What follows belongs to an exercise in optimizing a design on an open flow for small area; a production flow would make more cautious choices. Where RTL was checked, it was by simulation tests only, not by an equivalence proof against the original. Some runs may be left out. An edit can pass the tests and still lose a function that they never use. Function not checked in runs 4 to 7, 11 and 12: the RTL went through the layout flow alone.

<file path="flow/config.mk">
export PLATFORM = sky130hd
export DESIGN_NAME = top
export DESIGN_NICKNAME = top
export VERILOG_FILES = /design/flow/design.v
export SDC_FILE = /design/flow/constraint.sdc
export NUM_CORES = 4
export LEC_CHECK = 0
export CAP_MARGIN = 20
export CORE_MARGIN = 2
export CORE_UTILIZATION = 40
export SLEW_MARGIN = 20
</file>
<file path="flow/constraint.sdc">
create_clock -name core_clock -period 10.0 [get_ports {clk}]
set_input_delay 2.0000 -clock core_clock [delete_from_list [all_inputs] [get_ports {clk}]]
set_output_delay 2.0000 -clock core_clock [all_outputs]
set_load 0.01 [all_outputs]
</file>
<file path="flow/design.v">
module top(
	input						clk,
	input						rst_n,
	input 	[8-1:0]	pixel_in,
	input						valid_in,
	input	[2-1:0]color_in,
	input						last_col_in,
	input						last_pic_in,
	input	[3-1:0]	mode_in,
	output 	[8-1:0]	pixel_out,
	output						valid_out,
	output  [2-1:0]color_out,
	output						last_col_out,
	output						last_pic_out,
	output						finish_operation
);
	reg	[8-1:0]	pixel_in_reg;    
	reg						valid_in_reg;    
	reg	[2-1:0]color_in_reg;    
	reg						last_col_in_reg; 
	reg						last_pic_in_reg; 
	reg	[3-1:0]	mode_reg;       
	reg	[8-1:0]	pixel_out_reg,   n_pixel_out_reg;
	reg						valid_out_reg,   n_valid_out_reg;
	reg	[2-1:0]color_out_reg,   n_color_out_reg;
	reg						last_col_out_reg,n_last_col_out_reg;
	reg						last_pic_out_reg,n_last_pic_out_reg;
	reg						finish_reg, n_finish_reg;
	assign pixel_out   		= pixel_out_reg;
	assign valid_out   		= valid_out_reg;
	assign color_out   		= color_out_reg;
	assign last_col_out		= last_col_out_reg;
	assign last_pic_out		= last_pic_out_reg;
	assign finish_operation = finish_reg;
	localparam  r_mean_local = 8'b00010110;
	localparam  g_mean_local = 8'b00100110;
	localparam  b_mean_local = 8'b00010110;
	localparam 	k_r_local = 16'b0000000100111010;
	localparam 	k_g_local = 16'b0000000010110101;
	localparam 	k_b_local = 16'b0000000100111010;
	wire 	[8-1:0]	pixel_in_dem;
	wire 						valid_in_dem;
	wire 	[2-1:0]color_in_dem;
	wire 						last_col_in_dem;
	wire 						last_pic_in_dem;
	wire 	[8-1:0]	pixel_out_dem;
	wire 						valid_out_dem;
	wire 	[2-1:0]color_out_dem;
	wire 						last_col_out_dem;
	wire 						last_pic_out_dem;
	assign pixel_in_dem		= mode_reg == 3'd6 || mode_reg == 3'd0 ? pixel_in_reg : 8'd0;
	assign valid_in_dem		= mode_reg == 3'd6 || mode_reg == 3'd0 ? valid_in_reg : 1'b0;		
	assign color_in_dem		= mode_reg == 3'd6 || mode_reg == 3'd0 ? color_in_reg : 2'd3;		
	assign last_col_in_dem	= mode_reg == 3'd6 || mode_reg == 3'd0 ? last_col_in_reg : 1'b0;	
	assign last_pic_in_dem	= mode_reg == 3'd6 || mode_reg == 3'd0 ? last_pic_in_reg : 1'b0;	
	wire 	[8-1:0]	pixel_in_den;
	wire 						valid_in_den;
	wire 	[2-1:0]color_in_den;
	wire 						last_col_in_den;
	wire 						last_pic_in_den;
	wire 	[8-1:0]	pixel_out_den;
	wire 						valid_out_den;
	wire 	[2-1:0]color_out_den;
	wire 						last_col_out_den;
	wire 						last_pic_out_den;
	assign pixel_in_den		= mode_reg == 3'd1 ? pixel_in_reg : pixel_out_dem;
	assign valid_in_den		= mode_reg == 3'd1 ? valid_in_reg : valid_out_dem;		
	assign color_in_den		= mode_reg == 3'd1 ? color_in_reg : color_out_dem;
	assign last_col_in_den	= mode_reg == 3'd1 ? last_col_in_reg	: last_col_out_dem;
	assign last_pic_in_den	= mode_reg == 3'd1 ? last_pic_in_reg	: last_pic_out_dem;
	wire 	[8-1:0]	pixel_in_mean;
	wire 						valid_in_mean;
	wire 	[2-1:0]color_in_mean;
	wire 						last_pic_in_mean;
	wire 	[8-1:0]	r_mean_out_mean;
	wire 	[8-1:0]	g_mean_out_mean;
	wire 	[8-1:0]	b_mean_out_mean;
	wire 						valid_out_mean;
	wire 	[2-1:0]color_out_mean;
	wire 						last_pic_out_mean;
	wire 						finish_out_mean;
	assign pixel_in_mean	=  mode_reg == 3'd2 ? pixel_in_reg : pixel_out_den;
	assign valid_in_mean	=  mode_reg == 3'd2 ? valid_in_reg : valid_out_den;		
	assign color_in_mean	=  mode_reg == 3'd2 ? color_in_reg : color_out_den;
	assign last_pic_in_mean	=  mode_reg == 3'd2 ? last_pic_in_reg	: last_pic_out_den;
	wire 						valid_in_gain;
	wire 	[8-1:0]	r_mean_in_gain;
	wire 	[8-1:0]	g_mean_in_gain;
	wire 	[8-1:0]	b_mean_in_gain;
	wire 						valid_out_gain;
	wire 	[16-1:0]	k_r_out_gain;
	wire 	[16-1:0]	k_g_out_gain;
	wire 	[16-1:0]	k_b_out_gain;
	assign valid_in_gain 	= mode_reg == 3'd3 ? valid_in_reg : finish_out_mean;
	assign r_mean_in_gain	= mode_reg == 3'd3 ? r_mean_local : r_mean_out_mean;
	assign g_mean_in_gain	= mode_reg == 3'd3 ? g_mean_local : g_mean_out_mean;
	assign b_mean_in_gain	= mode_reg == 3'd3 ? b_mean_local : b_mean_out_mean;
	wire						valid_value_in_wb;
	wire 	[8-1:0]	pixel_in_wb;
	wire 	[2-1:0]color_in_wb;
	wire						valid_gain_in_wb;
	wire 						last_pic_in_wb;
	wire 	[16-1:0]	k_r_in_wb;
	wire 	[16-1:0]	k_g_in_wb;
	wire 	[16-1:0]	k_b_in_wb;
	wire						valid_value_out_wb;
	wire 	[8-1:0]	pixel_out_wb;
	wire 	[2-1:0]color_out_wb;
	wire 						last_pic_out_wb;
	assign valid_value_in_wb	= valid_in_reg;
	assign pixel_in_wb			= pixel_in_reg; 
	assign color_in_wb			= color_in_reg;
	assign last_pic_in_wb		= last_pic_in_reg;
	assign valid_gain_in_wb		= mode_reg == 3'd4 ? last_col_in : valid_out_gain;  
	assign k_r_in_wb			= mode_reg == 3'd4 ? k_r_local :  k_r_out_gain;
	assign k_g_in_wb			= mode_reg == 3'd4 ? k_g_local :  k_g_out_gain;
	assign k_b_in_wb			= mode_reg == 3'd4 ? k_b_local :  k_b_out_gain;
	wire 	[8-1:0]	pixel_in_gamma;
	wire 						valid_in_gamma;
	wire 	[2-1:0]color_in_gamma;
	wire 						last_pic_in_gamma;
	wire 	[8-1:0]	pixel_out_gamma;
	wire 						valid_out_gamma;
	wire 	[2-1:0]color_out_gamma;
	wire 						last_pic_out_gamma;
	assign pixel_in_gamma 		= mode_reg == 3'd5 ? pixel_in_reg : pixel_out_wb;
	assign valid_in_gamma		= mode_reg == 3'd5 ? valid_in_reg : valid_value_out_wb;
	assign color_in_gamma		= mode_reg == 3'd5 ? color_in_reg : color_out_wb;
	assign last_pic_in_gamma	= mode_reg == 3'd5 ? last_pic_out_reg : last_pic_out_wb;
demosaic demosaic(
	.clk(clk),
	.rst_n(rst_n),
	.valid(valid_in_dem),
	.data_in(pixel_in_dem),
	.end_col(last_col_in_dem),
	.end_pic(last_pic_in_dem),
	.RGB_valid(valid_out_dem),
	.RGB_data(pixel_out_dem),
	.color(color_out_dem),
	.col_last(last_col_out_dem),
	.pic_last(last_pic_out_dem)
);
denoise denoise(
	.clk(clk),
	.rst_n(rst_n),
	.pixel_in(pixel_in_den),
	.valid_in(valid_in_den),
	.color_in(color_in_den),
	.last_col_in(last_col_in_den),
	.last_pic_in(last_pic_in_den),
	.pixel_out(pixel_out_den),
	.valid_out(valid_out_den),
	.color_out(color_out_den),
	.last_col_out(last_col_out_den),
	.last_pic_out(last_pic_out_den)
);
Mean mean(
	.clk(clk), 
	.rst_n(rst_n),
	.valid_i(valid_in_mean),   
	.color_i(color_in_mean),
	.value_i(pixel_in_mean),
	.last_i(last_pic_in_mean),  
	.size_i(5'd20),  
	.r_mean_o(r_mean_out_mean),
	.g_mean_o(g_mean_out_mean),
	.b_mean_o(b_mean_out_mean),
	.valid_o(valid_out_mean),	 
	.color_o(color_out_mean),	 
	.last_o(last_pic_out_mean),	 
	.finish_o(finish_out_mean)
);
Gain gain(
	.clk(clk),
	.rst_n(rst_n),
	.valid_i(valid_in_gain),
	.r_mean_i(r_mean_in_gain),
	.g_mean_i(g_mean_in_gain),
	.b_mean_i(b_mean_in_gain),
	.K_R_o(k_r_out_gain),
	.K_G_o(k_g_out_gain),
	.K_B_o(k_b_out_gain),
	.valid_gain_o(valid_out_gain)  
	);
WB wb(
	.clk(clk),
	.rst_n(rst_n),
	.valid_value_i(valid_value_in_wb),  
	.color_i(color_in_wb),
	.value_i(pixel_in_wb),
	.valid_gain_i(valid_gain_in_wb),
	.last_i(last_pic_in_wb),
	.K_R(k_r_in_wb),
	.K_G(k_g_in_wb),
	.K_B(k_b_in_wb),
	.value_o(pixel_out_wb),
	.valid_o(valid_value_out_wb),
	.color_o(color_out_wb),
	.last_o(last_pic_out_wb)
	);
gamma_122 gamma(
	.clk(clk),
	.rst_n(rst_n),
	.pixel_in(pixel_in_gamma),
	.valid_in(valid_in_gamma),
	.color_in(color_in_gamma),
	.last_pic_in(last_pic_in_gamma),
	.pixel_out(pixel_out_gamma),
	.valid_out(valid_out_gamma),
	.color_out(color_out_gamma),
	.last_pic_out(last_pic_out_gamma)
);
always@(*) begin
	n_pixel_out_reg = pixel_out_reg;
	n_valid_out_reg = valid_out_reg;
	n_color_out_reg = color_out_reg;
	n_last_col_out_reg = 1'b0;
	n_last_pic_out_reg = 1'b0;
	n_finish_reg = 1'b0; 
	case(mode_reg)
		3'd0:begin
			n_pixel_out_reg =    pixel_out_dem;
			n_valid_out_reg =    valid_out_dem;
			n_color_out_reg =    color_out_dem;
			n_last_col_out_reg = last_col_out_dem;
			n_last_pic_out_reg = last_pic_out_dem;
			n_finish_reg = color_out_dem == 2'd2 && last_col_out_dem; 
		end
		3'd1:begin
			n_pixel_out_reg =    pixel_out_den;
			n_valid_out_reg =    valid_out_den;
			n_color_out_reg =    color_out_den;
			n_last_col_out_reg = last_col_out_den;
			n_last_pic_out_reg = last_pic_out_den;
			n_finish_reg = color_out_den == 2'd2 && last_col_out_den; 
		end
		3'd2:begin
			n_pixel_out_reg =    color_out_mean == 2'd0 ? r_mean_out_mean :
								 color_out_mean == 2'd1 ? g_mean_out_mean :
								 b_mean_out_mean;
			n_valid_out_reg =    valid_out_mean;
			n_color_out_reg =    color_out_mean;
			n_last_pic_out_reg = last_pic_out_mean;
			n_finish_reg = finish_out_mean; 
		end
		3'd3:begin
			n_pixel_out_reg = 	 k_r_out_gain;
			n_valid_out_reg =    valid_out_gain;
			n_color_out_reg =    2'd0;
			n_last_pic_out_reg = 1'b0;
			n_finish_reg = valid_out_gain; 
		end
		3'd4:begin
			n_pixel_out_reg = 	 pixel_out_wb;
			n_valid_out_reg =    valid_value_out_wb;
			n_color_out_reg =    color_out_wb;
			n_last_pic_out_reg = last_pic_out_wb;
			n_finish_reg = color_out_wb == 2'd2 && last_pic_out_wb; 
		end
		3'd5: begin
			n_pixel_out_reg = 	 pixel_out_gamma;
			n_valid_out_reg = 	 valid_out_gamma;
			n_color_out_reg = 	 color_out_gamma;
			n_last_pic_out_reg = last_pic_out_gamma;
			n_finish_reg	= 	 color_out_gamma == 2'd2 && last_pic_out_gamma;
		end
		3'd6: begin
			n_pixel_out_reg = 	 pixel_out_den;   
			n_valid_out_reg =    valid_out_den;  
			n_color_out_reg =    color_out_den;  
			n_last_col_out_reg = last_col_out_den;
			n_last_pic_out_reg = last_pic_out_den;
			n_finish_reg = valid_out_gain; 
		end
		3'd7: begin
			n_pixel_out_reg =    pixel_out_gamma;
			n_valid_out_reg = 	 valid_out_gamma;
			n_color_out_reg = 	 color_out_gamma;
			n_last_pic_out_reg = last_pic_out_gamma;
			n_finish_reg	= 	 color_out_gamma == 2'd2 && last_pic_out_gamma;
		end
	endcase
end
always@(posedge clk or negedge rst_n) begin
	if(!rst_n) begin
		pixel_in_reg	<= 0;    
		valid_in_reg    <= 0;
		color_in_reg    <= 2'd3;
		last_col_in_reg <= 0; 
		last_pic_in_reg <= 0;
		mode_reg		<= 3'd0;
		pixel_out_reg	<= 0 ;  
		valid_out_reg	<= 0;
		color_out_reg	<= 2'd3;   
		last_col_out_reg <= 0;
		last_pic_out_reg <= 0;
		finish_reg 		<=  0;
	end 
	else begin
		pixel_in_reg 	<= pixel_in;     
		valid_in_reg 	<= valid_in;
		color_in_reg 	<= color_in;
		last_col_in_reg <=  last_col_in;
		last_pic_in_reg <=  last_pic_in;
		mode_reg 		<= mode_in;
		pixel_out_reg 	<= n_pixel_out_reg;
		valid_out_reg 	<= n_valid_out_reg;
		color_out_reg 	<= n_color_out_reg;
		last_col_out_reg <= n_last_col_out_reg;
		last_pic_out_reg <= n_last_pic_out_reg;
		finish_reg 		<=  n_finish_reg;
	end
end
endmodule
module demosaic(
        clk,
        rst_n,
        valid,
        data_in,
        end_col,
        end_pic,
        RGB_valid,
        RGB_data,
        color,
        col_last,
        pic_last
        );
input           clk;
input           rst_n;
input           valid;
input   [7:0]   data_in;
input           end_col;
input           end_pic;
output          RGB_valid;
output  [7:0]   RGB_data;
output  [1:0]   color;
output          col_last;
output          pic_last;
parameter   IDLE        = 4'b0000;
parameter   INIT_COL1   = 4'b0001;
parameter   INIT_COL2   = 4'b0010;
parameter   NEW_COL_RG  = 4'b0011;
parameter   NEW_COL_GR  = 4'b0100;
parameter   NEW_COL_GB  = 4'b0101;
parameter   NEW_COL_BG  = 4'b0110;
parameter   PATTERN_RGR = 4'b0111;
parameter   PATTERN_GRG = 4'b1000;
parameter   PATTERN_GBG = 4'b1001;
parameter   PATTERN_BGB = 4'b1010;
parameter   STAGE1      = 3'b000;
parameter   RGR_STAGE2  = 3'b001;  
parameter   GRG_STAGE2  = 3'b010;  
parameter   GBG_STAGE2  = 3'b011;  
parameter   BGB_STAGE2  = 3'b100;  
parameter   OUTPUT_G    = 3'b101;
parameter   OUTPUT_B    = 3'b110;  
integer i;
reg         valid_r;
reg [7:0]   data_in_r;
reg         end_col_r;
reg         end_pic_r;
reg [3:0]   state_r, state_w;
reg [2:0]   logic_state_r, logic_state_w;
reg [2:0]   counter_r, counter_w;
reg         RGB_valid_r, RGB_valid_w;
reg [7:0]   RGB_data_r, RGB_data_w;
reg [7:0]   G_data_r, G_data_w;
reg [7:0]   B_data_r, B_data_w;
reg [1:0]   color_r, color_w;
reg [9:0]   col1_r[0:7], col1_w[0:7];
reg [9:0]   col2_r[0:7], col2_w[0:7];
reg [9:0]   col3_r[0:7], col3_w[0:7];
reg         col_last_r, col_last_w;
reg         col_last_buf_r, col_last_buf_w;
reg         pic_last_r, pic_last_w;
reg         pic_last_buf_r, pic_last_buf_w;
reg [9:0]   up_sum_r, up_sum_w;
reg [9:0]   down_sum_r, down_sum_w;
reg [9:0]   hor_sum_r, hor_sum_w;
reg [9:0]   ver_sum_r, ver_sum_w;
reg [9:0]   cen_r, cen_w;
wire [9:0]  pixel1, pixel2, pixel3, pixel4, pixel5, pixel6, pixel7, pixel8, pixel9;
assign RGB_valid = RGB_valid_r;
assign RGB_data = RGB_data_r;
assign color = color_r;
assign col_last = col_last_r;
assign pic_last = pic_last_r;
assign pixel1 = col1_r[counter_r - 3'd2];
assign pixel2 = col2_r[counter_r - 3'd2];
assign pixel3 = col3_r[counter_r - 3'd2];
assign pixel4 = col1_r[counter_r - 3'd1];
assign pixel5 = col2_r[counter_r - 3'd1];
assign pixel6 = col3_r[counter_r - 3'd1];
assign pixel7 = col1_r[counter_r];
assign pixel8 = col2_r[counter_r];
assign pixel9 = data_in_r;
always@(*) begin
    logic_state_w = logic_state_r;
    up_sum_w = up_sum_r;
    down_sum_w = down_sum_r;
    hor_sum_w = hor_sum_r;
    ver_sum_w = ver_sum_r;
    cen_w = cen_r;
    RGB_valid_w = RGB_valid_r;
    RGB_data_w = RGB_data_r;
    G_data_w = G_data_r;
    B_data_w = B_data_r;
    color_w = color_r;
    col_last_w = col_last_r;
    pic_last_w = pic_last_r;
    col_last_buf_w = col_last_buf_r;
    pic_last_buf_w = pic_last_buf_r;
    case(logic_state_r)
        STAGE1: begin
            if (valid_r) begin
                if (state_r == PATTERN_RGR) begin
                    logic_state_w = RGR_STAGE2;
                end
                else if (state_r == PATTERN_GRG) begin
                    logic_state_w = GRG_STAGE2;
                end
                else if (state_r == PATTERN_GBG) begin
                    logic_state_w = GBG_STAGE2;
                end
                else if (state_r == PATTERN_BGB) begin
                    logic_state_w = BGB_STAGE2;
                end
                else begin
                    logic_state_w = STAGE1;
                end
                up_sum_w = pixel1 + pixel3;
                down_sum_w = pixel7 + pixel9;
                hor_sum_w = pixel4 + pixel6;
                ver_sum_w = pixel2 + pixel8;
                cen_w = pixel5;
                if (end_col_r) begin
                    col_last_buf_w = 1'b1;
                end
                else begin
                    col_last_buf_w = 1'b0;
                end
                if (end_pic_r) begin
                    pic_last_buf_w = 1'b1;
                end
                else begin
                    pic_last_buf_w = 1'b0;
                end
            end
            else begin
                logic_state_w = STAGE1;
                up_sum_w = up_sum_r;
                down_sum_w = down_sum_r;
                hor_sum_w = hor_sum_r;
                ver_sum_w = ver_sum_r;
                cen_w = cen_r;
                col_last_buf_w = col_last_buf_r;
                pic_last_buf_w = pic_last_buf_r;
            end
            RGB_valid_w = 1'b0;
            color_w = color_r;
            col_last_w = 1'b0;
            pic_last_w = 1'b0;
        end
        RGR_STAGE2: begin
            logic_state_w = OUTPUT_G;
            RGB_valid_w = 1'b1;
            RGB_data_w = (up_sum_r + down_sum_r) >> 2;  
            G_data_w = (hor_sum_r + ver_sum_r) >> 2;
            B_data_w = cen_r;
            color_w = 2'b00;  
            col_last_w = col_last_buf_r;
            pic_last_w = pic_last_buf_r;
        end
        GRG_STAGE2: begin
            logic_state_w = OUTPUT_G;
            RGB_valid_w = 1'b1;
            RGB_data_w = hor_sum_r >> 1;  
            G_data_w = cen_r;
            B_data_w = ver_sum_r >> 1;
            color_w = 2'b00;  
            col_last_w = col_last_buf_r;
            pic_last_w = pic_last_buf_r;
        end
        GBG_STAGE2: begin
            logic_state_w = OUTPUT_G;
            RGB_valid_w = 1'b1;
            RGB_data_w = ver_sum_r >> 1;  
            G_data_w = cen_r;
            B_data_w = hor_sum_r >> 1;
            color_w = 2'b00;  
            col_last_w = col_last_buf_r;
            pic_last_w = pic_last_buf_r;
        end
        BGB_STAGE2: begin
            logic_state_w = OUTPUT_G;
            RGB_valid_w = 1'b1;
            RGB_data_w = cen_r;  
            G_data_w = (hor_sum_r + ver_sum_r) >> 2;
            B_data_w = (up_sum_r + down_sum_r) >> 2;
            color_w = 2'b00;  
            col_last_w = col_last_buf_r;
            pic_last_w = pic_last_buf_r;
        end
        OUTPUT_G: begin
            logic_state_w = OUTPUT_B;
            RGB_valid_w = 1'b1;
            RGB_data_w = G_data_r;  
            G_data_w = G_data_r;
            B_data_w = B_data_r;
            color_w = 2'b01;  
            col_last_w = col_last_r;
            pic_last_w = pic_last_r;
        end
        OUTPUT_B: begin
            if (valid_r) begin
                if (state_r == PATTERN_RGR) begin
                    logic_state_w = RGR_STAGE2;
                end
                else if (state_r == PATTERN_GRG) begin
                    logic_state_w = GRG_STAGE2;
                end
                else if (state_r == PATTERN_GBG) begin
                    logic_state_w = GBG_STAGE2;
                end
                else if (state_r == PATTERN_BGB) begin
                    logic_state_w = BGB_STAGE2;
                end
                else begin
                    logic_state_w = STAGE1;
                end
                up_sum_w = pixel1 + pixel3;
                down_sum_w = pixel7 + pixel9;
                hor_sum_w = pixel4 + pixel6;
                ver_sum_w = pixel2 + pixel8;
                cen_w = pixel5;
                if (end_col_r) begin
                    col_last_buf_w = 1'b1;
                end
                else begin
                    col_last_buf_w = 1'b0;
                end
                if (end_pic_r) begin
                    pic_last_buf_w = 1'b1;
                end
                else begin
                    pic_last_buf_w = 1'b0;
                end
            end
            else begin
                logic_state_w = STAGE1;
                up_sum_w = up_sum_r;
                down_sum_w = down_sum_r;
                hor_sum_w = hor_sum_r;
                ver_sum_w = ver_sum_r;
                cen_w = cen_r;
                col_last_buf_w = col_last_buf_r;
                pic_last_buf_w = pic_last_buf_r;
            end
            RGB_valid_w = 1'b1;
            RGB_data_w = B_data_r;  
            G_data_w = G_data_r;
            B_data_w = B_data_r;
            color_w = 2'b10;  
            col_last_w = col_last_r;
            pic_last_w = pic_last_r;
        end
    endcase
end
always@(*) begin
    state_w = state_r;
    counter_w = counter_r;
    for (i = 0; i < 8; i = i + 1) begin
        col1_w[i] = col1_r[i];
        col2_w[i] = col2_r[i];
        col3_w[i] = col3_r[i];
    end
    case(state_r)
        INIT_COL1: begin
            for (i = 0; i < 8; i = i + 1) col1_w[i] = col1_r[i];
            if (valid_r) begin
                if (counter_r == 3'd7) begin
                    state_w = INIT_COL2;
                    counter_w = 3'b0;
                end
                else begin
                    state_w = INIT_COL1;
                    counter_w = counter_r + 1;
                end
                col1_w[counter_r] = data_in_r;
            end
            else begin
                state_w = INIT_COL1;
                counter_w = counter_r;
            end
        end
        INIT_COL2: begin
            for (i = 0; i < 8; i = i + 1) col2_w[i] = col2_r[i];
            if (valid_r) begin
                if (counter_r == 3'd7) begin
                    state_w = NEW_COL_RG;
                    counter_w = 3'b0;
                end
                else begin
                    state_w = INIT_COL2;
                    counter_w = counter_r + 1;
                end
                col2_w[counter_r] = data_in_r;
            end
            else begin
                state_w = INIT_COL2;
                counter_w = counter_r;
            end
        end
        NEW_COL_RG: begin
            for (i = 0; i < 8; i = i + 1) col3_w[i] = col3_r[i];
            if (valid_r) begin
                if (counter_r == 3'd1) begin
                    state_w = PATTERN_RGR;
                    counter_w = counter_r + 1;
                end
                else begin
                    state_w = NEW_COL_RG;
                    counter_w = counter_r + 1;
                end
                col3_w[counter_r] = data_in_r;
            end
            else begin
                state_w = NEW_COL_RG;
                counter_w = counter_r;
            end
        end
        NEW_COL_GR: begin
            for (i = 0; i < 8; i = i + 1) col3_w[i] = col3_r[i];
            if (valid_r) begin
                if (counter_r == 3'd1) begin
                    state_w = PATTERN_GRG;
                    counter_w = counter_r + 1;
                end
                else begin
                    state_w = NEW_COL_GR;
                    counter_w = counter_r + 1;
                end
                col3_w[counter_r] = data_in_r;
            end
            else begin
                state_w = NEW_COL_GR;
                counter_w = counter_r;
            end
        end
        NEW_COL_GB: begin
            for (i = 0; i < 8; i = i + 1) col3_w[i] = col3_r[i];
            if (valid_r) begin
                if (counter_r == 3'd1) begin
                    state_w = PATTERN_GBG;
                    counter_w = counter_r + 1;
                end
                else begin
                    state_w = NEW_COL_GB;
                    counter_w = counter_r + 1;
                end
                col3_w[counter_r] = data_in_r;
            end
            else begin
                state_w = NEW_COL_GB;
                counter_w = counter_r;
            end
        end
        NEW_COL_BG: begin
            for (i = 0; i < 8; i = i + 1) col3_w[i] = col3_r[i];
            if (valid_r) begin
                if (counter_r == 3'd1) begin
                    state_w = PATTERN_BGB;
                    counter_w = counter_r + 1;
                end
                else begin
                    state_w = NEW_COL_BG;
                    counter_w = counter_r + 1;
                end
                col3_w[counter_r] = data_in_r;
            end
            else begin
                state_w = NEW_COL_BG;
                counter_w = counter_r;
            end
        end
        PATTERN_RGR: begin
            if (valid_r) begin
                for (i = 0; i < 8; i = i + 1) begin
                    col1_w[i] = col1_r[i];
                    col2_w[i] = col2_r[i];
                    col3_w[i] = col3_r[i];
                end
                if (end_col_r) begin
                    state_w = INIT_COL1;
                    counter_w = 3'b0;
                end
                else if (counter_r == 3'd7) begin
                    state_w = NEW_COL_BG;
                    counter_w = 3'b0;
                    for (i = 0; i < 8; i = i + 1) col1_w[i] = col2_r[i];
                    for (i = 0; i < 8; i = i + 1) col2_w[i] = col3_r[i];
                    col2_w[7] = data_in_r;
                end
                else begin
                    state_w = PATTERN_GRG;
                    counter_w = counter_r + 1;
                end
                col3_w[counter_r] = data_in_r;
            end
            else begin
                state_w = PATTERN_RGR;
                counter_w = counter_r;
                for (i = 0; i < 8; i = i + 1) begin
                    col1_w[i] = col1_r[i];
                    col2_w[i] = col2_r[i];
                    col3_w[i] = col3_r[i];
                end
            end
        end
        PATTERN_GRG: begin
            if (valid_r) begin
                for (i = 0; i < 8; i = i + 1) begin
                    col1_w[i] = col1_r[i];
                    col2_w[i] = col2_r[i];
                    col3_w[i] = col3_r[i];
                end
                if (end_col_r) begin
                    state_w = INIT_COL1;
                    counter_w = 3'b0;
                end
                else if (counter_r == 3'd7) begin
                    state_w = NEW_COL_GB;
                    counter_w = 3'b0;
                    for (i = 0; i < 8; i = i + 1) col1_w[i] = col2_r[i];
                    for (i = 0; i < 8; i = i + 1) col2_w[i] = col3_r[i];
                    col2_w[7] = data_in_r;
                end
                else begin
                    state_w = PATTERN_RGR;
                    counter_w = counter_r + 1;
                end
                col3_w[counter_r] = data_in_r;
            end
            else begin
                state_w = PATTERN_GRG;
                counter_w = counter_r;
                for (i = 0; i < 8; i = i + 1) begin
                    col1_w[i] = col1_r[i];
                    col2_w[i] = col2_r[i];
                    col3_w[i] = col3_r[i];
                end
            end
        end
        PATTERN_GBG: begin
            if (valid_r) begin
                for (i = 0; i < 8; i = i + 1) begin
                    col1_w[i] = col1_r[i];
                    col2_w[i] = col2_r[i];
                    col3_w[i] = col3_r[i];
                end
                if (end_col_r) begin
                    state_w = INIT_COL1;
                    counter_w = 3'b0;
                end
                else if (counter_r == 3'd7) begin
                    state_w = NEW_COL_GR;
                    counter_w = 3'b0;
                    for (i = 0; i < 8; i = i + 1) col1_w[i] = col2_r[i];
                    for (i = 0; i < 8; i = i + 1) col2_w[i] = col3_r[i];
                    col2_w[7] = data_in_r;
                end
                else begin
                    state_w = PATTERN_BGB;
                    counter_w = counter_r + 1;
                end
                col3_w[counter_r] = data_in_r;
            end
            else begin
                state_w = PATTERN_GBG;
                counter_w = counter_r;
                for (i = 0; i < 8; i = i + 1) begin
                    col1_w[i] = col1_r[i];
                    col2_w[i] = col2_r[i];
                    col3_w[i] = col3_r[i];
                end
            end
        end
        PATTERN_BGB: begin
            if (valid_r) begin
                for (i = 0; i < 8; i = i + 1) begin
                    col1_w[i] = col1_r[i];
                    col2_w[i] = col2_r[i];
                    col3_w[i] = col3_r[i];
                end
                if (end_col_r) begin
                    state_w = INIT_COL1;
                    counter_w = 3'b0;
                end
                else if (counter_r == 3'd7) begin
                    state_w = NEW_COL_RG;
                    counter_w = 3'b0;
                    for (i = 0; i < 8; i = i + 1) col1_w[i] = col2_r[i];
                    for (i = 0; i < 8; i = i + 1) col2_w[i] = col3_r[i];
                    col2_w[7] = data_in_r;
                end
                else begin
                    state_w = PATTERN_GBG;
                    counter_w = counter_r + 1;
                end
                col3_w[counter_r] = data_in_r;
            end
            else begin
                state_w = PATTERN_BGB;
                counter_w = counter_r;
                for (i = 0; i < 8; i = i + 1) begin
                    col1_w[i] = col1_r[i];
                    col2_w[i] = col2_r[i];
                    col3_w[i] = col3_r[i];
                end
            end
        end
    endcase
end
always@(posedge clk or negedge rst_n) begin
    if (!rst_n) begin
        valid_r <= 1'b0;
        data_in_r <= 8'b0;
        end_col_r <= 1'b0;
        end_pic_r <= 1'b0;
        state_r <= 4'd1;
        logic_state_r <= 3'b0;
        counter_r <= 3'b0;
        for (i = 0; i < 8; i = i + 1) begin
            col1_r[i] <= 10'b0;
            col2_r[i] <= 10'b0;
            col3_r[i] <= 10'b0;
        end
        up_sum_r <= 10'b0;
        down_sum_r <= 10'b0;
        hor_sum_r <= 10'b0;
        ver_sum_r <= 10'b0;
        cen_r <= 10'b0;
        RGB_valid_r <= 1'b0;
        RGB_data_r <= 8'b0;
        G_data_r <= 8'b0;
        B_data_r <= 8'b0;
        color_r <= 2'b00;
        col_last_r <= 1'b0;
        col_last_buf_r <= 1'b0;
        pic_last_r <= 1'b0;
        pic_last_buf_r <= 1'b0;
    end
    else begin
        valid_r <= valid;
        data_in_r <= data_in;
        end_col_r <= end_col;
        end_pic_r <= end_pic;
        state_r <= state_w;
        logic_state_r <= logic_state_w;
        counter_r <= counter_w;
        for (i = 0; i < 8; i = i + 1) begin
            col1_r[i] <= col1_w[i];
            col2_r[i] <= col2_w[i];
            col3_r[i] <= col3_w[i];
        end
        up_sum_r <= up_sum_w;
        down_sum_r <= down_sum_w;
        hor_sum_r <= hor_sum_w;
        ver_sum_r <= ver_sum_w;
        cen_r <= cen_w;
        RGB_valid_r <= RGB_valid_w;
        RGB_data_r <= RGB_data_w;
        G_data_r <= G_data_w;
        B_data_r <= B_data_w;
        color_r <= color_w;
        col_last_r <= col_last_w;
        col_last_buf_r <= col_last_buf_w;
        pic_last_r <= pic_last_w;
        pic_last_buf_r <= pic_last_buf_w;
    end
end
endmodule
module denoise(
	input			clk,
	input			rst_n,
	input 	[8-1:0]	pixel_in,
	input			valid_in,
	input	[2-1:0]	color_in,
	input			last_col_in,
	input			last_pic_in,
	output 	[8-1:0]	pixel_out,
	output			valid_out,
	output  [2-1:0]	color_out,
	output			last_col_out,
	output			last_pic_out
);
localparam LOAD_PIXEL 		= 3'd0;
localparam WAIT_PIXEL		= 3'd1;
localparam INIT_12 	= 2'd0;
localparam INIT_2	= 2'd1;
localparam OUT 		= 2'd3;
localparam RED		= 2'd0;
localparam GREEN	= 2'd1;
localparam BLUE		= 2'd2;
localparam VOID		= 2'd3;
reg	[8-1:0]	pixel_in_reg;
reg						valid_in_reg;
reg	[2-1:0] color_in_reg;
reg						last_col_in_reg;
reg						last_pic_in_reg;
reg	[8-1:0]	pixel_out_reg, n_pixel_out_reg;
reg						valid_out_reg, n_valid_out_reg;
reg	[2-1:0]				color_out_reg, n_color_out_reg;
reg						last_col_out_reg, n_last_col_out_reg;
reg						last_pic_out_reg, n_last_pic_out_reg;
assign pixel_out = pixel_out_reg;
assign valid_out = valid_out_reg;
assign color_out = color_out_reg;
assign last_col_out = last_col_out_reg;
assign last_pic_out = last_pic_out_reg;
integer i;
reg [8-1:0]	first_col_r 	[0:6-1];
reg [8-1:0]	n_first_col_r 	[0:6-1];
reg [8-1:0]	first_col_g 	[0:6-1];
reg [8-1:0]	n_first_col_g 	[0:6-1];
reg [8-1:0]	first_col_b 	[0:6-1];
reg [8-1:0]	n_first_col_b 	[0:6-1];
reg [8-1:0]	second_col_r 	[0:6-1];
reg [8-1:0]	n_second_col_r 	[0:6-1];
reg [8-1:0]	second_col_g 	[0:6-1];
reg [8-1:0]	n_second_col_g 	[0:6-1];
reg [8-1:0]	second_col_b 	[0:6-1];
reg [8-1:0]	n_second_col_b 	[0:6-1];
reg [8+1:0] 	sum6_r, n_sum6_r;
reg [8+1:0] 	sum3_r, n_sum3_r;
reg [8+1:0] 	sum6_g, n_sum6_g;
reg [8+1:0] 	sum3_g, n_sum3_g;
reg [8+1:0] 	sum6_b, n_sum6_b;
reg [8+1:0] 	sum3_b, n_sum3_b;
reg [2:0]				state_0, n_state_0;
reg [2:0]				counter_0, n_counter_0;
reg [2:0]				state_1, n_state_1;
reg 					last_col_1, n_last_col_1;
reg 					last_pic_1, n_last_pic_1;
reg [2-1:0] color_1, n_color_1;
reg						init_12_last_flag, n_init_12_last_flag;
reg [2:0]				counter_1, n_counter_1;
reg [1:0]				valid_count_0, n_valid_count_0;
reg [8-1:0]	pos9, n_pos9;
reg [8-1:0]	pos8, n_pos8;
reg [8-1:0]	pos7, n_pos7;
reg [8+1:0]	sum3, n_sum3;
reg [8+1:0]	sum6, n_sum6;
reg [2:0]				state_2, n_state_2;
reg 					last_col_2, n_last_col_2;
reg 					last_pic_2, n_last_pic_2;
reg [2-1:0] color_2, n_color_2;
reg [8+3:0]  sum9, n_sum9;
reg [8+3:0]  new_sum6, n_new_sum6;
always@(*) begin
	n_state_0 = state_0;
	n_counter_0 = counter_0;
	n_valid_count_0 = valid_count_0;
	n_init_12_last_flag = init_12_last_flag;
	n_init_12_last_flag = state_0 == INIT_12 ? (valid_count_0 == 2'd2 && counter_0 == 3'd5 ? 1'b1 : init_12_last_flag) : 1'b0;
	case(state_0)
		INIT_12: begin
			n_state_0 = (valid_count_0 == 2'd2 && valid_in_reg && counter_0 == 3'd5 && init_12_last_flag) ? INIT_2 : state_0;		
			n_counter_0 = valid_count_0 == 2'd2 && valid_in_reg ? (counter_0 == 3'd5 ? 4'd0 : counter_0 + 1) : counter_0;
		end
		INIT_2: begin
			n_state_0 = valid_count_0 == 2'd2 && valid_in_reg && counter_0 == 3'd1 ? OUT : state_0;
			n_counter_0 = valid_count_0 == 2'd2 && valid_in_reg  ?  counter_0 + 1 : counter_0;
		end
		OUT: begin
			n_state_0 = valid_count_0 == 2'd2 && valid_in_reg && counter_0 == 3'd5 ? (last_col_1 ? INIT_12 : INIT_2) : state_0;
			n_counter_0 = valid_count_0 == 2'd2 && valid_in_reg ? (counter_0 == 3'd5 ? 4'd0 : counter_0 + 1) : counter_0;
		end
	endcase
	if(valid_in_reg) begin
		n_valid_count_0 = valid_count_0 == 2'd2 ? 2'd0 : valid_count_0+1;
	end
	else begin
		n_valid_count_0 = valid_count_0;
	end
end
always@(*) begin
	n_state_1 = state_0;
	n_last_col_1 = last_col_1;
	n_last_pic_1 = last_pic_1;
	n_color_1 = color_1;
	n_counter_1 = counter_0;
	n_pos9 = pos9;
	n_pos8 = pos8;
	n_pos7 = pos7;
	n_sum3 = sum3;
	n_sum6 = sum6;
	if(valid_in_reg) begin
		case(valid_count_0)
			2'd0: n_color_1 = RED;
			2'd1: n_color_1 = GREEN;
			2'd2: n_color_1 = BLUE;
		endcase	
	end
	else begin
		n_color_1 = VOID;
	end
	case(valid_count_0)
		2'd0: begin
			n_pos9 = pixel_in_reg;
			n_pos8 = second_col_r[counter_0];
			n_pos7 = first_col_r[counter_0];
			n_sum6 = sum6_r;
			n_sum3 = sum3_r;
		end
		2'd1: begin
			n_pos9 = pixel_in_reg;
			n_pos8 = second_col_g[counter_0];
			n_pos7 = first_col_g[counter_0];
			n_sum6 = sum6_g;
			n_sum3 = sum3_g;
		end
		2'd2: begin
			n_pos9 = pixel_in_reg;
			n_pos8 = second_col_b[counter_0];
			n_pos7 = first_col_b[counter_0];
			n_sum6 = sum6_b;
			n_sum3 = sum3_b;
		end
	endcase
	n_last_col_1 = last_col_in_reg;
	n_last_pic_1 = last_pic_in_reg;
end
always@(*) begin
	n_state_2 = state_1;
	n_last_col_2 = last_col_1;
	n_last_pic_2 = last_pic_1;
	n_color_2 = color_1;
	n_new_sum6 = {2'b00,pos7} + {2'b00,pos8} + {2'b00,pos9};
	n_sum9 = {2'b00, n_new_sum6} + {4'b0000, sum3} + {4'b0000, sum6};
	for(i =0; i < 6; i = i+1) begin
		n_first_col_r[i] = first_col_r[i];
		n_first_col_g[i] = first_col_g[i];
		n_first_col_b[i] = first_col_b[i];
		n_second_col_r[i] = second_col_r[i];
		n_second_col_g[i] = second_col_g[i];
		n_second_col_b[i] = second_col_b[i];
	end
	case(color_1)
		RED: begin
			n_first_col_r[counter_1] = second_col_r[counter_1];
			n_second_col_r[counter_1] = pos9;
		end
		GREEN: begin
			n_first_col_g[counter_1] = second_col_g[counter_1];
			n_second_col_g[counter_1] = pos9;
		end
		BLUE: begin
			n_first_col_b[counter_1] = second_col_b[counter_1];
			n_second_col_b[counter_1] = pos9;
		end
	endcase
end
always@(*) begin
	n_sum6_r = sum6_r;
	n_sum3_r = sum3_r;
	n_sum6_g = sum6_g;
	n_sum3_g = sum3_g;
	n_sum6_b = sum6_b;
	n_sum3_b = sum3_b;
	n_pixel_out_reg = sum9/9;
	n_valid_out_reg = 1'b0;
	n_color_out_reg = VOID;
	n_last_col_out_reg = last_col_2;
	n_last_pic_out_reg = last_pic_2;
	if(state_2 == OUT) begin
		case(color_2)
			RED: begin
				n_color_out_reg = RED;
				n_valid_out_reg = 1'b1;
			end
			GREEN: begin
				n_color_out_reg = GREEN;
				n_valid_out_reg = 1'b1;
			end
			BLUE: begin
				n_color_out_reg = BLUE;
				n_valid_out_reg = 1'b1;
			end
		endcase
	end
	if(state_2 == OUT || state_2 == INIT_2) begin
		case(color_2)
			RED: begin
				n_sum6_r = new_sum6;
				n_sum3_r = sum6_r;
			end
			GREEN: begin
				n_sum6_g = new_sum6;
				n_sum3_g = sum6_g;
			end
			BLUE: begin
				n_sum6_b = new_sum6;
				n_sum3_b = sum6_b;
			end
		endcase
	end
end
always@(posedge clk or negedge rst_n) begin
	if(!rst_n) begin
		pixel_in_reg  <= 0; 
		valid_in_reg  <= 0; 
		color_in_reg  <= 0; 
		last_col_in_reg   <= 0; 
		last_pic_in_reg   <= 0; 
		pixel_out_reg <= 0; 
		valid_out_reg <= 0; 
		color_out_reg <= 0; 
		last_col_out_reg  <= 0; 
		last_pic_out_reg  <= 0; 
		for(i=0 ; i<6; i=i+1) begin
			first_col_r[i]	<= 0; 
			first_col_g[i] 	<= 0; 
			first_col_b[i] 	<= 0;  
			second_col_r[i] <= 0; 
			second_col_g[i] <= 0; 
			second_col_b[i] <= 0;  
		end
		sum6_r <= 0;
		sum3_r <= 0;
		sum6_g <= 0;
		sum3_g <= 0;
		sum6_b <= 0;
		sum3_b <= 0;
		state_0					<= INIT_12;
		counter_0   		 	<= 0;
		state_1   				<= INIT_12;
		last_col_1   				<= 0;
		last_pic_1   				<= 0;
		color_1   				<= RED;
		init_12_last_flag   	<= 0;
		counter_1   		 	<= 0;
		valid_count_0   		<= 0;
		pos9   					<= 0;
		pos8   					<= 0;
		pos7   					<= 0;
		sum3    				<= 0;
		sum6    				<= 0;
		state_2 	<= INIT_12; 
		last_col_2 		<= 0; 
		last_pic_2 		<= 0; 
		color_2 	<= VOID; 
		sum9 		<= 0; 
		new_sum6	<= 0; 
	end
	else begin
		pixel_in_reg  <= pixel_in;
		valid_in_reg  <= valid_in;
		color_in_reg  <= color_in;
		last_col_in_reg   <= last_col_in;
		last_pic_in_reg   <= last_pic_in;
		pixel_out_reg <= n_pixel_out_reg;
		valid_out_reg <= n_valid_out_reg;
		color_out_reg <= n_color_out_reg;
		last_col_out_reg  <= n_last_col_out_reg;
		last_pic_out_reg  <= n_last_pic_out_reg;
		for(i=0 ; i<6; i=i+1) begin
			first_col_r[i]	<= n_first_col_r[i]; 
			first_col_g[i] 	<= n_first_col_g[i]; 
			first_col_b[i] 	<= n_first_col_b[i];  
			second_col_r[i]	<= n_second_col_r[i]; 
			second_col_g[i]	<= n_second_col_g[i]; 
			second_col_b[i]	<= n_second_col_b[i];  
		end
		sum6_r <= n_sum6_r;
		sum3_r <= n_sum3_r;
		sum6_g <= n_sum6_g;
		sum3_g <= n_sum3_g;
		sum6_b <= n_sum6_b;
		sum3_b <= n_sum3_b;
		state_0					<= n_state_0;
		counter_0   		 	<= n_counter_0;
		state_1   				<= n_state_1;
		last_col_1   			<= n_last_col_1;
		last_pic_1   			<= n_last_pic_1;
		color_1   				<= n_color_1;
		init_12_last_flag   	<= n_init_12_last_flag;
		counter_1   		 	<= n_counter_1;
		valid_count_0   		<= n_valid_count_0;
		pos9   					<= n_pos9;
		pos8   					<= n_pos8;
		pos7   					<= n_pos7;
		sum3    				<= n_sum3;
		sum6    				<= n_sum6;
		state_2 	<= n_state_2;
		last_col_2 		<= n_last_col_2;
		last_pic_2 		<= n_last_pic_2;
		color_2 	<= n_color_2;
		sum9 		<= n_sum9;
		new_sum6	<= n_new_sum6;
	end
end
endmodule
module Mean(
	clk, 
	rst_n,
	valid_i,   
	color_i,
	value_i,
	last_i,  
	size_i,  
	r_mean_o,
	g_mean_o,
	b_mean_o,
	valid_o,
	color_o,
	last_o, 
	finish_o
	);
	localparam RED = 2'd0;
	localparam GREEN = 2'd1;
	localparam BLUE = 2'd2;
	input clk, rst_n, valid_i, last_i;
	input [1:0] color_i;
	input [7:0] value_i;
	input [4:0] size_i;
	output valid_o, last_o;
	output reg finish_o;
	output [1:0] color_o;
	output reg [7:0] r_mean_o, g_mean_o, b_mean_o;
	reg valid_r, last_r, last_w;
	reg [1:0] color_r;
	reg [7:0] value_r;
	reg [27:0] sum_r, sum_g, sum_b;
	reg [27:0] sum_r_nxt, sum_g_nxt, sum_b_nxt;
	reg [1:0] last_state_r, last_state_w;
	reg valid_tmp, last_tmp, finish_tmp;
	reg [1:0] color_tmp;
	wire [7:0] r_mean_tmp, g_mean_tmp, b_mean_tmp;
	assign valid_o = valid_tmp;
	assign last_o = last_tmp;
	assign color_o = color_tmp;
	assign r_mean_tmp 	= sum_r >> size_i;
	assign g_mean_tmp	= sum_g >> size_i;
	assign b_mean_tmp 	= sum_b >> size_i;
	localparam IDLE = 2'd0;
	localparam ONE 	= 2'd1;
	localparam TWO  = 2'd2;
	localparam THREE = 2'd3;
	always@(*) begin
		last_w = finish_o;
		last_state_w = last_state_r;
		case(last_state_r)
			IDLE:
			begin
				if(last_i == 1'b1) begin				
					last_state_w = ONE;
				end
				else begin
					last_state_w = IDLE;
				end
				last_w = 1'b0;
			end
			ONE:
			begin
				if(last_i == 1'b1) begin
					last_state_w = TWO;
				end
				else begin
					last_state_w = ONE;
				end
			end
			TWO:
			begin
				if(last_i == 1'b1) begin
					last_state_w 	= THREE;
				end
				else begin
					last_state_w = TWO;
				end
			end
			THREE:
			begin
				last_w = 1'b1;
				last_state_w = IDLE;
			end
			default:
			begin
				last_state_w = last_state_r;
			end
		endcase
	end
	always@(posedge clk or negedge rst_n) begin
		if(~rst_n) begin
			sum_r <= 0;
			sum_g <= 0;
			sum_b <= 0;
			valid_r <= 0;
			last_r 	<= 0;
			color_r <= 0;
			value_r <= 0;
			last_state_r <= 0;
			finish_tmp 	<= 0;
			finish_o 	<= 0;
			valid_tmp 	<= 0;
			last_tmp 	<= 0;
			color_tmp 	<= 0;
			r_mean_o 	<= 0;
			g_mean_o 	<= 0;
			b_mean_o 	<= 0;
		end
		else begin
			sum_r <= sum_r_nxt;
			sum_g <= sum_g_nxt;
			sum_b <= sum_b_nxt;
			valid_r <= valid_i;
			last_r 	<= last_i;
			color_r <= color_i;
			value_r <= value_i;
			last_state_r <= last_state_w;
			finish_tmp 	<= last_w;
			finish_o 	<= finish_tmp;
			valid_tmp 	<= valid_r;
			last_tmp 	<= last_r;
			color_tmp 	<= color_r;
			r_mean_o 	<= r_mean_tmp;
			g_mean_o 	<= g_mean_tmp;
			b_mean_o 	<= b_mean_tmp;
 		end
	end
	always@(*) begin
		sum_r_nxt = sum_r;
		sum_g_nxt = sum_g;
		sum_b_nxt = sum_b;
		case(valid_r)
			1'd1:
			begin
				case(color_r)
					RED: 	sum_r_nxt = sum_r + value_r;
					GREEN: 	sum_g_nxt = sum_g + value_r;
					BLUE:	sum_b_nxt = sum_b + value_r;
					default: 
					begin
						sum_r_nxt = sum_r;
						sum_g_nxt = sum_g;
						sum_b_nxt = sum_b;
					end
				endcase
			end
			1'd0:
			begin
				sum_r_nxt = sum_r;
				sum_g_nxt = sum_g;
				sum_b_nxt = sum_b;
			end
			default:
			begin
				sum_r_nxt = sum_r;
				sum_g_nxt = sum_g;
				sum_b_nxt = sum_b;
			end
		endcase
	end
endmodule
module Gain(
	clk,
	rst_n,
	valid_i,
	r_mean_i,
	g_mean_i,
	b_mean_i,
	K_R_o,
	K_G_o,
	K_B_o,
	valid_gain_o  
	);
	parameter PRECISION = 5'd16;
	input clk, rst_n, valid_i;
	input [7:0] r_mean_i, g_mean_i, b_mean_i;
	output reg valid_gain_o;
	output reg [PRECISION - 1:0] K_R_o, K_G_o, K_B_o; 		 
	wire [7:0] K_mean_w;
	assign K_mean_w = (r_mean_i + g_mean_i + b_mean_i)/3;
	reg valid_r;
	reg finish_R_w, finish_R_r, finish_G_w, finish_G_r, finish_B_w, finish_B_r; 
	reg [15:0] r_mean_r, g_mean_r, b_mean_r, r_mean_w, g_mean_w, b_mean_w;  
	reg [15:0] K_mean_r;
	reg [15:0] R_r, G_r, B_r, R_w, G_w, B_w; 	 
	reg [PRECISION - 1:0]  K_R_w, K_G_w, K_B_w;  
	reg [1:0] state_R_r, state_R_w, state_G_r, state_G_w, state_B_r, state_B_w;
	reg [4:0] counter_R_r, counter_R_w, counter_G_r, counter_G_w, counter_B_r, counter_B_w;  
	reg [2:0] MSB_R_r, MSB_R_w, MSB_G_r, MSB_G_w, MSB_B_r, MSB_B_w;
	wire valid_gain_tmp;
	reg [PRECISION - 1: 0] K_R_tmp, K_G_tmp, K_B_tmp;
	localparam IDLE = 2'd0;
	localparam FIND = 2'd1;
	localparam CALC = 2'd2;
	localparam DONE = 2'd3;
	assign valid_gain_tmp = finish_R_w & finish_G_w & finish_B_w;
	always@(*) begin
		state_R_w 	= state_R_r;
		counter_R_w = counter_R_r;
		finish_R_w 	= finish_R_r;
		case(state_R_r) 
			IDLE:
			begin
				if(valid_r) state_R_w = FIND;
				else 	 	state_R_w = IDLE;
			end
			FIND:
			begin
				if(r_mean_r[MSB_R_r] == 1'b1) begin
				 	 state_R_w 		= CALC;
				 	 counter_R_w 	= MSB_R_r;
				end
				else state_R_w = FIND;
			end
			CALC:
			begin
				if(counter_R_r == PRECISION - 1'd1) 	begin
					state_R_w 		= DONE;
					counter_R_w 	= 0;
				end
				else begin
					state_R_w 	= CALC;
					counter_R_w = counter_R_r + 4'd1; 
				end						
			end
			DONE:
			begin
				finish_R_w 	= 1'd1;
				state_R_w 	= IDLE;
			end
			default:
			begin
				state_R_w 	= state_R_r;
				counter_R_w 	= counter_R_r;
				finish_R_w 	= finish_R_r;
			end
		endcase
	end
	always@(*) begin
		R_w 		= R_r;	       
		r_mean_w 	= r_mean_r;    
		K_R_w		= K_R_tmp;       
		MSB_R_w 	= MSB_R_r;     
		case(state_R_r) 
			IDLE:
			begin
				if(valid_r) begin
					R_w 		= K_mean_r;  
					r_mean_w 	= r_mean_r;  
				end
				else begin
					R_w 		= K_mean_r;
					r_mean_w 	= r_mean_i;  
				end
			end
			FIND:
			begin
				if(r_mean_r[MSB_R_r] == 1'b1) begin
					R_w 					= R_r;			 
					r_mean_w 				= r_mean_r << (4'd15 - MSB_R_r);
				end
				else MSB_R_w	= MSB_R_r - 1'd1;
			end
			CALC:
			begin
				if(R_r < r_mean_r) begin
					R_w 	= R_r;
					K_R_w 	= {K_R_tmp[PRECISION-2:0], 1'd0};
				end
				else begin
					R_w 	= R_r - r_mean_r;
					K_R_w 	= {K_R_tmp[PRECISION-2:0], 1'd1};
				end
				r_mean_w = {1'b0, r_mean_r[15:1]};
			end
			default:
			begin
				R_w 		= R_r;	
				r_mean_w 	= r_mean_r;
				K_R_w		= K_R_tmp;
			end
		endcase
	end
		always@(*) begin
		state_G_w 	= state_G_r;
		counter_G_w 	= counter_G_r;
		finish_G_w 	= finish_G_r;
		case(state_G_r) 
			IDLE:
			begin
				if(valid_r) state_G_w = FIND;
				else 	 	state_G_w = IDLE;
			end
			FIND:
			begin
				if(g_mean_r[MSB_G_r] == 1'b1) begin
				 	 state_G_w 		= CALC;
				 	 counter_G_w 	= MSB_G_r;
				end
				else state_G_w = FIND;
			end
			CALC:
			begin
				if(counter_G_r == PRECISION - 1'd1) 	begin
					state_G_w 		= DONE;
					counter_G_w 	= 0;
				end
				else begin
					state_G_w 	= CALC;
					counter_G_w = counter_G_r + 4'd1; 
				end						
			end
			DONE:
			begin
				finish_G_w 	= 1'd1;
				state_G_w 	= IDLE;
			end
			default:
			begin
				state_G_w 	= state_G_r;
				counter_G_w 	= counter_G_r;
				finish_G_w 	= finish_G_r;
			end
		endcase
	end
	always@(*) begin
		G_w 		= G_r;	       
		g_mean_w 	= g_mean_r;    
		K_G_w		= K_G_tmp;       
		MSB_G_w 	= MSB_G_r;     
		case(state_G_r) 
			IDLE:
			begin
				if(valid_r) begin
					G_w 		= K_mean_r;  
					g_mean_w 	= g_mean_r;  
				end
				else begin
					G_w 		= K_mean_r;
					g_mean_w 	= g_mean_i;  
				end
			end
			FIND:
			begin
				if(g_mean_r[MSB_G_r] == 1'b1) begin
					G_w 					= G_r;			 
					g_mean_w 				= g_mean_r << (4'd15 - MSB_G_r);
				end
				else MSB_G_w	= MSB_G_r - 1'd1;
			end
			CALC:
			begin
				if(G_r < g_mean_r) begin
					G_w 	= G_r;
					K_G_w 	= {K_G_tmp[PRECISION-2:0], 1'd0};
				end
				else begin
					G_w 	= G_r - g_mean_r;
					K_G_w 	= {K_G_tmp[PRECISION-2:0], 1'd1};
				end
				g_mean_w = {1'b0, g_mean_r[15:1]};
			end
			default:
			begin
				G_w 		= G_r;	
				g_mean_w 	= g_mean_r;
				K_G_w		= K_G_tmp;
			end
		endcase
	end 
		always@(*) begin
		state_B_w 	= state_B_r;
		counter_B_w = counter_B_r;
		finish_B_w 	= finish_B_r;
		case(state_B_r) 
			IDLE:
			begin
				if(valid_r) state_B_w = FIND;
				else 	 	state_B_w = IDLE;
			end
			FIND:
			begin
				if(b_mean_r[MSB_B_r] == 1'b1) begin
				 	 state_B_w 		= CALC;
				 	 counter_B_w 	= MSB_B_r;
				end
				else state_B_w = FIND;
			end
			CALC:
			begin
				if(counter_B_r == PRECISION - 1'd1) 	begin
					state_B_w 		= DONE;
					counter_B_w 	= 0;
				end
				else begin
					state_B_w 	= CALC;
					counter_B_w = counter_B_r + 4'd1; 
				end						
			end
			DONE:
			begin
				finish_B_w 	= 1'd1;
				state_B_w 	= IDLE;
			end
			default:
			begin
				state_B_w 	= state_B_r;
				counter_B_w 	= counter_B_r;
				finish_B_w 	= finish_B_r;
			end
		endcase
	end
	always@(*) begin
		B_w 		= B_r;	       
		b_mean_w 	= b_mean_r;    
		K_B_w		= K_B_tmp;       
		MSB_B_w 	= MSB_B_r;     
		case(state_B_r) 
			IDLE:
			begin
				if(valid_r) begin
					B_w 		= K_mean_r;  
					b_mean_w 	= b_mean_r;  
				end
				else begin
					B_w 		= b_mean_r;
					b_mean_w 	= b_mean_i;  
				end
			end
			FIND:
			begin
				if(b_mean_r[MSB_B_r] == 1'b1) begin
					B_w 					= B_r;			 
					b_mean_w 				= b_mean_r << (4'd15 - MSB_B_r);
				end
				else MSB_B_w	= MSB_B_r - 1'd1;
			end
			CALC:
			begin
				if(B_r < b_mean_r) begin
					B_w 	= B_r;
					K_B_w 	= {K_B_tmp[PRECISION-2:0], 1'd0};
				end
				else begin
					B_w 	= B_r - b_mean_r;
					K_B_w 	= {K_B_tmp[PRECISION-2:0], 1'd1};
				end
				b_mean_w = {1'b0, b_mean_r[15:1]};
			end
			default:
			begin
				B_w 		= B_r;	
				b_mean_w 	= b_mean_r;
				K_B_w		= K_B_tmp;
			end
		endcase
	end
	always@(posedge clk or negedge rst_n) begin
		if(~rst_n) begin
			r_mean_r 	<= 0;
			g_mean_r 	<= 0;
			b_mean_r 	<= 0;
			K_mean_r 	<= 0;
			valid_r  	<= 0;
			K_R_o 		<= 0;
			K_G_o	 	<= 0;
			K_B_o		<= 0;
			valid_gain_o <= 0;
			K_R_tmp 	<= 0;
			K_G_tmp 	<= 0;
			K_B_tmp 	<= 0;
			state_R_r 	<= 0;
			r_mean_r	<= 0;
			R_r			<= 0;
			counter_R_r <= 0;
			MSB_R_r 	<= 3'd7;
			finish_R_r 	<= 0;
			state_G_r 	<= 0;
			g_mean_r	<= 0;
			G_r			<= 0;
			counter_G_r <= 0;
			MSB_G_r 	<= 3'd7;
			finish_G_r 	<= 0;
			state_B_r 	<= 0;
			b_mean_r	<= 0;
			B_r			<= 0;
			counter_B_r <= 0;
			MSB_B_r		<= 3'd7;
			finish_B_r 	<= 0;
		end
		else begin
			r_mean_r 	<= r_mean_w;
			g_mean_r 	<= g_mean_w;
			b_mean_r 	<= b_mean_w;
			K_mean_r 	<= {K_mean_w, 8'd0};
			valid_r  	<= valid_i;
			K_R_tmp 	<= K_R_w;
			K_G_tmp	 	<= K_G_w;
			K_B_tmp		<= K_B_w;
			K_R_o 		<= K_R_tmp;
			K_G_o 		<= K_G_tmp;
			K_B_o 		<= K_B_tmp;
			valid_gain_o <= valid_gain_tmp;
			state_R_r 	<= state_R_w;
			r_mean_r	<= r_mean_w;
			R_r			<= R_w;
			counter_R_r <= counter_R_w;
			MSB_R_r		<= MSB_R_w;
			finish_R_r 	<= finish_R_w;
			state_G_r 	<= state_G_w;
			g_mean_r	<= g_mean_w;
			G_r			<= G_w;
			counter_G_r <= counter_G_w;
			MSB_G_r 	<= MSB_G_w;
			finish_G_r  <= finish_G_w;
			state_B_r 	<= state_B_w;
			b_mean_r	<= b_mean_w;
			B_r			<= B_w;
			counter_B_r <= counter_B_w;
			MSB_B_r		<= MSB_B_w;
			finish_B_r 	<= finish_B_w;
		end
	end	
endmodule
module WB(
	clk,
	rst_n,
	valid_value_i,  
	color_i,
	value_i,
	valid_gain_i,
	last_i,
	K_R,
	K_G,
	K_B,
	value_o,
	valid_o,
	color_o,
	last_o
	);
	input clk, rst_n, valid_value_i, valid_gain_i, last_i;
	input [1:0] color_i;
	input [7:0] value_i;
	input [15:0] K_R, K_G, K_B;
	output reg valid_o;
	output [1:0] color_o;
	output reg last_o;
	output reg [7:0] value_o;
	reg valid_value_r, valid_gain_r; 
	reg [1:0] color_r;
	reg [7:0] value_r;
	reg [7:0] K_R_r, K_G_r, K_B_r;
	reg [15:0] value_tmp;
	wire valid_tmp;
	reg [1:0] color_tmp;
	wire [7:0] value_tmp_2;
	reg last_tmp;
	localparam RED = 2'd0;
	localparam GREEN = 2'd1;
	localparam BLUE = 2'd2;
	assign color_o = color_tmp;
	assign valid_tmp = valid_value_r & valid_gain_r;
	assign value_tmp_2 = value_tmp[15:4] > 12'b000011111111 ? 8'b11111111: value_tmp[11:4];
	always@(posedge clk or negedge rst_n) begin
		if(~rst_n) begin
			valid_value_r <= 1'd0;
			valid_gain_r <= 1'd0;
			color_r 	<= 2'd0;
			color_tmp 	<= 2'd0;
			value_r 	<= 8'd0;
			K_R_r 	<= 8'd0;
			K_G_r 	<= 8'd0;
			K_B_r 	<= 8'd0;
			last_o 	<= 0;
			last_tmp<= 0;
			valid_o <= 0;
			value_o	<= 0;
		end
		else begin
			valid_value_r 	<= valid_value_i;
			valid_gain_r 	<= valid_gain_i;
			color_r 	<= color_i;
			color_tmp 	<= color_r;
			value_r <= value_i;
			K_R_r 	<= K_R[11:4];
			K_G_r 	<= K_G[11:4];
			K_B_r 	<= K_B[11:4];
			last_tmp <= last_i;
			last_o 	<= last_tmp;
			valid_o <= valid_tmp;
			value_o <= value_tmp_2;
		end
	end
	always@(*) begin
		case(valid_tmp)
			1'd1:
			begin
				case(color_r)
					RED: 	value_tmp = K_R_r * value_r;
					GREEN:	value_tmp = K_G_r * value_r;
					BLUE:	value_tmp = K_B_r * value_r;
					default: value_tmp = value_r;
				endcase
			end
			1'd0:
			begin
				value_tmp = 15'd0;
			end
			default:
			begin
				value_tmp = 15'd0;
			end
		endcase
	end
endmodule
module gamma_122(
	input			clk,
	input			rst_n,
	input 	[8-1:0]	pixel_in,
	input			valid_in,
	input	[2-1:0]	color_in,
	input			last_pic_in,
	output 	[8-1:0]	pixel_out,
	output			valid_out,
	output  [2-1:0]	color_out,
	output			last_pic_out
);
reg	[8-1:0]	pixel_in_reg;
reg						valid_in_reg;
reg	[2-1:0]				color_in_reg;
reg						last_pic_in_reg;
reg	[8-1:0]	pixel_out_reg, n_pixel_out_reg;
reg						valid_out_reg, n_valid_out_reg;
reg	[2-1:0]				color_out_reg, n_color_out_reg;
reg						last_pic_out_reg, n_last_pic_out_reg;
assign pixel_out = pixel_out_reg;
assign valid_out = valid_out_reg;
assign color_out = color_out_reg;
assign last_pic_out = last_pic_out_reg;
always@(*) begin
	n_valid_out_reg = valid_in_reg;
	n_color_out_reg = color_in_reg;
	n_last_pic_out_reg = last_pic_in_reg;
end
always@(*) begin
	case(pixel_in_reg)
		8'd0:    n_pixel_out_reg = 8'd0;
		8'd1:    n_pixel_out_reg = 8'd20;
		8'd2:    n_pixel_out_reg = 8'd28;
		8'd3:    n_pixel_out_reg = 8'd33;
		8'd4:    n_pixel_out_reg = 8'd38;
		8'd5:    n_pixel_out_reg = 8'd42;
		8'd6:    n_pixel_out_reg = 8'd46;
		8'd7:    n_pixel_out_reg = 8'd49;
		8'd8:    n_pixel_out_reg = 8'd52;
		8'd9:    n_pixel_out_reg = 8'd55;
		8'd10:   n_pixel_out_reg = 8'd58;
		8'd11:   n_pixel_out_reg = 8'd61;
		8'd12:   n_pixel_out_reg = 8'd63;
		8'd13:   n_pixel_out_reg = 8'd65;
		8'd14:   n_pixel_out_reg = 8'd68;
		8'd15:   n_pixel_out_reg = 8'd70;
		8'd16:   n_pixel_out_reg = 8'd72;
		8'd17:   n_pixel_out_reg = 8'd74;
		8'd18:   n_pixel_out_reg = 8'd76;
		8'd19:   n_pixel_out_reg = 8'd78;
		8'd20:   n_pixel_out_reg = 8'd80;
		8'd21:   n_pixel_out_reg = 8'd81;
		8'd22:   n_pixel_out_reg = 8'd83;
		8'd23:   n_pixel_out_reg = 8'd85;
		8'd24:   n_pixel_out_reg = 8'd87;
		8'd25:   n_pixel_out_reg = 8'd88;
		8'd26:   n_pixel_out_reg = 8'd90;
		8'd27:   n_pixel_out_reg = 8'd91;
		8'd28:   n_pixel_out_reg = 8'd93;
		8'd29:   n_pixel_out_reg = 8'd94;
		8'd30:   n_pixel_out_reg = 8'd96;
		8'd31:   n_pixel_out_reg = 8'd97;
		8'd32:   n_pixel_out_reg = 8'd99;
		8'd33:   n_pixel_out_reg = 8'd100;
		8'd34:   n_pixel_out_reg = 8'd102;
		8'd35:   n_pixel_out_reg = 8'd103;
		8'd36:   n_pixel_out_reg = 8'd104;
		8'd37:   n_pixel_out_reg = 8'd106;
		8'd38:   n_pixel_out_reg = 8'd107;
		8'd39:   n_pixel_out_reg = 8'd108;
		8'd40:   n_pixel_out_reg = 8'd109;
		8'd41:   n_pixel_out_reg = 8'd111;
		8'd42:   n_pixel_out_reg = 8'd112;
		8'd43:   n_pixel_out_reg = 8'd113;
		8'd44:   n_pixel_out_reg = 8'd114;
		8'd45:   n_pixel_out_reg = 8'd115;
		8'd46:   n_pixel_out_reg = 8'd117;
		8'd47:   n_pixel_out_reg = 8'd118;
		8'd48:   n_pixel_out_reg = 8'd119;
		8'd49:   n_pixel_out_reg = 8'd120;
		8'd50:   n_pixel_out_reg = 8'd121;
		8'd51:   n_pixel_out_reg = 8'd122;
		8'd52:   n_pixel_out_reg = 8'd123;
		8'd53:   n_pixel_out_reg = 8'd124;
		8'd54:   n_pixel_out_reg = 8'd125;
		8'd55:   n_pixel_out_reg = 8'd126;
		8'd56:   n_pixel_out_reg = 8'd128;
		8'd57:   n_pixel_out_reg = 8'd129;
		8'd58:   n_pixel_out_reg = 8'd130;
		8'd59:   n_pixel_out_reg = 8'd131;
		8'd60:   n_pixel_out_reg = 8'd132;
		8'd61:   n_pixel_out_reg = 8'd133;
		8'd62:   n_pixel_out_reg = 8'd134;
		8'd63:   n_pixel_out_reg = 8'd135;
		8'd64:   n_pixel_out_reg = 8'd136;
		8'd65:   n_pixel_out_reg = 8'd136;
		8'd66:   n_pixel_out_reg = 8'd137;
		8'd67:   n_pixel_out_reg = 8'd138;
		8'd68:   n_pixel_out_reg = 8'd139;
		8'd69:   n_pixel_out_reg = 8'd140;
		8'd70:   n_pixel_out_reg = 8'd141;
		8'd71:   n_pixel_out_reg = 8'd142;
		8'd72:   n_pixel_out_reg = 8'd143;
		8'd73:   n_pixel_out_reg = 8'd144;
		8'd74:   n_pixel_out_reg = 8'd145;
		8'd75:   n_pixel_out_reg = 8'd146;
		8'd76:   n_pixel_out_reg = 8'd147;
		8'd77:   n_pixel_out_reg = 8'd147;
		8'd78:   n_pixel_out_reg = 8'd148;
		8'd79:   n_pixel_out_reg = 8'd149;
		8'd80:   n_pixel_out_reg = 8'd150;
		8'd81:   n_pixel_out_reg = 8'd151;
		8'd82:   n_pixel_out_reg = 8'd152;
		8'd83:   n_pixel_out_reg = 8'd153;
		8'd84:   n_pixel_out_reg = 8'd153;
		8'd85:   n_pixel_out_reg = 8'd154;
		8'd86:   n_pixel_out_reg = 8'd155;
		8'd87:   n_pixel_out_reg = 8'd156;
		8'd88:   n_pixel_out_reg = 8'd157;
		8'd89:   n_pixel_out_reg = 8'd158;
		8'd90:   n_pixel_out_reg = 8'd158;
		8'd91:   n_pixel_out_reg = 8'd159;
		8'd92:   n_pixel_out_reg = 8'd160;
		8'd93:   n_pixel_out_reg = 8'd161;
		8'd94:   n_pixel_out_reg = 8'd162;
		8'd95:   n_pixel_out_reg = 8'd162;
		8'd96:   n_pixel_out_reg = 8'd163;
		8'd97:   n_pixel_out_reg = 8'd164;
		8'd98:   n_pixel_out_reg = 8'd165;
		8'd99:   n_pixel_out_reg = 8'd165;
		8'd100:      n_pixel_out_reg = 8'd166;
		8'd101:      n_pixel_out_reg = 8'd167;
		8'd102:      n_pixel_out_reg = 8'd168;
		8'd103:      n_pixel_out_reg = 8'd168;
		8'd104:      n_pixel_out_reg = 8'd169;
		8'd105:      n_pixel_out_reg = 8'd170;
		8'd106:      n_pixel_out_reg = 8'd171;
		8'd107:      n_pixel_out_reg = 8'd171;
		8'd108:      n_pixel_out_reg = 8'd172;
		8'd109:      n_pixel_out_reg = 8'd173;
		8'd110:      n_pixel_out_reg = 8'd174;
		8'd111:      n_pixel_out_reg = 8'd174;
		8'd112:      n_pixel_out_reg = 8'd175;
		8'd113:      n_pixel_out_reg = 8'd176;
		8'd114:      n_pixel_out_reg = 8'd176;
		8'd115:      n_pixel_out_reg = 8'd177;
		8'd116:      n_pixel_out_reg = 8'd178;
		8'd117:      n_pixel_out_reg = 8'd178;
		8'd118:      n_pixel_out_reg = 8'd179;
		8'd119:      n_pixel_out_reg = 8'd180;
		8'd120:      n_pixel_out_reg = 8'd181;
		8'd121:      n_pixel_out_reg = 8'd181;
		8'd122:      n_pixel_out_reg = 8'd182;
		8'd123:      n_pixel_out_reg = 8'd183;
		8'd124:      n_pixel_out_reg = 8'd183;
		8'd125:      n_pixel_out_reg = 8'd184;
		8'd126:      n_pixel_out_reg = 8'd185;
		8'd127:      n_pixel_out_reg = 8'd185;
		8'd128:      n_pixel_out_reg = 8'd186;
		8'd129:      n_pixel_out_reg = 8'd187;
		8'd130:      n_pixel_out_reg = 8'd187;
		8'd131:      n_pixel_out_reg = 8'd188;
		8'd132:      n_pixel_out_reg = 8'd189;
		8'd133:      n_pixel_out_reg = 8'd189;
		8'd134:      n_pixel_out_reg = 8'd190;
		8'd135:      n_pixel_out_reg = 8'd190;
		8'd136:      n_pixel_out_reg = 8'd191;
		8'd137:      n_pixel_out_reg = 8'd192;
		8'd138:      n_pixel_out_reg = 8'd192;
		8'd139:      n_pixel_out_reg = 8'd193;
		8'd140:      n_pixel_out_reg = 8'd194;
		8'd141:      n_pixel_out_reg = 8'd194;
		8'd142:      n_pixel_out_reg = 8'd195;
		8'd143:      n_pixel_out_reg = 8'd196;
		8'd144:      n_pixel_out_reg = 8'd196;
		8'd145:      n_pixel_out_reg = 8'd197;
		8'd146:      n_pixel_out_reg = 8'd197;
		8'd147:      n_pixel_out_reg = 8'd198;
		8'd148:      n_pixel_out_reg = 8'd199;
		8'd149:      n_pixel_out_reg = 8'd199;
		8'd150:      n_pixel_out_reg = 8'd200;
		8'd151:      n_pixel_out_reg = 8'd200;
		8'd152:      n_pixel_out_reg = 8'd201;
		8'd153:      n_pixel_out_reg = 8'd202;
		8'd154:      n_pixel_out_reg = 8'd202;
		8'd155:      n_pixel_out_reg = 8'd203;
		8'd156:      n_pixel_out_reg = 8'd203;
		8'd157:      n_pixel_out_reg = 8'd204;
		8'd158:      n_pixel_out_reg = 8'd205;
		8'd159:      n_pixel_out_reg = 8'd205;
		8'd160:      n_pixel_out_reg = 8'd206;
		8'd161:      n_pixel_out_reg = 8'd206;
		8'd162:      n_pixel_out_reg = 8'd207;
		8'd163:      n_pixel_out_reg = 8'd208;
		8'd164:      n_pixel_out_reg = 8'd208;
		8'd165:      n_pixel_out_reg = 8'd209;
		8'd166:      n_pixel_out_reg = 8'd209;
		8'd167:      n_pixel_out_reg = 8'd210;
		8'd168:      n_pixel_out_reg = 8'd210;
		8'd169:      n_pixel_out_reg = 8'd211;
		8'd170:      n_pixel_out_reg = 8'd212;
		8'd171:      n_pixel_out_reg = 8'd212;
		8'd172:      n_pixel_out_reg = 8'd213;
		8'd173:      n_pixel_out_reg = 8'd213;
		8'd174:      n_pixel_out_reg = 8'd214;
		8'd175:      n_pixel_out_reg = 8'd214;
		8'd176:      n_pixel_out_reg = 8'd215;
		8'd177:      n_pixel_out_reg = 8'd216;
		8'd178:      n_pixel_out_reg = 8'd216;
		8'd179:      n_pixel_out_reg = 8'd217;
		8'd180:      n_pixel_out_reg = 8'd217;
		8'd181:      n_pixel_out_reg = 8'd218;
		8'd182:      n_pixel_out_reg = 8'd218;
		8'd183:      n_pixel_out_reg = 8'd219;
		8'd184:      n_pixel_out_reg = 8'd219;
		8'd185:      n_pixel_out_reg = 8'd220;
		8'd186:      n_pixel_out_reg = 8'd220;
		8'd187:      n_pixel_out_reg = 8'd221;
		8'd188:      n_pixel_out_reg = 8'd222;
		8'd189:      n_pixel_out_reg = 8'd222;
		8'd190:      n_pixel_out_reg = 8'd223;
		8'd191:      n_pixel_out_reg = 8'd223;
		8'd192:      n_pixel_out_reg = 8'd224;
		8'd193:      n_pixel_out_reg = 8'd224;
		8'd194:      n_pixel_out_reg = 8'd225;
		8'd195:      n_pixel_out_reg = 8'd225;
		8'd196:      n_pixel_out_reg = 8'd226;
		8'd197:      n_pixel_out_reg = 8'd226;
		8'd198:      n_pixel_out_reg = 8'd227;
		8'd199:      n_pixel_out_reg = 8'd227;
		8'd200:      n_pixel_out_reg = 8'd228;
		8'd201:      n_pixel_out_reg = 8'd228;
		8'd202:      n_pixel_out_reg = 8'd229;
		8'd203:      n_pixel_out_reg = 8'd229;
		8'd204:      n_pixel_out_reg = 8'd230;
		8'd205:      n_pixel_out_reg = 8'd230;
		8'd206:      n_pixel_out_reg = 8'd231;
		8'd207:      n_pixel_out_reg = 8'd231;
		8'd208:      n_pixel_out_reg = 8'd232;
		8'd209:      n_pixel_out_reg = 8'd232;
		8'd210:      n_pixel_out_reg = 8'd233;
		8'd211:      n_pixel_out_reg = 8'd233;
		8'd212:      n_pixel_out_reg = 8'd234;
		8'd213:      n_pixel_out_reg = 8'd234;
		8'd214:      n_pixel_out_reg = 8'd235;
		8'd215:      n_pixel_out_reg = 8'd235;
		8'd216:      n_pixel_out_reg = 8'd236;
		8'd217:      n_pixel_out_reg = 8'd236;
		8'd218:      n_pixel_out_reg = 8'd237;
		8'd219:      n_pixel_out_reg = 8'd237;
		8'd220:      n_pixel_out_reg = 8'd238;
		8'd221:      n_pixel_out_reg = 8'd238;
		8'd222:      n_pixel_out_reg = 8'd239;
		8'd223:      n_pixel_out_reg = 8'd239;
		8'd224:      n_pixel_out_reg = 8'd240;
		8'd225:      n_pixel_out_reg = 8'd240;
		8'd226:      n_pixel_out_reg = 8'd241;
		8'd227:      n_pixel_out_reg = 8'd241;
		8'd228:      n_pixel_out_reg = 8'd242;
		8'd229:      n_pixel_out_reg = 8'd242;
		8'd230:      n_pixel_out_reg = 8'd243;
		8'd231:      n_pixel_out_reg = 8'd243;
		8'd232:      n_pixel_out_reg = 8'd244;
		8'd233:      n_pixel_out_reg = 8'd244;
		8'd234:      n_pixel_out_reg = 8'd245;
		8'd235:      n_pixel_out_reg = 8'd245;
		8'd236:      n_pixel_out_reg = 8'd246;
		8'd237:      n_pixel_out_reg = 8'd246;
		8'd238:      n_pixel_out_reg = 8'd247;
		8'd239:      n_pixel_out_reg = 8'd247;
		8'd240:      n_pixel_out_reg = 8'd248;
		8'd241:      n_pixel_out_reg = 8'd248;
		8'd242:      n_pixel_out_reg = 8'd249;
		8'd243:      n_pixel_out_reg = 8'd249;
		8'd244:      n_pixel_out_reg = 8'd249;
		8'd245:      n_pixel_out_reg = 8'd250;
		8'd246:      n_pixel_out_reg = 8'd250;
		8'd247:      n_pixel_out_reg = 8'd251;
		8'd248:      n_pixel_out_reg = 8'd251;
		8'd249:      n_pixel_out_reg = 8'd252;
		8'd250:      n_pixel_out_reg = 8'd252;
		8'd251:      n_pixel_out_reg = 8'd253;
		8'd252:      n_pixel_out_reg = 8'd253;
		8'd253:      n_pixel_out_reg = 8'd254;
		8'd254:      n_pixel_out_reg = 8'd254;
		8'd255:      n_pixel_out_reg = 8'd255;
		default:     n_pixel_out_reg = 8'd0;
	endcase
end
always@(posedge clk or negedge rst_n)
	if(!rst_n) begin
		pixel_in_reg <= 0;
		valid_in_reg <= 0;
		color_in_reg <= 0;
		last_pic_in_reg <= 0;
		pixel_out_reg <= 0;
		valid_out_reg <= 0;
		color_out_reg <= 0;
		last_pic_out_reg <= 0;
	end
	else begin
		pixel_in_reg <= pixel_in;
		valid_in_reg <= valid_in;
		color_in_reg <= color_in;
		last_pic_in_reg <= last_pic_in;
		pixel_out_reg <= n_pixel_out_reg;
		valid_out_reg <= n_valid_out_reg;
		color_out_reg <= n_color_out_reg;
		last_pic_out_reg <= n_last_pic_out_reg;
	end
endmodule
</file>
<file path="flow/run.sh">
#!/bin/bash
# synth_recipe.tcl (not shown) runs the flow's synth.tcl, then flattens the netlist and writes it again
# the make line also repeats each setting of config.mk as NAME=value (left out here)
make -C /OpenROAD-flow-scripts/flow DESIGN_CONFIG=/design/flow/config.mk WORK_HOME=/design/flow/orfs CLKGATE_MAP_FILE= SYNTH_SCRIPT=/design/flow/synth_recipe.tcl finish
</file>
==> run summary, run 1 <==
* Status: complete, no violations
* Complex-gate fraction of the synthesized area at between 10% and 20%
* Final setup vio count at 0
* Grt met1 use at between 30% and 40%
* # fillers at between 15000 and 20000
* Syn Area/Cell at 9.61 um^2
* Crit path depth at 28
* Top FF cell, synth: dfrtp_1
* Post-synthesis simple-gate area fraction at between 10% and 20%
* Post-synth EDFFs at 0
* Post-cts resize count at 0
* Vias in the first global route at around 54000
* Slew HR at approximately 22%
* WL final at between 200000 and 250000 um
* Cts hold-fix bufs at 0
* Worst clock skew at roughly 0.045 ns
* Yosys cell types at 103
* Non-clk buf share at between 1.5 and 2%
* Metal-1 WL at 87700 um
* Setup crit start kind: register
* TAP cells at ~2300
* Most frequent cell after synthesis: dfrtp_1
* Routability cong. at 0.885
* Initial antenna violation count at 4
* Placed cell areas at a little over 70000 um^2
* Initial Util at between 40% and 50%
* Slew Limit Fails at 0
* CP max stage cell: nor4_2
* WS Path Type: register to register
* Final Hold Slack at roughly 0.34 ns
* Layout cell share with drive strength beyond 1 at around an eighth
* Yosys Warn Count at 25
* DRT Pass-1 Iters at 7
* Clock-pin slew on the worst setup and hold paths at 0.06 ns
* Total GRT Usage at about 22%
* Synth Cell Area at roughly 70000 um^2
* Total gr overflow at 0
* Setup repair bufs after CTS at 0
* Port Buffers at 31
* H-Tree Depth at 4
* WL met3 at 13300 um
* Fin area at between 70000 and 80000 um^2
* Reg-to-reg slack, setup at between 1.5 and 2 ns
* Achievable frequency at roughly 120 MHz
* Setup TNS at 0 ns
* I/O pins at 32
* Final layout net count at 7580
* CP endpoint kind: register
* Met2 global-route usage at 35.3%
* Top post-synthesis cells by area: dfrtp_1, mux2_2, ha_1, nand2_1, o21ai_0
* Seq/total area at between 30% and 40%
* Max FO, Critical Path at 14
* Synth Instances at 7256
* Largest net degree at the start of global routing at 160
* Comb_multi_in at around 5200
* Antenna cells at 1
* Clk sinks at ~1200
* GRT Max-Usage Layer: met2
* Multi-input gate area at approximately 37000 um^2
* Die area at ~180000 um^2
* Non-Filler Instances at ~9500
* Seq/Total Area, Yosys at 42.5%
* Multi-input combinational area share at between 40 and 50%
* Syn Nets at 7724
* Mux cell area share after synthesis at around a tenth
* Detailed Place HPWL at between 100000 and 150000 um
* Commonest non-fill, non-tap cell in the layout: dfrtp_1
* Worst path buffer plus inverter count at 3
* Async SR Flop Fraction at 100%
* Hold Path Cell Cnt at 0
* Top layer reached by signal wires: met5
* Non-clk bufs at 141
* Top-area cell type share of the netlist area at a little over two fifths
* Crit path to: denoise.pixel_out_reg[0]$_DFF_PN0_
* Worst path max stage delay at ~0.61 ns
* Clock-cell share at under 10%
* Worst slew pin tran at 1.17 ns
* Top cells by count, synth: dfrtp_1, nand2_1, o21ai_0
* Critical Path AT at ~9.1 ns
* Dpl cells at roughly 9300
* Worst Hold Path EP: wb.last_o$_DFF_PN0_
* Largest regs: demosaic.col1_r (64), demosaic.col2_r (64), demosaic.col3_r (64)
* Wire length per cell at ~21 um
* DRC viols at 0
* Period utilization at 84.7%
* Core Region at 173000 um^2
* Crit-path most repeated cell: nand2_1
* Post-route ant nets at 0
* Worst Setup SP: denoise.sum9[9]$_DFF_PN0_
* Iteration-0 DRC Markers at between 5000 and 6000
* Setup WS post-layout at ~1.5 ns
* Hold Startpoint: wb.last_tmp$_DFF_PN0_
* Final Hold Viols at 0
* Largest delay share family, worst path: simple AND/OR/NAND/NOR gates
* Crit Reg-Reg Startpoint: denoise.sum9[9]$_DFF_PN0_
* Post-Synth Adder-Cell Area at under 10%
* Clock buf count at ~200
* MaxCap Viol Count at 0
* Clk root buf: clkbuf_16
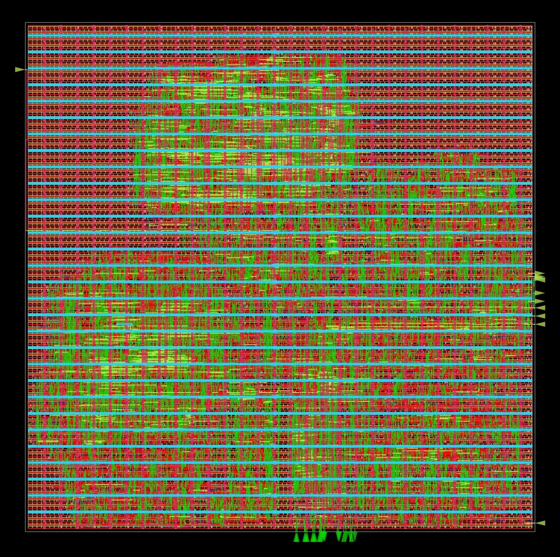
run_1/chip.png
Rows: 153
Die X: 422 um

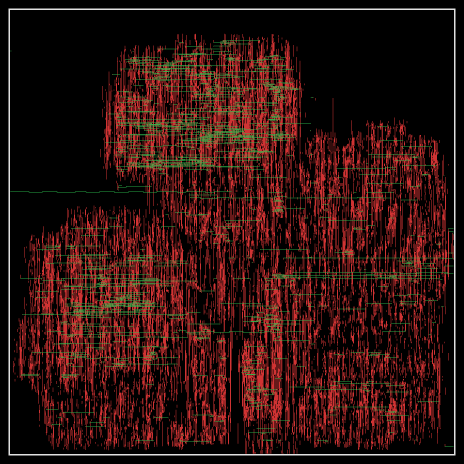
run_1/layers.png
Two of the layers only.
| layer | color | wire length |
|---|---|---|
| M3 | green | 13300 um |
| M2 | red | 92.2 mm |

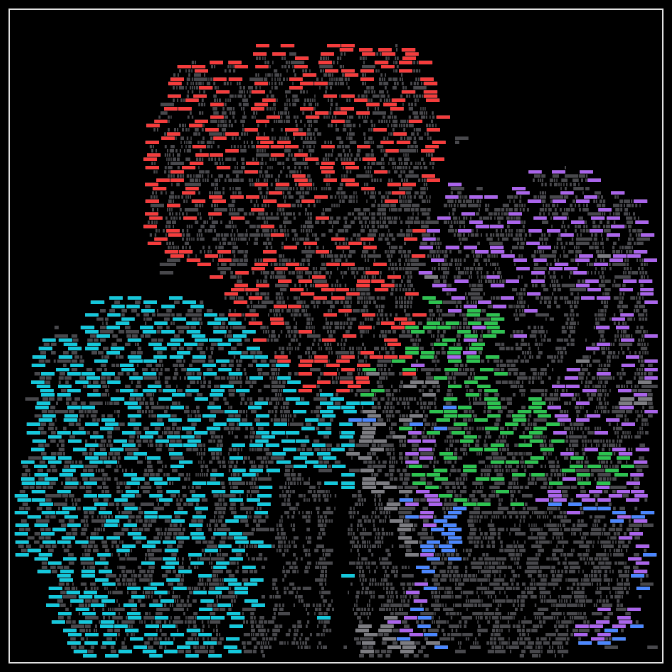
run_1/blocks.png
Other sequential cells in the stronger gray, the rest of the logic in the fainter gray.
| scope | color | sequential cells |
|---|---|---|
| mean | green | 127 |
| gain | purple | 200 |
| demosaic | red | 288 |
| wb | blue | 49 |
| denoise | cyan | 461 |

--- run 2 (changed files replaced; the others as in run 1) ---
==> flow/design.v <==
module top(
	input						clk,
	input						rst_n,
	input 	[8-1:0]	pixel_in,
	input						valid_in,
	input	[2-1:0]color_in,
	input						last_col_in,
	input						last_pic_in,
	input	[3-1:0]	mode_in,
	output 	[8-1:0]	pixel_out,
	output						valid_out,
	output  [2-1:0]color_out,
	output						last_col_out,
	output						last_pic_out,
	output						finish_operation
);
	reg	[8-1:0]	pixel_in_reg;    
	reg						valid_in_reg;    
	reg	[2-1:0]color_in_reg;    
	reg						last_col_in_reg; 
	reg						last_pic_in_reg; 
	reg	[3-1:0]	mode_reg;       
	reg	[8-1:0]	pixel_out_reg,   n_pixel_out_reg;
	reg						valid_out_reg,   n_valid_out_reg;
	reg	[2-1:0]color_out_reg,   n_color_out_reg;
	reg						last_col_out_reg,n_last_col_out_reg;
	reg						last_pic_out_reg,n_last_pic_out_reg;
	reg						finish_reg, n_finish_reg;
	assign pixel_out   		= pixel_out_reg;
	assign valid_out   		= valid_out_reg;
	assign color_out   		= color_out_reg;
	assign last_col_out		= last_col_out_reg;
	assign last_pic_out		= last_pic_out_reg;
	assign finish_operation = finish_reg;
	localparam  r_mean_local = 8'b00010110;
	localparam  g_mean_local = 8'b00100110;
	localparam  b_mean_local = 8'b00010110;
	localparam 	k_r_local = 16'b0000000100111010;
	localparam 	k_g_local = 16'b0000000010110101;
	localparam 	k_b_local = 16'b0000000100111010;
	wire 	[8-1:0]	pixel_in_dem;
	wire 						valid_in_dem;
	wire 	[2-1:0]color_in_dem;
	wire 						last_col_in_dem;
	wire 						last_pic_in_dem;
	wire 	[8-1:0]	pixel_out_dem;
	wire 						valid_out_dem;
	wire 	[2-1:0]color_out_dem;
	wire 						last_col_out_dem;
	wire 						last_pic_out_dem;
	assign pixel_in_dem		= mode_reg == 3'd6 || mode_reg == 3'd0 ? pixel_in_reg : 8'd0;
	assign valid_in_dem		= mode_reg == 3'd6 || mode_reg == 3'd0 ? valid_in_reg : 1'b0;		
	assign color_in_dem		= mode_reg == 3'd6 || mode_reg == 3'd0 ? color_in_reg : 2'd3;		
	assign last_col_in_dem	= mode_reg == 3'd6 || mode_reg == 3'd0 ? last_col_in_reg : 1'b0;	
	assign last_pic_in_dem	= mode_reg == 3'd6 || mode_reg == 3'd0 ? last_pic_in_reg : 1'b0;	
	wire 	[8-1:0]	pixel_in_den;
	wire 						valid_in_den;
	wire 	[2-1:0]color_in_den;
	wire 						last_col_in_den;
	wire 						last_pic_in_den;
	wire 	[8-1:0]	pixel_out_den;
	wire 						valid_out_den;
	wire 	[2-1:0]color_out_den;
	wire 						last_col_out_den;
	wire 						last_pic_out_den;
	assign pixel_in_den		= mode_reg == 3'd1 ? pixel_in_reg : pixel_out_dem;
	assign valid_in_den		= mode_reg == 3'd1 ? valid_in_reg : valid_out_dem;		
	assign color_in_den		= mode_reg == 3'd1 ? color_in_reg : color_out_dem;
	assign last_col_in_den	= mode_reg == 3'd1 ? last_col_in_reg	: last_col_out_dem;
	assign last_pic_in_den	= mode_reg == 3'd1 ? last_pic_in_reg	: last_pic_out_dem;
	wire 	[8-1:0]	pixel_in_mean;
	wire 						valid_in_mean;
	wire 	[2-1:0]color_in_mean;
	wire 						last_pic_in_mean;
	wire 	[8-1:0]	r_mean_out_mean;
	wire 	[8-1:0]	g_mean_out_mean;
	wire 	[8-1:0]	b_mean_out_mean;
	wire 						valid_out_mean;
	wire 	[2-1:0]color_out_mean;
	wire 						last_pic_out_mean;
	wire 						finish_out_mean;
	assign pixel_in_mean	=  mode_reg == 3'd2 ? pixel_in_reg : pixel_out_den;
	assign valid_in_mean	=  mode_reg == 3'd2 ? valid_in_reg : valid_out_den;		
	assign color_in_mean	=  mode_reg == 3'd2 ? color_in_reg : color_out_den;
	assign last_pic_in_mean	=  mode_reg == 3'd2 ? last_pic_in_reg	: last_pic_out_den;
	wire 						valid_in_gain;
	wire 	[8-1:0]	r_mean_in_gain;
	wire 	[8-1:0]	g_mean_in_gain;
	wire 	[8-1:0]	b_mean_in_gain;
	wire 						valid_out_gain;
	wire 	[16-1:0]	k_r_out_gain;
	wire 	[16-1:0]	k_g_out_gain;
	wire 	[16-1:0]	k_b_out_gain;
	assign valid_in_gain 	= mode_reg == 3'd3 ? valid_in_reg : finish_out_mean;
	assign r_mean_in_gain	= mode_reg == 3'd3 ? r_mean_local : r_mean_out_mean;
	assign g_mean_in_gain	= mode_reg == 3'd3 ? g_mean_local : g_mean_out_mean;
	assign b_mean_in_gain	= mode_reg == 3'd3 ? b_mean_local : b_mean_out_mean;
	wire						valid_value_in_wb;
	wire 	[8-1:0]	pixel_in_wb;
	wire 	[2-1:0]color_in_wb;
	wire						valid_gain_in_wb;
	wire 						last_pic_in_wb;
	wire 	[16-1:0]	k_r_in_wb;
	wire 	[16-1:0]	k_g_in_wb;
	wire 	[16-1:0]	k_b_in_wb;
	wire						valid_value_out_wb;
	wire 	[8-1:0]	pixel_out_wb;
	wire 	[2-1:0]color_out_wb;
	wire 						last_pic_out_wb;
	assign valid_value_in_wb	= valid_in_reg;
	assign pixel_in_wb			= pixel_in_reg; 
	assign color_in_wb			= color_in_reg;
	assign last_pic_in_wb		= last_pic_in_reg;
	assign valid_gain_in_wb		= mode_reg == 3'd4 ? last_col_in : valid_out_gain;  
	assign k_r_in_wb			= mode_reg == 3'd4 ? k_r_local :  k_r_out_gain;
	assign k_g_in_wb			= mode_reg == 3'd4 ? k_g_local :  k_g_out_gain;
	assign k_b_in_wb			= mode_reg == 3'd4 ? k_b_local :  k_b_out_gain;
	wire 	[8-1:0]	pixel_in_gamma;
	wire 						valid_in_gamma;
	wire 	[2-1:0]color_in_gamma;
	wire 						last_pic_in_gamma;
	wire 	[8-1:0]	pixel_out_gamma;
	wire 						valid_out_gamma;
	wire 	[2-1:0]color_out_gamma;
	wire 						last_pic_out_gamma;
	assign pixel_in_gamma 		= mode_reg == 3'd5 ? pixel_in_reg : pixel_out_wb;
	assign valid_in_gamma		= mode_reg == 3'd5 ? valid_in_reg : valid_value_out_wb;
	assign color_in_gamma		= mode_reg == 3'd5 ? color_in_reg : color_out_wb;
	assign last_pic_in_gamma	= mode_reg == 3'd5 ? last_pic_out_reg : last_pic_out_wb;
	reg last_col_d;
	wire [8-1:0] pixel_in_d;
	wire last_pic_d;
	always@(posedge clk or negedge rst_n) begin
		if(!rst_n) last_col_d <= 1'b0;
		else last_col_d <= last_col_in_reg;
	end
demosaic demosaic(
	.clk(clk),
	.rst_n(rst_n),
	.valid(valid_in_dem),
	.data_in_r(pixel_in_d),
	.end_col_r(last_col_d),
	.end_pic_r(last_pic_d),
	.RGB_valid(valid_out_dem),
	.RGB_data(pixel_out_dem),
	.color(color_out_dem),
	.col_last(last_col_out_dem),
	.pic_last(last_pic_out_dem)
);
denoise denoise(
	.clk(clk),
	.rst_n(rst_n),
	.pixel_in(pixel_in_den),
	.valid_in(valid_in_den),
	.last_col_in(last_col_in_den),
	.last_pic_in(last_pic_in_den),
	.pixel_out(pixel_out_den),
	.valid_out(valid_out_den),
	.color_out(color_out_den),
	.last_col_out(last_col_out_den),
	.last_pic_out(last_pic_out_den)
);
Mean mean(
	.clk(clk), 
	.rst_n(rst_n),
	.valid_i(valid_in_mean),   
	.color_i(color_in_mean),
	.value_i(pixel_in_mean),
	.last_i(last_pic_in_mean),  
	.r_mean_o(r_mean_out_mean),
	.g_mean_o(g_mean_out_mean),
	.b_mean_o(b_mean_out_mean),
	.valid_o(valid_out_mean),	 
	.color_o(color_out_mean),	 
	.last_o(last_pic_out_mean),	 
	.finish_o(finish_out_mean)
);
Gain gain(
	.clk(clk),
	.rst_n(rst_n),
	.valid_i(valid_in_gain),
	.r_mean_i(r_mean_in_gain),
	.g_mean_i(g_mean_in_gain),
	.b_mean_i(b_mean_in_gain),
	.K_R_o(k_r_out_gain),
	.K_G_o(k_g_out_gain),
	.K_B_o(k_b_out_gain),
	.valid_gain_o(valid_out_gain)  
	);
WB wb(
	.clk(clk),
	.rst_n(rst_n),
	.valid_value_i(valid_value_in_wb),  
	.color_i(color_in_wb),
	.value_i(pixel_in_wb),
	.valid_gain_i(valid_gain_in_wb),
	.last_i(last_pic_in_wb),
	.K_R(k_r_in_wb[11:4]),
	.K_G(k_g_in_wb[11:4]),
	.K_B(k_b_in_wb[11:4]),
	.value_r(pixel_in_d),
	.last_tmp(last_pic_d),
	.value_o(pixel_out_wb),
	.valid_o(valid_value_out_wb),
	.color_o(color_out_wb),
	.last_o(last_pic_out_wb)
	);
gamma_122 gamma(
	.clk(clk),
	.rst_n(rst_n),
	.pixel_in(pixel_in_gamma),
	.valid_in(valid_in_gamma),
	.color_in(color_in_gamma),
	.last_pic_in(last_pic_in_gamma),
	.pixel_out(pixel_out_gamma),
	.valid_out(valid_out_gamma),
	.color_out(color_out_gamma),
	.last_pic_out(last_pic_out_gamma)
);
always@(*) begin
	n_pixel_out_reg = pixel_out_reg;
	n_valid_out_reg = valid_out_reg;
	n_color_out_reg = color_out_reg;
	n_last_col_out_reg = 1'b0;
	n_last_pic_out_reg = 1'b0;
	n_finish_reg = 1'b0; 
	case(mode_reg)
		3'd0:begin
			n_pixel_out_reg =    pixel_out_dem;
			n_valid_out_reg =    valid_out_dem;
			n_color_out_reg =    color_out_dem;
			n_last_col_out_reg = last_col_out_dem;
			n_last_pic_out_reg = last_pic_out_dem;
			n_finish_reg = color_out_dem == 2'd2 && last_col_out_dem; 
		end
		3'd1:begin
			n_pixel_out_reg =    pixel_out_den;
			n_valid_out_reg =    valid_out_den;
			n_color_out_reg =    color_out_den;
			n_last_col_out_reg = last_col_out_den;
			n_last_pic_out_reg = last_pic_out_den;
			n_finish_reg = color_out_den == 2'd2 && last_col_out_den; 
		end
		3'd2:begin
			n_pixel_out_reg =    color_out_mean == 2'd0 ? r_mean_out_mean :
								 color_out_mean == 2'd1 ? g_mean_out_mean :
								 b_mean_out_mean;
			n_valid_out_reg =    valid_out_mean;
			n_color_out_reg =    color_out_mean;
			n_last_pic_out_reg = last_pic_out_mean;
			n_finish_reg = finish_out_mean; 
		end
		3'd3:begin
			n_pixel_out_reg = 	 k_r_out_gain;
			n_valid_out_reg =    valid_out_gain;
			n_color_out_reg =    2'd0;
			n_last_pic_out_reg = 1'b0;
			n_finish_reg = valid_out_gain; 
		end
		3'd4:begin
			n_pixel_out_reg = 	 pixel_out_wb;
			n_valid_out_reg =    valid_value_out_wb;
			n_color_out_reg =    color_out_wb;
			n_last_pic_out_reg = last_pic_out_wb;
			n_finish_reg = color_out_wb == 2'd2 && last_pic_out_wb; 
		end
		3'd5: begin
			n_pixel_out_reg = 	 pixel_out_gamma;
			n_valid_out_reg = 	 valid_out_gamma;
			n_color_out_reg = 	 color_out_gamma;
			n_last_pic_out_reg = last_pic_out_gamma;
			n_finish_reg	= 	 color_out_gamma == 2'd2 && last_pic_out_gamma;
		end
		3'd6: begin
			n_pixel_out_reg = 	 pixel_out_den;   
			n_valid_out_reg =    valid_out_den;  
			n_color_out_reg =    color_out_den;  
			n_last_col_out_reg = last_col_out_den;
			n_last_pic_out_reg = last_pic_out_den;
			n_finish_reg = valid_out_gain; 
		end
		3'd7: begin
			n_pixel_out_reg =    pixel_out_gamma;
			n_valid_out_reg = 	 valid_out_gamma;
			n_color_out_reg = 	 color_out_gamma;
			n_last_pic_out_reg = last_pic_out_gamma;
			n_finish_reg	= 	 color_out_gamma == 2'd2 && last_pic_out_gamma;
		end
	endcase
end
always@(posedge clk or negedge rst_n) begin
	if(!rst_n) begin
		pixel_in_reg	<= 0;    
		valid_in_reg    <= 0;
		color_in_reg    <= 2'd3;
		last_col_in_reg <= 0; 
		last_pic_in_reg <= 0;
		mode_reg		<= 3'd0;
		pixel_out_reg	<= 0 ;  
		valid_out_reg	<= 0;
		color_out_reg	<= 2'd3;   
		last_col_out_reg <= 0;
		last_pic_out_reg <= 0;
		finish_reg 		<=  0;
	end 
	else begin
		pixel_in_reg 	<= pixel_in;     
		valid_in_reg 	<= valid_in;
		color_in_reg 	<= color_in;
		last_col_in_reg <=  last_col_in;
		last_pic_in_reg <=  last_pic_in;
		mode_reg 		<= mode_in;
		pixel_out_reg 	<= n_pixel_out_reg;
		valid_out_reg 	<= n_valid_out_reg;
		color_out_reg 	<= n_color_out_reg;
		last_col_out_reg <= n_last_col_out_reg;
		last_pic_out_reg <= n_last_pic_out_reg;
		finish_reg 		<=  n_finish_reg;
	end
end
endmodule
module demosaic(
        clk,
        rst_n,
        valid,           
        data_in_r,       
        end_col_r,       
        end_pic_r,       
        RGB_valid,
        RGB_data,
        color,
        col_last,
        pic_last
        );
input           clk;
input           rst_n;
input           valid;
input   [7:0]   data_in_r;
input           end_col_r;
input           end_pic_r;
output          RGB_valid;
output  [7:0]   RGB_data;
output  [1:0]   color;
output          col_last;
output          pic_last;
localparam  P_INIT1 = 2'd0;
localparam  P_INIT2 = 2'd1;
localparam  P_NEW   = 2'd2;
localparam  P_PAT   = 2'd3;
localparam  L_IDLE  = 2'd0;
localparam  L_R     = 2'd1;
localparam  L_G     = 2'd2;
localparam  L_B     = 2'd3;
reg         valid_r;
reg [1:0]   phase_r;
reg         ctype_r;         
reg [2:0]   counter_r;
reg [1:0]   lstate_r;
reg [127:0] xs;              
reg [8:0]   s1_r, s2_r;      
reg [7:0]   r_n, g_n, b_n;
reg         cl_buf, pl_buf;
reg         RGB_valid_r;
reg [7:0]   RGB_data_r;
reg [1:0]   color_r;
reg         col_last_r;
reg         pic_last_r;
assign RGB_valid = RGB_valid_r;
assign RGB_data = RGB_data_r;
assign color = color_r;
assign col_last = col_last_r;
assign pic_last = pic_last_r;
wire [7:0]  x8   = xs[63:56];
wire [7:0]  x9   = xs[71:64];
wire [7:0]  x10  = xs[79:72];
wire [7:0]  x16  = xs[127:120];
wire [8:0]  s0   = data_in_r + x16;
wire [8:0]  ver  = x8 + x10;
wire [9:0]  ud   = s0 + s2_r;
wire [9:0]  hv   = s1_r + ver;
wire [7:0]  vX   = ud[9:2];
wire [7:0]  vY   = hv[9:2];
wire [7:0]  vH   = s1_r[8:1];
wire [7:0]  vV   = ver[8:1];
wire [7:0]  vC   = x9;
wire        odd  = counter_r[0];
reg  [7:0]  r_w, g_w, b_w;
always @(*) begin
    g_w = (ctype_r ^ odd) ? vC : vY;
    case ({ctype_r, odd})
        2'b00: begin r_w = vX; b_w = vC; end    
        2'b01: begin r_w = vH; b_w = vV; end    
        2'b10: begin r_w = vV; b_w = vH; end    
        default: begin r_w = vC; b_w = vX; end  
    endcase
end
wire        load = valid_r && (lstate_r == L_IDLE || lstate_r == L_B);
wire        pat  = (phase_r == P_PAT);
always @(posedge clk) begin
    if (valid_r) begin
        xs <= {xs[119:0], data_in_r};
        s1_r <= s0;
        s2_r <= s1_r;
    end
    r_n <= r_w;
    if (load) begin
        g_n <= g_w;
        b_n <= b_w;
        cl_buf <= end_col_r;
        pl_buf <= end_pic_r;
    end
end
always @(posedge clk or negedge rst_n) begin
    if (!rst_n) begin
        valid_r <= 1'b0;
        phase_r <= P_INIT1;
        ctype_r <= 1'b0;
        counter_r <= 3'd0;
        lstate_r <= L_IDLE;
        RGB_valid_r <= 1'b0;
        RGB_data_r <= 8'd0;
        color_r <= 2'd0;
        col_last_r <= 1'b0;
        pic_last_r <= 1'b0;
    end
    else begin
        valid_r <= valid;
        if (valid_r) begin
            case (phase_r)
                P_INIT1: begin
                    counter_r <= counter_r + 3'd1;
                    if (counter_r == 3'd7) phase_r <= P_INIT2;
                end
                P_INIT2: begin
                    counter_r <= counter_r + 3'd1;
                    if (counter_r == 3'd7) begin
                        phase_r <= P_NEW;
                        ctype_r <= 1'b0;
                    end
                end
                P_NEW: begin
                    counter_r <= counter_r + 3'd1;
                    if (counter_r[0]) phase_r <= P_PAT;
                end
                default: begin
                    if (end_col_r) begin
                        phase_r <= P_INIT1;
                        counter_r <= 3'd0;
                    end
                    else begin
                        counter_r <= counter_r + 3'd1;
                        if (counter_r == 3'd7) begin
                            phase_r <= P_NEW;
                            ctype_r <= ~ctype_r;
                        end
                    end
                end
            endcase
        end
        case (lstate_r)
            L_IDLE: begin
                RGB_valid_r <= 1'b0;
                col_last_r <= 1'b0;
                pic_last_r <= 1'b0;
                if (load && pat) lstate_r <= L_R;
            end
            L_R: begin
                lstate_r <= L_G;
                RGB_valid_r <= 1'b1;
                RGB_data_r <= r_n;
                color_r <= 2'd0;
                col_last_r <= cl_buf;
                pic_last_r <= pl_buf;
            end
            L_G: begin
                lstate_r <= L_B;
                RGB_valid_r <= 1'b1;
                RGB_data_r <= g_n;
                color_r <= 2'd1;
            end
            default: begin
                lstate_r <= (load && pat) ? L_R : L_IDLE;
                RGB_valid_r <= 1'b1;
                RGB_data_r <= b_n;
                color_r <= 2'd2;
            end
        endcase
    end
end
endmodule
module denoise(
	input			clk,
	input			rst_n,
	input 	[8-1:0]	pixel_in,
	input			valid_in,
	input			last_col_in,
	input			last_pic_in,
	output 	[8-1:0]	pixel_out,
	output			valid_out,
	output  [2-1:0]	color_out,
	output			last_col_out,
	output			last_pic_out
);
localparam INIT_12 	= 2'd0;
localparam INIT_2	= 2'd1;
localparam OUT 		= 2'd3;
localparam VOID		= 2'd3;
reg	[7:0]	pixel_in_reg;
reg			valid_in_reg;
reg			last_col_in_reg;
reg			last_pic_in_reg;
reg	[7:0]	pixel_out_reg;
reg			valid_out_reg;
reg	[1:0]	color_out_reg;
reg			last_col_out_reg;
reg			last_pic_out_reg;
assign pixel_out = pixel_out_reg;
assign valid_out = valid_out_reg;
assign color_out = color_out_reg;
assign last_col_out = last_col_out_reg;
assign last_pic_out = last_pic_out_reg;
reg [1:0]	state_0;
reg [2:0]	counter_0;
reg [1:0]	valid_count_0;
reg			init_12_last_flag;
reg			last_col_1, last_col_2;
reg			last_pic_1, last_pic_2;
reg [1:0]	oc_1, oc_2;			 
reg [7:0]	q_1, q_2;			 
reg [287:0]	line;				 
reg			full18, full36;		 
reg [9:0]	sum6_r, sum3_r, sum6_g, sum3_g, sum6_b, sum3_b;
wire		adv  = valid_in_reg && valid_count_0 == 2'd2;
wire		wrap = counter_0 == 3'd5;
wire [7:0]	pos8 = full18 ? line[143:136] : 8'd0;
wire [7:0]	pos7 = full36 ? line[287:280] : 8'd0;
wire [9:0]	h    = pos7 + pos8 + pixel_in_reg;
reg  [9:0]	s6, s3;
always @(*) begin
	case (valid_count_0)
		2'd0: begin s6 = sum6_r; s3 = sum3_r; end
		2'd1: begin s6 = sum6_g; s3 = sum3_g; end
		default: begin s6 = sum6_b; s3 = sum3_b; end
	endcase
end
wire [11:0]	sum9 = h + s3 + s6;
wire [24:0]	prod = sum9 * 13'd1821;
wire [7:0]	q_0  = prod[21:14];
wire		upd = valid_in_reg && (state_0 == OUT || state_0 == INIT_2);
always @(posedge clk) begin
	if (valid_in_reg) line <= {line[279:0], pixel_in_reg};
end
always @(posedge clk or negedge rst_n) begin
	if(!rst_n) begin
		pixel_in_reg  <= 0;
		valid_in_reg  <= 0;
		last_col_in_reg   <= 0;
		last_pic_in_reg   <= 0;
		pixel_out_reg <= 0;
		valid_out_reg <= 0;
		color_out_reg <= 0;
		last_col_out_reg  <= 0;
		last_pic_out_reg  <= 0;
		state_0 <= INIT_12;
		counter_0 <= 0;
		valid_count_0 <= 0;
		init_12_last_flag <= 0;
		last_col_1 <= 0;
		last_col_2 <= 0;
		last_pic_1 <= 0;
		last_pic_2 <= 0;
		oc_1 <= VOID;
		oc_2 <= VOID;
		q_1 <= 0;
		q_2 <= 0;
		full18 <= 0;
		full36 <= 0;
		sum6_r <= 0;
		sum3_r <= 0;
		sum6_g <= 0;
		sum3_g <= 0;
		sum6_b <= 0;
		sum3_b <= 0;
	end
	else begin
		pixel_in_reg  <= pixel_in;
		valid_in_reg  <= valid_in;
		last_col_in_reg   <= last_col_in;
		last_pic_in_reg   <= last_pic_in;
		init_12_last_flag <= state_0 == INIT_12 ? ((valid_count_0 == 2'd2 && wrap) ? 1'b1 : init_12_last_flag) : 1'b0;
		case (state_0)
			INIT_12: begin
				if (adv && wrap && init_12_last_flag) state_0 <= INIT_2;
				if (adv) counter_0 <= wrap ? 3'd0 : counter_0 + 3'd1;
			end
			INIT_2: begin
				if (adv && counter_0 == 3'd1) state_0 <= OUT;
				if (adv) counter_0 <= counter_0 + 3'd1;
			end
			default: begin
				if (adv && wrap) state_0 <= last_col_1 ? INIT_12 : INIT_2;
				if (adv) counter_0 <= wrap ? 3'd0 : counter_0 + 3'd1;
			end
		endcase
		if (valid_in_reg) begin
			valid_count_0 <= valid_count_0 == 2'd2 ? 2'd0 : valid_count_0 + 2'd1;
			if (valid_count_0 == 2'd2 && wrap) begin
				full18 <= 1'b1;
				if (full18) full36 <= 1'b1;
			end
		end
		if (upd) begin
			case (valid_count_0)
				2'd0: begin sum6_r <= h; sum3_r <= sum6_r; end
				2'd1: begin sum6_g <= h; sum3_g <= sum6_g; end
				default: begin sum6_b <= h; sum3_b <= sum6_b; end
			endcase
		end
		oc_1 <= (valid_in_reg && state_0 == OUT) ? valid_count_0 : VOID;
		q_1 <= q_0;
		last_col_1 <= last_col_in_reg;
		last_pic_1 <= last_pic_in_reg;
		oc_2 <= oc_1;
		q_2 <= q_1;
		last_col_2 <= last_col_1;
		last_pic_2 <= last_pic_1;
		pixel_out_reg <= q_2;
		valid_out_reg <= oc_2 != VOID;
		color_out_reg <= oc_2;
		last_col_out_reg <= last_col_2;
		last_pic_out_reg <= last_pic_2;
	end
end
endmodule
module Mean(
	clk,
	rst_n,
	valid_i,
	color_i,
	value_i,
	last_i,
	r_mean_o,
	g_mean_o,
	b_mean_o,
	valid_o,
	color_o,
	last_o,
	finish_o
	);
	localparam RED = 2'd0;
	localparam GREEN = 2'd1;
	localparam BLUE = 2'd2;
	input clk, rst_n, valid_i, last_i;
	input [1:0] color_i;
	input [7:0] value_i;
	output valid_o, last_o;
	output reg finish_o;
	output [1:0] color_o;
	output [7:0] r_mean_o, g_mean_o, b_mean_o;
	reg valid_r, last_r;
	reg [1:0] color_r;
	reg [7:0] value_r, value_d;
	reg valid_tmp, last_tmp, finish_tmp;
	reg [1:0] color_tmp;
	reg [1:0] last_state_r;
	reg [27:0] acc_r, acc_g, acc_b;
	assign valid_o = valid_tmp;
	assign last_o = last_tmp;
	assign color_o = color_tmp;
	assign r_mean_o = acc_r[27:20];
	assign g_mean_o = acc_g[27:20];
	assign b_mean_o = acc_b[27:20];
	reg [27:0] acc_sel;
	always @(*) begin
		case (color_tmp)
			RED:     acc_sel = acc_r;
			GREEN:   acc_sel = acc_g;
			default: acc_sel = acc_b;
		endcase
	end
	wire [27:0] acc_sum = acc_sel + value_d;
	always @(posedge clk) begin
		value_r <= value_i;
		value_d <= value_r;
	end
	always @(posedge clk or negedge rst_n) begin
		if (~rst_n) begin
			valid_r <= 0;
			last_r <= 0;
			color_r <= 0;
			valid_tmp <= 0;
			last_tmp <= 0;
			color_tmp <= 0;
			finish_tmp <= 0;
			finish_o <= 0;
			last_state_r <= 0;
			acc_r <= 0;
			acc_g <= 0;
			acc_b <= 0;
		end
		else begin
			valid_r <= valid_i;
			last_r <= last_i;
			color_r <= color_i;
			valid_tmp <= valid_r;
			last_tmp <= last_r;
			color_tmp <= color_r;
			finish_o <= finish_tmp;
			finish_tmp <= last_state_r == 2'd3 ? 1'b1 :
			              last_state_r == 2'd0 ? 1'b0 : finish_o;
			case (last_state_r)
				2'd3: last_state_r <= 2'd0;
				default: if (last_i) last_state_r <= last_state_r + 2'd1;
			endcase
			if (valid_tmp) begin
				case (color_tmp)
					RED:   acc_r <= acc_sum;
					GREEN: acc_g <= acc_sum;
					BLUE:  acc_b <= acc_sum;
					default: ;
				endcase
			end
		end
	end
endmodule
module gain_div(
	input             clk,
	input             rst_n,
	input             valid_r,
	input      [7:0]  mean_i,
	input      [7:0]  k_mean_r,
	output reg [15:0] k_tmp,
	output reg        finish
	);
	localparam IDLE = 2'd0;
	localparam FIND = 2'd1;
	localparam CALC = 2'd2;
	localparam DONE = 2'd3;
	reg [1:0]  state;
	reg [3:0]  counter;
	reg [2:0]  msb;
	reg [15:0] dvs;       
	reg [15:0] rem;       
	wire       found = dvs[msb];
	wire       ge    = rem >= dvs;
	always @(posedge clk or negedge rst_n) begin
		if (~rst_n) begin
			state   <= IDLE;
			counter <= 0;
			msb     <= 3'd7;
			finish  <= 0;
			dvs     <= 0;
			rem     <= 0;
			k_tmp   <= 0;
		end
		else begin
			case (state)
				IDLE: begin
					rem <= {k_mean_r, 8'd0};
					if (valid_r) state <= FIND;
					else         dvs <= {8'd0, mean_i};
				end
				FIND: begin
					if (found) begin
						state   <= CALC;
						counter <= {1'b0, msb};
						dvs     <= dvs << (4'd15 - {1'b0, msb});
					end
					else msb <= msb - 3'd1;
				end
				CALC: begin
					if (counter == 4'd15) begin
						state   <= DONE;
						counter <= 0;
					end
					else counter <= counter + 4'd1;
					if (ge) rem <= rem - dvs;
					k_tmp <= {k_tmp[14:0], ge};
					dvs   <= {1'b0, dvs[15:1]};
				end
				default: begin
					finish <= 1'b1;
					state  <= IDLE;
				end
			endcase
		end
	end
endmodule
module Gain(
	clk,
	rst_n,
	valid_i,
	r_mean_i,
	g_mean_i,
	b_mean_i,
	K_R_o,
	K_G_o,
	K_B_o,
	valid_gain_o
	);
	input clk, rst_n, valid_i;
	input [7:0] r_mean_i, g_mean_i, b_mean_i;
	output valid_gain_o;
	output reg [15:0] K_R_o, K_G_o, K_B_o;
	wire [9:0]  msum = r_mean_i + g_mean_i + b_mean_i;
	wire [20:0] mprod = msum * 11'd683;
	reg valid_r;
	reg [7:0] K_mean_r;
	wire [15:0] K_R_tmp, K_G_tmp, K_B_tmp;
	wire finish_R, finish_G, finish_B;
	assign valid_gain_o = finish_R & finish_G & finish_B;
	gain_div div_r(.clk(clk), .rst_n(rst_n), .valid_r(valid_r), .mean_i(r_mean_i),
		.k_mean_r(K_mean_r), .k_tmp(K_R_tmp), .finish(finish_R));
	gain_div div_g(.clk(clk), .rst_n(rst_n), .valid_r(valid_r), .mean_i(g_mean_i),
		.k_mean_r(K_mean_r), .k_tmp(K_G_tmp), .finish(finish_G));
	gain_div div_b(.clk(clk), .rst_n(rst_n), .valid_r(valid_r), .mean_i(b_mean_i),
		.k_mean_r(K_mean_r), .k_tmp(K_B_tmp), .finish(finish_B));
	always@(posedge clk or negedge rst_n) begin
		if(~rst_n) begin
			K_mean_r 	<= 0;
			valid_r  	<= 0;
			K_R_o 		<= 0;
			K_G_o	 	<= 0;
			K_B_o		<= 0;
		end
		else begin
			K_mean_r 	<= mprod[18:11];
			valid_r  	<= valid_i;
			K_R_o 		<= K_R_tmp;
			K_G_o 		<= K_G_tmp;
			K_B_o 		<= K_B_tmp;
		end
	end
endmodule
module WB(
	clk,
	rst_n,
	valid_value_i,
	color_i,
	value_i,
	valid_gain_i,
	last_i,
	K_R,
	K_G,
	K_B,
	value_r,
	last_tmp,
	value_o,
	valid_o,
	color_o,
	last_o
	);
	input clk, rst_n, valid_value_i, valid_gain_i, last_i;
	input [1:0] color_i;
	input [7:0] value_i;
	input [7:0] K_R, K_G, K_B;		 
	output reg [7:0] value_r;
	output reg last_tmp;
	output reg valid_o;
	output [1:0] color_o;
	output reg last_o;
	output reg [7:0] value_o;
	reg valid_tmp;
	reg [1:0] color_r, color_tmp;
	reg [7:0] k_sel;
	assign color_o = color_tmp;
	wire valid_w = valid_value_i & valid_gain_i;
	reg [7:0] k_w;
	always @(*) begin
		if (!valid_w) k_w = 8'd0;
		else case (color_i)
			2'd0: k_w = K_R;
			2'd1: k_w = K_G;
			2'd2: k_w = K_B;
			default: k_w = 8'd1;
		endcase
	end
	wire [15:0] value_tmp = k_sel * value_r;
	wire [7:0] value_tmp_2 = value_tmp[15:12] != 4'd0 ? 8'hff : value_tmp[11:4];
	always @(posedge clk or negedge rst_n) begin
		if(~rst_n) begin
			valid_tmp <= 1'd0;
			color_r 	<= 2'd0;
			color_tmp 	<= 2'd0;
			value_r 	<= 8'd0;
			k_sel 	<= 8'd0;
			last_o 	<= 0;
			last_tmp<= 0;
			valid_o <= 0;
			value_o	<= 0;
		end
		else begin
			valid_tmp <= valid_w;
			color_r 	<= color_i;
			color_tmp 	<= color_r;
			value_r <= value_i;
			k_sel 	<= k_w;
			last_tmp <= last_i;
			last_o 	<= last_tmp;
			valid_o <= valid_tmp;
			value_o <= value_tmp_2;
		end
	end
endmodule
module gamma_122(
	input			clk,
	input			rst_n,
	input 	[8-1:0]	pixel_in,
	input			valid_in,
	input	[2-1:0]	color_in,
	input			last_pic_in,
	output 	[8-1:0]	pixel_out,
	output			valid_out,
	output  [2-1:0]	color_out,
	output			last_pic_out
);
reg	[8-1:0]	pixel_in_reg;
reg						valid_in_reg;
reg	[2-1:0]				color_in_reg;
reg						last_pic_in_reg;
reg	[8-1:0]	pixel_out_reg, n_pixel_out_reg;
reg						valid_out_reg, n_valid_out_reg;
reg	[2-1:0]				color_out_reg, n_color_out_reg;
reg						last_pic_out_reg, n_last_pic_out_reg;
assign pixel_out = pixel_out_reg;
assign valid_out = valid_out_reg;
assign color_out = color_out_reg;
assign last_pic_out = last_pic_out_reg;
always@(*) begin
	n_valid_out_reg = valid_in_reg;
	n_color_out_reg = color_in_reg;
	n_last_pic_out_reg = last_pic_in_reg;
end
always@(*) begin
	case(pixel_in_reg)
		8'd0:    n_pixel_out_reg = 8'd0;
		8'd1:    n_pixel_out_reg = 8'd20;
		8'd2:    n_pixel_out_reg = 8'd28;
		8'd3:    n_pixel_out_reg = 8'd33;
		8'd4:    n_pixel_out_reg = 8'd38;
		8'd5:    n_pixel_out_reg = 8'd42;
		8'd6:    n_pixel_out_reg = 8'd46;
		8'd7:    n_pixel_out_reg = 8'd49;
		8'd8:    n_pixel_out_reg = 8'd52;
		8'd9:    n_pixel_out_reg = 8'd55;
		8'd10:   n_pixel_out_reg = 8'd58;
		8'd11:   n_pixel_out_reg = 8'd61;
		8'd12:   n_pixel_out_reg = 8'd63;
		8'd13:   n_pixel_out_reg = 8'd65;
		8'd14:   n_pixel_out_reg = 8'd68;
		8'd15:   n_pixel_out_reg = 8'd70;
		8'd16:   n_pixel_out_reg = 8'd72;
		8'd17:   n_pixel_out_reg = 8'd74;
		8'd18:   n_pixel_out_reg = 8'd76;
		8'd19:   n_pixel_out_reg = 8'd78;
		8'd20:   n_pixel_out_reg = 8'd80;
		8'd21:   n_pixel_out_reg = 8'd81;
		8'd22:   n_pixel_out_reg = 8'd83;
		8'd23:   n_pixel_out_reg = 8'd85;
		8'd24:   n_pixel_out_reg = 8'd87;
		8'd25:   n_pixel_out_reg = 8'd88;
		8'd26:   n_pixel_out_reg = 8'd90;
		8'd27:   n_pixel_out_reg = 8'd91;
		8'd28:   n_pixel_out_reg = 8'd93;
		8'd29:   n_pixel_out_reg = 8'd94;
		8'd30:   n_pixel_out_reg = 8'd96;
		8'd31:   n_pixel_out_reg = 8'd97;
		8'd32:   n_pixel_out_reg = 8'd99;
		8'd33:   n_pixel_out_reg = 8'd100;
		8'd34:   n_pixel_out_reg = 8'd102;
		8'd35:   n_pixel_out_reg = 8'd103;
		8'd36:   n_pixel_out_reg = 8'd104;
		8'd37:   n_pixel_out_reg = 8'd106;
		8'd38:   n_pixel_out_reg = 8'd107;
		8'd39:   n_pixel_out_reg = 8'd108;
		8'd40:   n_pixel_out_reg = 8'd109;
		8'd41:   n_pixel_out_reg = 8'd111;
		8'd42:   n_pixel_out_reg = 8'd112;
		8'd43:   n_pixel_out_reg = 8'd113;
		8'd44:   n_pixel_out_reg = 8'd114;
		8'd45:   n_pixel_out_reg = 8'd115;
		8'd46:   n_pixel_out_reg = 8'd117;
		8'd47:   n_pixel_out_reg = 8'd118;
		8'd48:   n_pixel_out_reg = 8'd119;
		8'd49:   n_pixel_out_reg = 8'd120;
		8'd50:   n_pixel_out_reg = 8'd121;
		8'd51:   n_pixel_out_reg = 8'd122;
		8'd52:   n_pixel_out_reg = 8'd123;
		8'd53:   n_pixel_out_reg = 8'd124;
		8'd54:   n_pixel_out_reg = 8'd125;
		8'd55:   n_pixel_out_reg = 8'd126;
		8'd56:   n_pixel_out_reg = 8'd128;
		8'd57:   n_pixel_out_reg = 8'd129;
		8'd58:   n_pixel_out_reg = 8'd130;
		8'd59:   n_pixel_out_reg = 8'd131;
		8'd60:   n_pixel_out_reg = 8'd132;
		8'd61:   n_pixel_out_reg = 8'd133;
		8'd62:   n_pixel_out_reg = 8'd134;
		8'd63:   n_pixel_out_reg = 8'd135;
		8'd64:   n_pixel_out_reg = 8'd136;
		8'd65:   n_pixel_out_reg = 8'd136;
		8'd66:   n_pixel_out_reg = 8'd137;
		8'd67:   n_pixel_out_reg = 8'd138;
		8'd68:   n_pixel_out_reg = 8'd139;
		8'd69:   n_pixel_out_reg = 8'd140;
		8'd70:   n_pixel_out_reg = 8'd141;
		8'd71:   n_pixel_out_reg = 8'd142;
		8'd72:   n_pixel_out_reg = 8'd143;
		8'd73:   n_pixel_out_reg = 8'd144;
		8'd74:   n_pixel_out_reg = 8'd145;
		8'd75:   n_pixel_out_reg = 8'd146;
		8'd76:   n_pixel_out_reg = 8'd147;
		8'd77:   n_pixel_out_reg = 8'd147;
		8'd78:   n_pixel_out_reg = 8'd148;
		8'd79:   n_pixel_out_reg = 8'd149;
		8'd80:   n_pixel_out_reg = 8'd150;
		8'd81:   n_pixel_out_reg = 8'd151;
		8'd82:   n_pixel_out_reg = 8'd152;
		8'd83:   n_pixel_out_reg = 8'd153;
		8'd84:   n_pixel_out_reg = 8'd153;
		8'd85:   n_pixel_out_reg = 8'd154;
		8'd86:   n_pixel_out_reg = 8'd155;
		8'd87:   n_pixel_out_reg = 8'd156;
		8'd88:   n_pixel_out_reg = 8'd157;
		8'd89:   n_pixel_out_reg = 8'd158;
		8'd90:   n_pixel_out_reg = 8'd158;
		8'd91:   n_pixel_out_reg = 8'd159;
		8'd92:   n_pixel_out_reg = 8'd160;
		8'd93:   n_pixel_out_reg = 8'd161;
		8'd94:   n_pixel_out_reg = 8'd162;
		8'd95:   n_pixel_out_reg = 8'd162;
		8'd96:   n_pixel_out_reg = 8'd163;
		8'd97:   n_pixel_out_reg = 8'd164;
		8'd98:   n_pixel_out_reg = 8'd165;
		8'd99:   n_pixel_out_reg = 8'd165;
		8'd100:      n_pixel_out_reg = 8'd166;
		8'd101:      n_pixel_out_reg = 8'd167;
		8'd102:      n_pixel_out_reg = 8'd168;
		8'd103:      n_pixel_out_reg = 8'd168;
		8'd104:      n_pixel_out_reg = 8'd169;
		8'd105:      n_pixel_out_reg = 8'd170;
		8'd106:      n_pixel_out_reg = 8'd171;
		8'd107:      n_pixel_out_reg = 8'd171;
		8'd108:      n_pixel_out_reg = 8'd172;
		8'd109:      n_pixel_out_reg = 8'd173;
		8'd110:      n_pixel_out_reg = 8'd174;
		8'd111:      n_pixel_out_reg = 8'd174;
		8'd112:      n_pixel_out_reg = 8'd175;
		8'd113:      n_pixel_out_reg = 8'd176;
		8'd114:      n_pixel_out_reg = 8'd176;
		8'd115:      n_pixel_out_reg = 8'd177;
		8'd116:      n_pixel_out_reg = 8'd178;
		8'd117:      n_pixel_out_reg = 8'd178;
		8'd118:      n_pixel_out_reg = 8'd179;
		8'd119:      n_pixel_out_reg = 8'd180;
		8'd120:      n_pixel_out_reg = 8'd181;
		8'd121:      n_pixel_out_reg = 8'd181;
		8'd122:      n_pixel_out_reg = 8'd182;
		8'd123:      n_pixel_out_reg = 8'd183;
		8'd124:      n_pixel_out_reg = 8'd183;
		8'd125:      n_pixel_out_reg = 8'd184;
		8'd126:      n_pixel_out_reg = 8'd185;
		8'd127:      n_pixel_out_reg = 8'd185;
		8'd128:      n_pixel_out_reg = 8'd186;
		8'd129:      n_pixel_out_reg = 8'd187;
		8'd130:      n_pixel_out_reg = 8'd187;
		8'd131:      n_pixel_out_reg = 8'd188;
		8'd132:      n_pixel_out_reg = 8'd189;
		8'd133:      n_pixel_out_reg = 8'd189;
		8'd134:      n_pixel_out_reg = 8'd190;
		8'd135:      n_pixel_out_reg = 8'd190;
		8'd136:      n_pixel_out_reg = 8'd191;
		8'd137:      n_pixel_out_reg = 8'd192;
		8'd138:      n_pixel_out_reg = 8'd192;
		8'd139:      n_pixel_out_reg = 8'd193;
		8'd140:      n_pixel_out_reg = 8'd194;
		8'd141:      n_pixel_out_reg = 8'd194;
		8'd142:      n_pixel_out_reg = 8'd195;
		8'd143:      n_pixel_out_reg = 8'd196;
		8'd144:      n_pixel_out_reg = 8'd196;
		8'd145:      n_pixel_out_reg = 8'd197;
		8'd146:      n_pixel_out_reg = 8'd197;
		8'd147:      n_pixel_out_reg = 8'd198;
		8'd148:      n_pixel_out_reg = 8'd199;
		8'd149:      n_pixel_out_reg = 8'd199;
		8'd150:      n_pixel_out_reg = 8'd200;
		8'd151:      n_pixel_out_reg = 8'd200;
		8'd152:      n_pixel_out_reg = 8'd201;
		8'd153:      n_pixel_out_reg = 8'd202;
		8'd154:      n_pixel_out_reg = 8'd202;
		8'd155:      n_pixel_out_reg = 8'd203;
		8'd156:      n_pixel_out_reg = 8'd203;
		8'd157:      n_pixel_out_reg = 8'd204;
		8'd158:      n_pixel_out_reg = 8'd205;
		8'd159:      n_pixel_out_reg = 8'd205;
		8'd160:      n_pixel_out_reg = 8'd206;
		8'd161:      n_pixel_out_reg = 8'd206;
		8'd162:      n_pixel_out_reg = 8'd207;
		8'd163:      n_pixel_out_reg = 8'd208;
		8'd164:      n_pixel_out_reg = 8'd208;
		8'd165:      n_pixel_out_reg = 8'd209;
		8'd166:      n_pixel_out_reg = 8'd209;
		8'd167:      n_pixel_out_reg = 8'd210;
		8'd168:      n_pixel_out_reg = 8'd210;
		8'd169:      n_pixel_out_reg = 8'd211;
		8'd170:      n_pixel_out_reg = 8'd212;
		8'd171:      n_pixel_out_reg = 8'd212;
		8'd172:      n_pixel_out_reg = 8'd213;
		8'd173:      n_pixel_out_reg = 8'd213;
		8'd174:      n_pixel_out_reg = 8'd214;
		8'd175:      n_pixel_out_reg = 8'd214;
		8'd176:      n_pixel_out_reg = 8'd215;
		8'd177:      n_pixel_out_reg = 8'd216;
		8'd178:      n_pixel_out_reg = 8'd216;
		8'd179:      n_pixel_out_reg = 8'd217;
		8'd180:      n_pixel_out_reg = 8'd217;
		8'd181:      n_pixel_out_reg = 8'd218;
		8'd182:      n_pixel_out_reg = 8'd218;
		8'd183:      n_pixel_out_reg = 8'd219;
		8'd184:      n_pixel_out_reg = 8'd219;
		8'd185:      n_pixel_out_reg = 8'd220;
		8'd186:      n_pixel_out_reg = 8'd220;
		8'd187:      n_pixel_out_reg = 8'd221;
		8'd188:      n_pixel_out_reg = 8'd222;
		8'd189:      n_pixel_out_reg = 8'd222;
		8'd190:      n_pixel_out_reg = 8'd223;
		8'd191:      n_pixel_out_reg = 8'd223;
		8'd192:      n_pixel_out_reg = 8'd224;
		8'd193:      n_pixel_out_reg = 8'd224;
		8'd194:      n_pixel_out_reg = 8'd225;
		8'd195:      n_pixel_out_reg = 8'd225;
		8'd196:      n_pixel_out_reg = 8'd226;
		8'd197:      n_pixel_out_reg = 8'd226;
		8'd198:      n_pixel_out_reg = 8'd227;
		8'd199:      n_pixel_out_reg = 8'd227;
		8'd200:      n_pixel_out_reg = 8'd228;
		8'd201:      n_pixel_out_reg = 8'd228;
		8'd202:      n_pixel_out_reg = 8'd229;
		8'd203:      n_pixel_out_reg = 8'd229;
		8'd204:      n_pixel_out_reg = 8'd230;
		8'd205:      n_pixel_out_reg = 8'd230;
		8'd206:      n_pixel_out_reg = 8'd231;
		8'd207:      n_pixel_out_reg = 8'd231;
		8'd208:      n_pixel_out_reg = 8'd232;
		8'd209:      n_pixel_out_reg = 8'd232;
		8'd210:      n_pixel_out_reg = 8'd233;
		8'd211:      n_pixel_out_reg = 8'd233;
		8'd212:      n_pixel_out_reg = 8'd234;
		8'd213:      n_pixel_out_reg = 8'd234;
		8'd214:      n_pixel_out_reg = 8'd235;
		8'd215:      n_pixel_out_reg = 8'd235;
		8'd216:      n_pixel_out_reg = 8'd236;
		8'd217:      n_pixel_out_reg = 8'd236;
		8'd218:      n_pixel_out_reg = 8'd237;
		8'd219:      n_pixel_out_reg = 8'd237;
		8'd220:      n_pixel_out_reg = 8'd238;
		8'd221:      n_pixel_out_reg = 8'd238;
		8'd222:      n_pixel_out_reg = 8'd239;
		8'd223:      n_pixel_out_reg = 8'd239;
		8'd224:      n_pixel_out_reg = 8'd240;
		8'd225:      n_pixel_out_reg = 8'd240;
		8'd226:      n_pixel_out_reg = 8'd241;
		8'd227:      n_pixel_out_reg = 8'd241;
		8'd228:      n_pixel_out_reg = 8'd242;
		8'd229:      n_pixel_out_reg = 8'd242;
		8'd230:      n_pixel_out_reg = 8'd243;
		8'd231:      n_pixel_out_reg = 8'd243;
		8'd232:      n_pixel_out_reg = 8'd244;
		8'd233:      n_pixel_out_reg = 8'd244;
		8'd234:      n_pixel_out_reg = 8'd245;
		8'd235:      n_pixel_out_reg = 8'd245;
		8'd236:      n_pixel_out_reg = 8'd246;
		8'd237:      n_pixel_out_reg = 8'd246;
		8'd238:      n_pixel_out_reg = 8'd247;
		8'd239:      n_pixel_out_reg = 8'd247;
		8'd240:      n_pixel_out_reg = 8'd248;
		8'd241:      n_pixel_out_reg = 8'd248;
		8'd242:      n_pixel_out_reg = 8'd249;
		8'd243:      n_pixel_out_reg = 8'd249;
		8'd244:      n_pixel_out_reg = 8'd249;
		8'd245:      n_pixel_out_reg = 8'd250;
		8'd246:      n_pixel_out_reg = 8'd250;
		8'd247:      n_pixel_out_reg = 8'd251;
		8'd248:      n_pixel_out_reg = 8'd251;
		8'd249:      n_pixel_out_reg = 8'd252;
		8'd250:      n_pixel_out_reg = 8'd252;
		8'd251:      n_pixel_out_reg = 8'd253;
		8'd252:      n_pixel_out_reg = 8'd253;
		8'd253:      n_pixel_out_reg = 8'd254;
		8'd254:      n_pixel_out_reg = 8'd254;
		8'd255:      n_pixel_out_reg = 8'd255;
		default:     n_pixel_out_reg = 8'd0;
	endcase
end
always@(posedge clk or negedge rst_n)
	if(!rst_n) begin
		pixel_in_reg <= 0;
		valid_in_reg <= 0;
		color_in_reg <= 0;
		last_pic_in_reg <= 0;
		pixel_out_reg <= 0;
		valid_out_reg <= 0;
		color_out_reg <= 0;
		last_pic_out_reg <= 0;
	end
	else begin
		pixel_in_reg <= pixel_in;
		valid_in_reg <= valid_in;
		color_in_reg <= color_in;
		last_pic_in_reg <= last_pic_in;
		pixel_out_reg <= n_pixel_out_reg;
		valid_out_reg <= n_valid_out_reg;
		color_out_reg <= n_color_out_reg;
		last_pic_out_reg <= n_last_pic_out_reg;
	end
endmodule
==> flow/config.mk <==
export PLATFORM = sky130hd
export DESIGN_NAME = top
export DESIGN_NICKNAME = top
export VERILOG_FILES = /design/flow/design.v
export SDC_FILE = /design/flow/constraint.sdc
export NUM_CORES = 4
export LEC_CHECK = 0
export CAP_MARGIN = 20
export CORE_MARGIN = 2
export CORE_UTILIZATION = 40
export CTS_BUF_LIST = sky130_fd_sc_hd__clkbuf_4
export CTS_CLUSTER_SIZE = 20
export SLEW_MARGIN = 20
==> run summary, run 2 <==
* Status: complete, no violations
* Antenna cells at 5 (+4)
* Worst Hold Path EP: mean.value_d[2]$_DFF_P_
* Final setup vio count at 0 (unchanged)
* Commonest non-fill, non-tap cells in the layout: dfrtp_1, edfxtp_1, clkbuf_4
* Most frequent cell after synthesis: dfrtp_1
* Setup crit start kind: register
* WL met3 at 5040 um (-62%)
* Multi-input combinational area share at 37.4% (-11 points)
* CTS Buf Count at roughly 290
* Critical Path AT at 10.41 ns (+1.28 ns)
* Total GRT Usage at 17.2% (-5.1 points)
* Post-synthesis simple-gate area fraction at 8.72% (-3.6 points)
* Setup TNS at 0 ns (unchanged)
* XOR/XNOR Fraction of Synth Area at 3.01%
* WS Path Type: register to register
* Non-clk bufs at 75 (-47%)
* Initial Util at 40.4% (+0.24 points)
* TAP cells at 1625 (-30%)
* Port Buffers at 31 (unchanged)
* Wire length per cell at 17.3 um (-18%)
* Total gr overflow at 0 (unchanged)
* Die X at 355 um (-16%)
* Seq_cells at approximately 1000
* Reg2reg end: denoise.q_1[6]$_DFF_PN0_
* Max FO, Critical Path at 5 (-9)
* Placed cell areas at 51500 um^2 (-29%)
* I/O pins at 32 (unchanged)
* Largest regs: denoise.line (288), demosaic.xs (128)
* Post-synth EDFFs at 452 (+452)
* Multi-input gate area at 20700 um^2 (-44%)
* Worst path max stage delay at 0.56 ns (-0.05 ns)
* Cts hold-fix bufs at 0 (unchanged)
* Grt met1 use at 25.5% (-5.1 points)
* Worst path buffer plus inverter count at 7 (+4)
* Top post-synthesis cells by area: edfxtp_1, dfrtp_1, ha_1, fa_1, o21ai_0
* Commonest non-fill, non-tap cell in the layout: dfrtp_1
* Crit Reg-Reg Startpoint: denoise.full36$_DFFE_PN0P_
* Slew Limit Fails at 0 (unchanged)
* Detailed Place HPWL at 71700 um (-46%)
* Iteration-0 DRC Markers at 2302 (-58%)
* GRT Max-Usage Layer: met1
* Inverter count at 323
* H-Tree Depth at 5 (+1)
* Slew HR at 25.1% (+3.0 points)
* Crit path required time at roughly 11 ns
* Hold Crit Class: register to register
* R2R depth at 39
* Hold Path Cell Cnt at 0 (unchanged)
* CP endpoint kind: register
* Via count at about 32000
* Setup repair bufs after CTS at 0 (unchanged)
* Clock-pin slew on the worst setup and hold paths at 0.07 ns (about the same)
* CP max stage cell: or4_4
* First-pass GRT wire length at between 150000 and 200000 um
* CTS tree: built
* Largest net degree at the start of global routing at 158 (-1.3%)
* Crit path depth at 39 (+39%)
* Die height at roughly 360 um
* Complex-gate fraction of the synthesized area at 11.3% (-7.0 points)
* Vias in the first global route at 32100 (-41%)
* Post-route ant nets at 0 (unchanged)
* Top cells by count, synth: dfrtp_1, edfxtp_1, nand2_1
* #FFs+latches synth at roughly 1000
* Final core occ at 45.2%
* Register area at about 27000 um^2
* Worst clock skew at 0.128 ns (+0.0825 ns)
* Post-cts resize count at 1 (+1)
* Setup WS post-layout at 0.557 ns (-0.973 ns)
* Reg-to-reg slack, setup at 0.56 ns (-0.97 ns)
* Metal-1 WL at 53100 um (-39%)
* Largest family of logic cells by synthesized area: adder cells
* DRC viols at 0 (unchanged)
* Clock-cell share at 6.30% (+0.29 points)
* Worst slew pin tran at 1.12 ns (-0.0510 ns)
* Seq/total area at 49.2% (+11 points)
* GR Util met3 at approximately 3.8%
* MaxCap Viol Count at 0 (unchanged)
* Rows at 128 (-16%)
* Top-area cell type share of the netlist area at 27.5% (-14 points)
* Syn Nets at 4600 (-40%)
* Syn Area/Cell at 11.9 um^2 (+24%)
* Routability cong. at 0.835 (-5.6%)
* Clk sinks at 998 (-16%)
* Crit path to: denoise.q_1[6]$_DFF_PN0_
* Biggest Area Class: flip-flops and latches
* Yosys cell types at 85 (-17%)
* Crit path time final at around 9.4 ns
* Final Hold Slack at 0.308 ns (-0.0359 ns)
* Largest delay share family, worst path: adder cells
* Initial antenna violation count at 7 (+3)
* Top layer reached by signal wires: met4
* Non-Filler Instances at 6178 (-35%)
* # fillers at 11300 (-32%)
* Yosys Warn Count at 8 (-68%)
* Clock buf count at 425 (+110%)
* CTS Buffer Depth at 4
* WL final at 107000 um (-47%)
* Worst-skew pair later-pin latency at around 1.2 ns
* Clk root buf: clkbuf_4
* Post-Synth Adder-Cell Area at 12.7% (+3.0 points)
* Worst Setup SP: denoise.full36$_DFFE_PN0P_
* Fin area at 55200 um^2 (-28%)
* Synth-to-Final Area Change at 11.8%
* Top FF cell, synth: dfrtp_1
* Seq/Total Area, Yosys at 54.9% (+12 points)
* Non-clk buf share at 1.25% (-0.33 points)
* Comb_multi_in at 2668 (-49%)
* Synth Cell Area at 49400 um^2 (-29%)
* Final layout net count at 4814 (-36%)
* Flip-flop count of the largest register after layout at approximately 290
* Synth Instances at 4141 (-43%)
* Core Region at 122000 um^2 (-30%)
* Achievable frequency at 106 MHz (-10%)
* Mux cell area share after synthesis at 5.70% (-4.0 points)
* Final Hold Viols at 0 (unchanged)
* Die area at 126000 um^2 (-29%)
* Period utilization at 94.4% (+9.7 points)
* DRT Pass-1 Iters at 7 (unchanged)
* Dpl cells at 5681 (-39%)
* Async SR Flop Fraction at 52.3% (-48 points)
* Pre-CTS setup slack at ~0.12 ns
* Met2 global-route usage at 25.3% (-10 points)
* Layout cell share with drive strength beyond 1 at 16.1% (+2.8 points)
* Hold Startpoint: mean.value_r[2]$_DFF_P_
* Crit-path most repeated cell: inv_1
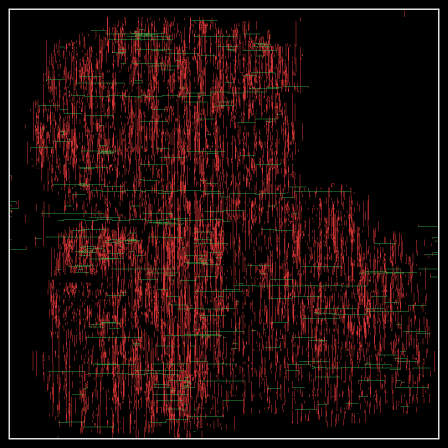
run_2/layers.png
Two of the layers only.
| layer | color | wire length |
|---|---|---|
| M3 | green | 5040 um |
| M2 | red | 46.8 mm |

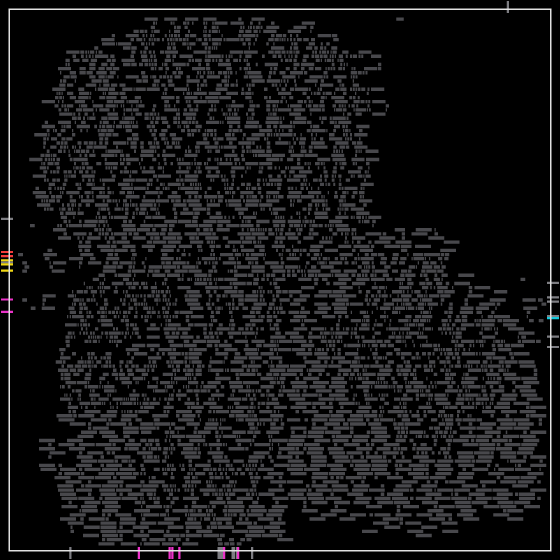
run_2/pinout.png
Pins as bars across the die edge, other pins in gray.
| port | color | pins | direction | edge |
|---|---|---|---|---|
| mode_in | yellow | 3 | input | west |
| pixel_in | magenta | 8 | input | 6 south, 2 west |
| color_in | red | 2 | input | west |
| last_pic_out | cyan | 1 | output | east |
all pins by edge: 15 south, 9 west, 7 east, 1 north

--- run 3 (diff from run 2) ---
--- a/flow/config.mk
+++ b/flow/config.mk
@@ -9,5 +9,3 @@
 export CORE_MARGIN = 2
 export CORE_UTILIZATION = 40
-export CTS_BUF_LIST = sky130_fd_sc_hd__clkbuf_4
-export CTS_CLUSTER_SIZE = 20
 export SLEW_MARGIN = 20
==> run summary, run 3 <==
* Status: complete, no violations
* Synth-to-Final Area Change at 12.2%
* Multi-input gate area at 20600 um^2 (about the same)
* Inverter count at 323 (unchanged)
* I/O pins at 32 (unchanged)
* MaxCap Viol Count at 0 (unchanged)
* Post-Synth Adder-Cell Area at 12.7% (unchanged)
* Dpl cells at 5681 (unchanged)
* TAP cells at 1625 (unchanged)
* Worst Hold Path EP: mean.value_d[3]$_DFF_P_
* Biggest Area Class: flip-flops and latches
* CP endpoint kind: register
* Largest family of logic cells by synthesized area: adder cells
* Yosys Warn Count at 8 (unchanged)
* Hold Path Cell Cnt at 0 (unchanged)
* Routability cong. at 0.835 (unchanged)
* Top cells by count, synth: dfrtp_1, edfxtp_1, nand2_1
* Layout cell share with drive strength beyond 1 at 10.8% (-5.3 points)
* Via count at 30700 (-3.6%)
* Final setup vio count at 0 (unchanged)
* Worst slew pin tran at 1.08 ns (-0.0394 ns)
* Top layer reached by signal wires: met4
* Syn Area/Cell at 11.9 um^2 (unchanged)
* Comb_multi_in at 2668 (unchanged)
* Mux cell area share after synthesis at 5.70% (unchanged)
* DRC viols at 0 (unchanged)
* Initial antenna violation count at 5 (-2)
* Cts hold-fix bufs at 0 (unchanged)
* Post-route ant nets at 0 (unchanged)
* First-pass GRT wire length at 171000 um (-2.0%)
* Hold Startpoint: mean.value_r[3]$_DFF_P_
* Complex-gate fraction of the synthesized area at 11.3% (unchanged)
* Pre-CTS setup slack at 0.122 ns (unchanged)
* Final Hold Viols at 0 (unchanged)
* Initial Util at 40.4% (unchanged)
* Setup TNS at 0 ns (unchanged)
* Period utilization at 94.5% (+0.10 points)
* Largest net degree at the start of global routing at 158 (unchanged)
* Final core occ at 45.4% (+0.19 points)
* Max FO, Critical Path at 9 (+4)
* Worst clock skew at 0.0839 ns (-0.0439 ns)
* CTS Buf Count at 106 (-63%)
* Worst Setup SP: denoise.full36$_DFFE_PN0P_
* Detailed Place HPWL at 71700 um (unchanged)
* Yosys cell types at 85 (unchanged)
* Slew HR at 28.2% (+3.0 points)
* # fillers at 11100 (-1.9%)
* Commonest non-fill, non-tap cell in the layout: dfrtp_1
* Seq/Total Area, Yosys at 54.9% (unchanged)
* Crit path required time at 10.57 ns (-0.39 ns)
* Setup crit start kind: register
* Slew Limit Fails at 0 (unchanged)
* Final Hold Slack at 0.326 ns (+0.0180 ns)
* Iteration-0 DRC Markers at 2509 (+9.0%)
* CP max stage cell: fa_1
* Clk root buf: clkbuf_16
* Async SR Flop Fraction at 52.3% (unchanged)
* Multi-input combinational area share at 37.2% (-0.17 points)
* Die height at 355 um (unchanged)
* R2R depth at 39 (unchanged)
* DRT Pass-1 Iters at 5 (-2)
* #FFs+latches synth at 998 (unchanged)
* Reg2reg end: denoise.q_1[6]$_DFF_PN0_
* Synth Instances at 4141 (unchanged)
* Top FF cell, synth: dfrtp_1
* H-Tree Depth at 3 (-2)
* WS Path Type: register to register
* Crit path time final at 9.45 ns (+0.0102 ns)
* Crit path to: denoise.q_1[6]$_DFF_PN0_
* Largest regs: denoise.line (288), demosaic.xs (128)
* Seq_cells at 998 (unchanged)
* Crit Reg-Reg Startpoint: denoise.full36$_DFFE_PN0P_
* Crit path depth at 39 (unchanged)
* Die area at 126000 um^2 (unchanged)
* Non-Filler Instances at 5886 (-4.7%)
* Crit-path most repeated cell: inv_1
* WL final at 105000 um (-1.5%)
* Fin area at 55500 um^2 (+0.41%)
* Core Region at 122000 um^2 (unchanged)
* Worst path max stage delay at 0.54 ns (-0.02 ns)
* Commonest non-fill, non-tap cells in the layout: dfrtp_1, edfxtp_1, nand2_1
* Non-clk bufs at 74 (-1.3%)
* Syn Nets at 4600 (unchanged)
* CTS Buffer Depth at 3 (-1)
* Antenna cells at 0 (-5)
* Achievable frequency at 106 MHz (-0.11%)
* Top post-synthesis cells by area: edfxtp_1, dfrtp_1, ha_1, fa_1, o21ai_0
* Worst path buffer plus inverter count at 7 (unchanged)
* Post-synth EDFFs at 452 (unchanged)
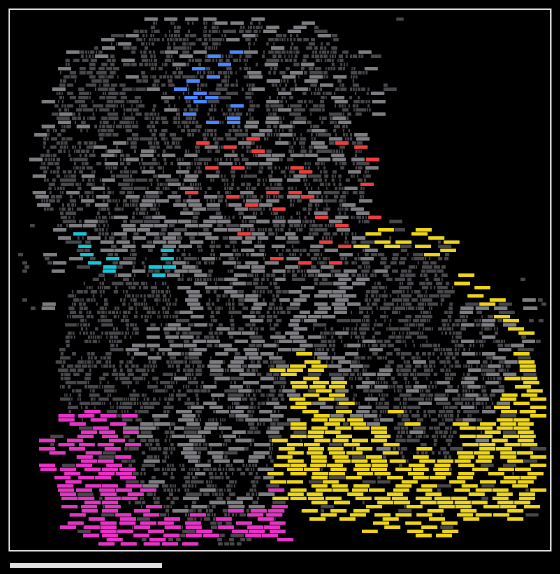
run_3/ff_map.png
Scale bar: 100 um. Other sequential cells in the stronger gray, the rest of the logic in the fainter gray.
| netlist name | color | sequential cells |
|---|---|---|
| gain.div_g.dvs | blue | 16 |
| mean.acc_r | red | 28 |
| denoise.line | yellow | 288 |
| demosaic.xs | magenta | 128 |
| gain.div_b.k_tmp | cyan | 12 |
not colored: 526

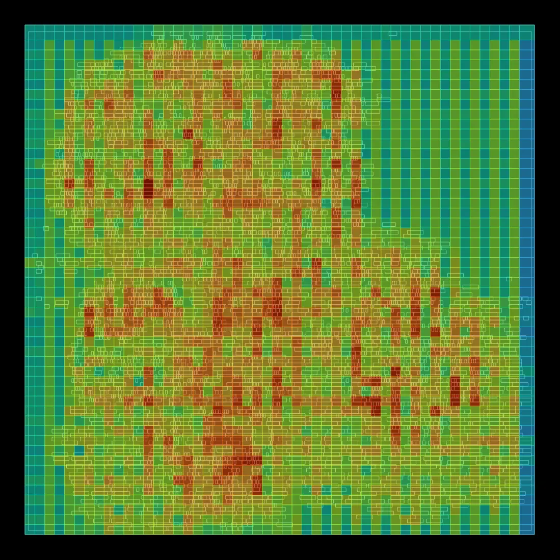
run_3/congestion_map.png
grt met1 use: 25.6%
GRT Max-Usage Layer: met1
GR Util met3: 2.29%
wire length per cell: 17.8 um
met2 global-route usage: 25.3%

--- run 4 (diff from run 3) ---
--- a/flow/design.v
+++ b/flow/design.v
@@ -89,7 +89,7 @@
 	wire 	[8-1:0]	b_mean_in_gain;
 	wire 						valid_out_gain;
-	wire 	[16-1:0]	k_r_out_gain;
-	wire 	[16-1:0]	k_g_out_gain;
-	wire 	[16-1:0]	k_b_out_gain;
+	wire 	[11:0]	k_r_out_gain;
+	wire 	[11:0]	k_g_out_gain;
+	wire 	[11:0]	k_b_out_gain;
 	assign valid_in_gain 	= mode_reg == 3'd3 ? valid_in_reg : finish_out_mean;
 	assign r_mean_in_gain	= mode_reg == 3'd3 ? r_mean_local : r_mean_out_mean;
@@ -730,5 +730,5 @@
 	input      [7:0]  mean_i,
 	input      [7:0]  k_mean_r,
-	output reg [15:0] k_tmp,
+	output     [11:0] k_prev,      
 	output reg        finish
 	);
@@ -740,8 +740,13 @@
 	reg [3:0]  counter;
 	reg [2:0]  msb;
-	reg [15:0] dvs;       
-	reg [15:0] rem;       
-	wire       found = dvs[msb];
-	wire       ge    = rem >= dvs;
+	reg [7:0]  dv;        
+	reg [8:0]  rem;
+	reg [12:0] k_tmp;
+	wire       found = dv[msb];
+	wire       ge    = rem >= {1'b0, dv};
+	wire [7:0] rem_s = ge ? rem[7:0] - dv : rem[7:0];
+	wire [2:0] sh    = 3'd7 - msb;
+	wire       shifted = state == DONE || (state == CALC && counter != {1'b0, msb});
+	assign k_prev = shifted ? k_tmp[12:1] : k_tmp[11:0];
 	always @(posedge clk or negedge rst_n) begin
 		if (~rst_n) begin
@@ -750,5 +755,5 @@
 			msb     <= 3'd7;
 			finish  <= 0;
-			dvs     <= 0;
+			dv      <= 0;
 			rem     <= 0;
 			k_tmp   <= 0;
@@ -757,7 +762,7 @@
 			case (state)
 				IDLE: begin
-					rem <= {k_mean_r, 8'd0};
+					rem <= {1'b0, k_mean_r};
 					if (valid_r) state <= FIND;
-					else         dvs <= {8'd0, mean_i};
+					else         dv <= mean_i;
 				end
 				FIND: begin
@@ -765,5 +770,5 @@
 						state   <= CALC;
 						counter <= {1'b0, msb};
-						dvs     <= dvs << (4'd15 - {1'b0, msb});
+						dv      <= dv << sh;
 					end
 					else msb <= msb - 3'd1;
@@ -773,9 +778,9 @@
 						state   <= DONE;
 						counter <= 0;
+						dv      <= (dv >> 1) >> sh;
 					end
 					else counter <= counter + 4'd1;
-					if (ge) rem <= rem - dvs;
-					k_tmp <= {k_tmp[14:0], ge};
-					dvs   <= {1'b0, dvs[15:1]};
+					rem   <= {rem_s, 1'b0};
+					k_tmp <= {k_tmp[11:0], ge};
 				end
 				default: begin
@@ -802,32 +807,25 @@
 	input [7:0] r_mean_i, g_mean_i, b_mean_i;
 	output valid_gain_o;
-	output reg [15:0] K_R_o, K_G_o, K_B_o;
+	output [11:0] K_R_o, K_G_o, K_B_o;	 
 	wire [9:0]  msum = r_mean_i + g_mean_i + b_mean_i;
 	wire [20:0] mprod = msum * 11'd683;
 	reg valid_r;
 	reg [7:0] K_mean_r;
-	wire [15:0] K_R_tmp, K_G_tmp, K_B_tmp;
 	wire finish_R, finish_G, finish_B;
 	assign valid_gain_o = finish_R & finish_G & finish_B;
 	gain_div div_r(.clk(clk), .rst_n(rst_n), .valid_r(valid_r), .mean_i(r_mean_i),
-		.k_mean_r(K_mean_r), .k_tmp(K_R_tmp), .finish(finish_R));
+		.k_mean_r(K_mean_r), .k_prev(K_R_o), .finish(finish_R));
 	gain_div div_g(.clk(clk), .rst_n(rst_n), .valid_r(valid_r), .mean_i(g_mean_i),
-		.k_mean_r(K_mean_r), .k_tmp(K_G_tmp), .finish(finish_G));
+		.k_mean_r(K_mean_r), .k_prev(K_G_o), .finish(finish_G));
 	gain_div div_b(.clk(clk), .rst_n(rst_n), .valid_r(valid_r), .mean_i(b_mean_i),
-		.k_mean_r(K_mean_r), .k_tmp(K_B_tmp), .finish(finish_B));
+		.k_mean_r(K_mean_r), .k_prev(K_B_o), .finish(finish_B));
 	always@(posedge clk or negedge rst_n) begin
 		if(~rst_n) begin
 			K_mean_r 	<= 0;
 			valid_r  	<= 0;
-			K_R_o 		<= 0;
-			K_G_o	 	<= 0;
-			K_B_o		<= 0;
 		end
 		else begin
 			K_mean_r 	<= mprod[18:11];
 			valid_r  	<= valid_i;
-			K_R_o 		<= K_R_tmp;
-			K_G_o 		<= K_G_tmp;
-			K_B_o 		<= K_B_tmp;
 		end
 	end
--- a/flow/config.mk
+++ b/flow/config.mk
@@ -9,3 +9,6 @@
 export CORE_MARGIN = 2
 export CORE_UTILIZATION = 40
+export CTS_BUF_LIST = sky130_fd_sc_hd__clkbuf_8
+export CTS_CLUSTER_DIAMETER = 60
+export CTS_CLUSTER_SIZE = 20
 export SLEW_MARGIN = 20
==> run summary, run 4 <==
* Status: complete, no violations
* WL final at 98000 um (-6.7%)
* TAP cells at 1536 (-5.5%)
* Clk root buf: clkbuf_8
* Inverter count at 269 (-17%)
* Synth Instances at 3919 (-5.4%)
* Most flops, register: denoise.line
* Antenna cells at 1 (+1)
* Via count at 29200 (-5.0%)
* Crit path required time at 10.69 ns (+0.12 ns)
* Post-cts resize count at 0
* Top FF cell, synth: edfxtp_1
* Syn Area/Cell at 12.0 um^2 (+0.89%)
* Detailed Place HPWL at 67300 um (-6.2%)
* Crit path to: denoise.q_1[7]$_DFF_PN0_
* CTS Buffer Depth at 3 (unchanged)
* #FFs+latches synth at 928 (-7.0%)
* MaxCap Viol Count at 0 (unchanged)
* Final Hold Viols at 0 (unchanged)
* Setup crit start kind: register
* Worst path buffer plus inverter count at 6 (-1)
* CTS tree: built
* R2R depth at 37 (-5.1%)
* Largest delay share family, worst path: adder cells
* Initial antenna violation count at 4 (-1)
* First-pass GRT wire length at 159000 um (-7.0%)
* Achievable frequency at 109 MHz (+3.3%)
* Worst Hold Path EP: denoise.pixel_out_reg[1]$_DFF_PN0_
* Die area at 121000 um^2 (-4.5%)
* Dpl cells at 5363 (-5.6%)
* Worst-skew pair later-pin latency at between 0.7 and 0.8 ns
* I/O pins at 32 (unchanged)
* Post-Synth Adder-Cell Area at 12.7% (about the same)
* Metal-1 WL at 47800 um
* Multi-input gate area at 20200 um^2 (-2.4%)
* Reg-to-reg slack, setup at about 0.85 ns
* Pre-CTS setup slack at 0.860 ns (+0.738 ns)
* Die X at roughly 350 um
* Non-Filler Instances at 5525 (-6.1%)
* Complex-gate fraction of the synthesized area at 11.6% (+0.29 points)
* Iteration-0 DRC Markers at 2099 (-16%)
* Hold Path Cell Cnt at 0 (unchanged)
* DRC viols at 0 (unchanged)
* Top-area cell type share of the netlist area at between 20% and 30%
* Non-clk bufs at 64 (-14%)
* Largest regs: denoise.line (288), demosaic.xs (128)
* Crit path depth at 37 (-5.1%)
* Mux cell area share after synthesis at 7.17% (+1.5 points)
* Final core occ at 43.5% (-1.9 points)
* Reg2reg end: denoise.q_1[7]$_DFF_PN0_
* Synth Cell Area at 47200 um^2
* CP endpoint kind: register
* Top layer reached by signal wires: met4
* Worst Setup SP: denoise.full18$_DFFE_PN0P_
* Cell taking the most area after synthesis: edfxtp_1
* Layout cell share with drive strength beyond 1 at 10.4% (-0.34 points)
* Seq/Total Area, Yosys at 53.8% (-1.1 points)
* Crit path time final at 9.15 ns (-0.303 ns)
* Comb_multi_in at 2566 (-3.8%)
* Syn Nets at 4356 (-5.3%)
* Final Hold Slack at 0.330 ns (+0.00403 ns)
* Cts hold-fix bufs at 0 (unchanged)
* Final setup vio count at 0 (unchanged)
* Yosys cell types at 93 (+9.4%)
* Slew Limit Fails at 0 (unchanged)
* Max FO, Critical Path at 10 (+1)
* H-Tree Depth at 3 (unchanged)
* Biggest Area Class: flip-flops and latches
* Vias in the first global route at around 28000
* Setup TNS at 0 ns (unchanged)
* Synth-to-Final Area Change at 8.37%
* Crit Reg-Reg Startpoint: denoise.full18$_DFFE_PN0P_
* Top cells by count, synth: edfxtp_1, dfrtp_1, nand2_1
* Hold Startpoint: denoise.q_2[1]$_DFF_PN0_
* Worst slew pin tran at 1.09 ns (+0.0103 ns)
* Total gr overflow at 0
* CTS Buf Count at 87 (-18%)
* # fillers at 10800 (-2.4%)
* Largest family of logic cells by synthesized area: adder cells
* Post-route ant nets at 0 (unchanged)
* Slew HR at 27.3% (-0.84 points)
* Clock-cell share at about 4%
* Post-synth EDFFs at 452 (unchanged)
* Async SR Flop Fraction at 48.7% (-3.6 points)
* Yosys Warn Count at 8 (unchanged)
* Commonest non-fill, non-tap cells in the layout: edfxtp_1, dfrtp_1, nand2_1
* Routability cong. at 0.873 (+4.5%)
* Final layout net count at around 4400
* Multi-input combinational area share at 39.4% (+2.2 points)
* Routed met2 length at 43300 um
* CP max stage cell: fa_1
* Placed cell areas at around 50000 um^2
* Worst path max stage delay at 0.53 ns (about the same)
* Wire length per cell at 17.7 um (-0.62%)
* Top post-synthesis cells by area: edfxtp_1, dfrtp_1, ha_1, fa_1, mux2_2
* Rows at about 130
* Worst clock skew at 0.0486 ns (-0.0354 ns)
* Period utilization at 91.5% (-3.0 points)
* Hold Crit Class: register to register
* Register area at 25400 um^2
* GRT Max-Usage Layer: met2
* Setup repair bufs after CTS at 0
* WL met3 at 5030 um
* WS Path Type: register to register
* Commonest non-fill, non-tap cell in the layout: edfxtp_1
* Fin area at 51100 um^2 (-7.8%)
* Avg Vias per Cell at about 5.3
* DRT Pass-1 Iters at 6 (+1)
* Core Region at 117000 um^2 (-3.9%)
* Largest net degree at the start of global routing at 92 (-42%)
* Clk sinks at 928
* Unrepaired setup endpoints after global routing: no
* Initial Util at 40.2% (-0.27 points)
* Seq_cells at 928 (-7.0%)
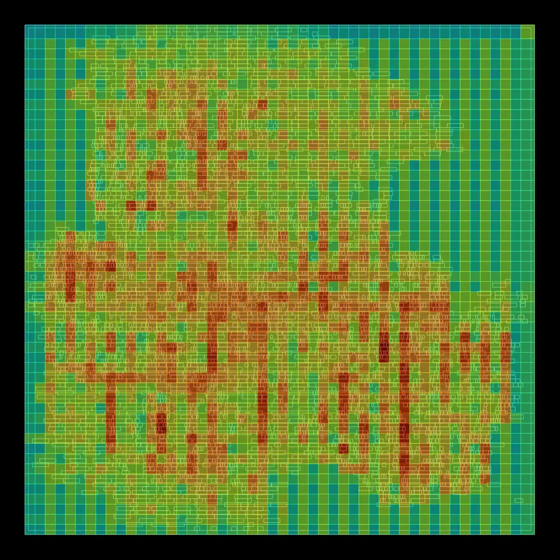
run_4/congestion_map.png
met2 global-route usage: 24.7%
Total GRT Usage: 16.4%
grt met1 use: 24.6%
GR Util met3: 2.64%

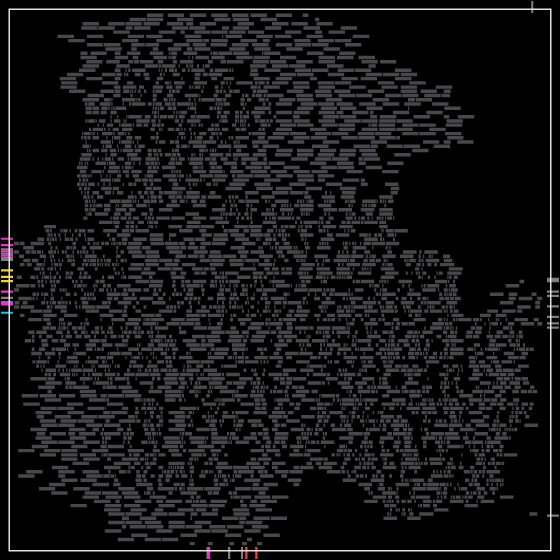
run_4/pinout.png
Pins as bars across the die edge, other pins in gray.
Port Buffers: 31
die height: 347 um

--- run 5 (diff from run 4) ---
--- a/flow/config.mk
+++ b/flow/config.mk
@@ -9,6 +9,6 @@
 export CORE_MARGIN = 2
 export CORE_UTILIZATION = 40
-export CTS_BUF_LIST = sky130_fd_sc_hd__clkbuf_8
-export CTS_CLUSTER_DIAMETER = 60
-export CTS_CLUSTER_SIZE = 20
+export CTS_BUF_LIST = sky130_fd_sc_hd__clkbuf_16
+export CTS_CLUSTER_DIAMETER = 80
+export CTS_CLUSTER_SIZE = 30
 export SLEW_MARGIN = 20
==> run summary, run 5 <==
* #FFs+latches synth at 928 (unchanged)
* Final setup vio count at 0 (unchanged)
* Largest family of logic cells by synthesized area: adder cells
* CP max stage cell: fa_1
* Synth-to-Final Area Change at 8.13%
* WL final at 97300 um (-0.68%)
* Commonest non-fill, non-tap cells in the layout: edfxtp_1, dfrtp_1, nand2_1
* Period utilization at 91.7% (+0.23 points)
* Commonest non-fill, non-tap cell in the layout: edfxtp_1
* Crit path to: denoise.q_1[7]$_DFF_PN0_
* Hold Path Cell Cnt at 0 (unchanged)
* DRC viols at 0 (unchanged)
* Yosys cell types at 93 (unchanged)
* CP endpoint kind: register
* Post-cts resize count at 0 (unchanged)
* Seq_cells at 928 (unchanged)
* Crit path required time at 10.62 ns (-0.07 ns)
* Die height at 347 um (unchanged)
* MaxCap Viol Count at 0 (unchanged)
* Achievable frequency at 109 MHz (-0.25%)
* Max FO, Critical Path at 10 (unchanged)
* Crit path time final at 9.17 ns (+0.0230 ns)
* Rows at 126 (unchanged)
* Post-route ant nets at 0 (unchanged)
* Worst Setup SP: denoise.full18$_DFFE_PN0P_
* Biggest Area Class: flip-flops and latches
* Setup repair bufs after CTS at 0 (unchanged)
* Cts hold-fix bufs at 0 (unchanged)
* Core Region at 117000 um^2 (unchanged)
* Total GRT Usage at 16.2% (-0.16 points)
* Die X at 347 um (unchanged)
* Detailed Place HPWL at 67300 um (unchanged)
* Crit Reg-Reg Startpoint: denoise.full18$_DFFE_PN0P_
* Die area at 121000 um^2 (unchanged)
* Top layer reached by signal wires: met4
* Dpl cells at 5363 (unchanged)
* WS Path Type: register to register
* Comb_multi_in at 2566 (unchanged)
* Worst clock skew at 0.0554 ns (+0.00682 ns)
* Most flops, register: denoise.line
* Largest net degree at the start of global routing at 92 (unchanged)
* Worst-skew pair later-pin latency at 0.69 ns (-0.08 ns)
* Yosys Warn Count at 8 (unchanged)
* Worst path buffer plus inverter count at 6 (unchanged)
* Metal-1 WL at 47700 um (-0.28%)
* Largest delay share family, worst path: adder cells
* I/O pins at 32 (unchanged)
* Vias in the first global route at 28000 (-1.3%)
* Slew Limit Fails at 0 (unchanged)
* Syn Nets at 4356 (unchanged)
* R2R depth at 37 (unchanged)
* Non-Filler Instances at 5464 (-1.1%)
* Top-area cell type share of the netlist area at 28.8% (unchanged)
* Status: complete, no violations
* Pre-CTS setup slack at 0.860 ns (unchanged)
* Inverter count at 269 (unchanged)
* Top FF cell, synth: edfxtp_1
* Hold Crit Class: register to register
* Fin area at 51000 um^2 (-0.22%)
* GR Util met3 at 2.81% (+0.17 points)
* Total gr overflow at 0 (unchanged)
* Worst slew pin tran at 1.11 ns (+0.0213 ns)
* Final Hold Slack at 0.337 ns (+0.00662 ns)
* Register area at 25400 um^2 (unchanged)
* Syn Area/Cell at 12.0 um^2 (unchanged)
* Mux cell area share after synthesis at 7.17% (unchanged)
* Met2 global-route usage at 24.9% (+0.14 points)
* Synth Instances at 3919 (unchanged)
* Worst Hold Path EP: mean.value_d[2]$_DFF_P_
* Routability cong. at 0.873 (unchanged)
* Final layout net count at 4319 (-0.78%)
* Final Hold Viols at 0 (unchanged)
* Initial Util at 40.2% (unchanged)
* Reg-to-reg slack, setup at 0.83 ns (-0.02 ns)
* Multi-input combinational area share at 39.5% (+0.088 points)
* Post-synth EDFFs at 452 (unchanged)
* Initial antenna violation count at 4 (unchanged)
* CTS Buf Count at 52 (-40%)
* Seq/Total Area, Yosys at 53.8% (unchanged)
* Avg Vias per Cell at 5.28 (about the same)
* Setup crit start kind: register
* CTS Buffer Depth at 3 (unchanged)
* Antenna cells at 2 (+1)
* Setup TNS at 0 ns (unchanged)
* Synth Cell Area at 47200 um^2 (unchanged)
* Reg2reg end: denoise.q_1[7]$_DFF_PN0_
* CTS tree: built
* Iteration-0 DRC Markers at 2441 (+16%)
* Hold Startpoint: mean.value_r[2]$_DFF_P_
* Non-clk bufs at 65 (+1.6%)
* DRT Pass-1 Iters at 6 (unchanged)
* Clk sinks at 928 (unchanged)
* Complex-gate fraction of the synthesized area at 11.6% (unchanged)
* Via count at 28800 (-1.2%)
* Wire length per cell at 17.8 um (+0.43%)
* Routed met2 length at 43200 um (-0.23%)
* TAP cells at 1536 (unchanged)
* Clk root buf: clkbuf_16
* # fillers at 10800 (-0.38%)
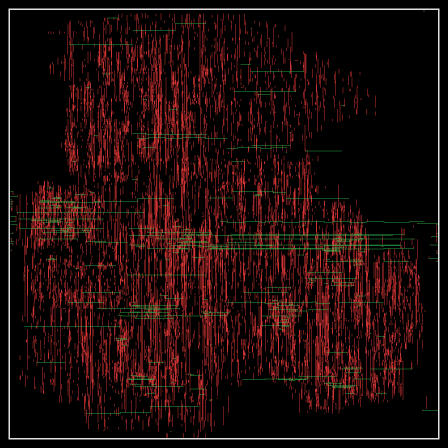
run_5/layers.png
Two of the layers only.
| layer | color | wire length |
|---|---|---|
| M2 | red | 43.2 mm |
| M3 | green | 4810 um |

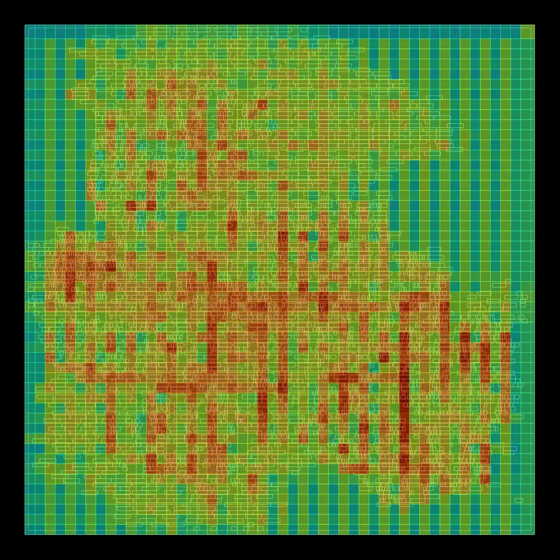
run_5/congestion_map.png
grt met1 use: 24.3%
final core occ: 43.4%
GRT Max-Usage Layer: met2

--- run 6 (diff from run 5) ---
--- a/flow/design.v
+++ b/flow/design.v
@@ -545,6 +545,5 @@
 end
 wire [11:0]	sum9 = h + s3 + s6;
-wire [24:0]	prod = sum9 * 13'd1821;
-wire [7:0]	q_0  = prod[21:14];
+wire [7:0]	q_0  = sum9 / 4'd9;
 wire		upd = valid_in_reg && (state_0 == OUT || state_0 == INIT_2);
 always @(posedge clk) begin
@@ -809,5 +808,5 @@
 	output [11:0] K_R_o, K_G_o, K_B_o;	 
 	wire [9:0]  msum = r_mean_i + g_mean_i + b_mean_i;
-	wire [20:0] mprod = msum * 11'd683;
+	wire [7:0]  kmean = msum / 2'd3;
 	reg valid_r;
 	reg [7:0] K_mean_r;
@@ -826,5 +825,5 @@
 		end
 		else begin
-			K_mean_r 	<= mprod[18:11];
+			K_mean_r 	<= kmean;
 			valid_r  	<= valid_i;
 		end
--- a/flow/config.mk
+++ b/flow/config.mk
@@ -10,5 +10,5 @@
 export CORE_UTILIZATION = 40
 export CTS_BUF_LIST = sky130_fd_sc_hd__clkbuf_16
-export CTS_CLUSTER_DIAMETER = 80
-export CTS_CLUSTER_SIZE = 30
+export CTS_CLUSTER_DIAMETER = 60
+export CTS_CLUSTER_SIZE = 25
 export SLEW_MARGIN = 20
==> run summary, run 6 <==
* Complex-gate fraction of the synthesized area at 13.5% (+1.9 points)
* Crit path time final at 9.32 ns (+0.142 ns)
* Worst Setup SP: denoise.full18$_DFFE_PN0P_
* Final Hold Viols at 0 (unchanged)
* Seq/Total Area, Yosys at 56.2% (+2.4 points)
* Crit path to: denoise.q_1[0]$_DFF_PN0_
* Top-area cell type share of the netlist area at 30.0% (+1.3 points)
* CTS Buf Count at 86 (+65%)
* Largest net degree at the start of global routing at 148 (+61%)
* Multi-input gate area at ~19000 um^2
* Clk root buf: clkbuf_16
* #FFs+latches synth at 928 (unchanged)
* Initial Util at 40.2% (+0.052 points)
* Die height at 340 um (-2.1%)
* Largest delay share family, worst path: compound AO/OA/AOI/OAI gates
* Period utilization at 93.2% (+1.4 points)
* Syn Area/Cell at 11.5 um^2 (-4.8%)
* Biggest Area Class: flip-flops and latches
* Met2 global-route usage at 24.5% (-0.42 points)
* DRT Pass-1 Iters at 7 (+1)
* Initial antenna violation count at 7 (+3)
* XOR/XNOR Fraction of Synth Area at under 10%
* Total GRT Usage at 16.7% (+0.47 points)
* Post-route ant nets at 0 (unchanged)
* MaxCap Viol Count at 0 (unchanged)
* # fillers at 10400 (-3.9%)
* Routed met2 length at 41600 um (-3.8%)
* Non-clk bufs at 68 (+4.6%)
* Max FO, Critical Path at 10 (unchanged)
* Total gr overflow at 0 (unchanged)
* Mux cell area share after synthesis at 6.18% (-0.99 points)
* DRC viols at 0 (unchanged)
* Post-cts resize count at 0 (unchanged)
* Top layer reached by signal wires: met5
* Top FF cell, synth: edfxtp_1
* Top post-synthesis cells by area: edfxtp_1, dfrtp_1, ha_1, nand2_1, o21ai_0
* Top cells by count, synth: nand2_1, edfxtp_1, dfrtp_1
* Achievable frequency at 107 MHz (-1.5%)
* Avg Vias per Cell at 5.31 (+0.62%)
* Setup WS post-layout at between 0.6 and 0.7 ns
* CP max stage cell: ha_1
* Setup repair bufs after CTS at 0 (unchanged)
* Crit Reg-Reg Startpoint: denoise.full18$_DFFE_PN0P_
* Inverter count at 176 (-35%)
* Worst path buffer plus inverter count at 4 (-2)
* Worst clock skew at 0.0335 ns (-0.0219 ns)
* Register area at 25400 um^2 (about the same)
* Detailed Place HPWL at 64800 um (-3.8%)
* Cts hold-fix bufs at 0 (unchanged)
* CP endpoint kind: register
* Synth Instances at 3943 (+0.61%)
* Multi-input combinational area share at 36.8% (-2.7 points)
* Commonest non-fill, non-tap cell in the layout: nand2_1
* Setup crit start kind: register
* Synth Cell Area at 45200 um^2 (-4.2%)
* Setup TNS at 0 ns (unchanged)
* Hold Startpoint: mean.value_r[6]$_DFF_P_
* Non-clk buf share at approximately 1.3%
* Routability cong. at 0.838 (-4.1%)
* Post-synth EDFFs at 452 (unchanged)
* Hold Crit Class: register to register
* GRT Max-Usage Layer: met1
* GR Util met3 at 2.88% (+0.066 points)
* R2R depth at 38 (+2.7%)
* Worst-skew pair later-pin latency at 0.67 ns (-0.02 ns)
* Reg2reg end: denoise.q_1[0]$_DFF_PN0_
* Syn Nets at 4212 (-3.3%)
* Largest family of logic cells by synthesized area: compound AO/OA/AOI/OAI gates
* WL final at 96400 um (-0.94%)
* CTS tree: built
* Final layout net count at 4184 (-3.1%)
* Clk sinks at 928 (unchanged)
* Yosys cell types at 95 (+2.2%)
* Crit path required time at 10.58 ns (-0.04 ns)
* Dpl cells at 5322 (-0.76%)
* Core Region at 112000 um^2 (-4.3%)
* Seq_cells at 928 (unchanged)
* Metal-1 WL at 47600 um (about the same)
* Grt met1 use at 25.2% (+0.94 points)
* Most flops, register: denoise.line
* Non-Filler Instances at 5489 (+0.46%)
* Worst slew pin tran at 1.09 ns (-0.0197 ns)
* Status: complete, no violations
* Pre-CTS setup slack at 0.469 ns (-0.391 ns)
* Reg-to-reg slack, setup at 0.68 ns (-0.14 ns)
* Vias in the first global route at 28000 (-0.068%)
* Slew Limit Fails at 0 (unchanged)
* Hold Path Cell Cnt at 0 (unchanged)
* Final setup vio count at 0 (unchanged)
* Iteration-0 DRC Markers at 2560 (+4.9%)
* Via count at 29100 (+1.1%)
* WS Path Type: register to register
* TAP cells at 1500 (-2.3%)
* Commonest non-fill, non-tap cells in the layout: nand2_1, edfxtp_1, dfrtp_1
* Comb_multi_in at 2655 (+3.5%)
* Yosys Warn Count at 8 (unchanged)
* Post-Synth Adder-Cell Area at 7.81%
* Die X at 340 um (-2.1%)
* Worst Hold Path EP: mean.value_d[6]$_DFF_P_
* Wire length per cell at 17.6 um (-1.4%)
* Antenna cells at 1 (-1)
* CTS Buffer Depth at 3 (unchanged)
* Synth-to-Final Area Change at 11.3%
* Final Hold Slack at 0.333 ns (-0.00428 ns)
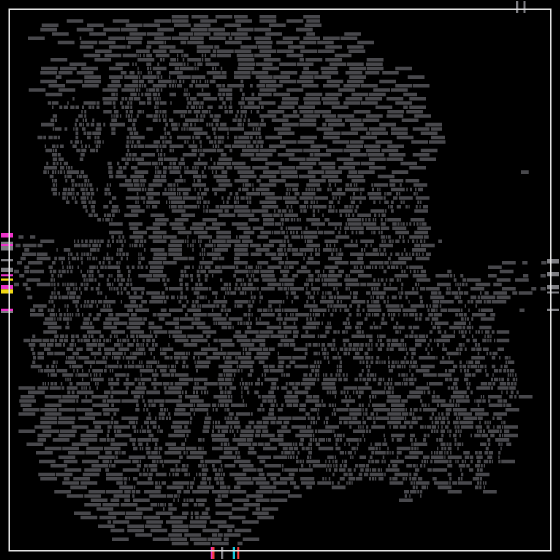
run_6/pinout.png
Pins as bars across the die edge, other pins in gray.
| port | color | pins | direction | edge |
|---|---|---|---|---|
| last_pic_out | cyan | 1 | output | south |
| mode_in | yellow | 3 | input | west |
| pixel_in | magenta | 8 | input | 7 west, 1 south |
| color_in | red | 2 | input | south |
all pins by edge: 17 west, 8 east, 5 south, 2 north

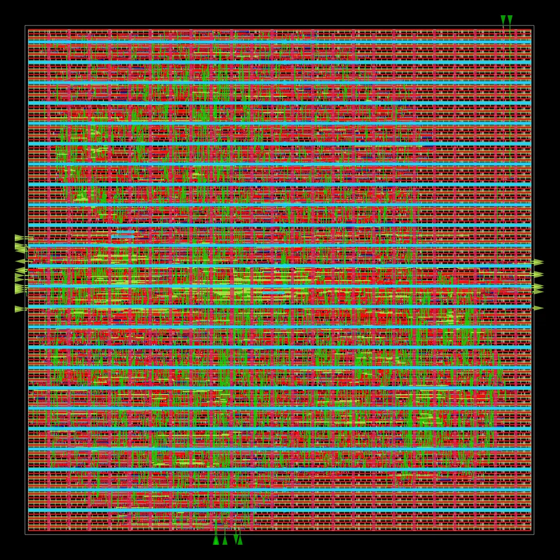
run_6/chip.png
Rows: 123
fin area: 50300 um^2
final core occ: 44.8%
die area: 116000 um^2
I/O pins: 32

--- run 7 (diff from run 6) ---
--- a/flow/config.mk
+++ b/flow/config.mk
@@ -9,6 +9,6 @@
 export CORE_MARGIN = 2
 export CORE_UTILIZATION = 40
-export CTS_BUF_LIST = sky130_fd_sc_hd__clkbuf_16
-export CTS_CLUSTER_DIAMETER = 60
-export CTS_CLUSTER_SIZE = 25
+export CTS_BUF_LIST = sky130_fd_sc_hd__clkbuf_8
+export CTS_CLUSTER_DIAMETER = 50
+export CTS_CLUSTER_SIZE = 16
 export SLEW_MARGIN = 20
==> run summary, run 7 <==
* Status: complete, no violations
* Seq_cells at 928 (unchanged)
* CTS Buffer Depth at 3 (unchanged)
* Routed met2 length at 41500 um (-0.28%)
* Antenna cells at 1 (unchanged)
* Slew Limit Fails at 0 (unchanged)
* Dpl cells at 5322 (unchanged)
* Non-Filler Instances at 5514 (+0.46%)
* Routability cong. at 0.838 (unchanged)
* Worst path buffer plus inverter count at 4 (unchanged)
* CP max stage cell: dfrtp_2
* Hold Crit Class: register to register
* I/O pins at 32 (unchanged)
* Die height at 340 um (unchanged)
* Syn Nets at 4212 (unchanged)
* Top cells by count, synth: nand2_1, edfxtp_1, dfrtp_1
* Max FO, Critical Path at 10 (unchanged)
* Multi-input gate area at 18500 um^2 (unchanged)
* Biggest Area Class: flip-flops and latches
* Top-area cell type share of the netlist area at 30.0% (unchanged)
* Final Hold Slack at 0.336 ns (+0.00287 ns)
* CP endpoint kind: register
* Achievable frequency at 107 MHz (-0.64%)
* Comb_multi_in at 2655 (unchanged)
* Clk root buf: clkbuf_8
* CTS tree: built
* Initial antenna violation count at 8 (+1)
* Worst Hold Path EP: mean.value_d[6]$_DFF_P_
* Largest net degree at the start of global routing at 148 (unchanged)
* WL final at 96500 um (+0.11%)
* Core Region at 112000 um^2 (unchanged)
* Synth-to-Final Area Change at 9.31%
* Metal-1 WL at 47600 um (-0.14%)
* Final setup vio count at 0 (unchanged)
* Yosys cell types at 95 (unchanged)
* GR Util met3 at 2.97% (+0.089 points)
* Period utilization at 93.8% (+0.60 points)
* Rows at 123 (unchanged)
* R2R depth at 38 (unchanged)
* Top post-synthesis cells by area: edfxtp_1, dfrtp_1, ha_1, nand2_1, o21ai_0
* Largest delay share family, worst path: compound AO/OA/AOI/OAI gates
* Worst slew pin tran at 1.09 ns (-0.00340 ns)
* Multi-input combinational area share at 37.5% (+0.67 points)
* Die area at 116000 um^2 (unchanged)
* Inverter count at 176 (unchanged)
* Initial Util at 40.2% (unchanged)
* DRT Pass-1 Iters at 6 (-1)
* Non-clk bufs at 68 (unchanged)
* Die X at 340 um (unchanged)
* Vias in the first global route at 28000 (+0.057%)
* Mux cell area share after synthesis at 6.18% (unchanged)
* Final core occ at 44.0% (-0.80 points)
* Register area at 25400 um^2 (unchanged)
* Avg Vias per Cell at 5.29 (-0.40%)
* Crit path required time at 10.68 ns (+0.10 ns)
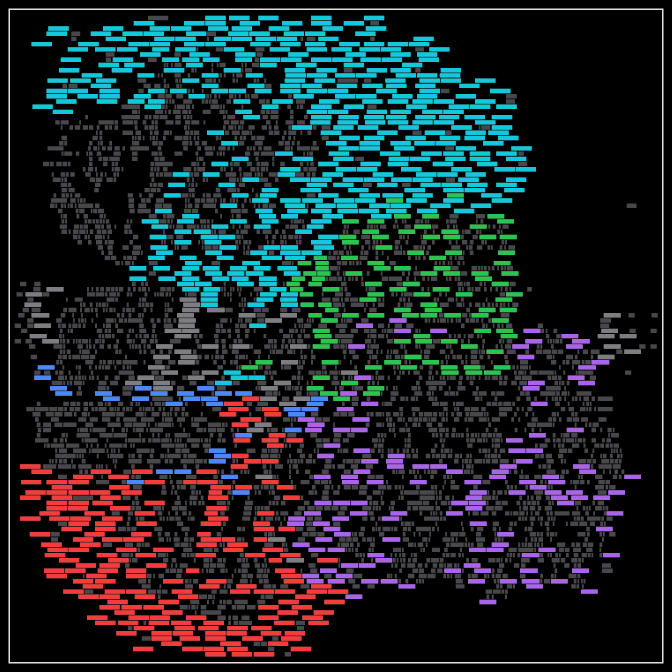
run_7/blocks.png
Other sequential cells in the stronger gray, the rest of the logic in the fainter gray.
| scope | color | sequential cells |
|---|---|---|
| wb | blue | 32 |
| denoise | cyan | 406 |
| gain | purple | 129 |
| mean | green | 112 |
| demosaic | red | 194 |
not colored: 55

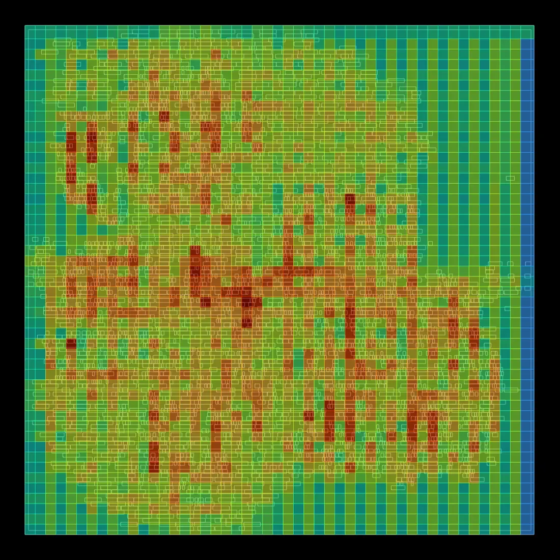
run_7/congestion_map.png
GRT Max-Usage Layer: met1
met2 global-route usage: 24.5%
Total GRT Usage: 16.7%
grt met1 use: 25.2%
wire length per cell: 17.5 um

--- run 8 (diff from run 7) ---
--- a/flow/design.v
+++ b/flow/design.v
@@ -670,13 +670,7 @@
 	assign g_mean_o = acc_g[27:20];
 	assign b_mean_o = acc_b[27:20];
-	reg [27:0] acc_sel;
-	always @(*) begin
-		case (color_tmp)
-			RED:     acc_sel = acc_r;
-			GREEN:   acc_sel = acc_g;
-			default: acc_sel = acc_b;
-		endcase
-	end
-	wire [27:0] acc_sum = acc_sel + value_d;
+	wire [7:0] add_r = (valid_tmp && color_tmp == RED)   ? value_d : 8'd0;
+	wire [7:0] add_g = (valid_tmp && color_tmp == GREEN) ? value_d : 8'd0;
+	wire [7:0] add_b = (valid_tmp && color_tmp == BLUE)  ? value_d : 8'd0;
 	always @(posedge clk) begin
 		value_r <= value_i;
@@ -712,12 +706,7 @@
 				default: if (last_i) last_state_r <= last_state_r + 2'd1;
 			endcase
-			if (valid_tmp) begin
-				case (color_tmp)
-					RED:   acc_r <= acc_sum;
-					GREEN: acc_g <= acc_sum;
-					BLUE:  acc_b <= acc_sum;
-					default: ;
-				endcase
-			end
+			acc_r <= acc_r + add_r;
+			acc_g <= acc_g + add_g;
+			acc_b <= acc_b + add_b;
 		end
 	end
--- a/flow/config.mk
+++ b/flow/config.mk
@@ -6,4 +6,5 @@
 export NUM_CORES = 4
 export LEC_CHECK = 0
+export ABC_AREA = 1
 export CAP_MARGIN = 20
 export CORE_MARGIN = 2
==> run summary, run 8 <==
* Status: complete, no violations
* Multi-input combinational area share at 32.8% (-4.7 points)
* Clk root buf: clkbuf_8
* Synth Instances at between 4000 and 5000
* Core Region at 109000 um^2 (-3.0%)
* CP max stage cell: dfrtp_1
* CTS Buffer Depth at 3 (unchanged)
* Total GRT Usage at 17.6% (+0.90 points)
* Avg Vias per Cell at 5.10 (-3.5%)
* Commonest non-fill, non-tap cells in the layout: nand2_1, inv_1, edfxtp_1
* Non-clk bufs at 56 (-18%)
* Pre-CTS setup slack at 1.34 ns
* First-pass GRT wire length at between 150000 and 200000 um
* Hold Path Cell Cnt at 0
* Non-Filler Instances at 5912 (+7.2%)
* Clock buf count at 120
* Register area at 25400 um^2 (about the same)
* Routed met2 length at 43500 um (+4.9%)
* Die area at 113000 um^2 (-2.6%)
* Die X at 336 um (-1.3%)
* Clock-pin slew on the worst setup and hold paths at about 0.09 ns
* GR Util met3 at 2.52% (-0.44 points)
* Most flops, register: denoise.line
* # fillers at ~10000
* Post-synthesis simple-gate area fraction at approximately 13%
* GRT Max-Usage Layer: met2
* Setup TNS at 0 ns
* Achievable frequency at 114 MHz (+6.7%)
* Crit path to: denoise.q_1[0]$_DFF_PN0_
* Largest net degree at the start of global routing at 177 (+20%)
* Initial Util at 40.4% (+0.15 points)
* CTS Buf Count at ~110
* Worst clock skew at between 0.03 and 0.04 ns
* Top post-synthesis cells by area: edfxtp_1, dfrtp_1, nand2_1, ha_1, inv_1
* Worst slew pin tran at 1.04 ns (-0.0503 ns)
* #FFs+latches synth at between 900 and 1000
* Seq_cells at 928 (unchanged)
* Iteration-0 DRC Markers at around 2600
* WL final at 98800 um (+2.4%)
* Total gr overflow at 0
* Grt met1 use at 25.9% (+0.73 points)
* Critical Path AT at roughly 9.5 ns
* Comb_multi_in at 2694 (+1.5%)
* Largest family of logic cells by synthesized area: simple AND/OR/NAND/NOR gates
* Flip-flop count of the largest register after layout at between 200 and 300
* DRT Pass-1 Iters at 6 (unchanged)
* Post-route ant nets at 0
* Multi-input gate area at 15900 um^2 (-14%)
* Vias in the first global route at 28900 (+3.2%)
* CP endpoint kind: register
* Syn Nets at 4628 (+9.9%)
* Fin area at about 48000 um^2
* R2R depth at 65 (+71%)
* Cts hold-fix bufs at 0
* Synth Cell Area at about 44000 um^2
* Most frequent cell after synthesis: nand2_1
* Final setup vio count at 0 (unchanged)
* Crit path required time at 10.66 ns (-0.02 ns)
* Inverter count at 618 (+250%)
* Port Buffers at 31
* Period utilization at 87.9% (-5.8 points)
* Met2 global-route usage at 26.8% (+2.3 points)
* Final Hold Slack at 0.329 ns (-0.00700 ns)
* Clock-cell share at under 10%
* MaxCap Viol Count at 0
* Biggest Area Class: flip-flops and latches
* Slew Limit Fails at 0 (unchanged)
* Dpl cells at 5710 (+7.3%)
* Top cells by count, synth: nand2_1, inv_1, edfxtp_1
* Worst path buffer plus inverter count at 10 (+6)
* Seq/Total Area, Yosys at approximately 58%
* Crit path time final at a little under 9 ns
* Crit path depth at 65
* Wire length per cell at 16.7 um (-4.5%)
* Reg-to-reg slack, setup at 1.21 ns
* Mux cell area share after synthesis at 0.0256% (-6.2 points)
* XOR/XNOR Fraction of Synth Area at around 3.1%
* Setup crit start kind: register
* Top-area cell type share of the netlist area at 30.8% (+0.80 points)
* Unrepaired setup endpoints after global routing: no
* Non-clk buf share at 1.09%
* H-Tree Depth at 3
* Antenna cells at 1 (unchanged)
* Largest delay share family, worst path: simple AND/OR/NAND/NOR gates
* Routability cong. at 0.883 (+5.5%)
* I/O pins at 32 (unchanged)
* Metal-1 WL at 47600 um (about the same)
* Worst Setup SP: denoise.full36$_DFFE_PN0P_
* Synth-to-Final Area Change at 10.1%
* Largest regs: denoise.line (288), demosaic.xs (128)
* Yosys cell types at 67 (-29%)
* Via count at between 30000 and 40000
* Max FO, Critical Path at 9 (-1)
* Worst path max stage delay at between 0.5 and 0.6 ns
* Hold Crit Class: register to register
* Layout cell share with drive strength beyond 1 at roughly 7.0%
* Worst Hold Path EP: mean.value_d[5]$_DFF_P_
* Detailed Place HPWL at ~68000 um
* Setup WS post-layout at 1.21 ns
* CTS tree: built
* Die height at 336 um (-1.3%)
* Rows at 121 (-1.6%)
* Initial antenna violation count at 3 (-5)
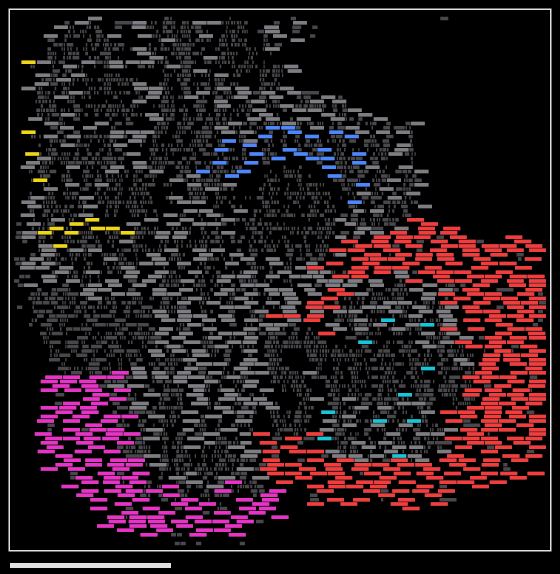
run_8/ff_map.png
Scale bar: 100 um. Other sequential cells in the stronger gray, the rest of the logic in the fainter gray.
Seq/total area: 52.4%
final core occ: 44.4%

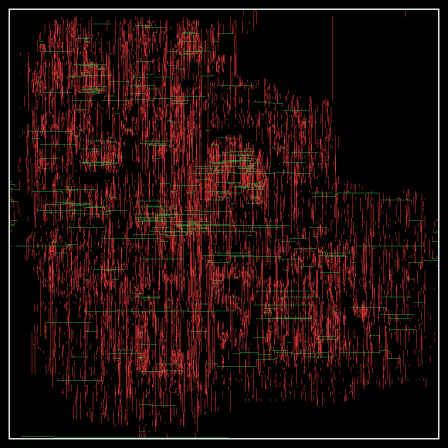
run_8/layers.png
Two of the layers only.
| layer | color | wire length |
|---|---|---|
| M3 | green | 4800 um |
| M2 | red | 43.5 mm |

--- run 9 (diff from run 8) ---
==> flow/flow/run.sh (new file) <==
#!/bin/bash
# The standard layout, with clock tree synthesis told not to add dummy
# loads (balancing inverters that drive nothing).
set -euo pipefail
bash standard.sh \
  CTS_ARGS="-sink_clustering_enable -repair_clock_nets -dont_use_dummy_load -sink_clustering_size 16 -sink_clustering_max_diameter 50 -buf_list sky130_fd_sc_hd__clkbuf_8" \
  finish > standard.log 2>&1
==> flow/standard.sh (new file) <==
#!/bin/bash
# synth_recipe.tcl (not shown) runs the flow's synth.tcl, then flattens the netlist and writes it again
# the make line also repeats each setting of config.mk as NAME=value (left out here)
make -C /OpenROAD-flow-scripts/flow DESIGN_CONFIG=/design/flow/config.mk WORK_HOME=/design/flow/orfs CLKGATE_MAP_FILE= SYNTH_SCRIPT=/design/flow/synth_recipe.tcl "${@:-finish}"
removed: flow/run.sh
==> run summary, run 9 <==
* Critical Path AT at 9.42 ns (-0.03 ns)
* Top layer reached by signal wires: met4
* WL met3 at about 4800 um
* Clock-cell share at 3.11% (-2.1 points)
* Grt met1 use at 25.9% (about the same)
* Largest net degree at the start of global routing at 177 (unchanged)
* Biggest Area Class: flip-flops and latches
* Routed met2 length at 43100 um (-0.90%)
* Worst Hold Path EP: mean.value_d[5]$_DFF_P_
* Largest regs: denoise.line (288), demosaic.xs (128)
* Worst path max stage delay at 0.51 ns (about the same)
* Setup crit start kind: register
* Flip-flop count of the largest register after layout at 288 (unchanged)
* Initial Util at 40.4% (unchanged)
* CP endpoint kind: register
* #FFs+latches synth at 928 (unchanged)
* Non-clk buf share at 1.11% (+0.024 points)
* Non-clk bufs at 56 (unchanged)
* Die X at 336 um (unchanged)
* Synth Cell Area at 44000 um^2 (unchanged)
* # fillers at 10400 (+0.88%)
* Vias in the first global route at 28800 (-0.57%)
* Layout cell share with drive strength beyond 1 at 5.38% (-1.6 points)
* Iteration-0 DRC Markers at 2588 (-0.35%)
* Seq_cells at 928 (unchanged)
* Syn Nets at 4628 (unchanged)
* Crit path required time at 10.62 ns (-0.04 ns)
* XOR/XNOR Fraction of Synth Area at 3.12% (unchanged)
* Worst clock skew at 0.0799 ns (+0.0444 ns)
* Setup TNS at 0 ns (unchanged)
* First-pass GRT wire length at 157000 um (-0.53%)
* Largest delay share family, worst path: simple AND/OR/NAND/NOR gates
* CTS Buffer Depth at 3 (unchanged)
* Avg Vias per Cell at 5.14 (+0.82%)
* Post-cts resize count at 0
* Post-route ant nets at 0 (unchanged)
* CP max stage cell: dfrtp_1
* Top post-synthesis cells by area: edfxtp_1, dfrtp_1, nand2_1, ha_1, inv_1
* Mux cell area share after synthesis at 0.0256% (unchanged)
* Clock-pin slew on the worst setup and hold paths at 0.09 ns (about the same)
* Slew HR at 32.4%
* Achievable frequency at 114 MHz (-0.14%)
* Top cells by count, synth: nand2_1, inv_1, edfxtp_1
* Slew Limit Fails at 0 (unchanged)
* Hold Path Cell Cnt at 0 (unchanged)
* Synth-to-Final Area Change at 7.69%
* Antenna cells at 1 (unchanged)
* H-Tree Depth at 3 (unchanged)
* Register area at 25400 um^2 (unchanged)
* Worst path buffer plus inverter count at 10 (unchanged)
* Most frequent cell after synthesis: nand2_1
* GRT Max-Usage Layer: met2
* Core Region at 109000 um^2 (unchanged)
* Worst Setup SP: denoise.full36$_DFFE_PN0P_
* Seq/total area at 53.6% (+1.2 points)
* Initial antenna violation count at 3 (unchanged)
* Clock buf count at 107 (-11%)
* Multi-input combinational area share at 33.6% (+0.73 points)
* Total gr overflow at 0 (unchanged)
* Final Hold Slack at 0.305 ns (-0.0232 ns)
* Fin area at 47400 um^2 (-2.2%)
* Top-area cell type share of the netlist area at 30.8% (unchanged)
* Detailed Place HPWL at 68500 um (unchanged)
* Wire length per cell at 16.9 um (+1.1%)
* R2R depth at 65 (unchanged)
* CTS Buf Count at 107 (unchanged)
* Most flops, register: denoise.line
* Post-synthesis simple-gate area fraction at 13.4% (unchanged)
* MaxCap Viol Count at 0 (unchanged)
* Max FO, Critical Path at 9 (unchanged)
* Routability cong. at 0.883 (unchanged)
* Clk root buf: clkbuf_8
* WL final at 98300 um (-0.52%)
* Worst-skew pair later-pin latency at between 0.7 and 0.8 ns
* Pre-CTS setup slack at 1.34 ns (unchanged)
* Yosys cell types at 67 (unchanged)
* Comb_multi_in at 2694 (unchanged)
* Rows at 121 (unchanged)
* Metal-1 WL at 47600 um (about the same)
* Dpl cells at 5710 (unchanged)
* Status: complete, no violations
* Port Buffers at 31 (unchanged)
* Seq/Total Area, Yosys at 57.7% (unchanged)
* Cts hold-fix bufs at 0 (unchanged)
* Final setup vio count at 0 (unchanged)
* Worst slew pin tran at 1.01 ns (-0.0220 ns)
* Crit path to: denoise.q_1[0]$_DFF_PN0_
* DRT Pass-1 Iters at 5 (-1)
* Hold Crit Class: register to register
* Unrepaired setup endpoints after global routing: no
* Period utilization at 88.0% (+0.13 points)
* Die height at 336 um (unchanged)
* Reg-to-reg slack, setup at 1.20 ns (about the same)
* Setup WS post-layout at 1.20 ns (-0.0125 ns)
* Via count at 29900 (-0.78%)
* Crit path time final at 8.80 ns (+0.0125 ns)
* Commonest non-fill, non-tap cells in the layout: nand2_1, inv_1, edfxtp_1
* Setup repair bufs after CTS at 0
* Crit path depth at 65 (unchanged)
* I/O pins at 32 (unchanged)
* Multi-input gate area at 15900 um^2 (unchanged)
* CTS tree: built
* Largest family of logic cells by synthesized area: simple AND/OR/NAND/NOR gates
* Inverter count at 618 (unchanged)
* Synth Instances at 4348 (unchanged)
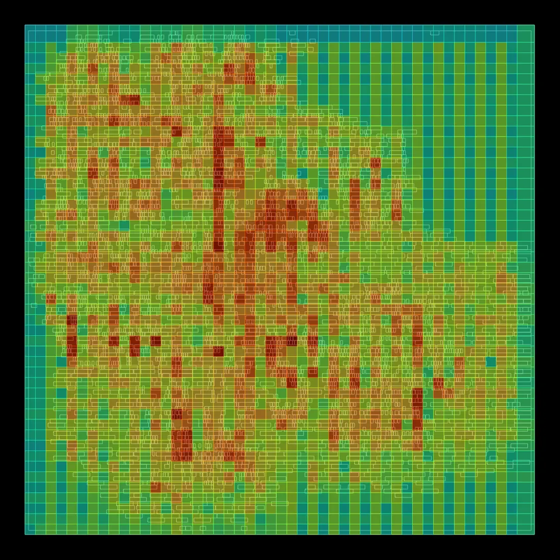
run_9/congestion_map.png
met2 global-route usage: 26.6%
GR Util met3: 2.52%
Total GRT Usage: 17.6%

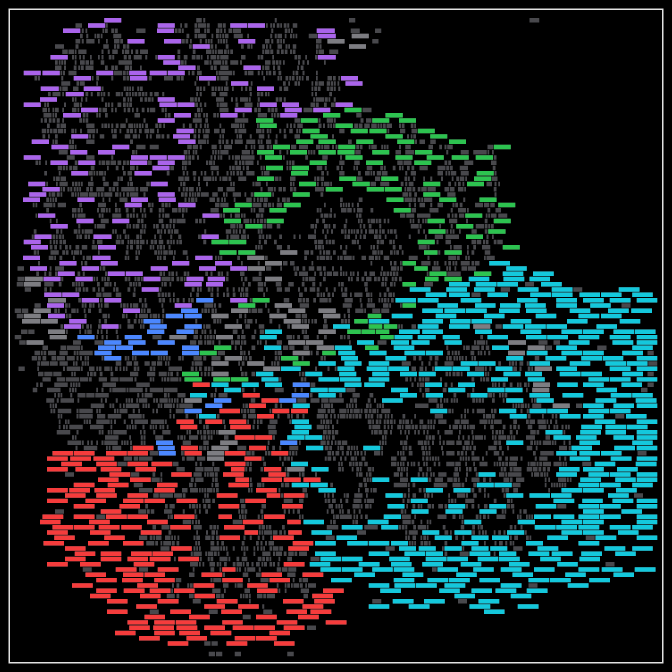
run_9/blocks.png
Other sequential cells in the stronger gray, the rest of the logic in the fainter gray.
Non-Filler Instances: 5818
die area: 113000 um^2
final core occ: 43.5%

--- run 10 (diff from run 9) ---
==> flow/flow/run.sh (replaced) <==
#!/bin/bash
# The standard layout, with clock tree synthesis told not to add dummy
# loads (balancing inverters that drive nothing).
set -euo pipefail
bash standard.sh \
  CTS_ARGS="-sink_clustering_enable -repair_clock_nets -dont_use_dummy_load -sink_clustering_size 12 -sink_clustering_max_diameter 40 -buf_list sky130_fd_sc_hd__clkbuf_4" \
  finish > standard.log 2>&1
==> run summary, run 10 <==
* Initial Util at 40.4% (unchanged)
* Most frequent cell after synthesis: nand2_1
* Metal-1 WL at 48000 um (+0.98%)
* Critical Path AT at 9.68 ns (+0.26 ns)
* Slew Limit Fails at 0 (unchanged)
* Die X at 336 um (unchanged)
* Fin area at 47000 um^2 (-0.92%)
* Die height at 336 um (unchanged)
* Total gr overflow at 0 (unchanged)
* WL met3 at 4630 um (-3.2%)
* R2R depth at 65 (unchanged)
* DRT Pass-1 Iters at 6 (+1)
* Detailed Place HPWL at 68500 um (unchanged)
* Iteration-0 DRC Markers at 2595 (+0.27%)
* Worst slew pin tran at 1.04 ns (+0.0212 ns)
* XOR/XNOR Fraction of Synth Area at 3.12% (unchanged)
* Routability cong. at 0.883 (unchanged)
* Routed met2 length at 43200 um (+0.26%)
* Setup crit start kind: register
* Yosys cell types at 67 (unchanged)
* Non-Filler Instances at 5852 (+0.58%)
* Top layer reached by signal wires: met4
* Wire length per cell at 16.9 um (-0.12%)
* Top post-synthesis cells by area: edfxtp_1, dfrtp_1, nand2_1, ha_1, inv_1
* Pre-CTS setup slack at 1.34 ns (unchanged)
* CTS Buf Count at 137 (+28%)
* I/O pins at 32 (unchanged)
* Slew HR at 31.0% (-1.4 points)
* Clock-pin slew on the worst setup and hold paths at 0.09 ns (about the same)
* Setup repair bufs after CTS at 0 (unchanged)
* Hold Crit Class: register to register
* Inverter count at 618 (unchanged)
* Setup TNS at 0 ns (unchanged)
* Worst Hold Path EP: mean.value_d[5]$_DFF_P_
* CP endpoint kind: register
* Clk root buf: clkbuf_4
* Crit path depth at 65 (unchanged)
* GR Util met3 at 2.73% (+0.21 points)
* Final core occ at 43.1% (-0.40 points)
* Post-cts resize count at 0 (unchanged)
* Status: complete, no violations
* Reg-to-reg slack, setup at 1.21 ns (about the same)
* CP max stage cell: dfrtp_1
* H-Tree Depth at 4 (+1)
* Max FO, Critical Path at 9 (unchanged)
* Syn Nets at 4628 (unchanged)
* Avg Vias per Cell at 5.13 (-0.26%)
* Initial antenna violation count at 5 (+2)
* Vias in the first global route at 29000 (+0.83%)
* GRT Max-Usage Layer: met2
* Met2 global-route usage at 26.5% (-0.11 points)
* # fillers at 10400 (+0.20%)
* #FFs+latches synth at 928 (unchanged)
* Register area at 25400 um^2 (unchanged)
* Worst path buffer plus inverter count at 10 (unchanged)
* Largest regs: denoise.line (288), demosaic.xs (128)
* Biggest Area Class: flip-flops and latches
* Non-clk buf share at 1.12% (+0.010 points)
* Worst-skew pair later-pin latency at 1.07 ns (+0.29 ns)
* Multi-input gate area at 15900 um^2 (unchanged)
* First-pass GRT wire length at 158000 um (+0.44%)
* CTS Buffer Depth at 3 (unchanged)
* Largest delay share family, worst path: simple AND/OR/NAND/NOR gates
* Achievable frequency at 114 MHz (+0.16%)
* WL final at 98800 um (+0.47%)
* Final setup vio count at 0 (unchanged)
* Mux cell area share after synthesis at 0.0256% (unchanged)
* Crit path to: denoise.q_1[0]$_DFF_PN0_
* Die area at 113000 um^2 (unchanged)
* Rows at 121 (unchanged)
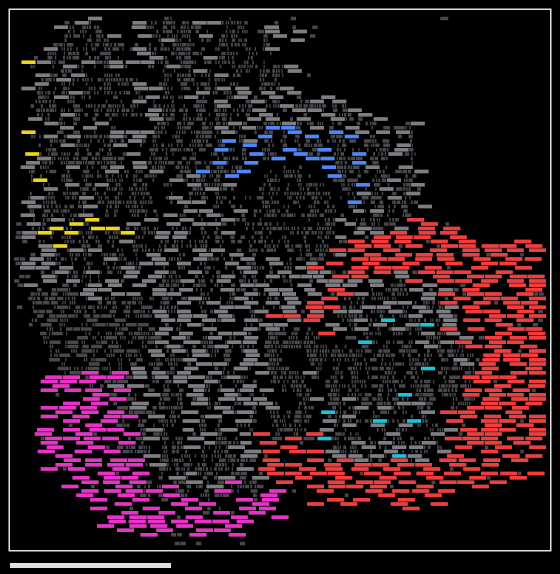
run_10/ff_map.png
Scale bar: 100 um. Other sequential cells in the stronger gray, the rest of the logic in the fainter gray.
| netlist name | color | sequential cells |
|---|---|---|
| mean.acc_r | blue | 28 |
| denoise.sum6_g | cyan | 10 |
| gain.div_b.k_tmp | yellow | 13 |
| denoise.line | red | 288 |
| demosaic.xs | magenta | 128 |
not colored: 461

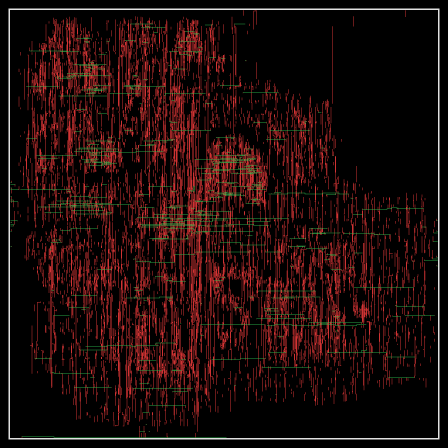
run_10/layers.png
Two of the layers only.
| layer | color | wire length |
|---|---|---|
| M3 | green | 4630 um |
| M2 | red | 43.2 mm |

--- run 11 (diff from run 10) ---
--- a/flow/design.v
+++ b/flow/design.v
@@ -131,7 +131,8 @@
 	wire [8-1:0] pixel_in_d;
 	wire last_pic_d;
-	always@(posedge clk or negedge rst_n) begin
-		if(!rst_n) last_col_d <= 1'b0;
-		else last_col_d <= last_col_in_reg;
+	always@(posedge clk) begin
+		pixel_in_reg <= pixel_in;
+		last_col_in_reg <= last_col_in;
+		last_col_d <= last_col_in_reg;
 	end
 demosaic demosaic(
@@ -291,8 +292,6 @@
 always@(posedge clk or negedge rst_n) begin
 	if(!rst_n) begin
-		pixel_in_reg	<= 0;    
 		valid_in_reg    <= 0;
 		color_in_reg    <= 2'd3;
-		last_col_in_reg <= 0; 
 		last_pic_in_reg <= 0;
 		mode_reg		<= 3'd0;
@@ -305,8 +304,6 @@
 	end 
 	else begin
-		pixel_in_reg 	<= pixel_in;     
 		valid_in_reg 	<= valid_in;
 		color_in_reg 	<= color_in;
-		last_col_in_reg <=  last_col_in;
 		last_pic_in_reg <=  last_pic_in;
 		mode_reg 		<= mode_in;
@@ -737,12 +734,21 @@
 	wire       shifted = state == DONE || (state == CALC && counter != {1'b0, msb});
 	assign k_prev = shifted ? k_tmp[12:1] : k_tmp[11:0];
+	always @(posedge clk) begin
+		case (state)
+			IDLE: rem <= {1'b0, k_mean_r};
+			FIND: counter <= {1'b0, msb};
+			CALC: begin
+				counter <= counter + 4'd1;
+				rem     <= {rem_s, 1'b0};
+			end
+			default: ;
+		endcase
+	end
 	always @(posedge clk or negedge rst_n) begin
 		if (~rst_n) begin
 			state   <= IDLE;
-			counter <= 0;
 			msb     <= 3'd7;
 			finish  <= 0;
 			dv      <= 0;
-			rem     <= 0;
 			k_tmp   <= 0;
 		end
@@ -750,5 +756,4 @@
 			case (state)
 				IDLE: begin
-					rem <= {1'b0, k_mean_r};
 					if (valid_r) state <= FIND;
 					else         dv <= mean_i;
@@ -757,5 +762,4 @@
 					if (found) begin
 						state   <= CALC;
-						counter <= {1'b0, msb};
 						dv      <= dv << sh;
 					end
@@ -765,9 +769,6 @@
 					if (counter == 4'd15) begin
 						state   <= DONE;
-						counter <= 0;
 						dv      <= (dv >> 1) >> sh;
 					end
-					else counter <= counter + 4'd1;
-					rem   <= {rem_s, 1'b0};
 					k_tmp <= {k_tmp[11:0], ge};
 				end
@@ -864,4 +865,5 @@
 	wire [15:0] value_tmp = k_sel * value_r;
 	wire [7:0] value_tmp_2 = value_tmp[15:12] != 4'd0 ? 8'hff : value_tmp[11:4];
+	always @(posedge clk) value_r <= value_i;
 	always @(posedge clk or negedge rst_n) begin
 		if(~rst_n) begin
@@ -869,5 +871,4 @@
 			color_r 	<= 2'd0;
 			color_tmp 	<= 2'd0;
-			value_r 	<= 8'd0;
 			k_sel 	<= 8'd0;
 			last_o 	<= 0;
@@ -880,5 +881,4 @@
 			color_r 	<= color_i;
 			color_tmp 	<= color_r;
-			value_r <= value_i;
 			k_sel 	<= k_w;
 			last_tmp <= last_i;
==> flow/flow/run.sh (replaced) <==
#!/bin/bash
# The standard layout with two changes:
# - the synthesis maps with an area-oriented ABC script (flow/abc_area.script);
#   everything else in it is the standard flow's own synthesis script (synth_recipe.tcl)
# - clock tree synthesis adds no dummy loads (inverters that drive nothing)
set -euo pipefail
HERE=$(pwd)
cat > "$HERE/area_synth.tcl" <<EOT
proc abc {args} {
  set i [lsearch -exact \$args -script]
  if {\$i >= 0} { set args [lreplace \$args [expr {\$i+1}] [expr {\$i+1}] $HERE/flow/abc_area.script] }
  yosys abc {*}\$args
}
source $HERE/synth_recipe.tcl
EOT
bash standard.sh SYNTH_SCRIPT="$HERE/area_synth.tcl" \
  CTS_ARGS="-sink_clustering_enable -repair_clock_nets -dont_use_dummy_load -sink_clustering_size 16 -sink_clustering_max_diameter 50 -buf_list sky130_fd_sc_hd__clkbuf_8" \
  finish > standard.log 2>&1
==> flow/flow/abc_area.script (new file) <==
strash
dch -f
amap
topo
stime -c
==> run summary, run 11 <==
* Status: failed layout checks
* Layout check failures: setup timing
* Non-clk buf share at 3.78% (+2.7 points)
* Unrepaired setup endpoints after global routing: yes
* WL met3 at 5220 um (+13%)
* Largest regs: denoise.line (288), demosaic.xs (128)
* Worst path buffer plus inverter count at 19 (+9)
* Crit path depth at 79 (+22%)
* DRT Pass-1 Iters at 9 (+3)
* Post-route ant nets at 0
* Slew HR at 30.8% (-0.23 points)
* Setup WS post-layout at -0.920 ns
* Worst slew pin tran at 1.04 ns (+0.00340 ns)
* MaxCap Viol Count at 0
* Final layout net count at between 4000 and 5000
* Hold Path Cell Cnt at 0
* Layout cell share with drive strength beyond 1 at 10.9%
* Met2 global-route usage at 26.5% (about the same)
* Async SR Flop Fraction at around 43%
* Syn Area/Cell at between 10 and 15 um^2
* GRT Max-Usage Layer: met2
* Initial Util at 40.4% (about the same)
* Slew Limit Fails at 0 (unchanged)
* Setup TNS at -1.34 ns (-1.34 ns)
* Synth-to-Final Area Change at 13.3%
* Commonest non-fill, non-tap cell in the layout: nor2_1
* Achievable frequency at 91.6 MHz (-20%)
* Port Buffers at 31
* # fillers at 9498 (-8.8%)
* Top FF cell, synth: edfxtp_1
* Die area at 107000 um^2 (-5.0%)
* Clock-cell share at around 2.9%
* Register area at 25500 um^2 (+0.41%)
* Setup crit start kind: register
* Die height at 327 um (-2.5%)
* Syn Nets at 3938 (-15%)
* XOR/XNOR Fraction of Synth Area at 0.0419% (-3.1 points)
* Top-area cell type share of the netlist area at 35.3%
* Final Hold Viols at 0
* Top cells by count, synth: nor2_1, edfxtp_1, clkinv_1
* Placed cell areas at 45200 um^2
* First-pass GRT wire length at 152000 um (-3.7%)
* Avg Vias per Cell at 5.39 (+5.0%)
* Largest net degree at the start of global routing at 173
* Crit Reg-Reg Startpoint: denoise.full18$_DFFE_PN0P_
* Core Region at 103000 um^2
* Cell taking the most area after synthesis: edfxtp_1
* Commonest non-fill, non-tap cells in the layout: nor2_1, edfxtp_1, clkinv_1
* Clk sinks at 928
* Worst-skew pair later-pin latency at 0.79 ns (-0.28 ns)
* Initial antenna violation count at 2 (-3)
* Hold Startpoint: gamma.color_in_reg[1]$_DFF_PN0_
* #FFs+latches synth at 928 (unchanged)
* DRC viols at 0
* Worst clock skew at 0.115 ns
* Post-Synth Adder-Cell Area at under 10%
* CTS Buffer Depth at 3 (unchanged)
* R2R depth at 79 (+22%)
* Final setup vio count at 2 (+2)
* Max FO, Critical Path at 4 (-5)
* I/O pins at 32 (unchanged)
* Flip-flop count of the largest register after layout at 288
* Dpl cells at 5209
* Yosys Warn Count at 8
* Top layer reached by signal wires: met4
* Routability cong. at 0.880 (-0.36%)
* Final core occ at 45.7% (+2.7 points)
* Setup repair bufs after CTS at 36 (+36)
* Clock-pin slew on the worst setup and hold paths at 0.10 ns (about the same)
* Biggest Area Class: flip-flops and latches
* Largest delay share family, worst path: compound AO/OA/AOI/OAI gates
* Post-synth EDFFs at roughly 490
* Post-cts resize count at 41 (+41)
* Worst Setup SP: denoise.full18$_DFFE_PN0P_
* Routed met2 length at 41700 um (-3.4%)
* Most frequent cell after synthesis: nor2_1
* Inverter count at 461 (-25%)
* Synth Instances at between 3000 and 4000
* Most flops, register: denoise.line
* Period utilization at 109%
* Crit path required time at roughly 11 ns
* Non-clk bufs at ~220
* TAP cells at about 1400
* CP endpoint kind: register
* CTS Buf Count at 101 (-26%)
* GR Util met3 at 3.35% (+0.62 points)
* CP max stage cell: fa_2
* Yosys cell types at 57 (-15%)
* Metal-1 WL at 45700 um (-5.0%)
* Antenna cells at 2
* Post-synthesis simple-gate area fraction at 9.50%
* Synth Cell Area at 41800 um^2
* Clock buf count at around 100
* Reg2reg end: denoise.q_1[0]$_DFF_PN0_
* Die X at 327 um (-2.5%)
* Seq/total area at ~54%
* H-Tree Depth at 3 (-1)
* Total gr overflow at 0 (unchanged)
* Seq/Total Area, Yosys at ~61%
* WS Path Type: register to register
* Final Hold Slack at ~0.27 ns
* Reg-to-reg slack, setup at -0.92 ns (-2.13 ns)
* Hold Crit Class: register to register
* Worst path max stage delay at between 0.5 and 0.6 ns
* Mux cell area share after synthesis at 0% (-0.026 points)
* Detailed Place HPWL at 65700 um (-4.1%)
* Multi-input combinational area share at about a third
* Critical Path AT at 11.59 ns (+1.91 ns)
* Largest family of logic cells by synthesized area: compound AO/OA/AOI/OAI gates
* Pre-CTS setup slack at -1.14 ns (-2.47 ns)
* Clk root buf: clkbuf_8
* Complex-gate fraction of the synthesized area at 16.5%
* Crit path to: denoise.q_1[0]$_DFF_PN0_
* Grt met1 use at between 20% and 30%
* Crit path time final at about 11 ns
* Comb_multi_in at ~2300
* Cts hold-fix bufs at 0
* Worst Hold Path EP: gamma.color_out_reg[1]$_DFF_PN0_
* Vias in the first global route at 27700 (-4.7%)
* Non-Filler Instances at 5361 (-8.4%)
* Top post-synthesis cells by area: edfxtp_1, dfrtp_1, ha_1, nor2_1, clkinv_1
* Multi-input gate area at 15200 um^2 (-4.7%)
* CTS tree: built
* Iteration-0 DRC Markers at 2653 (+2.2%)
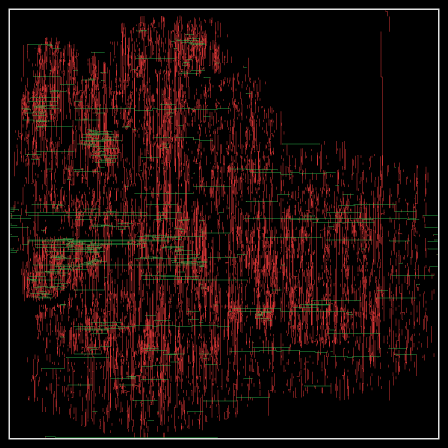
run_11/layers.png
Two of the layers only.
Total GRT Usage: 17.8%
WL final: 95400 um
via count: 28900
wire length per cell: 17.8 um

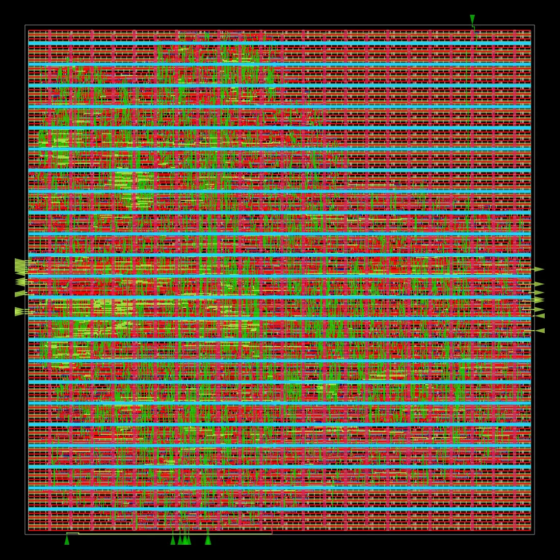
run_11/chip.png
Rows: 118
fin area: 47300 um^2

--- run 12 (diff from run 11) ---
--- a/flow/flow/run.sh
+++ b/flow/flow/run.sh
@@ -15,4 +15,4 @@
 EOT
 bash standard.sh SYNTH_SCRIPT="$HERE/area_synth.tcl" \
-  CTS_ARGS="-sink_clustering_enable -repair_clock_nets -dont_use_dummy_load -sink_clustering_size 16 -sink_clustering_max_diameter 50 -buf_list sky130_fd_sc_hd__clkbuf_8" \
+  CTS_ARGS="-sink_clustering_enable -repair_clock_nets -dont_use_dummy_load -sink_clustering_size 10 -sink_clustering_max_diameter 35 -buf_list sky130_fd_sc_hd__clkbuf_4" \
   finish > standard.log 2>&1
==> run summary, run 12 <==
* XOR/XNOR Fraction of Synth Area at 0.0419% (unchanged)
* Layout check failures: setup timing
* Dpl cells at 5209 (unchanged)
* Biggest Area Class: flip-flops and latches
* Reg2reg end: denoise.q_1[0]$_DFF_PN0_
* Final Hold Slack at 0.276 ns (+0.00643 ns)
* GR Util met3 at 3.64% (+0.29 points)
* Seq/Total Area, Yosys at 61.0% (unchanged)
* H-Tree Depth at 4 (+1)
* Clock-pin slew on the worst setup and hold paths at 0.10 ns (about the same)
* Largest delay share family, worst path: compound AO/OA/AOI/OAI gates
* Crit path required time at 10.91 ns (+0.24 ns)
* Crit Reg-Reg Startpoint: denoise.full18$_DFFE_PN0P_
* Clk root buf: clkbuf_4
* # fillers at 9594 (+1.0%)
* Crit path depth at 78 (-1.3%)
* Slew HR at 30.6% (-0.13 points)
* Mux cell area share after synthesis at 0% (unchanged)
* Hold Crit Class: register to register
* Top post-synthesis cells by area: edfxtp_1, dfrtp_1, ha_1, nor2_1, clkinv_1
* Pre-CTS setup slack at -1.14 ns (unchanged)
* CP endpoint kind: register
* DRT Pass-1 Iters at 7 (-2)
* Synth Cell Area at 41800 um^2 (unchanged)
* Worst-skew pair later-pin latency at 1.05 ns (+0.26 ns)
* CTS Buffer Depth at 3 (unchanged)
* Multi-input combinational area share at 32.2% (+0.13 points)
* Async SR Flop Fraction at 42.6% (unchanged)
* Commonest non-fill, non-tap cell in the layout: nor2_1
* Core Region at 103000 um^2 (unchanged)
* Crit-path most repeated cell: nor2_4
* Complex-gate fraction of the synthesized area at 16.5% (unchanged)
* Die X at 327 um (unchanged)
* Yosys Warn Count at 8 (unchanged)
* Port Buffers at 31 (unchanged)
* Post-route ant nets at 0 (unchanged)
* Initial Util at 40.4% (unchanged)
* Most frequent cell after synthesis: nor2_1
* Detailed Place HPWL at 65700 um (unchanged)
* Grt met1 use at 26.5% (+0.28 points)
* I/O pins at 32 (unchanged)
* Non-clk buf share at 3.83% (+0.054 points)
* Initial antenna violation count at 2 (unchanged)
* Cell taking the most area after synthesis: edfxtp_1
* Via count at 29200 (+1.1%)
* Yosys cell types at 57 (unchanged)
* #FFs+latches synth at 928 (unchanged)
* Setup repair bufs after CTS at 36 (unchanged)
* Largest net degree at the start of global routing at 173 (unchanged)
* Period utilization at 111% (+1.4 points)
* Final setup vio count at 2 (unchanged)
* Max FO, Critical Path at 4 (unchanged)
* Crit path to: denoise.q_1[0]$_DFF_PN0_
* Hold Startpoint: denoise.q_1[6]$_DFF_PN0_
* Iteration-0 DRC Markers at 2558 (-3.6%)
* Flip-flop count of the largest register after layout at 288 (unchanged)
* Met2 global-route usage at 26.7% (+0.16 points)
* Setup crit start kind: register
* Syn Nets at 3938 (unchanged)
* Routed met2 length at 42000 um (+0.56%)
* Worst path max stage delay at 0.42 ns (-0.14 ns)
* Worst Setup SP: denoise.full18$_DFFE_PN0P_
* Post-synthesis simple-gate area fraction at 9.50% (unchanged)
* Largest regs: denoise.line (288), demosaic.xs (128)
* GRT Max-Usage Layer: met2
* Top layer reached by signal wires: met4
* CP max stage cell: a2111o_1
* Metal-1 WL at 46000 um (+0.76%)
* Unrepaired setup endpoints after global routing: yes
* Post-synth EDFFs at 491 (unchanged)
* Critical Path AT at 11.97 ns (+0.38 ns)
* Setup TNS at -1.61 ns (-0.269 ns)
* Die height at 327 um (unchanged)
* Post-cts resize count at 41 (unchanged)
* Top cells by count, synth: nor2_1, edfxtp_1, clkinv_1
* Worst clock skew at 0.143 ns (+0.0278 ns)
* Wire length per cell at 17.6 um (-0.98%)
* Vias in the first global route at 28100 (+1.8%)
* Placed cell areas at 45200 um^2 (unchanged)
* Total gr overflow at 0 (unchanged)
* Slew Limit Fails at 0 (unchanged)
* Comb_multi_in at 2267 (unchanged)
* Most flops, register: denoise.line
* R2R depth at 78 (-1.3%)
* Achievable frequency at 90.4 MHz (-1.3%)
* TAP cells at 1380 (unchanged)
* Routability cong. at 0.880 (unchanged)
* Clock buf count at 157 (+55%)
* Reg-to-reg slack, setup at -1.06 ns (-0.14 ns)
* Post-Synth Adder-Cell Area at 8.80% (unchanged)
* Multi-input gate area at 15200 um^2 (about the same)
* DRC viols at 0 (unchanged)
* Worst path buffer plus inverter count at 16 (-3)
* Final Hold Viols at 0 (unchanged)
* Clk sinks at 928 (unchanged)
* Rows at 118 (unchanged)
* Synth Instances at 3656 (unchanged)
* Status: failed layout checks
* First-pass GRT wire length at 154000 um (+0.89%)
* MaxCap Viol Count at 0 (unchanged)
* Crit path time final at 11.06 ns (+0.143 ns)
* WS Path Type: register to register
* Clock-cell share at 2.50% (-0.44 points)
* Non-clk bufs at 223 (+0.45%)
* WL met3 at 5310 um (+1.9%)
* Syn Area/Cell at 11.4 um^2 (unchanged)
* Seq/total area at 54.1% (+0.20 points)
* Avg Vias per Cell at 5.38 (about the same)
* Worst slew pin tran at 1.04 ns (+0.00190 ns)
* Setup WS post-layout at -1.06 ns (-0.143 ns)
* Antenna cells at 8 (+6)
* Inverter count at 461 (unchanged)
* CTS Buf Count at 157 (+55%)
* Commonest non-fill, non-tap cells in the layout: nor2_1, edfxtp_1, clkinv_1
* Largest family of logic cells by synthesized area: compound AO/OA/AOI/OAI gates
* Layout cell share with drive strength beyond 1 at 12.2% (+1.3 points)
* CTS tree: built
* Final layout net count at 4320 (+1.3%)
* Top FF cell, synth: edfxtp_1
* Cts hold-fix bufs at 0 (unchanged)
* Total GRT Usage at 18.0% (+0.20 points)
* Hold Path Cell Cnt at 0 (unchanged)
* Synth-to-Final Area Change at 12.9%
* Top-area cell type share of the netlist area at 35.3% (unchanged)
* Register area at 25500 um^2 (unchanged)
* Worst Hold Path EP: denoise.q_2[6]$_DFF_PN0_
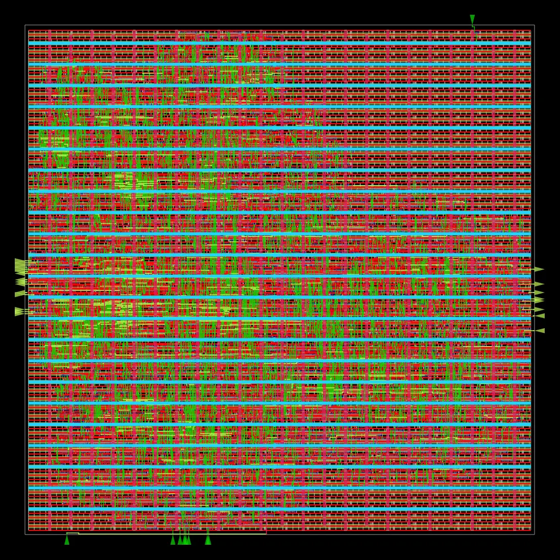
run_12/chip.png
WL final: 95600 um
fin area: 47200 um^2
die area: 107000 um^2
final core occ: 45.6%
Non-Filler Instances: 5424

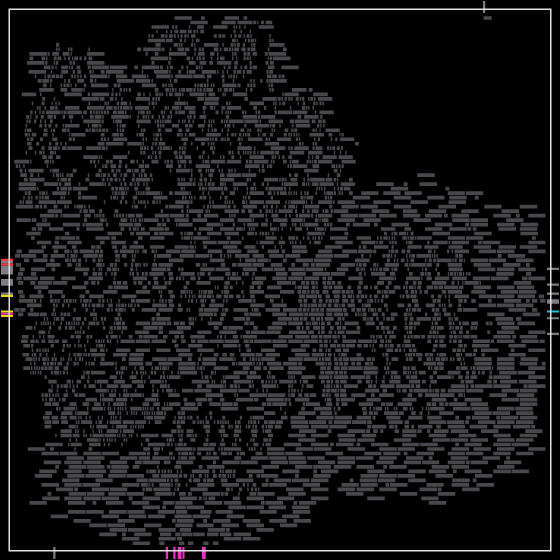
run_12/pinout.png
Pins as bars across the die edge, other pins in gray.
| port | color | pins | direction | edge |
|---|---|---|---|---|
| last_pic_out | cyan | 1 | output | east |
| color_in | red | 2 | input | west |
| pixel_in | magenta | 8 | input | 7 south, 1 west |
| mode_in | yellow | 3 | input | west |
all pins by edge: 15 west, 8 south, 8 east, 1 north

--- run 13 (diff from run 12) ---
--- a/flow/design.v
+++ b/flow/design.v
@@ -524,5 +524,6 @@
 reg			last_pic_1, last_pic_2;
 reg [1:0]	oc_1, oc_2;			 
-reg [7:0]	q_1, q_2;			 
+reg [11:0]	s9_1;				 
+reg [7:0]	q_2;				 
 reg [287:0]	line;				 
 reg			full18, full36;		 
@@ -542,5 +543,5 @@
 end
 wire [11:0]	sum9 = h + s3 + s6;
-wire [7:0]	q_0  = sum9 / 4'd9;
+wire [7:0]	q_1  = s9_1 / 4'd9;
 wire		upd = valid_in_reg && (state_0 == OUT || state_0 == INIT_2);
 always @(posedge clk) begin
@@ -568,5 +569,5 @@
 		oc_1 <= VOID;
 		oc_2 <= VOID;
-		q_1 <= 0;
+		s9_1 <= 0;
 		q_2 <= 0;
 		full18 <= 0;
@@ -614,5 +615,5 @@
 		end
 		oc_1 <= (valid_in_reg && state_0 == OUT) ? valid_count_0 : VOID;
-		q_1 <= q_0;
+		s9_1 <= sum9;
 		last_col_1 <= last_col_in_reg;
 		last_pic_1 <= last_pic_in_reg;
@@ -714,5 +715,5 @@
 	input             valid_r,
 	input      [7:0]  mean_i,
-	input      [7:0]  k_mean_r,
+	input      [7:0]  k_mean,      
 	output     [11:0] k_prev,      
 	output reg        finish
@@ -736,5 +737,6 @@
 	always @(posedge clk) begin
 		case (state)
-			IDLE: rem <= {1'b0, k_mean_r};
+			IDLE: if (!valid_r) rem <= {1'b0, k_mean};
+			DONE: rem <= {1'b0, k_mean};
 			FIND: counter <= {1'b0, msb};
 			CALC: begin
@@ -800,20 +802,17 @@
 	wire [7:0]  kmean = msum / 2'd3;
 	reg valid_r;
-	reg [7:0] K_mean_r;
 	wire finish_R, finish_G, finish_B;
 	assign valid_gain_o = finish_R & finish_G & finish_B;
 	gain_div div_r(.clk(clk), .rst_n(rst_n), .valid_r(valid_r), .mean_i(r_mean_i),
-		.k_mean_r(K_mean_r), .k_prev(K_R_o), .finish(finish_R));
+		.k_mean(kmean), .k_prev(K_R_o), .finish(finish_R));
 	gain_div div_g(.clk(clk), .rst_n(rst_n), .valid_r(valid_r), .mean_i(g_mean_i),
-		.k_mean_r(K_mean_r), .k_prev(K_G_o), .finish(finish_G));
+		.k_mean(kmean), .k_prev(K_G_o), .finish(finish_G));
 	gain_div div_b(.clk(clk), .rst_n(rst_n), .valid_r(valid_r), .mean_i(b_mean_i),
-		.k_mean_r(K_mean_r), .k_prev(K_B_o), .finish(finish_B));
+		.k_mean(kmean), .k_prev(K_B_o), .finish(finish_B));
 	always@(posedge clk or negedge rst_n) begin
 		if(~rst_n) begin
-			K_mean_r 	<= 0;
 			valid_r  	<= 0;
 		end
 		else begin
-			K_mean_r 	<= kmean;
 			valid_r  	<= valid_i;
 		end
==> flow/flow/abc_area.script (replaced) <==
strash
dch -f
amap
topo
stime -c
buffer -c
upsize -c
dnsize -c
==> run summary, run 13 <==
* Largest regs: denoise.line (288), demosaic.xs (128)
* Metal-1 WL at 45600 um (-0.77%)
* Crit path depth at 46 (-41%)
* Hold Startpoint: mean.value_r[1]$_DFF_P_
* Most frequent cell after synthesis: nor2_1
* Non-clk buf share at 1.31% (-2.5 points)
* Clk root buf: clkbuf_4
* Setup WS post-layout at 0.892 ns (+1.96 ns)
* Critical Path AT at 9.87 ns (-2.10 ns)
* CTS Buf Count at 160 (+1.9%)
* Crit path required time at 10.76 ns (-0.15 ns)
* Port Buffers at 31 (unchanged)
* Antenna cells at 2 (-6)
* Met2 global-route usage at 26.8% (+0.068 points)
* Clock-cell share at 2.64% (+0.15 points)
* Yosys Warn Count at 8 (unchanged)
* Initial antenna violation count at 3 (+1)
* Worst Hold Path EP: mean.value_d[1]$_DFF_P_
* CTS tree: built
* WL final at 96400 um (+0.85%)
* H-Tree Depth at 4 (unchanged)
* Top cells by count, synth: nor2_1, edfxtp_1, inv_1
* Comb_multi_in at 2285 (+0.79%)
* Final Hold Slack at 0.304 ns (+0.0287 ns)
* Biggest Area Class: flip-flops and latches
* Syn Area/Cell at 11.2 um^2 (-1.6%)
* Synth Instances at 3754 (+2.7%)
* GRT Max-Usage Layer: met2
* Slew HR at 30.7% (+0.032 points)
* Worst path max stage delay at 0.57 ns (+0.15 ns)
* Commonest non-fill, non-tap cells in the layout: nor2_1, edfxtp_1, inv_1
* Crit-path most repeated cell: nor2_1
* GR Util met3 at 3.49% (-0.15 points)
* Cts hold-fix bufs at 0 (unchanged)
* Flip-flop count of the largest register after layout at 288 (unchanged)
* Crit path time final at 9.11 ns (-1.96 ns)
* Top layer reached by signal wires: met4
* Post-cts resize count at 0 (-100%)
* #FFs+latches synth at 924 (-0.43%)
* Worst path buffer plus inverter count at 7 (-9)
* Initial Util at 40.2% (-0.15 points)
* Seq_cells at between 900 and 1000
* DRT Pass-1 Iters at 6 (-1)
* Placed cell areas at 44200 um^2 (-2.3%)
* Worst clock skew at 0.125 ns (-0.0183 ns)
* Async SR Flop Fraction at 42.3% (-0.25 points)
* Mux cell area share after synthesis at 0% (unchanged)
* Cell taking the most area after synthesis: edfxtp_1
* Detailed Place HPWL at 67700 um (+3.1%)
* Post-Synth Adder-Cell Area at 8.83% (+0.027 points)
* Status: complete, no violations
* Post-synthesis simple-gate area fraction at 9.74% (+0.24 points)
* TAP cells at 1391 (+0.80%)
* Via count at 28400 (-2.9%)
* First-pass GRT wire length at 153000 um (-0.31%)
* CTS Buffer Depth at 3 (unchanged)
* MaxCap Viol Count at 0 (unchanged)
* Complex-gate fraction of the synthesized area at 16.3% (-0.18 points)
* Worst Setup SP: mode_reg[1]$_DFF_PN0_
* Final layout net count at 4175 (-3.4%)
* Seq/total area at 55.9% (+1.8 points)
* Clock-pin slew on the worst setup and hold paths at 0.10 ns (about the same)
* Largest family of logic cells by synthesized area: compound AO/OA/AOI/OAI gates
* Slew Limit Fails at 0 (unchanged)
* Top post-synthesis cells by area: edfxtp_1, dfrtp_1, ha_1, nor2_1, inv_1
* XOR/XNOR Fraction of Synth Area at 0.0830% (+0.041 points)
* Syn Nets at 4040 (+2.6%)
* Avg Vias per Cell at 5.37 (-0.25%)
* Top FF cell, synth: edfxtp_1
* Post-route ant nets at 0 (unchanged)
* Setup TNS at 0 ns (+1.61 ns)
* Core Region at 105000 um^2 (+1.4%)
* # fillers at 9924 (+3.4%)
* Register area at 25400 um^2 (-0.39%)
* WL met3 at 5130 um (-3.4%)
* Yosys cell types at 80 (+40%)
* Hold Crit Class: register to register
* Final Hold Viols at 0 (unchanged)
* Worst-skew pair later-pin latency at 1.07 ns (+0.02 ns)
* Multi-input combinational area share at 32.5% (+0.36 points)
* Wire length per cell at 18.3 um (+3.6%)
* Routed met2 length at 42300 um (+0.76%)
* Unrepaired setup endpoints after global routing: no
* Top-area cell type share of the netlist area at 34.9% (-0.37 points)
* Achievable frequency at 110 MHz (+21%)
* R2R depth at 46 (-41%)
* Final core occ at 43.3% (-2.3 points)
* Rows at 119 (+0.85%)
* Dpl cells at 5117 (-1.8%)
* Non-Filler Instances at 5280 (-2.7%)
* CP max stage cell: nor3_2
* Clk sinks at 924 (-0.43%)
* Post-synth EDFFs at 491 (unchanged)
* WS Path Type: register to register
* Synth Cell Area at 42200 um^2 (+1.0%)
* Most flops, register: denoise.line
* Final setup vio count at 0 (-2)
* Total gr overflow at 0 (unchanged)
* Max FO, Critical Path at 8 (+4)
* Largest delay share family, worst path: compound AO/OA/AOI/OAI gates
* DRC viols at 0 (unchanged)
* CP endpoint kind: register
* Worst slew pin tran at 1.04 ns (-0.000479 ns)
* Reg-to-reg slack, setup at 0.89 ns (+1.96 ns)
* Commonest non-fill, non-tap cell in the layout: nor2_1
* Crit path to: gain.div_g.rem[0]$_SDFFCE_PP0P_
* Pre-CTS setup slack at 1.06 ns (+2.20 ns)
* Inverter count at 454 (-1.5%)
* Crit Reg-Reg Startpoint: mode_reg[1]$_DFF_PN0_
* Routability cong. at 0.915 (+4.0%)
* Vias in the first global route at 27600 (-1.8%)
* Iteration-0 DRC Markers at 2932 (+15%)
* Multi-input gate area at 14800 um^2 (-2.6%)
* I/O pins at 32 (unchanged)
* Clock buf count at 160 (+1.9%)
* Total GRT Usage at 18.0% (about the same)
* Largest net degree at the start of global routing at 216 (+25%)
* Setup repair bufs after CTS at 0 (-100%)
* Setup crit start kind: register
* Hold Path Cell Cnt at 0 (unchanged)
* Period utilization at 91.1% (-20 points)
* Non-clk bufs at 64 (-71%)
* Synth-to-Final Area Change at 7.63%
* Grt met1 use at 25.7% (-0.79 points)
* Reg2reg end: gain.div_g.rem[0]$_SDFFCE_PP0P_
* Layout cell share with drive strength beyond 1 at 7.49% (-4.7 points)
* Seq/Total Area, Yosys at 60.1% (-0.87 points)
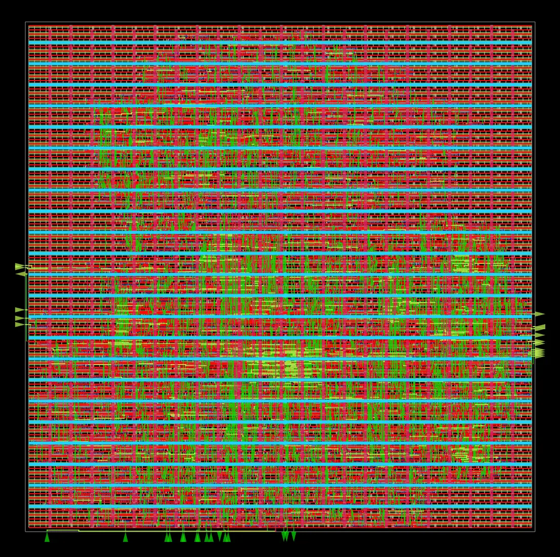
run_13/chip.png
die area: 108000 um^2
fin area: 45400 um^2
die height: 329 um
Die X: 329 um

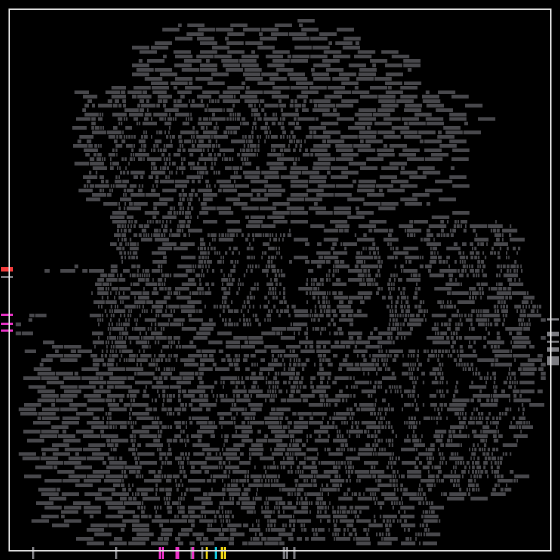
run_13/pinout.png
Pins as bars across the die edge, other pins in gray.
| port | color | pins | direction | edge |
|---|---|---|---|---|
| pixel_in | magenta | 8 | input | 5 south, 3 west |
| mode_in | yellow | 3 | input | south |
| color_in | red | 2 | input | west |
| last_pic_out | cyan | 1 | output | south |

--- run 14 (diff from run 13) ---
--- a/flow/flow/run.sh
+++ b/flow/flow/run.sh
@@ -15,4 +15,4 @@
 EOT
 bash standard.sh SYNTH_SCRIPT="$HERE/area_synth.tcl" \
-  CTS_ARGS="-sink_clustering_enable -repair_clock_nets -dont_use_dummy_load -sink_clustering_size 10 -sink_clustering_max_diameter 35 -buf_list sky130_fd_sc_hd__clkbuf_4" \
+  CTS_ARGS="-sink_clustering_enable -repair_clock_nets -dont_use_dummy_load -sink_clustering_size 16 -sink_clustering_max_diameter 50 -buf_list sky130_fd_sc_hd__clkbuf_8" \
   finish > standard.log 2>&1
==> flow/flow/abc_area.script (replaced) <==
strash
dch -f
amap
topo
stime -c
==> run summary, run 14 <==
* Worst path buffer plus inverter count at 6 (-1)
* Multi-input gate area at 14600 um^2 (-0.97%)
* Slew HR at 25.1% (-5.6 points)
* Worst Setup SP: denoise.s9_1[8]$_DFF_PN0_
* Cts hold-fix bufs at 0 (unchanged)
* Metal-1 WL at 44900 um (-1.6%)
* Placed cell areas at 44000 um^2 (-0.43%)
* Crit path time final at 8.92 ns (-0.189 ns)
* WS Path Type: register to register
* Seq/total area at 55.9% (about the same)
* Slew Limit Fails at 0 (unchanged)
* Comb_multi_in at 2285 (unchanged)
* Mux cell area share after synthesis at 0% (unchanged)
* Grt met1 use at 25.6% (-0.17 points)
* Commonest non-fill, non-tap cells in the layout: nor2_1, edfxtp_1, clkinv_1
* Seq_cells at 924 (unchanged)
* Total gr overflow at 0 (unchanged)
* CTS Buffer Depth at 3 (unchanged)
* Flip-flop count of the largest register after layout at 288 (unchanged)
* Max FO, Critical Path at 7 (-1)
* First-pass GRT wire length at 149000 um (-2.4%)
* CTS tree: built
* Most flops, register: denoise.line
* Setup TNS at 0 ns (unchanged)
* Register area at 25400 um^2 (unchanged)
* H-Tree Depth at 3 (-1)
* Hold Crit Class: register to register
* TAP cells at 1380 (-0.79%)
* Port Buffers at 31 (unchanged)
* Routed met2 length at 42400 um (+0.21%)
* Async SR Flop Fraction at 42.3% (unchanged)
* Status: complete, no violations
* WL met3 at 4300 um (-16%)
* Synth Cell Area at 41700 um^2 (-1.2%)
* Post-cts resize count at 0 (unchanged)
* Clock buf count at 99 (-38%)
* Worst Hold Path EP: wb.color_tmp[0]$_DFF_PN0_
* Clock-pin slew on the worst setup and hold paths at 0.09 ns (about the same)
* MaxCap Viol Count at 0 (unchanged)
* Rows at 118 (-0.84%)
* Multi-input combinational area share at 32.2% (-0.30 points)
* Worst path max stage delay at 0.43 ns (-0.14 ns)
* Vias in the first global route at 26800 (-3.0%)
* Top cells by count, synth: nor2_1, edfxtp_1, clkinv_1
* Core Region at 103000 um^2 (-1.4%)
* Final layout net count at 4115 (-1.4%)
* Clk sinks at 924 (unchanged)
* Biggest Area Class: flip-flops and latches
* Top FF cell, synth: edfxtp_1
* Clk root buf: clkbuf_8
* Complex-gate fraction of the synthesized area at 16.3% (-0.046 points)
* Initial antenna violation count at 10 (+7)
* Largest delay share family, worst path: compound AO/OA/AOI/OAI gates
* Layout cell share with drive strength beyond 1 at 4.26% (-3.2 points)
* Final Hold Viols at 0 (unchanged)
* Synth Instances at 3663 (-2.4%)
* Crit path depth at 48 (+4.3%)
* Setup WS post-layout at 1.08 ns (+0.189 ns)
* Commonest non-fill, non-tap cell in the layout: nor2_1
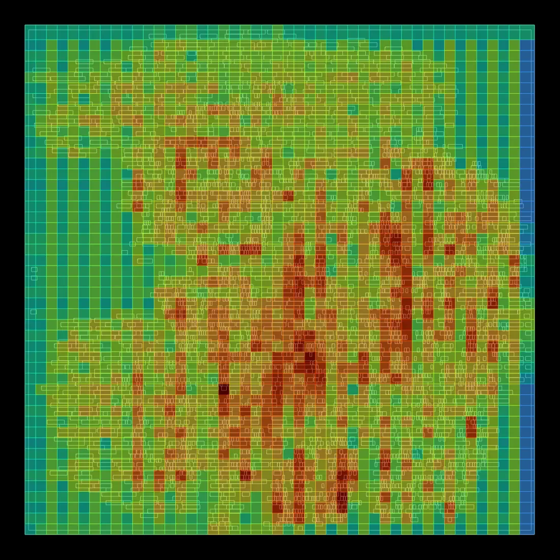
run_14/congestion_map.png
final core occ: 43.9%
wire length per cell: 18.1 um
met2 global-route usage: 27.2%

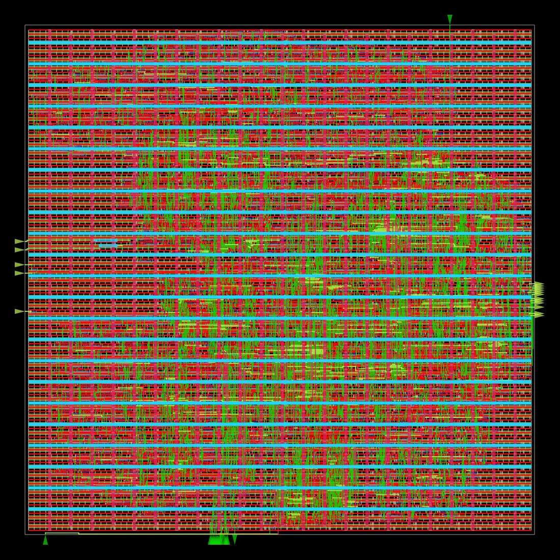
run_14/chip.png
die area: 107000 um^2
Die X: 327 um
fin area: 45400 um^2
WL final: 94500 um
Non-Filler Instances: 5208

--- run 15 (diff from run 14) ---
==> flow/flow/abc_area.script (replaced) <==
strash
dch -f
amap -m -F 3 -A 10
topo
stime -c
--- a/flow/config.mk
+++ b/flow/config.mk
@@ -9,7 +9,4 @@
 export CAP_MARGIN = 20
 export CORE_MARGIN = 2
-export CORE_UTILIZATION = 40
-export CTS_BUF_LIST = sky130_fd_sc_hd__clkbuf_8
-export CTS_CLUSTER_DIAMETER = 50
-export CTS_CLUSTER_SIZE = 16
+export CORE_UTILIZATION = 65
 export SLEW_MARGIN = 20
==> run summary, run 15 <==
* Status: complete, no violations
* Setup WS post-layout at 0.870 ns (-0.211 ns)
* TAP cells at 846 (-39%)
* Met2 global-route usage at 47.1% (+20 points)
* Crit path depth at 47 (-2.1%)
* Worst-skew pair later-pin latency at roughly 0.72 ns
* Total GRT Usage at a little under a third
* Most flops, register: denoise.line
* Grt met1 use at 43.6% (+18 points)
* Initial Util at around two thirds
* Crit path required time at 10.51 ns
* Yosys Warn Count at 8
* Reg2reg end: denoise.q_2[0]$_DFF_PN0_
* Hold Startpoint: mean.value_r[5]$_DFF_P_
* Crit path time final at 9.13 ns (+0.211 ns)
* Port Buffers at 31 (unchanged)
* Metal-1 WL at 42800 um (-4.6%)
* XOR/XNOR Fraction of Synth Area at less than 1%
* Top FF cell, synth: edfxtp_1
* Top cells by count, synth: nor2_1, edfxtp_1, clkinv_1
* Worst path buffer plus inverter count at 8 (+2)
* Reg-to-reg slack, setup at a little under 0.9 ns
* Post-Synth Adder-Cell Area at ~9%
* Fin area at 44500 um^2 (-2.1%)
* GRT Max-Usage Layer: met2
* Initial antenna violation count at 2 (-8)
* Seq/Total Area, Yosys at 61.1%
* Synth-to-Final Area Change at 6.97%
* Worst slew pin tran at roughly 1.1 ns
* Final core occ at 70.4% (+27 points)
* Layout cell share with drive strength beyond 1 at 3.86% (-0.40 points)
* Final Hold Viols at 0 (unchanged)
* CTS Buffer Depth at 3 (unchanged)
* Cell taking the most area after synthesis: edfxtp_1
* Commonest non-fill, non-tap cells in the layout: nor2_1, edfxtp_1, clkinv_1
* Seq_cells at 924 (unchanged)
* Register area at 25400 um^2 (unchanged)
* Rows at 92 (-22%)
* CP endpoint kind: register
* Worst clock skew at a little over 0.1 ns
* #FFs+latches synth at between 900 and 1000
* Iteration-0 DRC Markers at between 3000 and 4000
* Via count at just under 30000
* Clk sinks at 924 (unchanged)
* Mux cell area share after synthesis at 0% (unchanged)
* Synth Instances at 3629 (-0.93%)
* Hold Crit Class: register to register
* Worst Hold Path EP: mean.value_d[5]$_DFF_P_
* Syn Nets at roughly 4000
* Crit Reg-Reg Startpoint: denoise.s9_1[9]$_DFF_PN0_
* Slew HR at 26.7% (+1.6 points)
* Largest net degree at the start of global routing at 220
* Cts hold-fix bufs at 0 (unchanged)
* Die X at 257 um (-21%)
* Multi-input gate area at 14500 um^2 (-0.83%)
* Post-synthesis simple-gate area fraction at a little under a tenth
* Total gr overflow at 0 (unchanged)
* Top layer reached by signal wires: met5
* CP max stage cell: dfrtp_1
* Post-route ant nets at 0
* Period utilization at 91.3%
* Multi-input combinational area share at 32.6% (+0.40 points)
* Non-Filler Instances at 4625 (-11%)
* Clock-cell share at 2.72%
* First-pass GRT wire length at 157000 um (+5.1%)
* Most frequent cell after synthesis: nor2_1
* Dpl cells at ~4500
* Routability cong. at between 0.9 and 1
* Async SR Flop Fraction at 42.3% (unchanged)
* Hold Path Cell Cnt at 0
* Final Hold Slack at approximately 0.21 ns
* Clock-pin slew on the worst setup and hold paths at 0.10 ns (about the same)
* Crit path to: denoise.q_2[0]$_DFF_PN0_
* Core Region at 63200 um^2 (-39%)
* Vias in the first global route at 28800 (+7.5%)
* Slew Limit Fails at 0 (unchanged)
* Antenna cells at 0
* Complex-gate fraction of the synthesized area at 16.7% (+0.45 points)
* Clk root buf: clkbuf_8
* R2R depth at 47
* Clock buf count at 88 (-11%)
* Flip-flop count of the largest register after layout at 288 (unchanged)
* Non-clk bufs at 62
* WS Path Type: register to register
* MaxCap Viol Count at 0 (unchanged)
* # fillers at between 4000 and 5000
* Detailed Place HPWL at a little over 70000 um
* WL met3 at 8590 um (+100%)
* Pre-CTS setup slack at roughly 0.67 ns
* Worst Setup SP: denoise.s9_1[9]$_DFF_PN0_
* H-Tree Depth at 3 (unchanged)
* Biggest Area Class: flip-flops and latches
* Worst path max stage delay at 0.40 ns (-0.03 ns)
* Wire length per cell at 21.5 um (+18%)
* DRC viols at 0
* Largest delay share family, worst path: compound AO/OA/AOI/OAI gates
* Inverter count at about 460
* Non-clk buf share at between 1 and 1.5%
* Setup crit start kind: register
* WL final at 99300 um (+5.1%)
* Synth Cell Area at 41600 um^2 (-0.25%)
* Max FO, Critical Path at 7 (unchanged)
* CTS tree: built
* Setup TNS at 0 ns (unchanged)
* Comb_multi_in at 2244 (-1.8%)
* Post-cts resize count at 0 (unchanged)
* Seq/total area at 57.1% (+1.2 points)
* Commonest non-fill, non-tap cell in the layout: nor2_1
* Routed met2 length at 44900 um (+5.9%)
* Syn Area/Cell at 11.5 um^2
* Die area at 66000 um^2 (-38%)
* CTS Buf Count at between 80 and 90
* Largest family of logic cells by synthesized area: compound AO/OA/AOI/OAI gates
* Final setup vio count at 0
* Placed cell areas at 43200 um^2 (-1.8%)
* Final layout net count at 4067 (-1.2%)
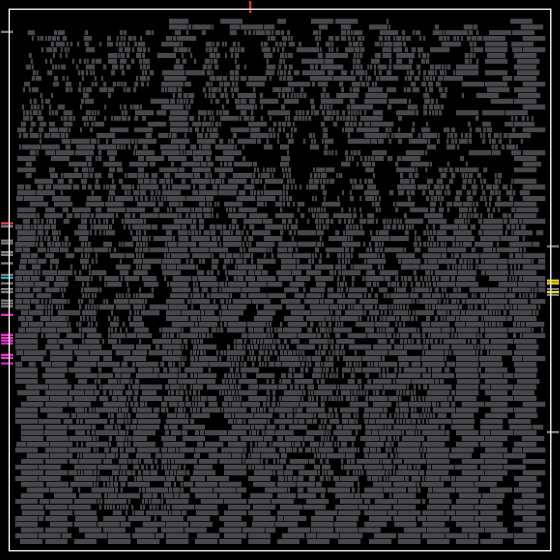
run_15/pinout.png
Pins as bars across the die edge, other pins in gray.
| port | color | pins | direction | edge |
|---|---|---|---|---|
| color_in | red | 2 | input | 1 west, 1 north |
| pixel_in | magenta | 8 | input | west |
| last_pic_out | cyan | 1 | output | west |
| mode_in | yellow | 3 | input | east |

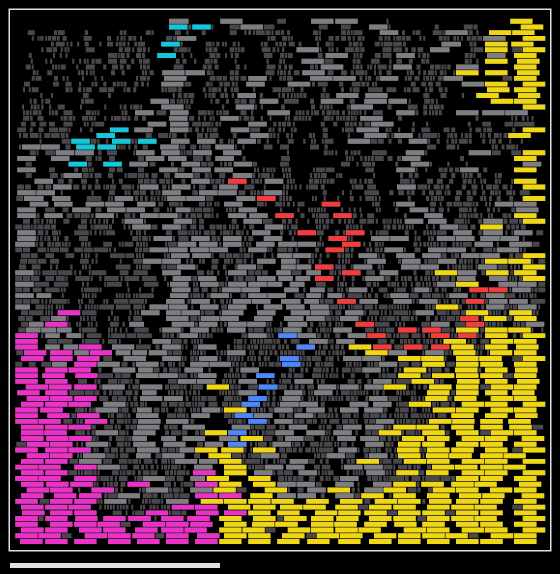
run_15/ff_map.png
Scale bar: 100 um. Other sequential cells in the stronger gray, the rest of the logic in the fainter gray.
| netlist name | color | sequential cells |
|---|---|---|
| gain.div_b.k_tmp | cyan | 13 |
| denoise.line | yellow | 288 |
| denoise.s9_1 | blue | 12 |
| demosaic.xs | magenta | 128 |
| mean.acc_r | red | 28 |
not colored: 455

--- run 16 (diff from run 15) ---
--- a/flow/config.mk
+++ b/flow/config.mk
@@ -7,6 +7,6 @@
 export LEC_CHECK = 0
 export ABC_AREA = 1
-export CAP_MARGIN = 20
+export CAP_MARGIN = 0
 export CORE_MARGIN = 2
 export CORE_UTILIZATION = 65
-export SLEW_MARGIN = 20
+export SLEW_MARGIN = 0
==> run summary, run 16 <==
* Status: complete, no violations
* Crit path time final at 9.13 ns (+0.00196 ns)
* Core Region at 63200 um^2 (unchanged)
* Setup WS post-layout at 0.868 ns (-0.00196 ns)
* Multi-input gate area at 14500 um^2 (unchanged)
* WL met3 at 8150 um (-5.1%)
* Achievable frequency at between 100 and 150 MHz
* Non-clk bufs at 61 (-1.6%)
* Dpl cells at 4533 (-0.022%)
* Multi-input combinational area share at 32.6% (about the same)
* Post-synthesis simple-gate area fraction at 9.03% (unchanged)
* Clock buf count at 87 (-1.1%)
* CP endpoint kind: register
* Seq_cells at 924 (unchanged)
* Hold Startpoint: mean.value_r[5]$_DFF_P_
* CP max stage cell: dfrtp_1
* Final layout net count at 4065 (-0.049%)
* Crit path required time at 10.51 ns (about the same)
* Most flops, register: denoise.line
* Iteration-0 DRC Markers at 3268 (-2.1%)
* CTS Buffer Depth at 3 (unchanged)
* Clock-pin slew on the worst setup and hold paths at 0.09 ns (about the same)
* Via count at 29400 (+0.21%)
* Final Hold Slack at 0.273 ns (+0.0585 ns)
* Top FF cell, synth: edfxtp_1
* Complex-gate fraction of the synthesized area at 16.7% (unchanged)
* Metal-1 WL at 43100 um (+0.55%)
* Synth Cell Area at 41600 um^2 (unchanged)
* Crit path depth at 49 (+4.3%)
* Clk sinks at 924 (unchanged)
* Reg-to-reg slack, setup at 0.87 ns (about the same)
* Reg2reg end: denoise.q_2[0]$_DFF_PN0_
* DRC viols at 0 (unchanged)
* Routed met2 length at 44400 um (-1.1%)
* Rows at 92 (unchanged)
* Vias in the first global route at 28800 (-0.0035%)
* Hold Crit Class: register to register
* Worst Hold Path EP: mean.value_d[5]$_DFF_P_
* Worst path max stage delay at 0.40 ns (about the same)
* Seq/total area at 57.1% (about the same)
* CTS Buf Count at 87 (-1.1%)
* MaxCap Viol Count at 0 (unchanged)
* Die area at 66000 um^2 (unchanged)
* Met2 global-route usage at 46.8% (-0.28 points)
* Final setup vio count at 0 (unchanged)
* Inverter count at 461 (unchanged)
* Clk root buf: clkbuf_8
* Top cells by count, synth: nor2_1, edfxtp_1, clkinv_1
* Flip-flop count of the largest register after layout at 288 (unchanged)
* Syn Nets at 3915 (unchanged)
* Syn Area/Cell at 11.5 um^2 (unchanged)
* R2R depth at 49 (+4.3%)
* Worst clock skew at 0.0987 ns (-0.00355 ns)
* Largest net degree at the start of global routing at 220 (unchanged)
* TAP cells at 846 (unchanged)
* Layout cell share with drive strength beyond 1 at 3.81% (-0.051 points)
* Initial antenna violation count at 2 (unchanged)
* CTS tree: built
* Slew Limit Fails at 0 (unchanged)
* Seq/Total Area, Yosys at 61.1% (unchanged)
* Worst Setup SP: denoise.s9_1[9]$_DFF_PN0_
* Clock-cell share at 2.69% (-0.030 points)
* # fillers at 4360 (-0.91%)
* First-pass GRT wire length at 157000 um (about the same)
* Setup TNS at 0 ns (unchanged)
* Synth-to-Final Area Change at 6.92% (about the same)
* Post-cts resize count at 0 (unchanged)
* Async SR Flop Fraction at 42.3% (unchanged)
* Yosys Warn Count at 8 (unchanged)
* Crit Reg-Reg Startpoint: denoise.s9_1[9]$_DFF_PN0_
* Avg Vias per Cell at roughly 6.4
* Worst path buffer plus inverter count at 8 (unchanged)
* Top layer reached by signal wires: met5
* Synth Instances at 3629 (unchanged)
* Comb_multi_in at 2244 (unchanged)
* Cell taking the most area after synthesis: edfxtp_1
* Most frequent cell after synthesis: nor2_1
* Total gr overflow at 0 (unchanged)
* WS Path Type: register to register
* Routability cong. at 0.987 (unchanged)
* Antenna cells at 0 (unchanged)
* Initial Util at 65.8% (unchanged)
* Slew HR at 15.6% (-11 points)
* Die X at 257 um (unchanged)
* Register area at 25400 um^2 (unchanged)
* #FFs+latches synth at 924 (unchanged)
* XOR/XNOR Fraction of Synth Area at 0.0632% (unchanged)
* Period utilization at 91.3% (about the same)
* Port Buffers at 31 (unchanged)
* Commonest non-fill, non-tap cell in the layout: nor2_1
* Post-Synth Adder-Cell Area at 8.97% (unchanged)
* Placed cell areas at 43200 um^2 (about the same)
* Worst-skew pair later-pin latency at 0.71 ns (about the same)
* Final Hold Viols at 0 (unchanged)
* Max FO, Critical Path at 7 (unchanged)
* Mux cell area share after synthesis at 0% (unchanged)
* Worst slew pin tran at 1.27 ns (+0.168 ns)
* Hold Path Cell Cnt at 0 (unchanged)
* Post-route ant nets at 0 (unchanged)
* Cts hold-fix bufs at 0 (unchanged)
* Biggest Area Class: flip-flops and latches
* Pre-CTS setup slack at 0.584 ns (-0.0855 ns)
* H-Tree Depth at 3 (unchanged)
* Largest family of logic cells by synthesized area: compound AO/OA/AOI/OAI gates
* Setup crit start kind: register
* Detailed Place HPWL at 70900 um (about the same)
* Non-clk buf share at 1.27% (-0.016 points)
* Total GRT Usage at 30.3% (about the same)
* Crit path to: denoise.q_2[0]$_DFF_PN0_
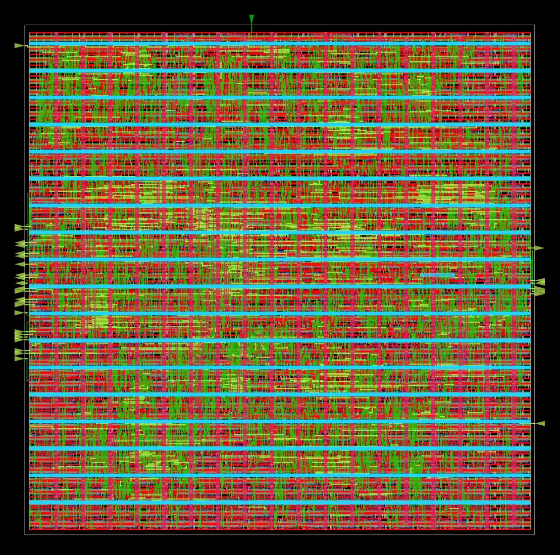
run_16/chip.png
Non-Filler Instances: 4623
die height: 257 um
fin area: 44500 um^2
WL final: 98800 um

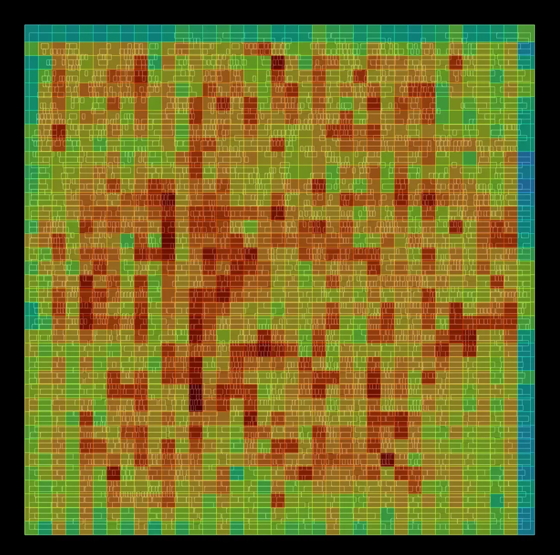
run_16/congestion_map.png
GRT Max-Usage Layer: met2
final core occ: 70.4%
wire length per cell: 21.4 um
GR Util met3: 5.40%
grt met1 use: 43.9%

--- run 17 (diff from run 16) ---
--- a/flow/config.mk
+++ b/flow/config.mk
@@ -7,6 +7,6 @@
 export LEC_CHECK = 0
 export ABC_AREA = 1
-export CAP_MARGIN = 0
+export CAP_MARGIN = 20
 export CORE_MARGIN = 2
-export CORE_UTILIZATION = 65
-export SLEW_MARGIN = 0
+export CORE_UTILIZATION = 75
+export SLEW_MARGIN = 20
==> run summary, run 17 <==
* Clock-cell share at 2.55% (-0.15 points)
* Slew HR at 27.1% (+12 points)
* Worst path buffer plus inverter count at 8 (unchanged)
* Clk sinks at 924 (unchanged)
* Synth Instances at 3629 (unchanged)
* Max FO, Critical Path at 7 (unchanged)
* Iteration-0 DRC Markers at 4734 (+45%)
* Metal-1 WL at 39800 um (-7.5%)
* Total gr overflow at 0 (unchanged)
* Async SR Flop Fraction at 42.3% (unchanged)
* CP endpoint kind: register
* Met2 global-route usage at 59.1% (+12 points)
* R2R depth at 49 (unchanged)
* Seq/total area at 57.3% (+0.19 points)
* Die X at 239 um (-6.8%)
* Final Hold Viols at 0 (unchanged)
* Post-Synth Adder-Cell Area at 8.97% (unchanged)
* Complex-gate fraction of the synthesized area at 16.7% (unchanged)
* Commonest non-fill, non-tap cell in the layout: nor2_1
* CP max stage cell: dfrtp_1
* Biggest Area Class: flip-flops and latches
* Top FF cell, synth: edfxtp_1
* Register area at 25400 um^2 (unchanged)
* Initial Util at 75.6% (+9.8 points)
* Worst Hold Path EP: mean.value_d[6]$_DFF_P_
* Yosys Warn Count at 8 (unchanged)
* Seq_cells at 924 (unchanged)
* Period utilization at 93.0% (+1.7 points)
* Final layout net count at 4062 (-0.074%)
* Worst Setup SP: denoise.s9_1[10]$_DFF_PN0_
* Reg2reg end: denoise.q_2[0]$_DFF_PN0_
* # fillers at 3027 (-31%)
* Inverter count at 461 (unchanged)
* Syn Nets at 3915 (unchanged)
* Clock-pin slew on the worst setup and hold paths at 0.10 ns (about the same)
* WS Path Type: register to register
* TAP cells at 748 (-12%)
* Fin area at 44300 um^2 (-0.34%)
* Top cells by count, synth: nor2_1, edfxtp_1, clkinv_1
* Synth-to-Final Area Change at 6.56%
* Largest family of logic cells by synthesized area: compound AO/OA/AOI/OAI gates
* Hold Path Cell Cnt at 0 (unchanged)
* #FFs+latches synth at 924 (unchanged)
* Rows at 86 (-6.5%)
* Crit path time final at 9.30 ns (+0.168 ns)
* Slew Limit Fails at 0 (unchanged)
* First-pass GRT wire length at 164000 um (+4.3%)
* Placed cell areas at 43100 um^2 (-0.30%)
* Final Hold Slack at 0.339 ns (+0.0656 ns)
* Flip-flop count of the largest register after layout at 288 (unchanged)
* Worst slew pin tran at 1.07 ns (-0.201 ns)
* Clk root buf: clkbuf_8
* Largest net degree at the start of global routing at 146 (-34%)
* Final setup vio count at 0 (unchanged)
* Setup TNS at 0 ns (unchanged)
* Total GRT Usage at 37.2% (+6.9 points)
* Grt met1 use at 50.2% (+6.2 points)
* Reg-to-reg slack, setup at 0.70 ns (-0.17 ns)
* GR Util met3 at 7.72% (+2.3 points)
* WL met3 at 10800 um (+32%)
* Top layer reached by signal wires: met5
* Wire length per cell at 23.2 um (+8.5%)
* Cts hold-fix bufs at 0 (unchanged)
* Hold Crit Class: register to register
* Layout cell share with drive strength beyond 1 at 3.82% (about the same)
* Clock buf count at 82 (-5.7%)
* Routed met2 length at 48600 um (+9.4%)
* Via count at 30700 (+4.6%)
* Antenna cells at 1 (+1)
* Cell taking the most area after synthesis: edfxtp_1
* Hold Startpoint: mean.value_r[6]$_DFF_P_
* Multi-input combinational area share at 32.8% (+0.15 points)
* Post-route ant nets at 0 (unchanged)
* Status: complete, no violations
* WL final at 105000 um (+6.2%)
* Most flops, register: denoise.line
* DRC viols at 0 (unchanged)
* Mux cell area share after synthesis at 0% (unchanged)
* Multi-input gate area at 14500 um^2 (+0.11%)
* Non-clk buf share at 1.33% (+0.055 points)
* Worst-skew pair later-pin latency at 0.71 ns (about the same)
* Seq/Total Area, Yosys at 61.1% (unchanged)
* Setup WS post-layout at 0.701 ns (-0.168 ns)
* Crit path required time at 10.54 ns (+0.03 ns)
* Core Region at 55000 um^2 (-13%)
* Non-clk bufs at 63 (+3.3%)
* Syn Area/Cell at 11.5 um^2 (unchanged)
* Routability cong. at 0.960 (-2.7%)
* Pre-CTS setup slack at 0.295 ns (-0.289 ns)
* MaxCap Viol Count at 0 (unchanged)
* Achievable frequency at 108 MHz (-1.8%)
* Detailed Place HPWL at 74800 um (+5.5%)
* Post-cts resize count at 0 (unchanged)
* Synth Cell Area at 41600 um^2 (unchanged)
* CTS Buf Count at 82 (-5.7%)
* Comb_multi_in at 2244 (unchanged)
* CTS Buffer Depth at 3 (unchanged)
* Port Buffers at 31 (unchanged)
* Most frequent cell after synthesis: nor2_1
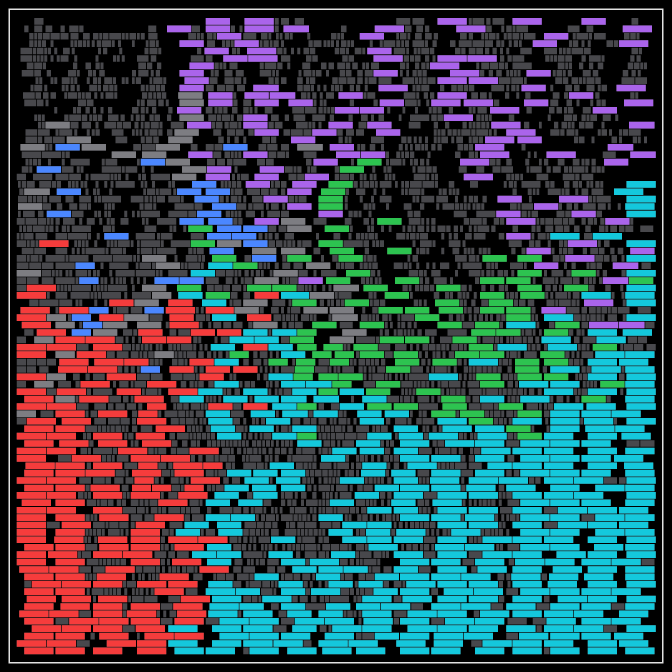
run_17/blocks.png
Other sequential cells in the stronger gray, the rest of the logic in the fainter gray.
die area: 57300 um^2
final core occ: 80.6%
Non-Filler Instances: 4523

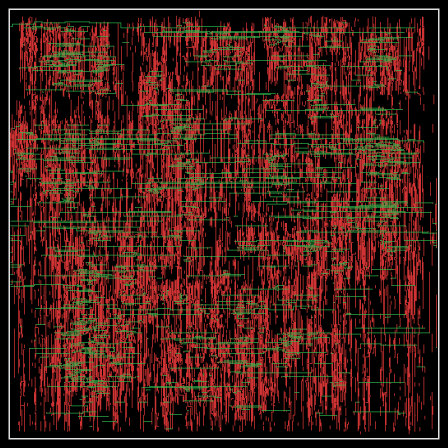
run_17/layers.png
Two of the layers only.
| layer | color | wire length |
|---|---|---|
| M2 | red | 48.6 mm |
| M3 | green | 10800 um |


==> layout pictures side by side <==
Sequential cells colored by instance or generate block.
Other sequential cells in the stronger gray, the rest of the logic in the fainter gray.
shot_01.png
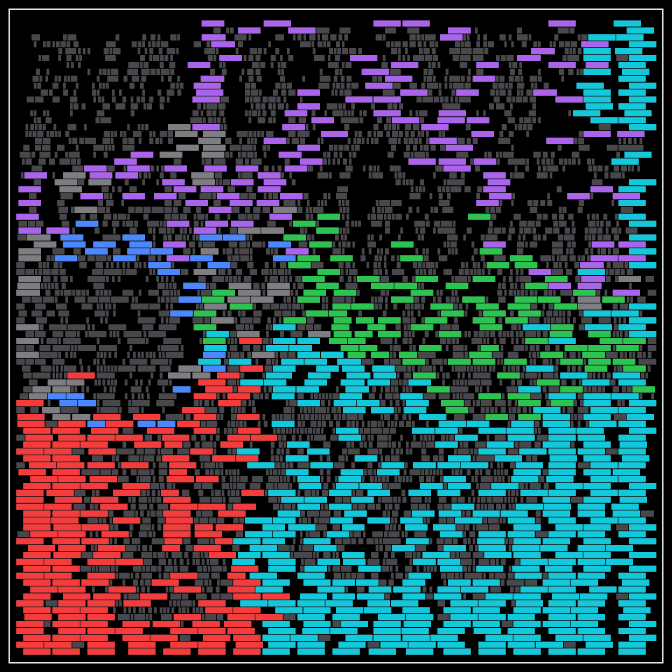
shot_02.png
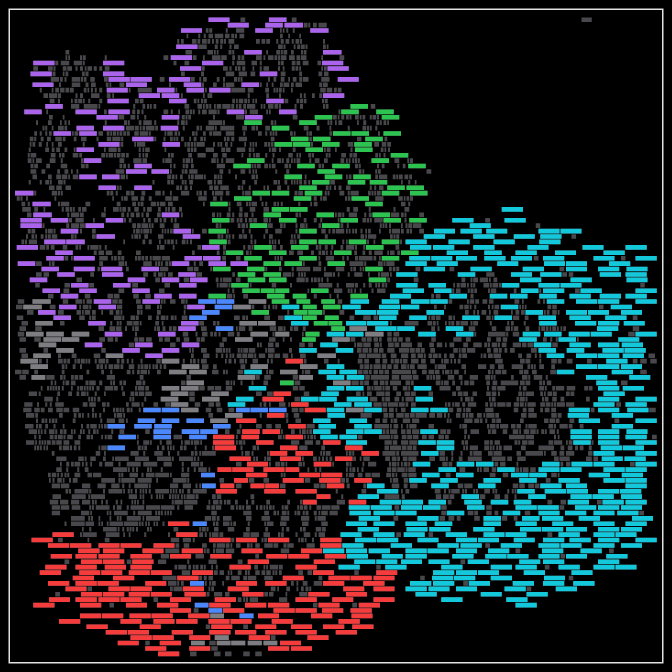
shot_03.png
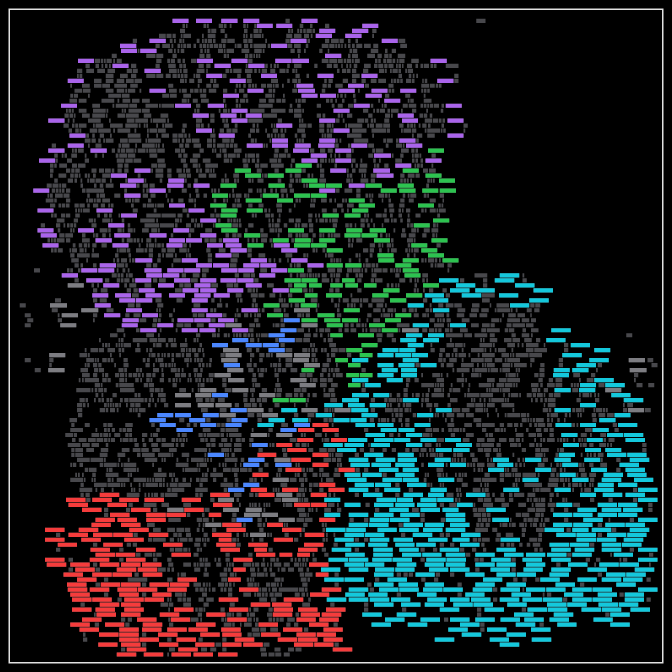
shot_04.png
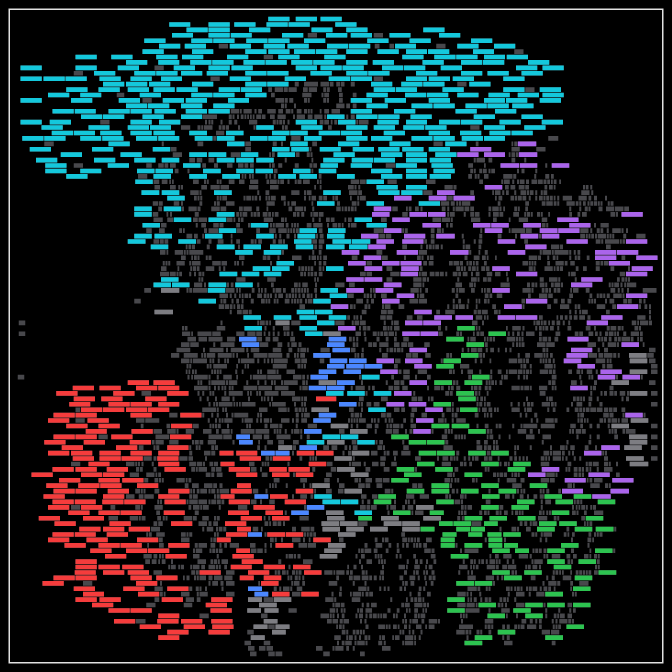
shot_05.png
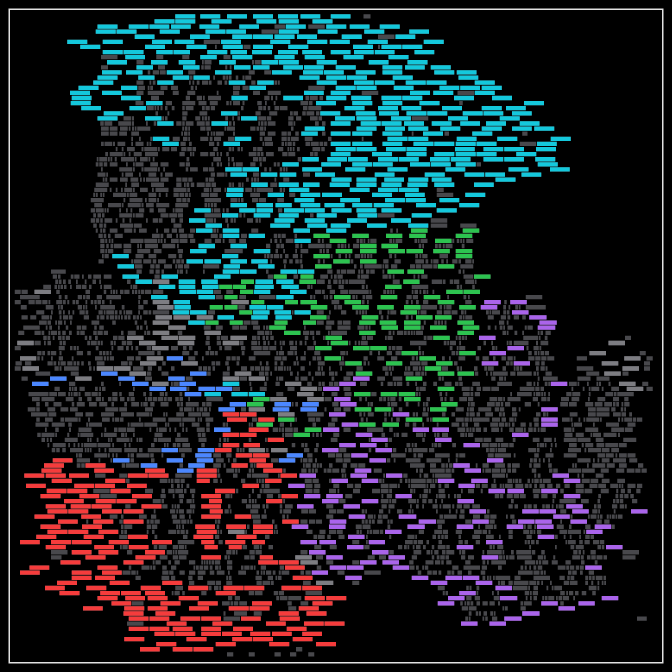
shot_06.png
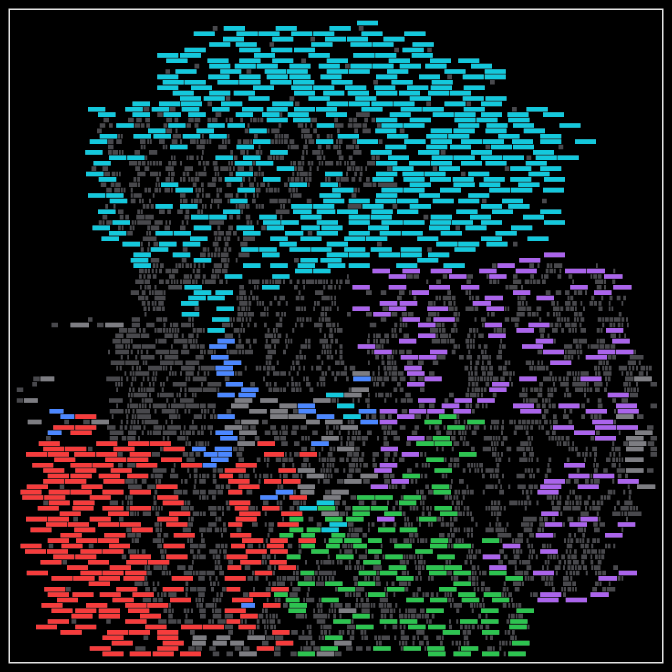
- run 13 = shot_06.png
- run 14 = shot_04.png
- run 16 = shot_01.png
- run 2 = shot_03.png
- run 12 = shot_02.png
- run 5 = shot_05.png


==> notes/layouts.md <==
Pictures saved along the way, in no particular order.

Sequential cells colored by instance or generate block.
Other sequential cells in the stronger gray, the rest of the logic in the fainter gray.
image #1
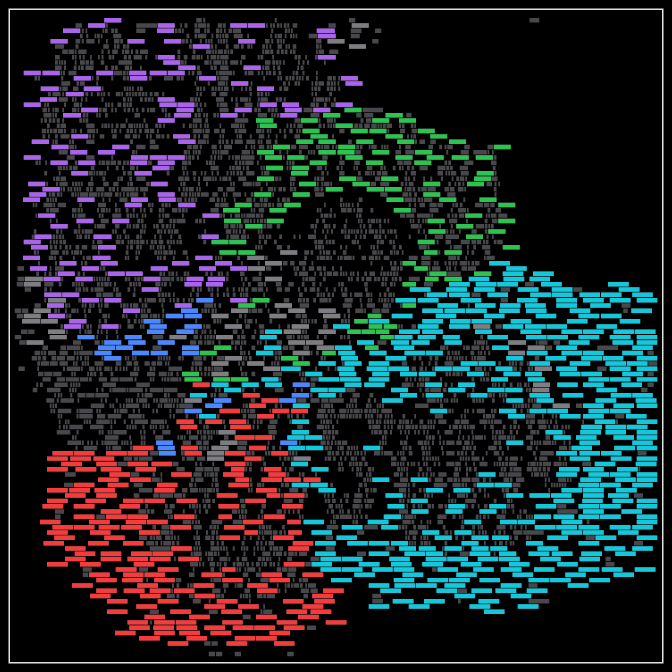
image #2
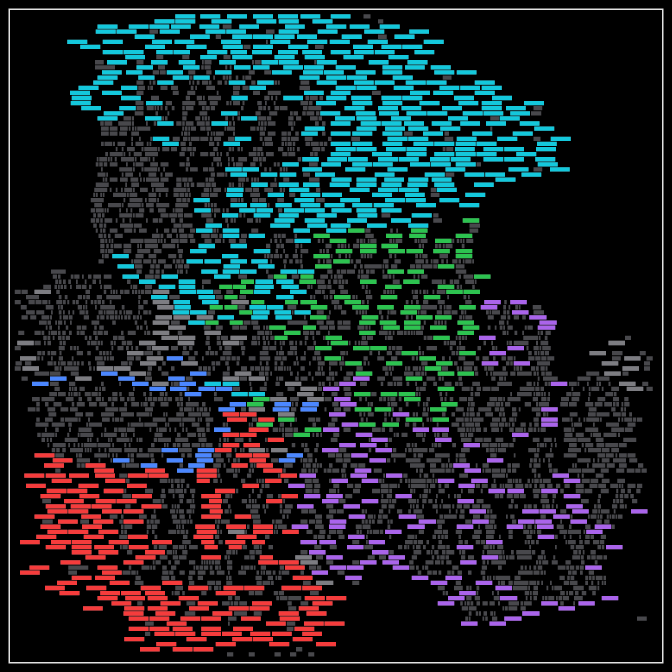
- image #2 = run 4
- image #1 = run 8

-- what the ideal ports hide --
No port has a modelled driver above. Below, the same layouts with a new extraction and two added sets of constraints.
Step 1 assumes that a clkbuf_16 drives the clock port and a buf_2 every other input.
Step 2 moves the port delays by t, midway between the first and last clock arrival at a register: inputs arrive t later, outputs are due t later. That takes back most of the time a late clock gives input paths.
a / b / c = ideal ports / drivers / drivers and shift; a / b = the first two.
| run | t, ns | setup WS [ns] | worst setup path at the end | pins driven straight from the clock port |
|---|---|---|---|---|
| run 1 | 0.845 | 1.530 / 1.530 / 1.530 | register to register | 1 |
| run 2 | 1.200 | 0.557 / 0.557 / 0.557 | register to register | 1 |
| run 3 | 0.751 | 0.547 / 0.547 / 0.547 | register to register | 1 |
| run 4 | 0.817 | 0.849 / 0.849 / 0.849 | register to register | 1 |
| run 5 | 0.736 | 0.826 / 0.826 / 0.826 | register to register | 1 |
| run 6 | 0.726 | 0.684 / 0.684 / 0.684 | register to register | 1 |
| run 7 | 0.823 | 0.624 / 0.624 / 0.624 | register to register | 1 |
| run 8 | 0.829 | 1.209 / 1.209 / 1.209 | register to register | 1 |
| run 9 | 0.800 | 1.196 / 1.196 / 1.196 | register to register | 1 |
| run 10 | 1.060 | 1.210 / 1.210 / 1.210 | register to register | 1 |
| run 11 | 0.792 | -0.920 / -0.920 / -0.920 | register to register | 1 |
| run 12 | 1.047 | -1.063 / -1.063 / -1.063 | register to register | 1 |
| run 13 | 1.064 | 0.892 / 0.892 / 0.892 | register to register | 1 |
| run 14 | 0.781 | 1.081 / 1.081 / 1.081 | register to register | 1 |
| run 15 | 0.729 | 0.870 / 0.870 / 0.870 | register to register | 1 |
| run 16 | 0.725 | 0.868 / 0.868 / 0.868 | register to register | 1 |
| run 17 | 0.731 | 0.701 / 0.701 / 0.701 | register to register | 1 |
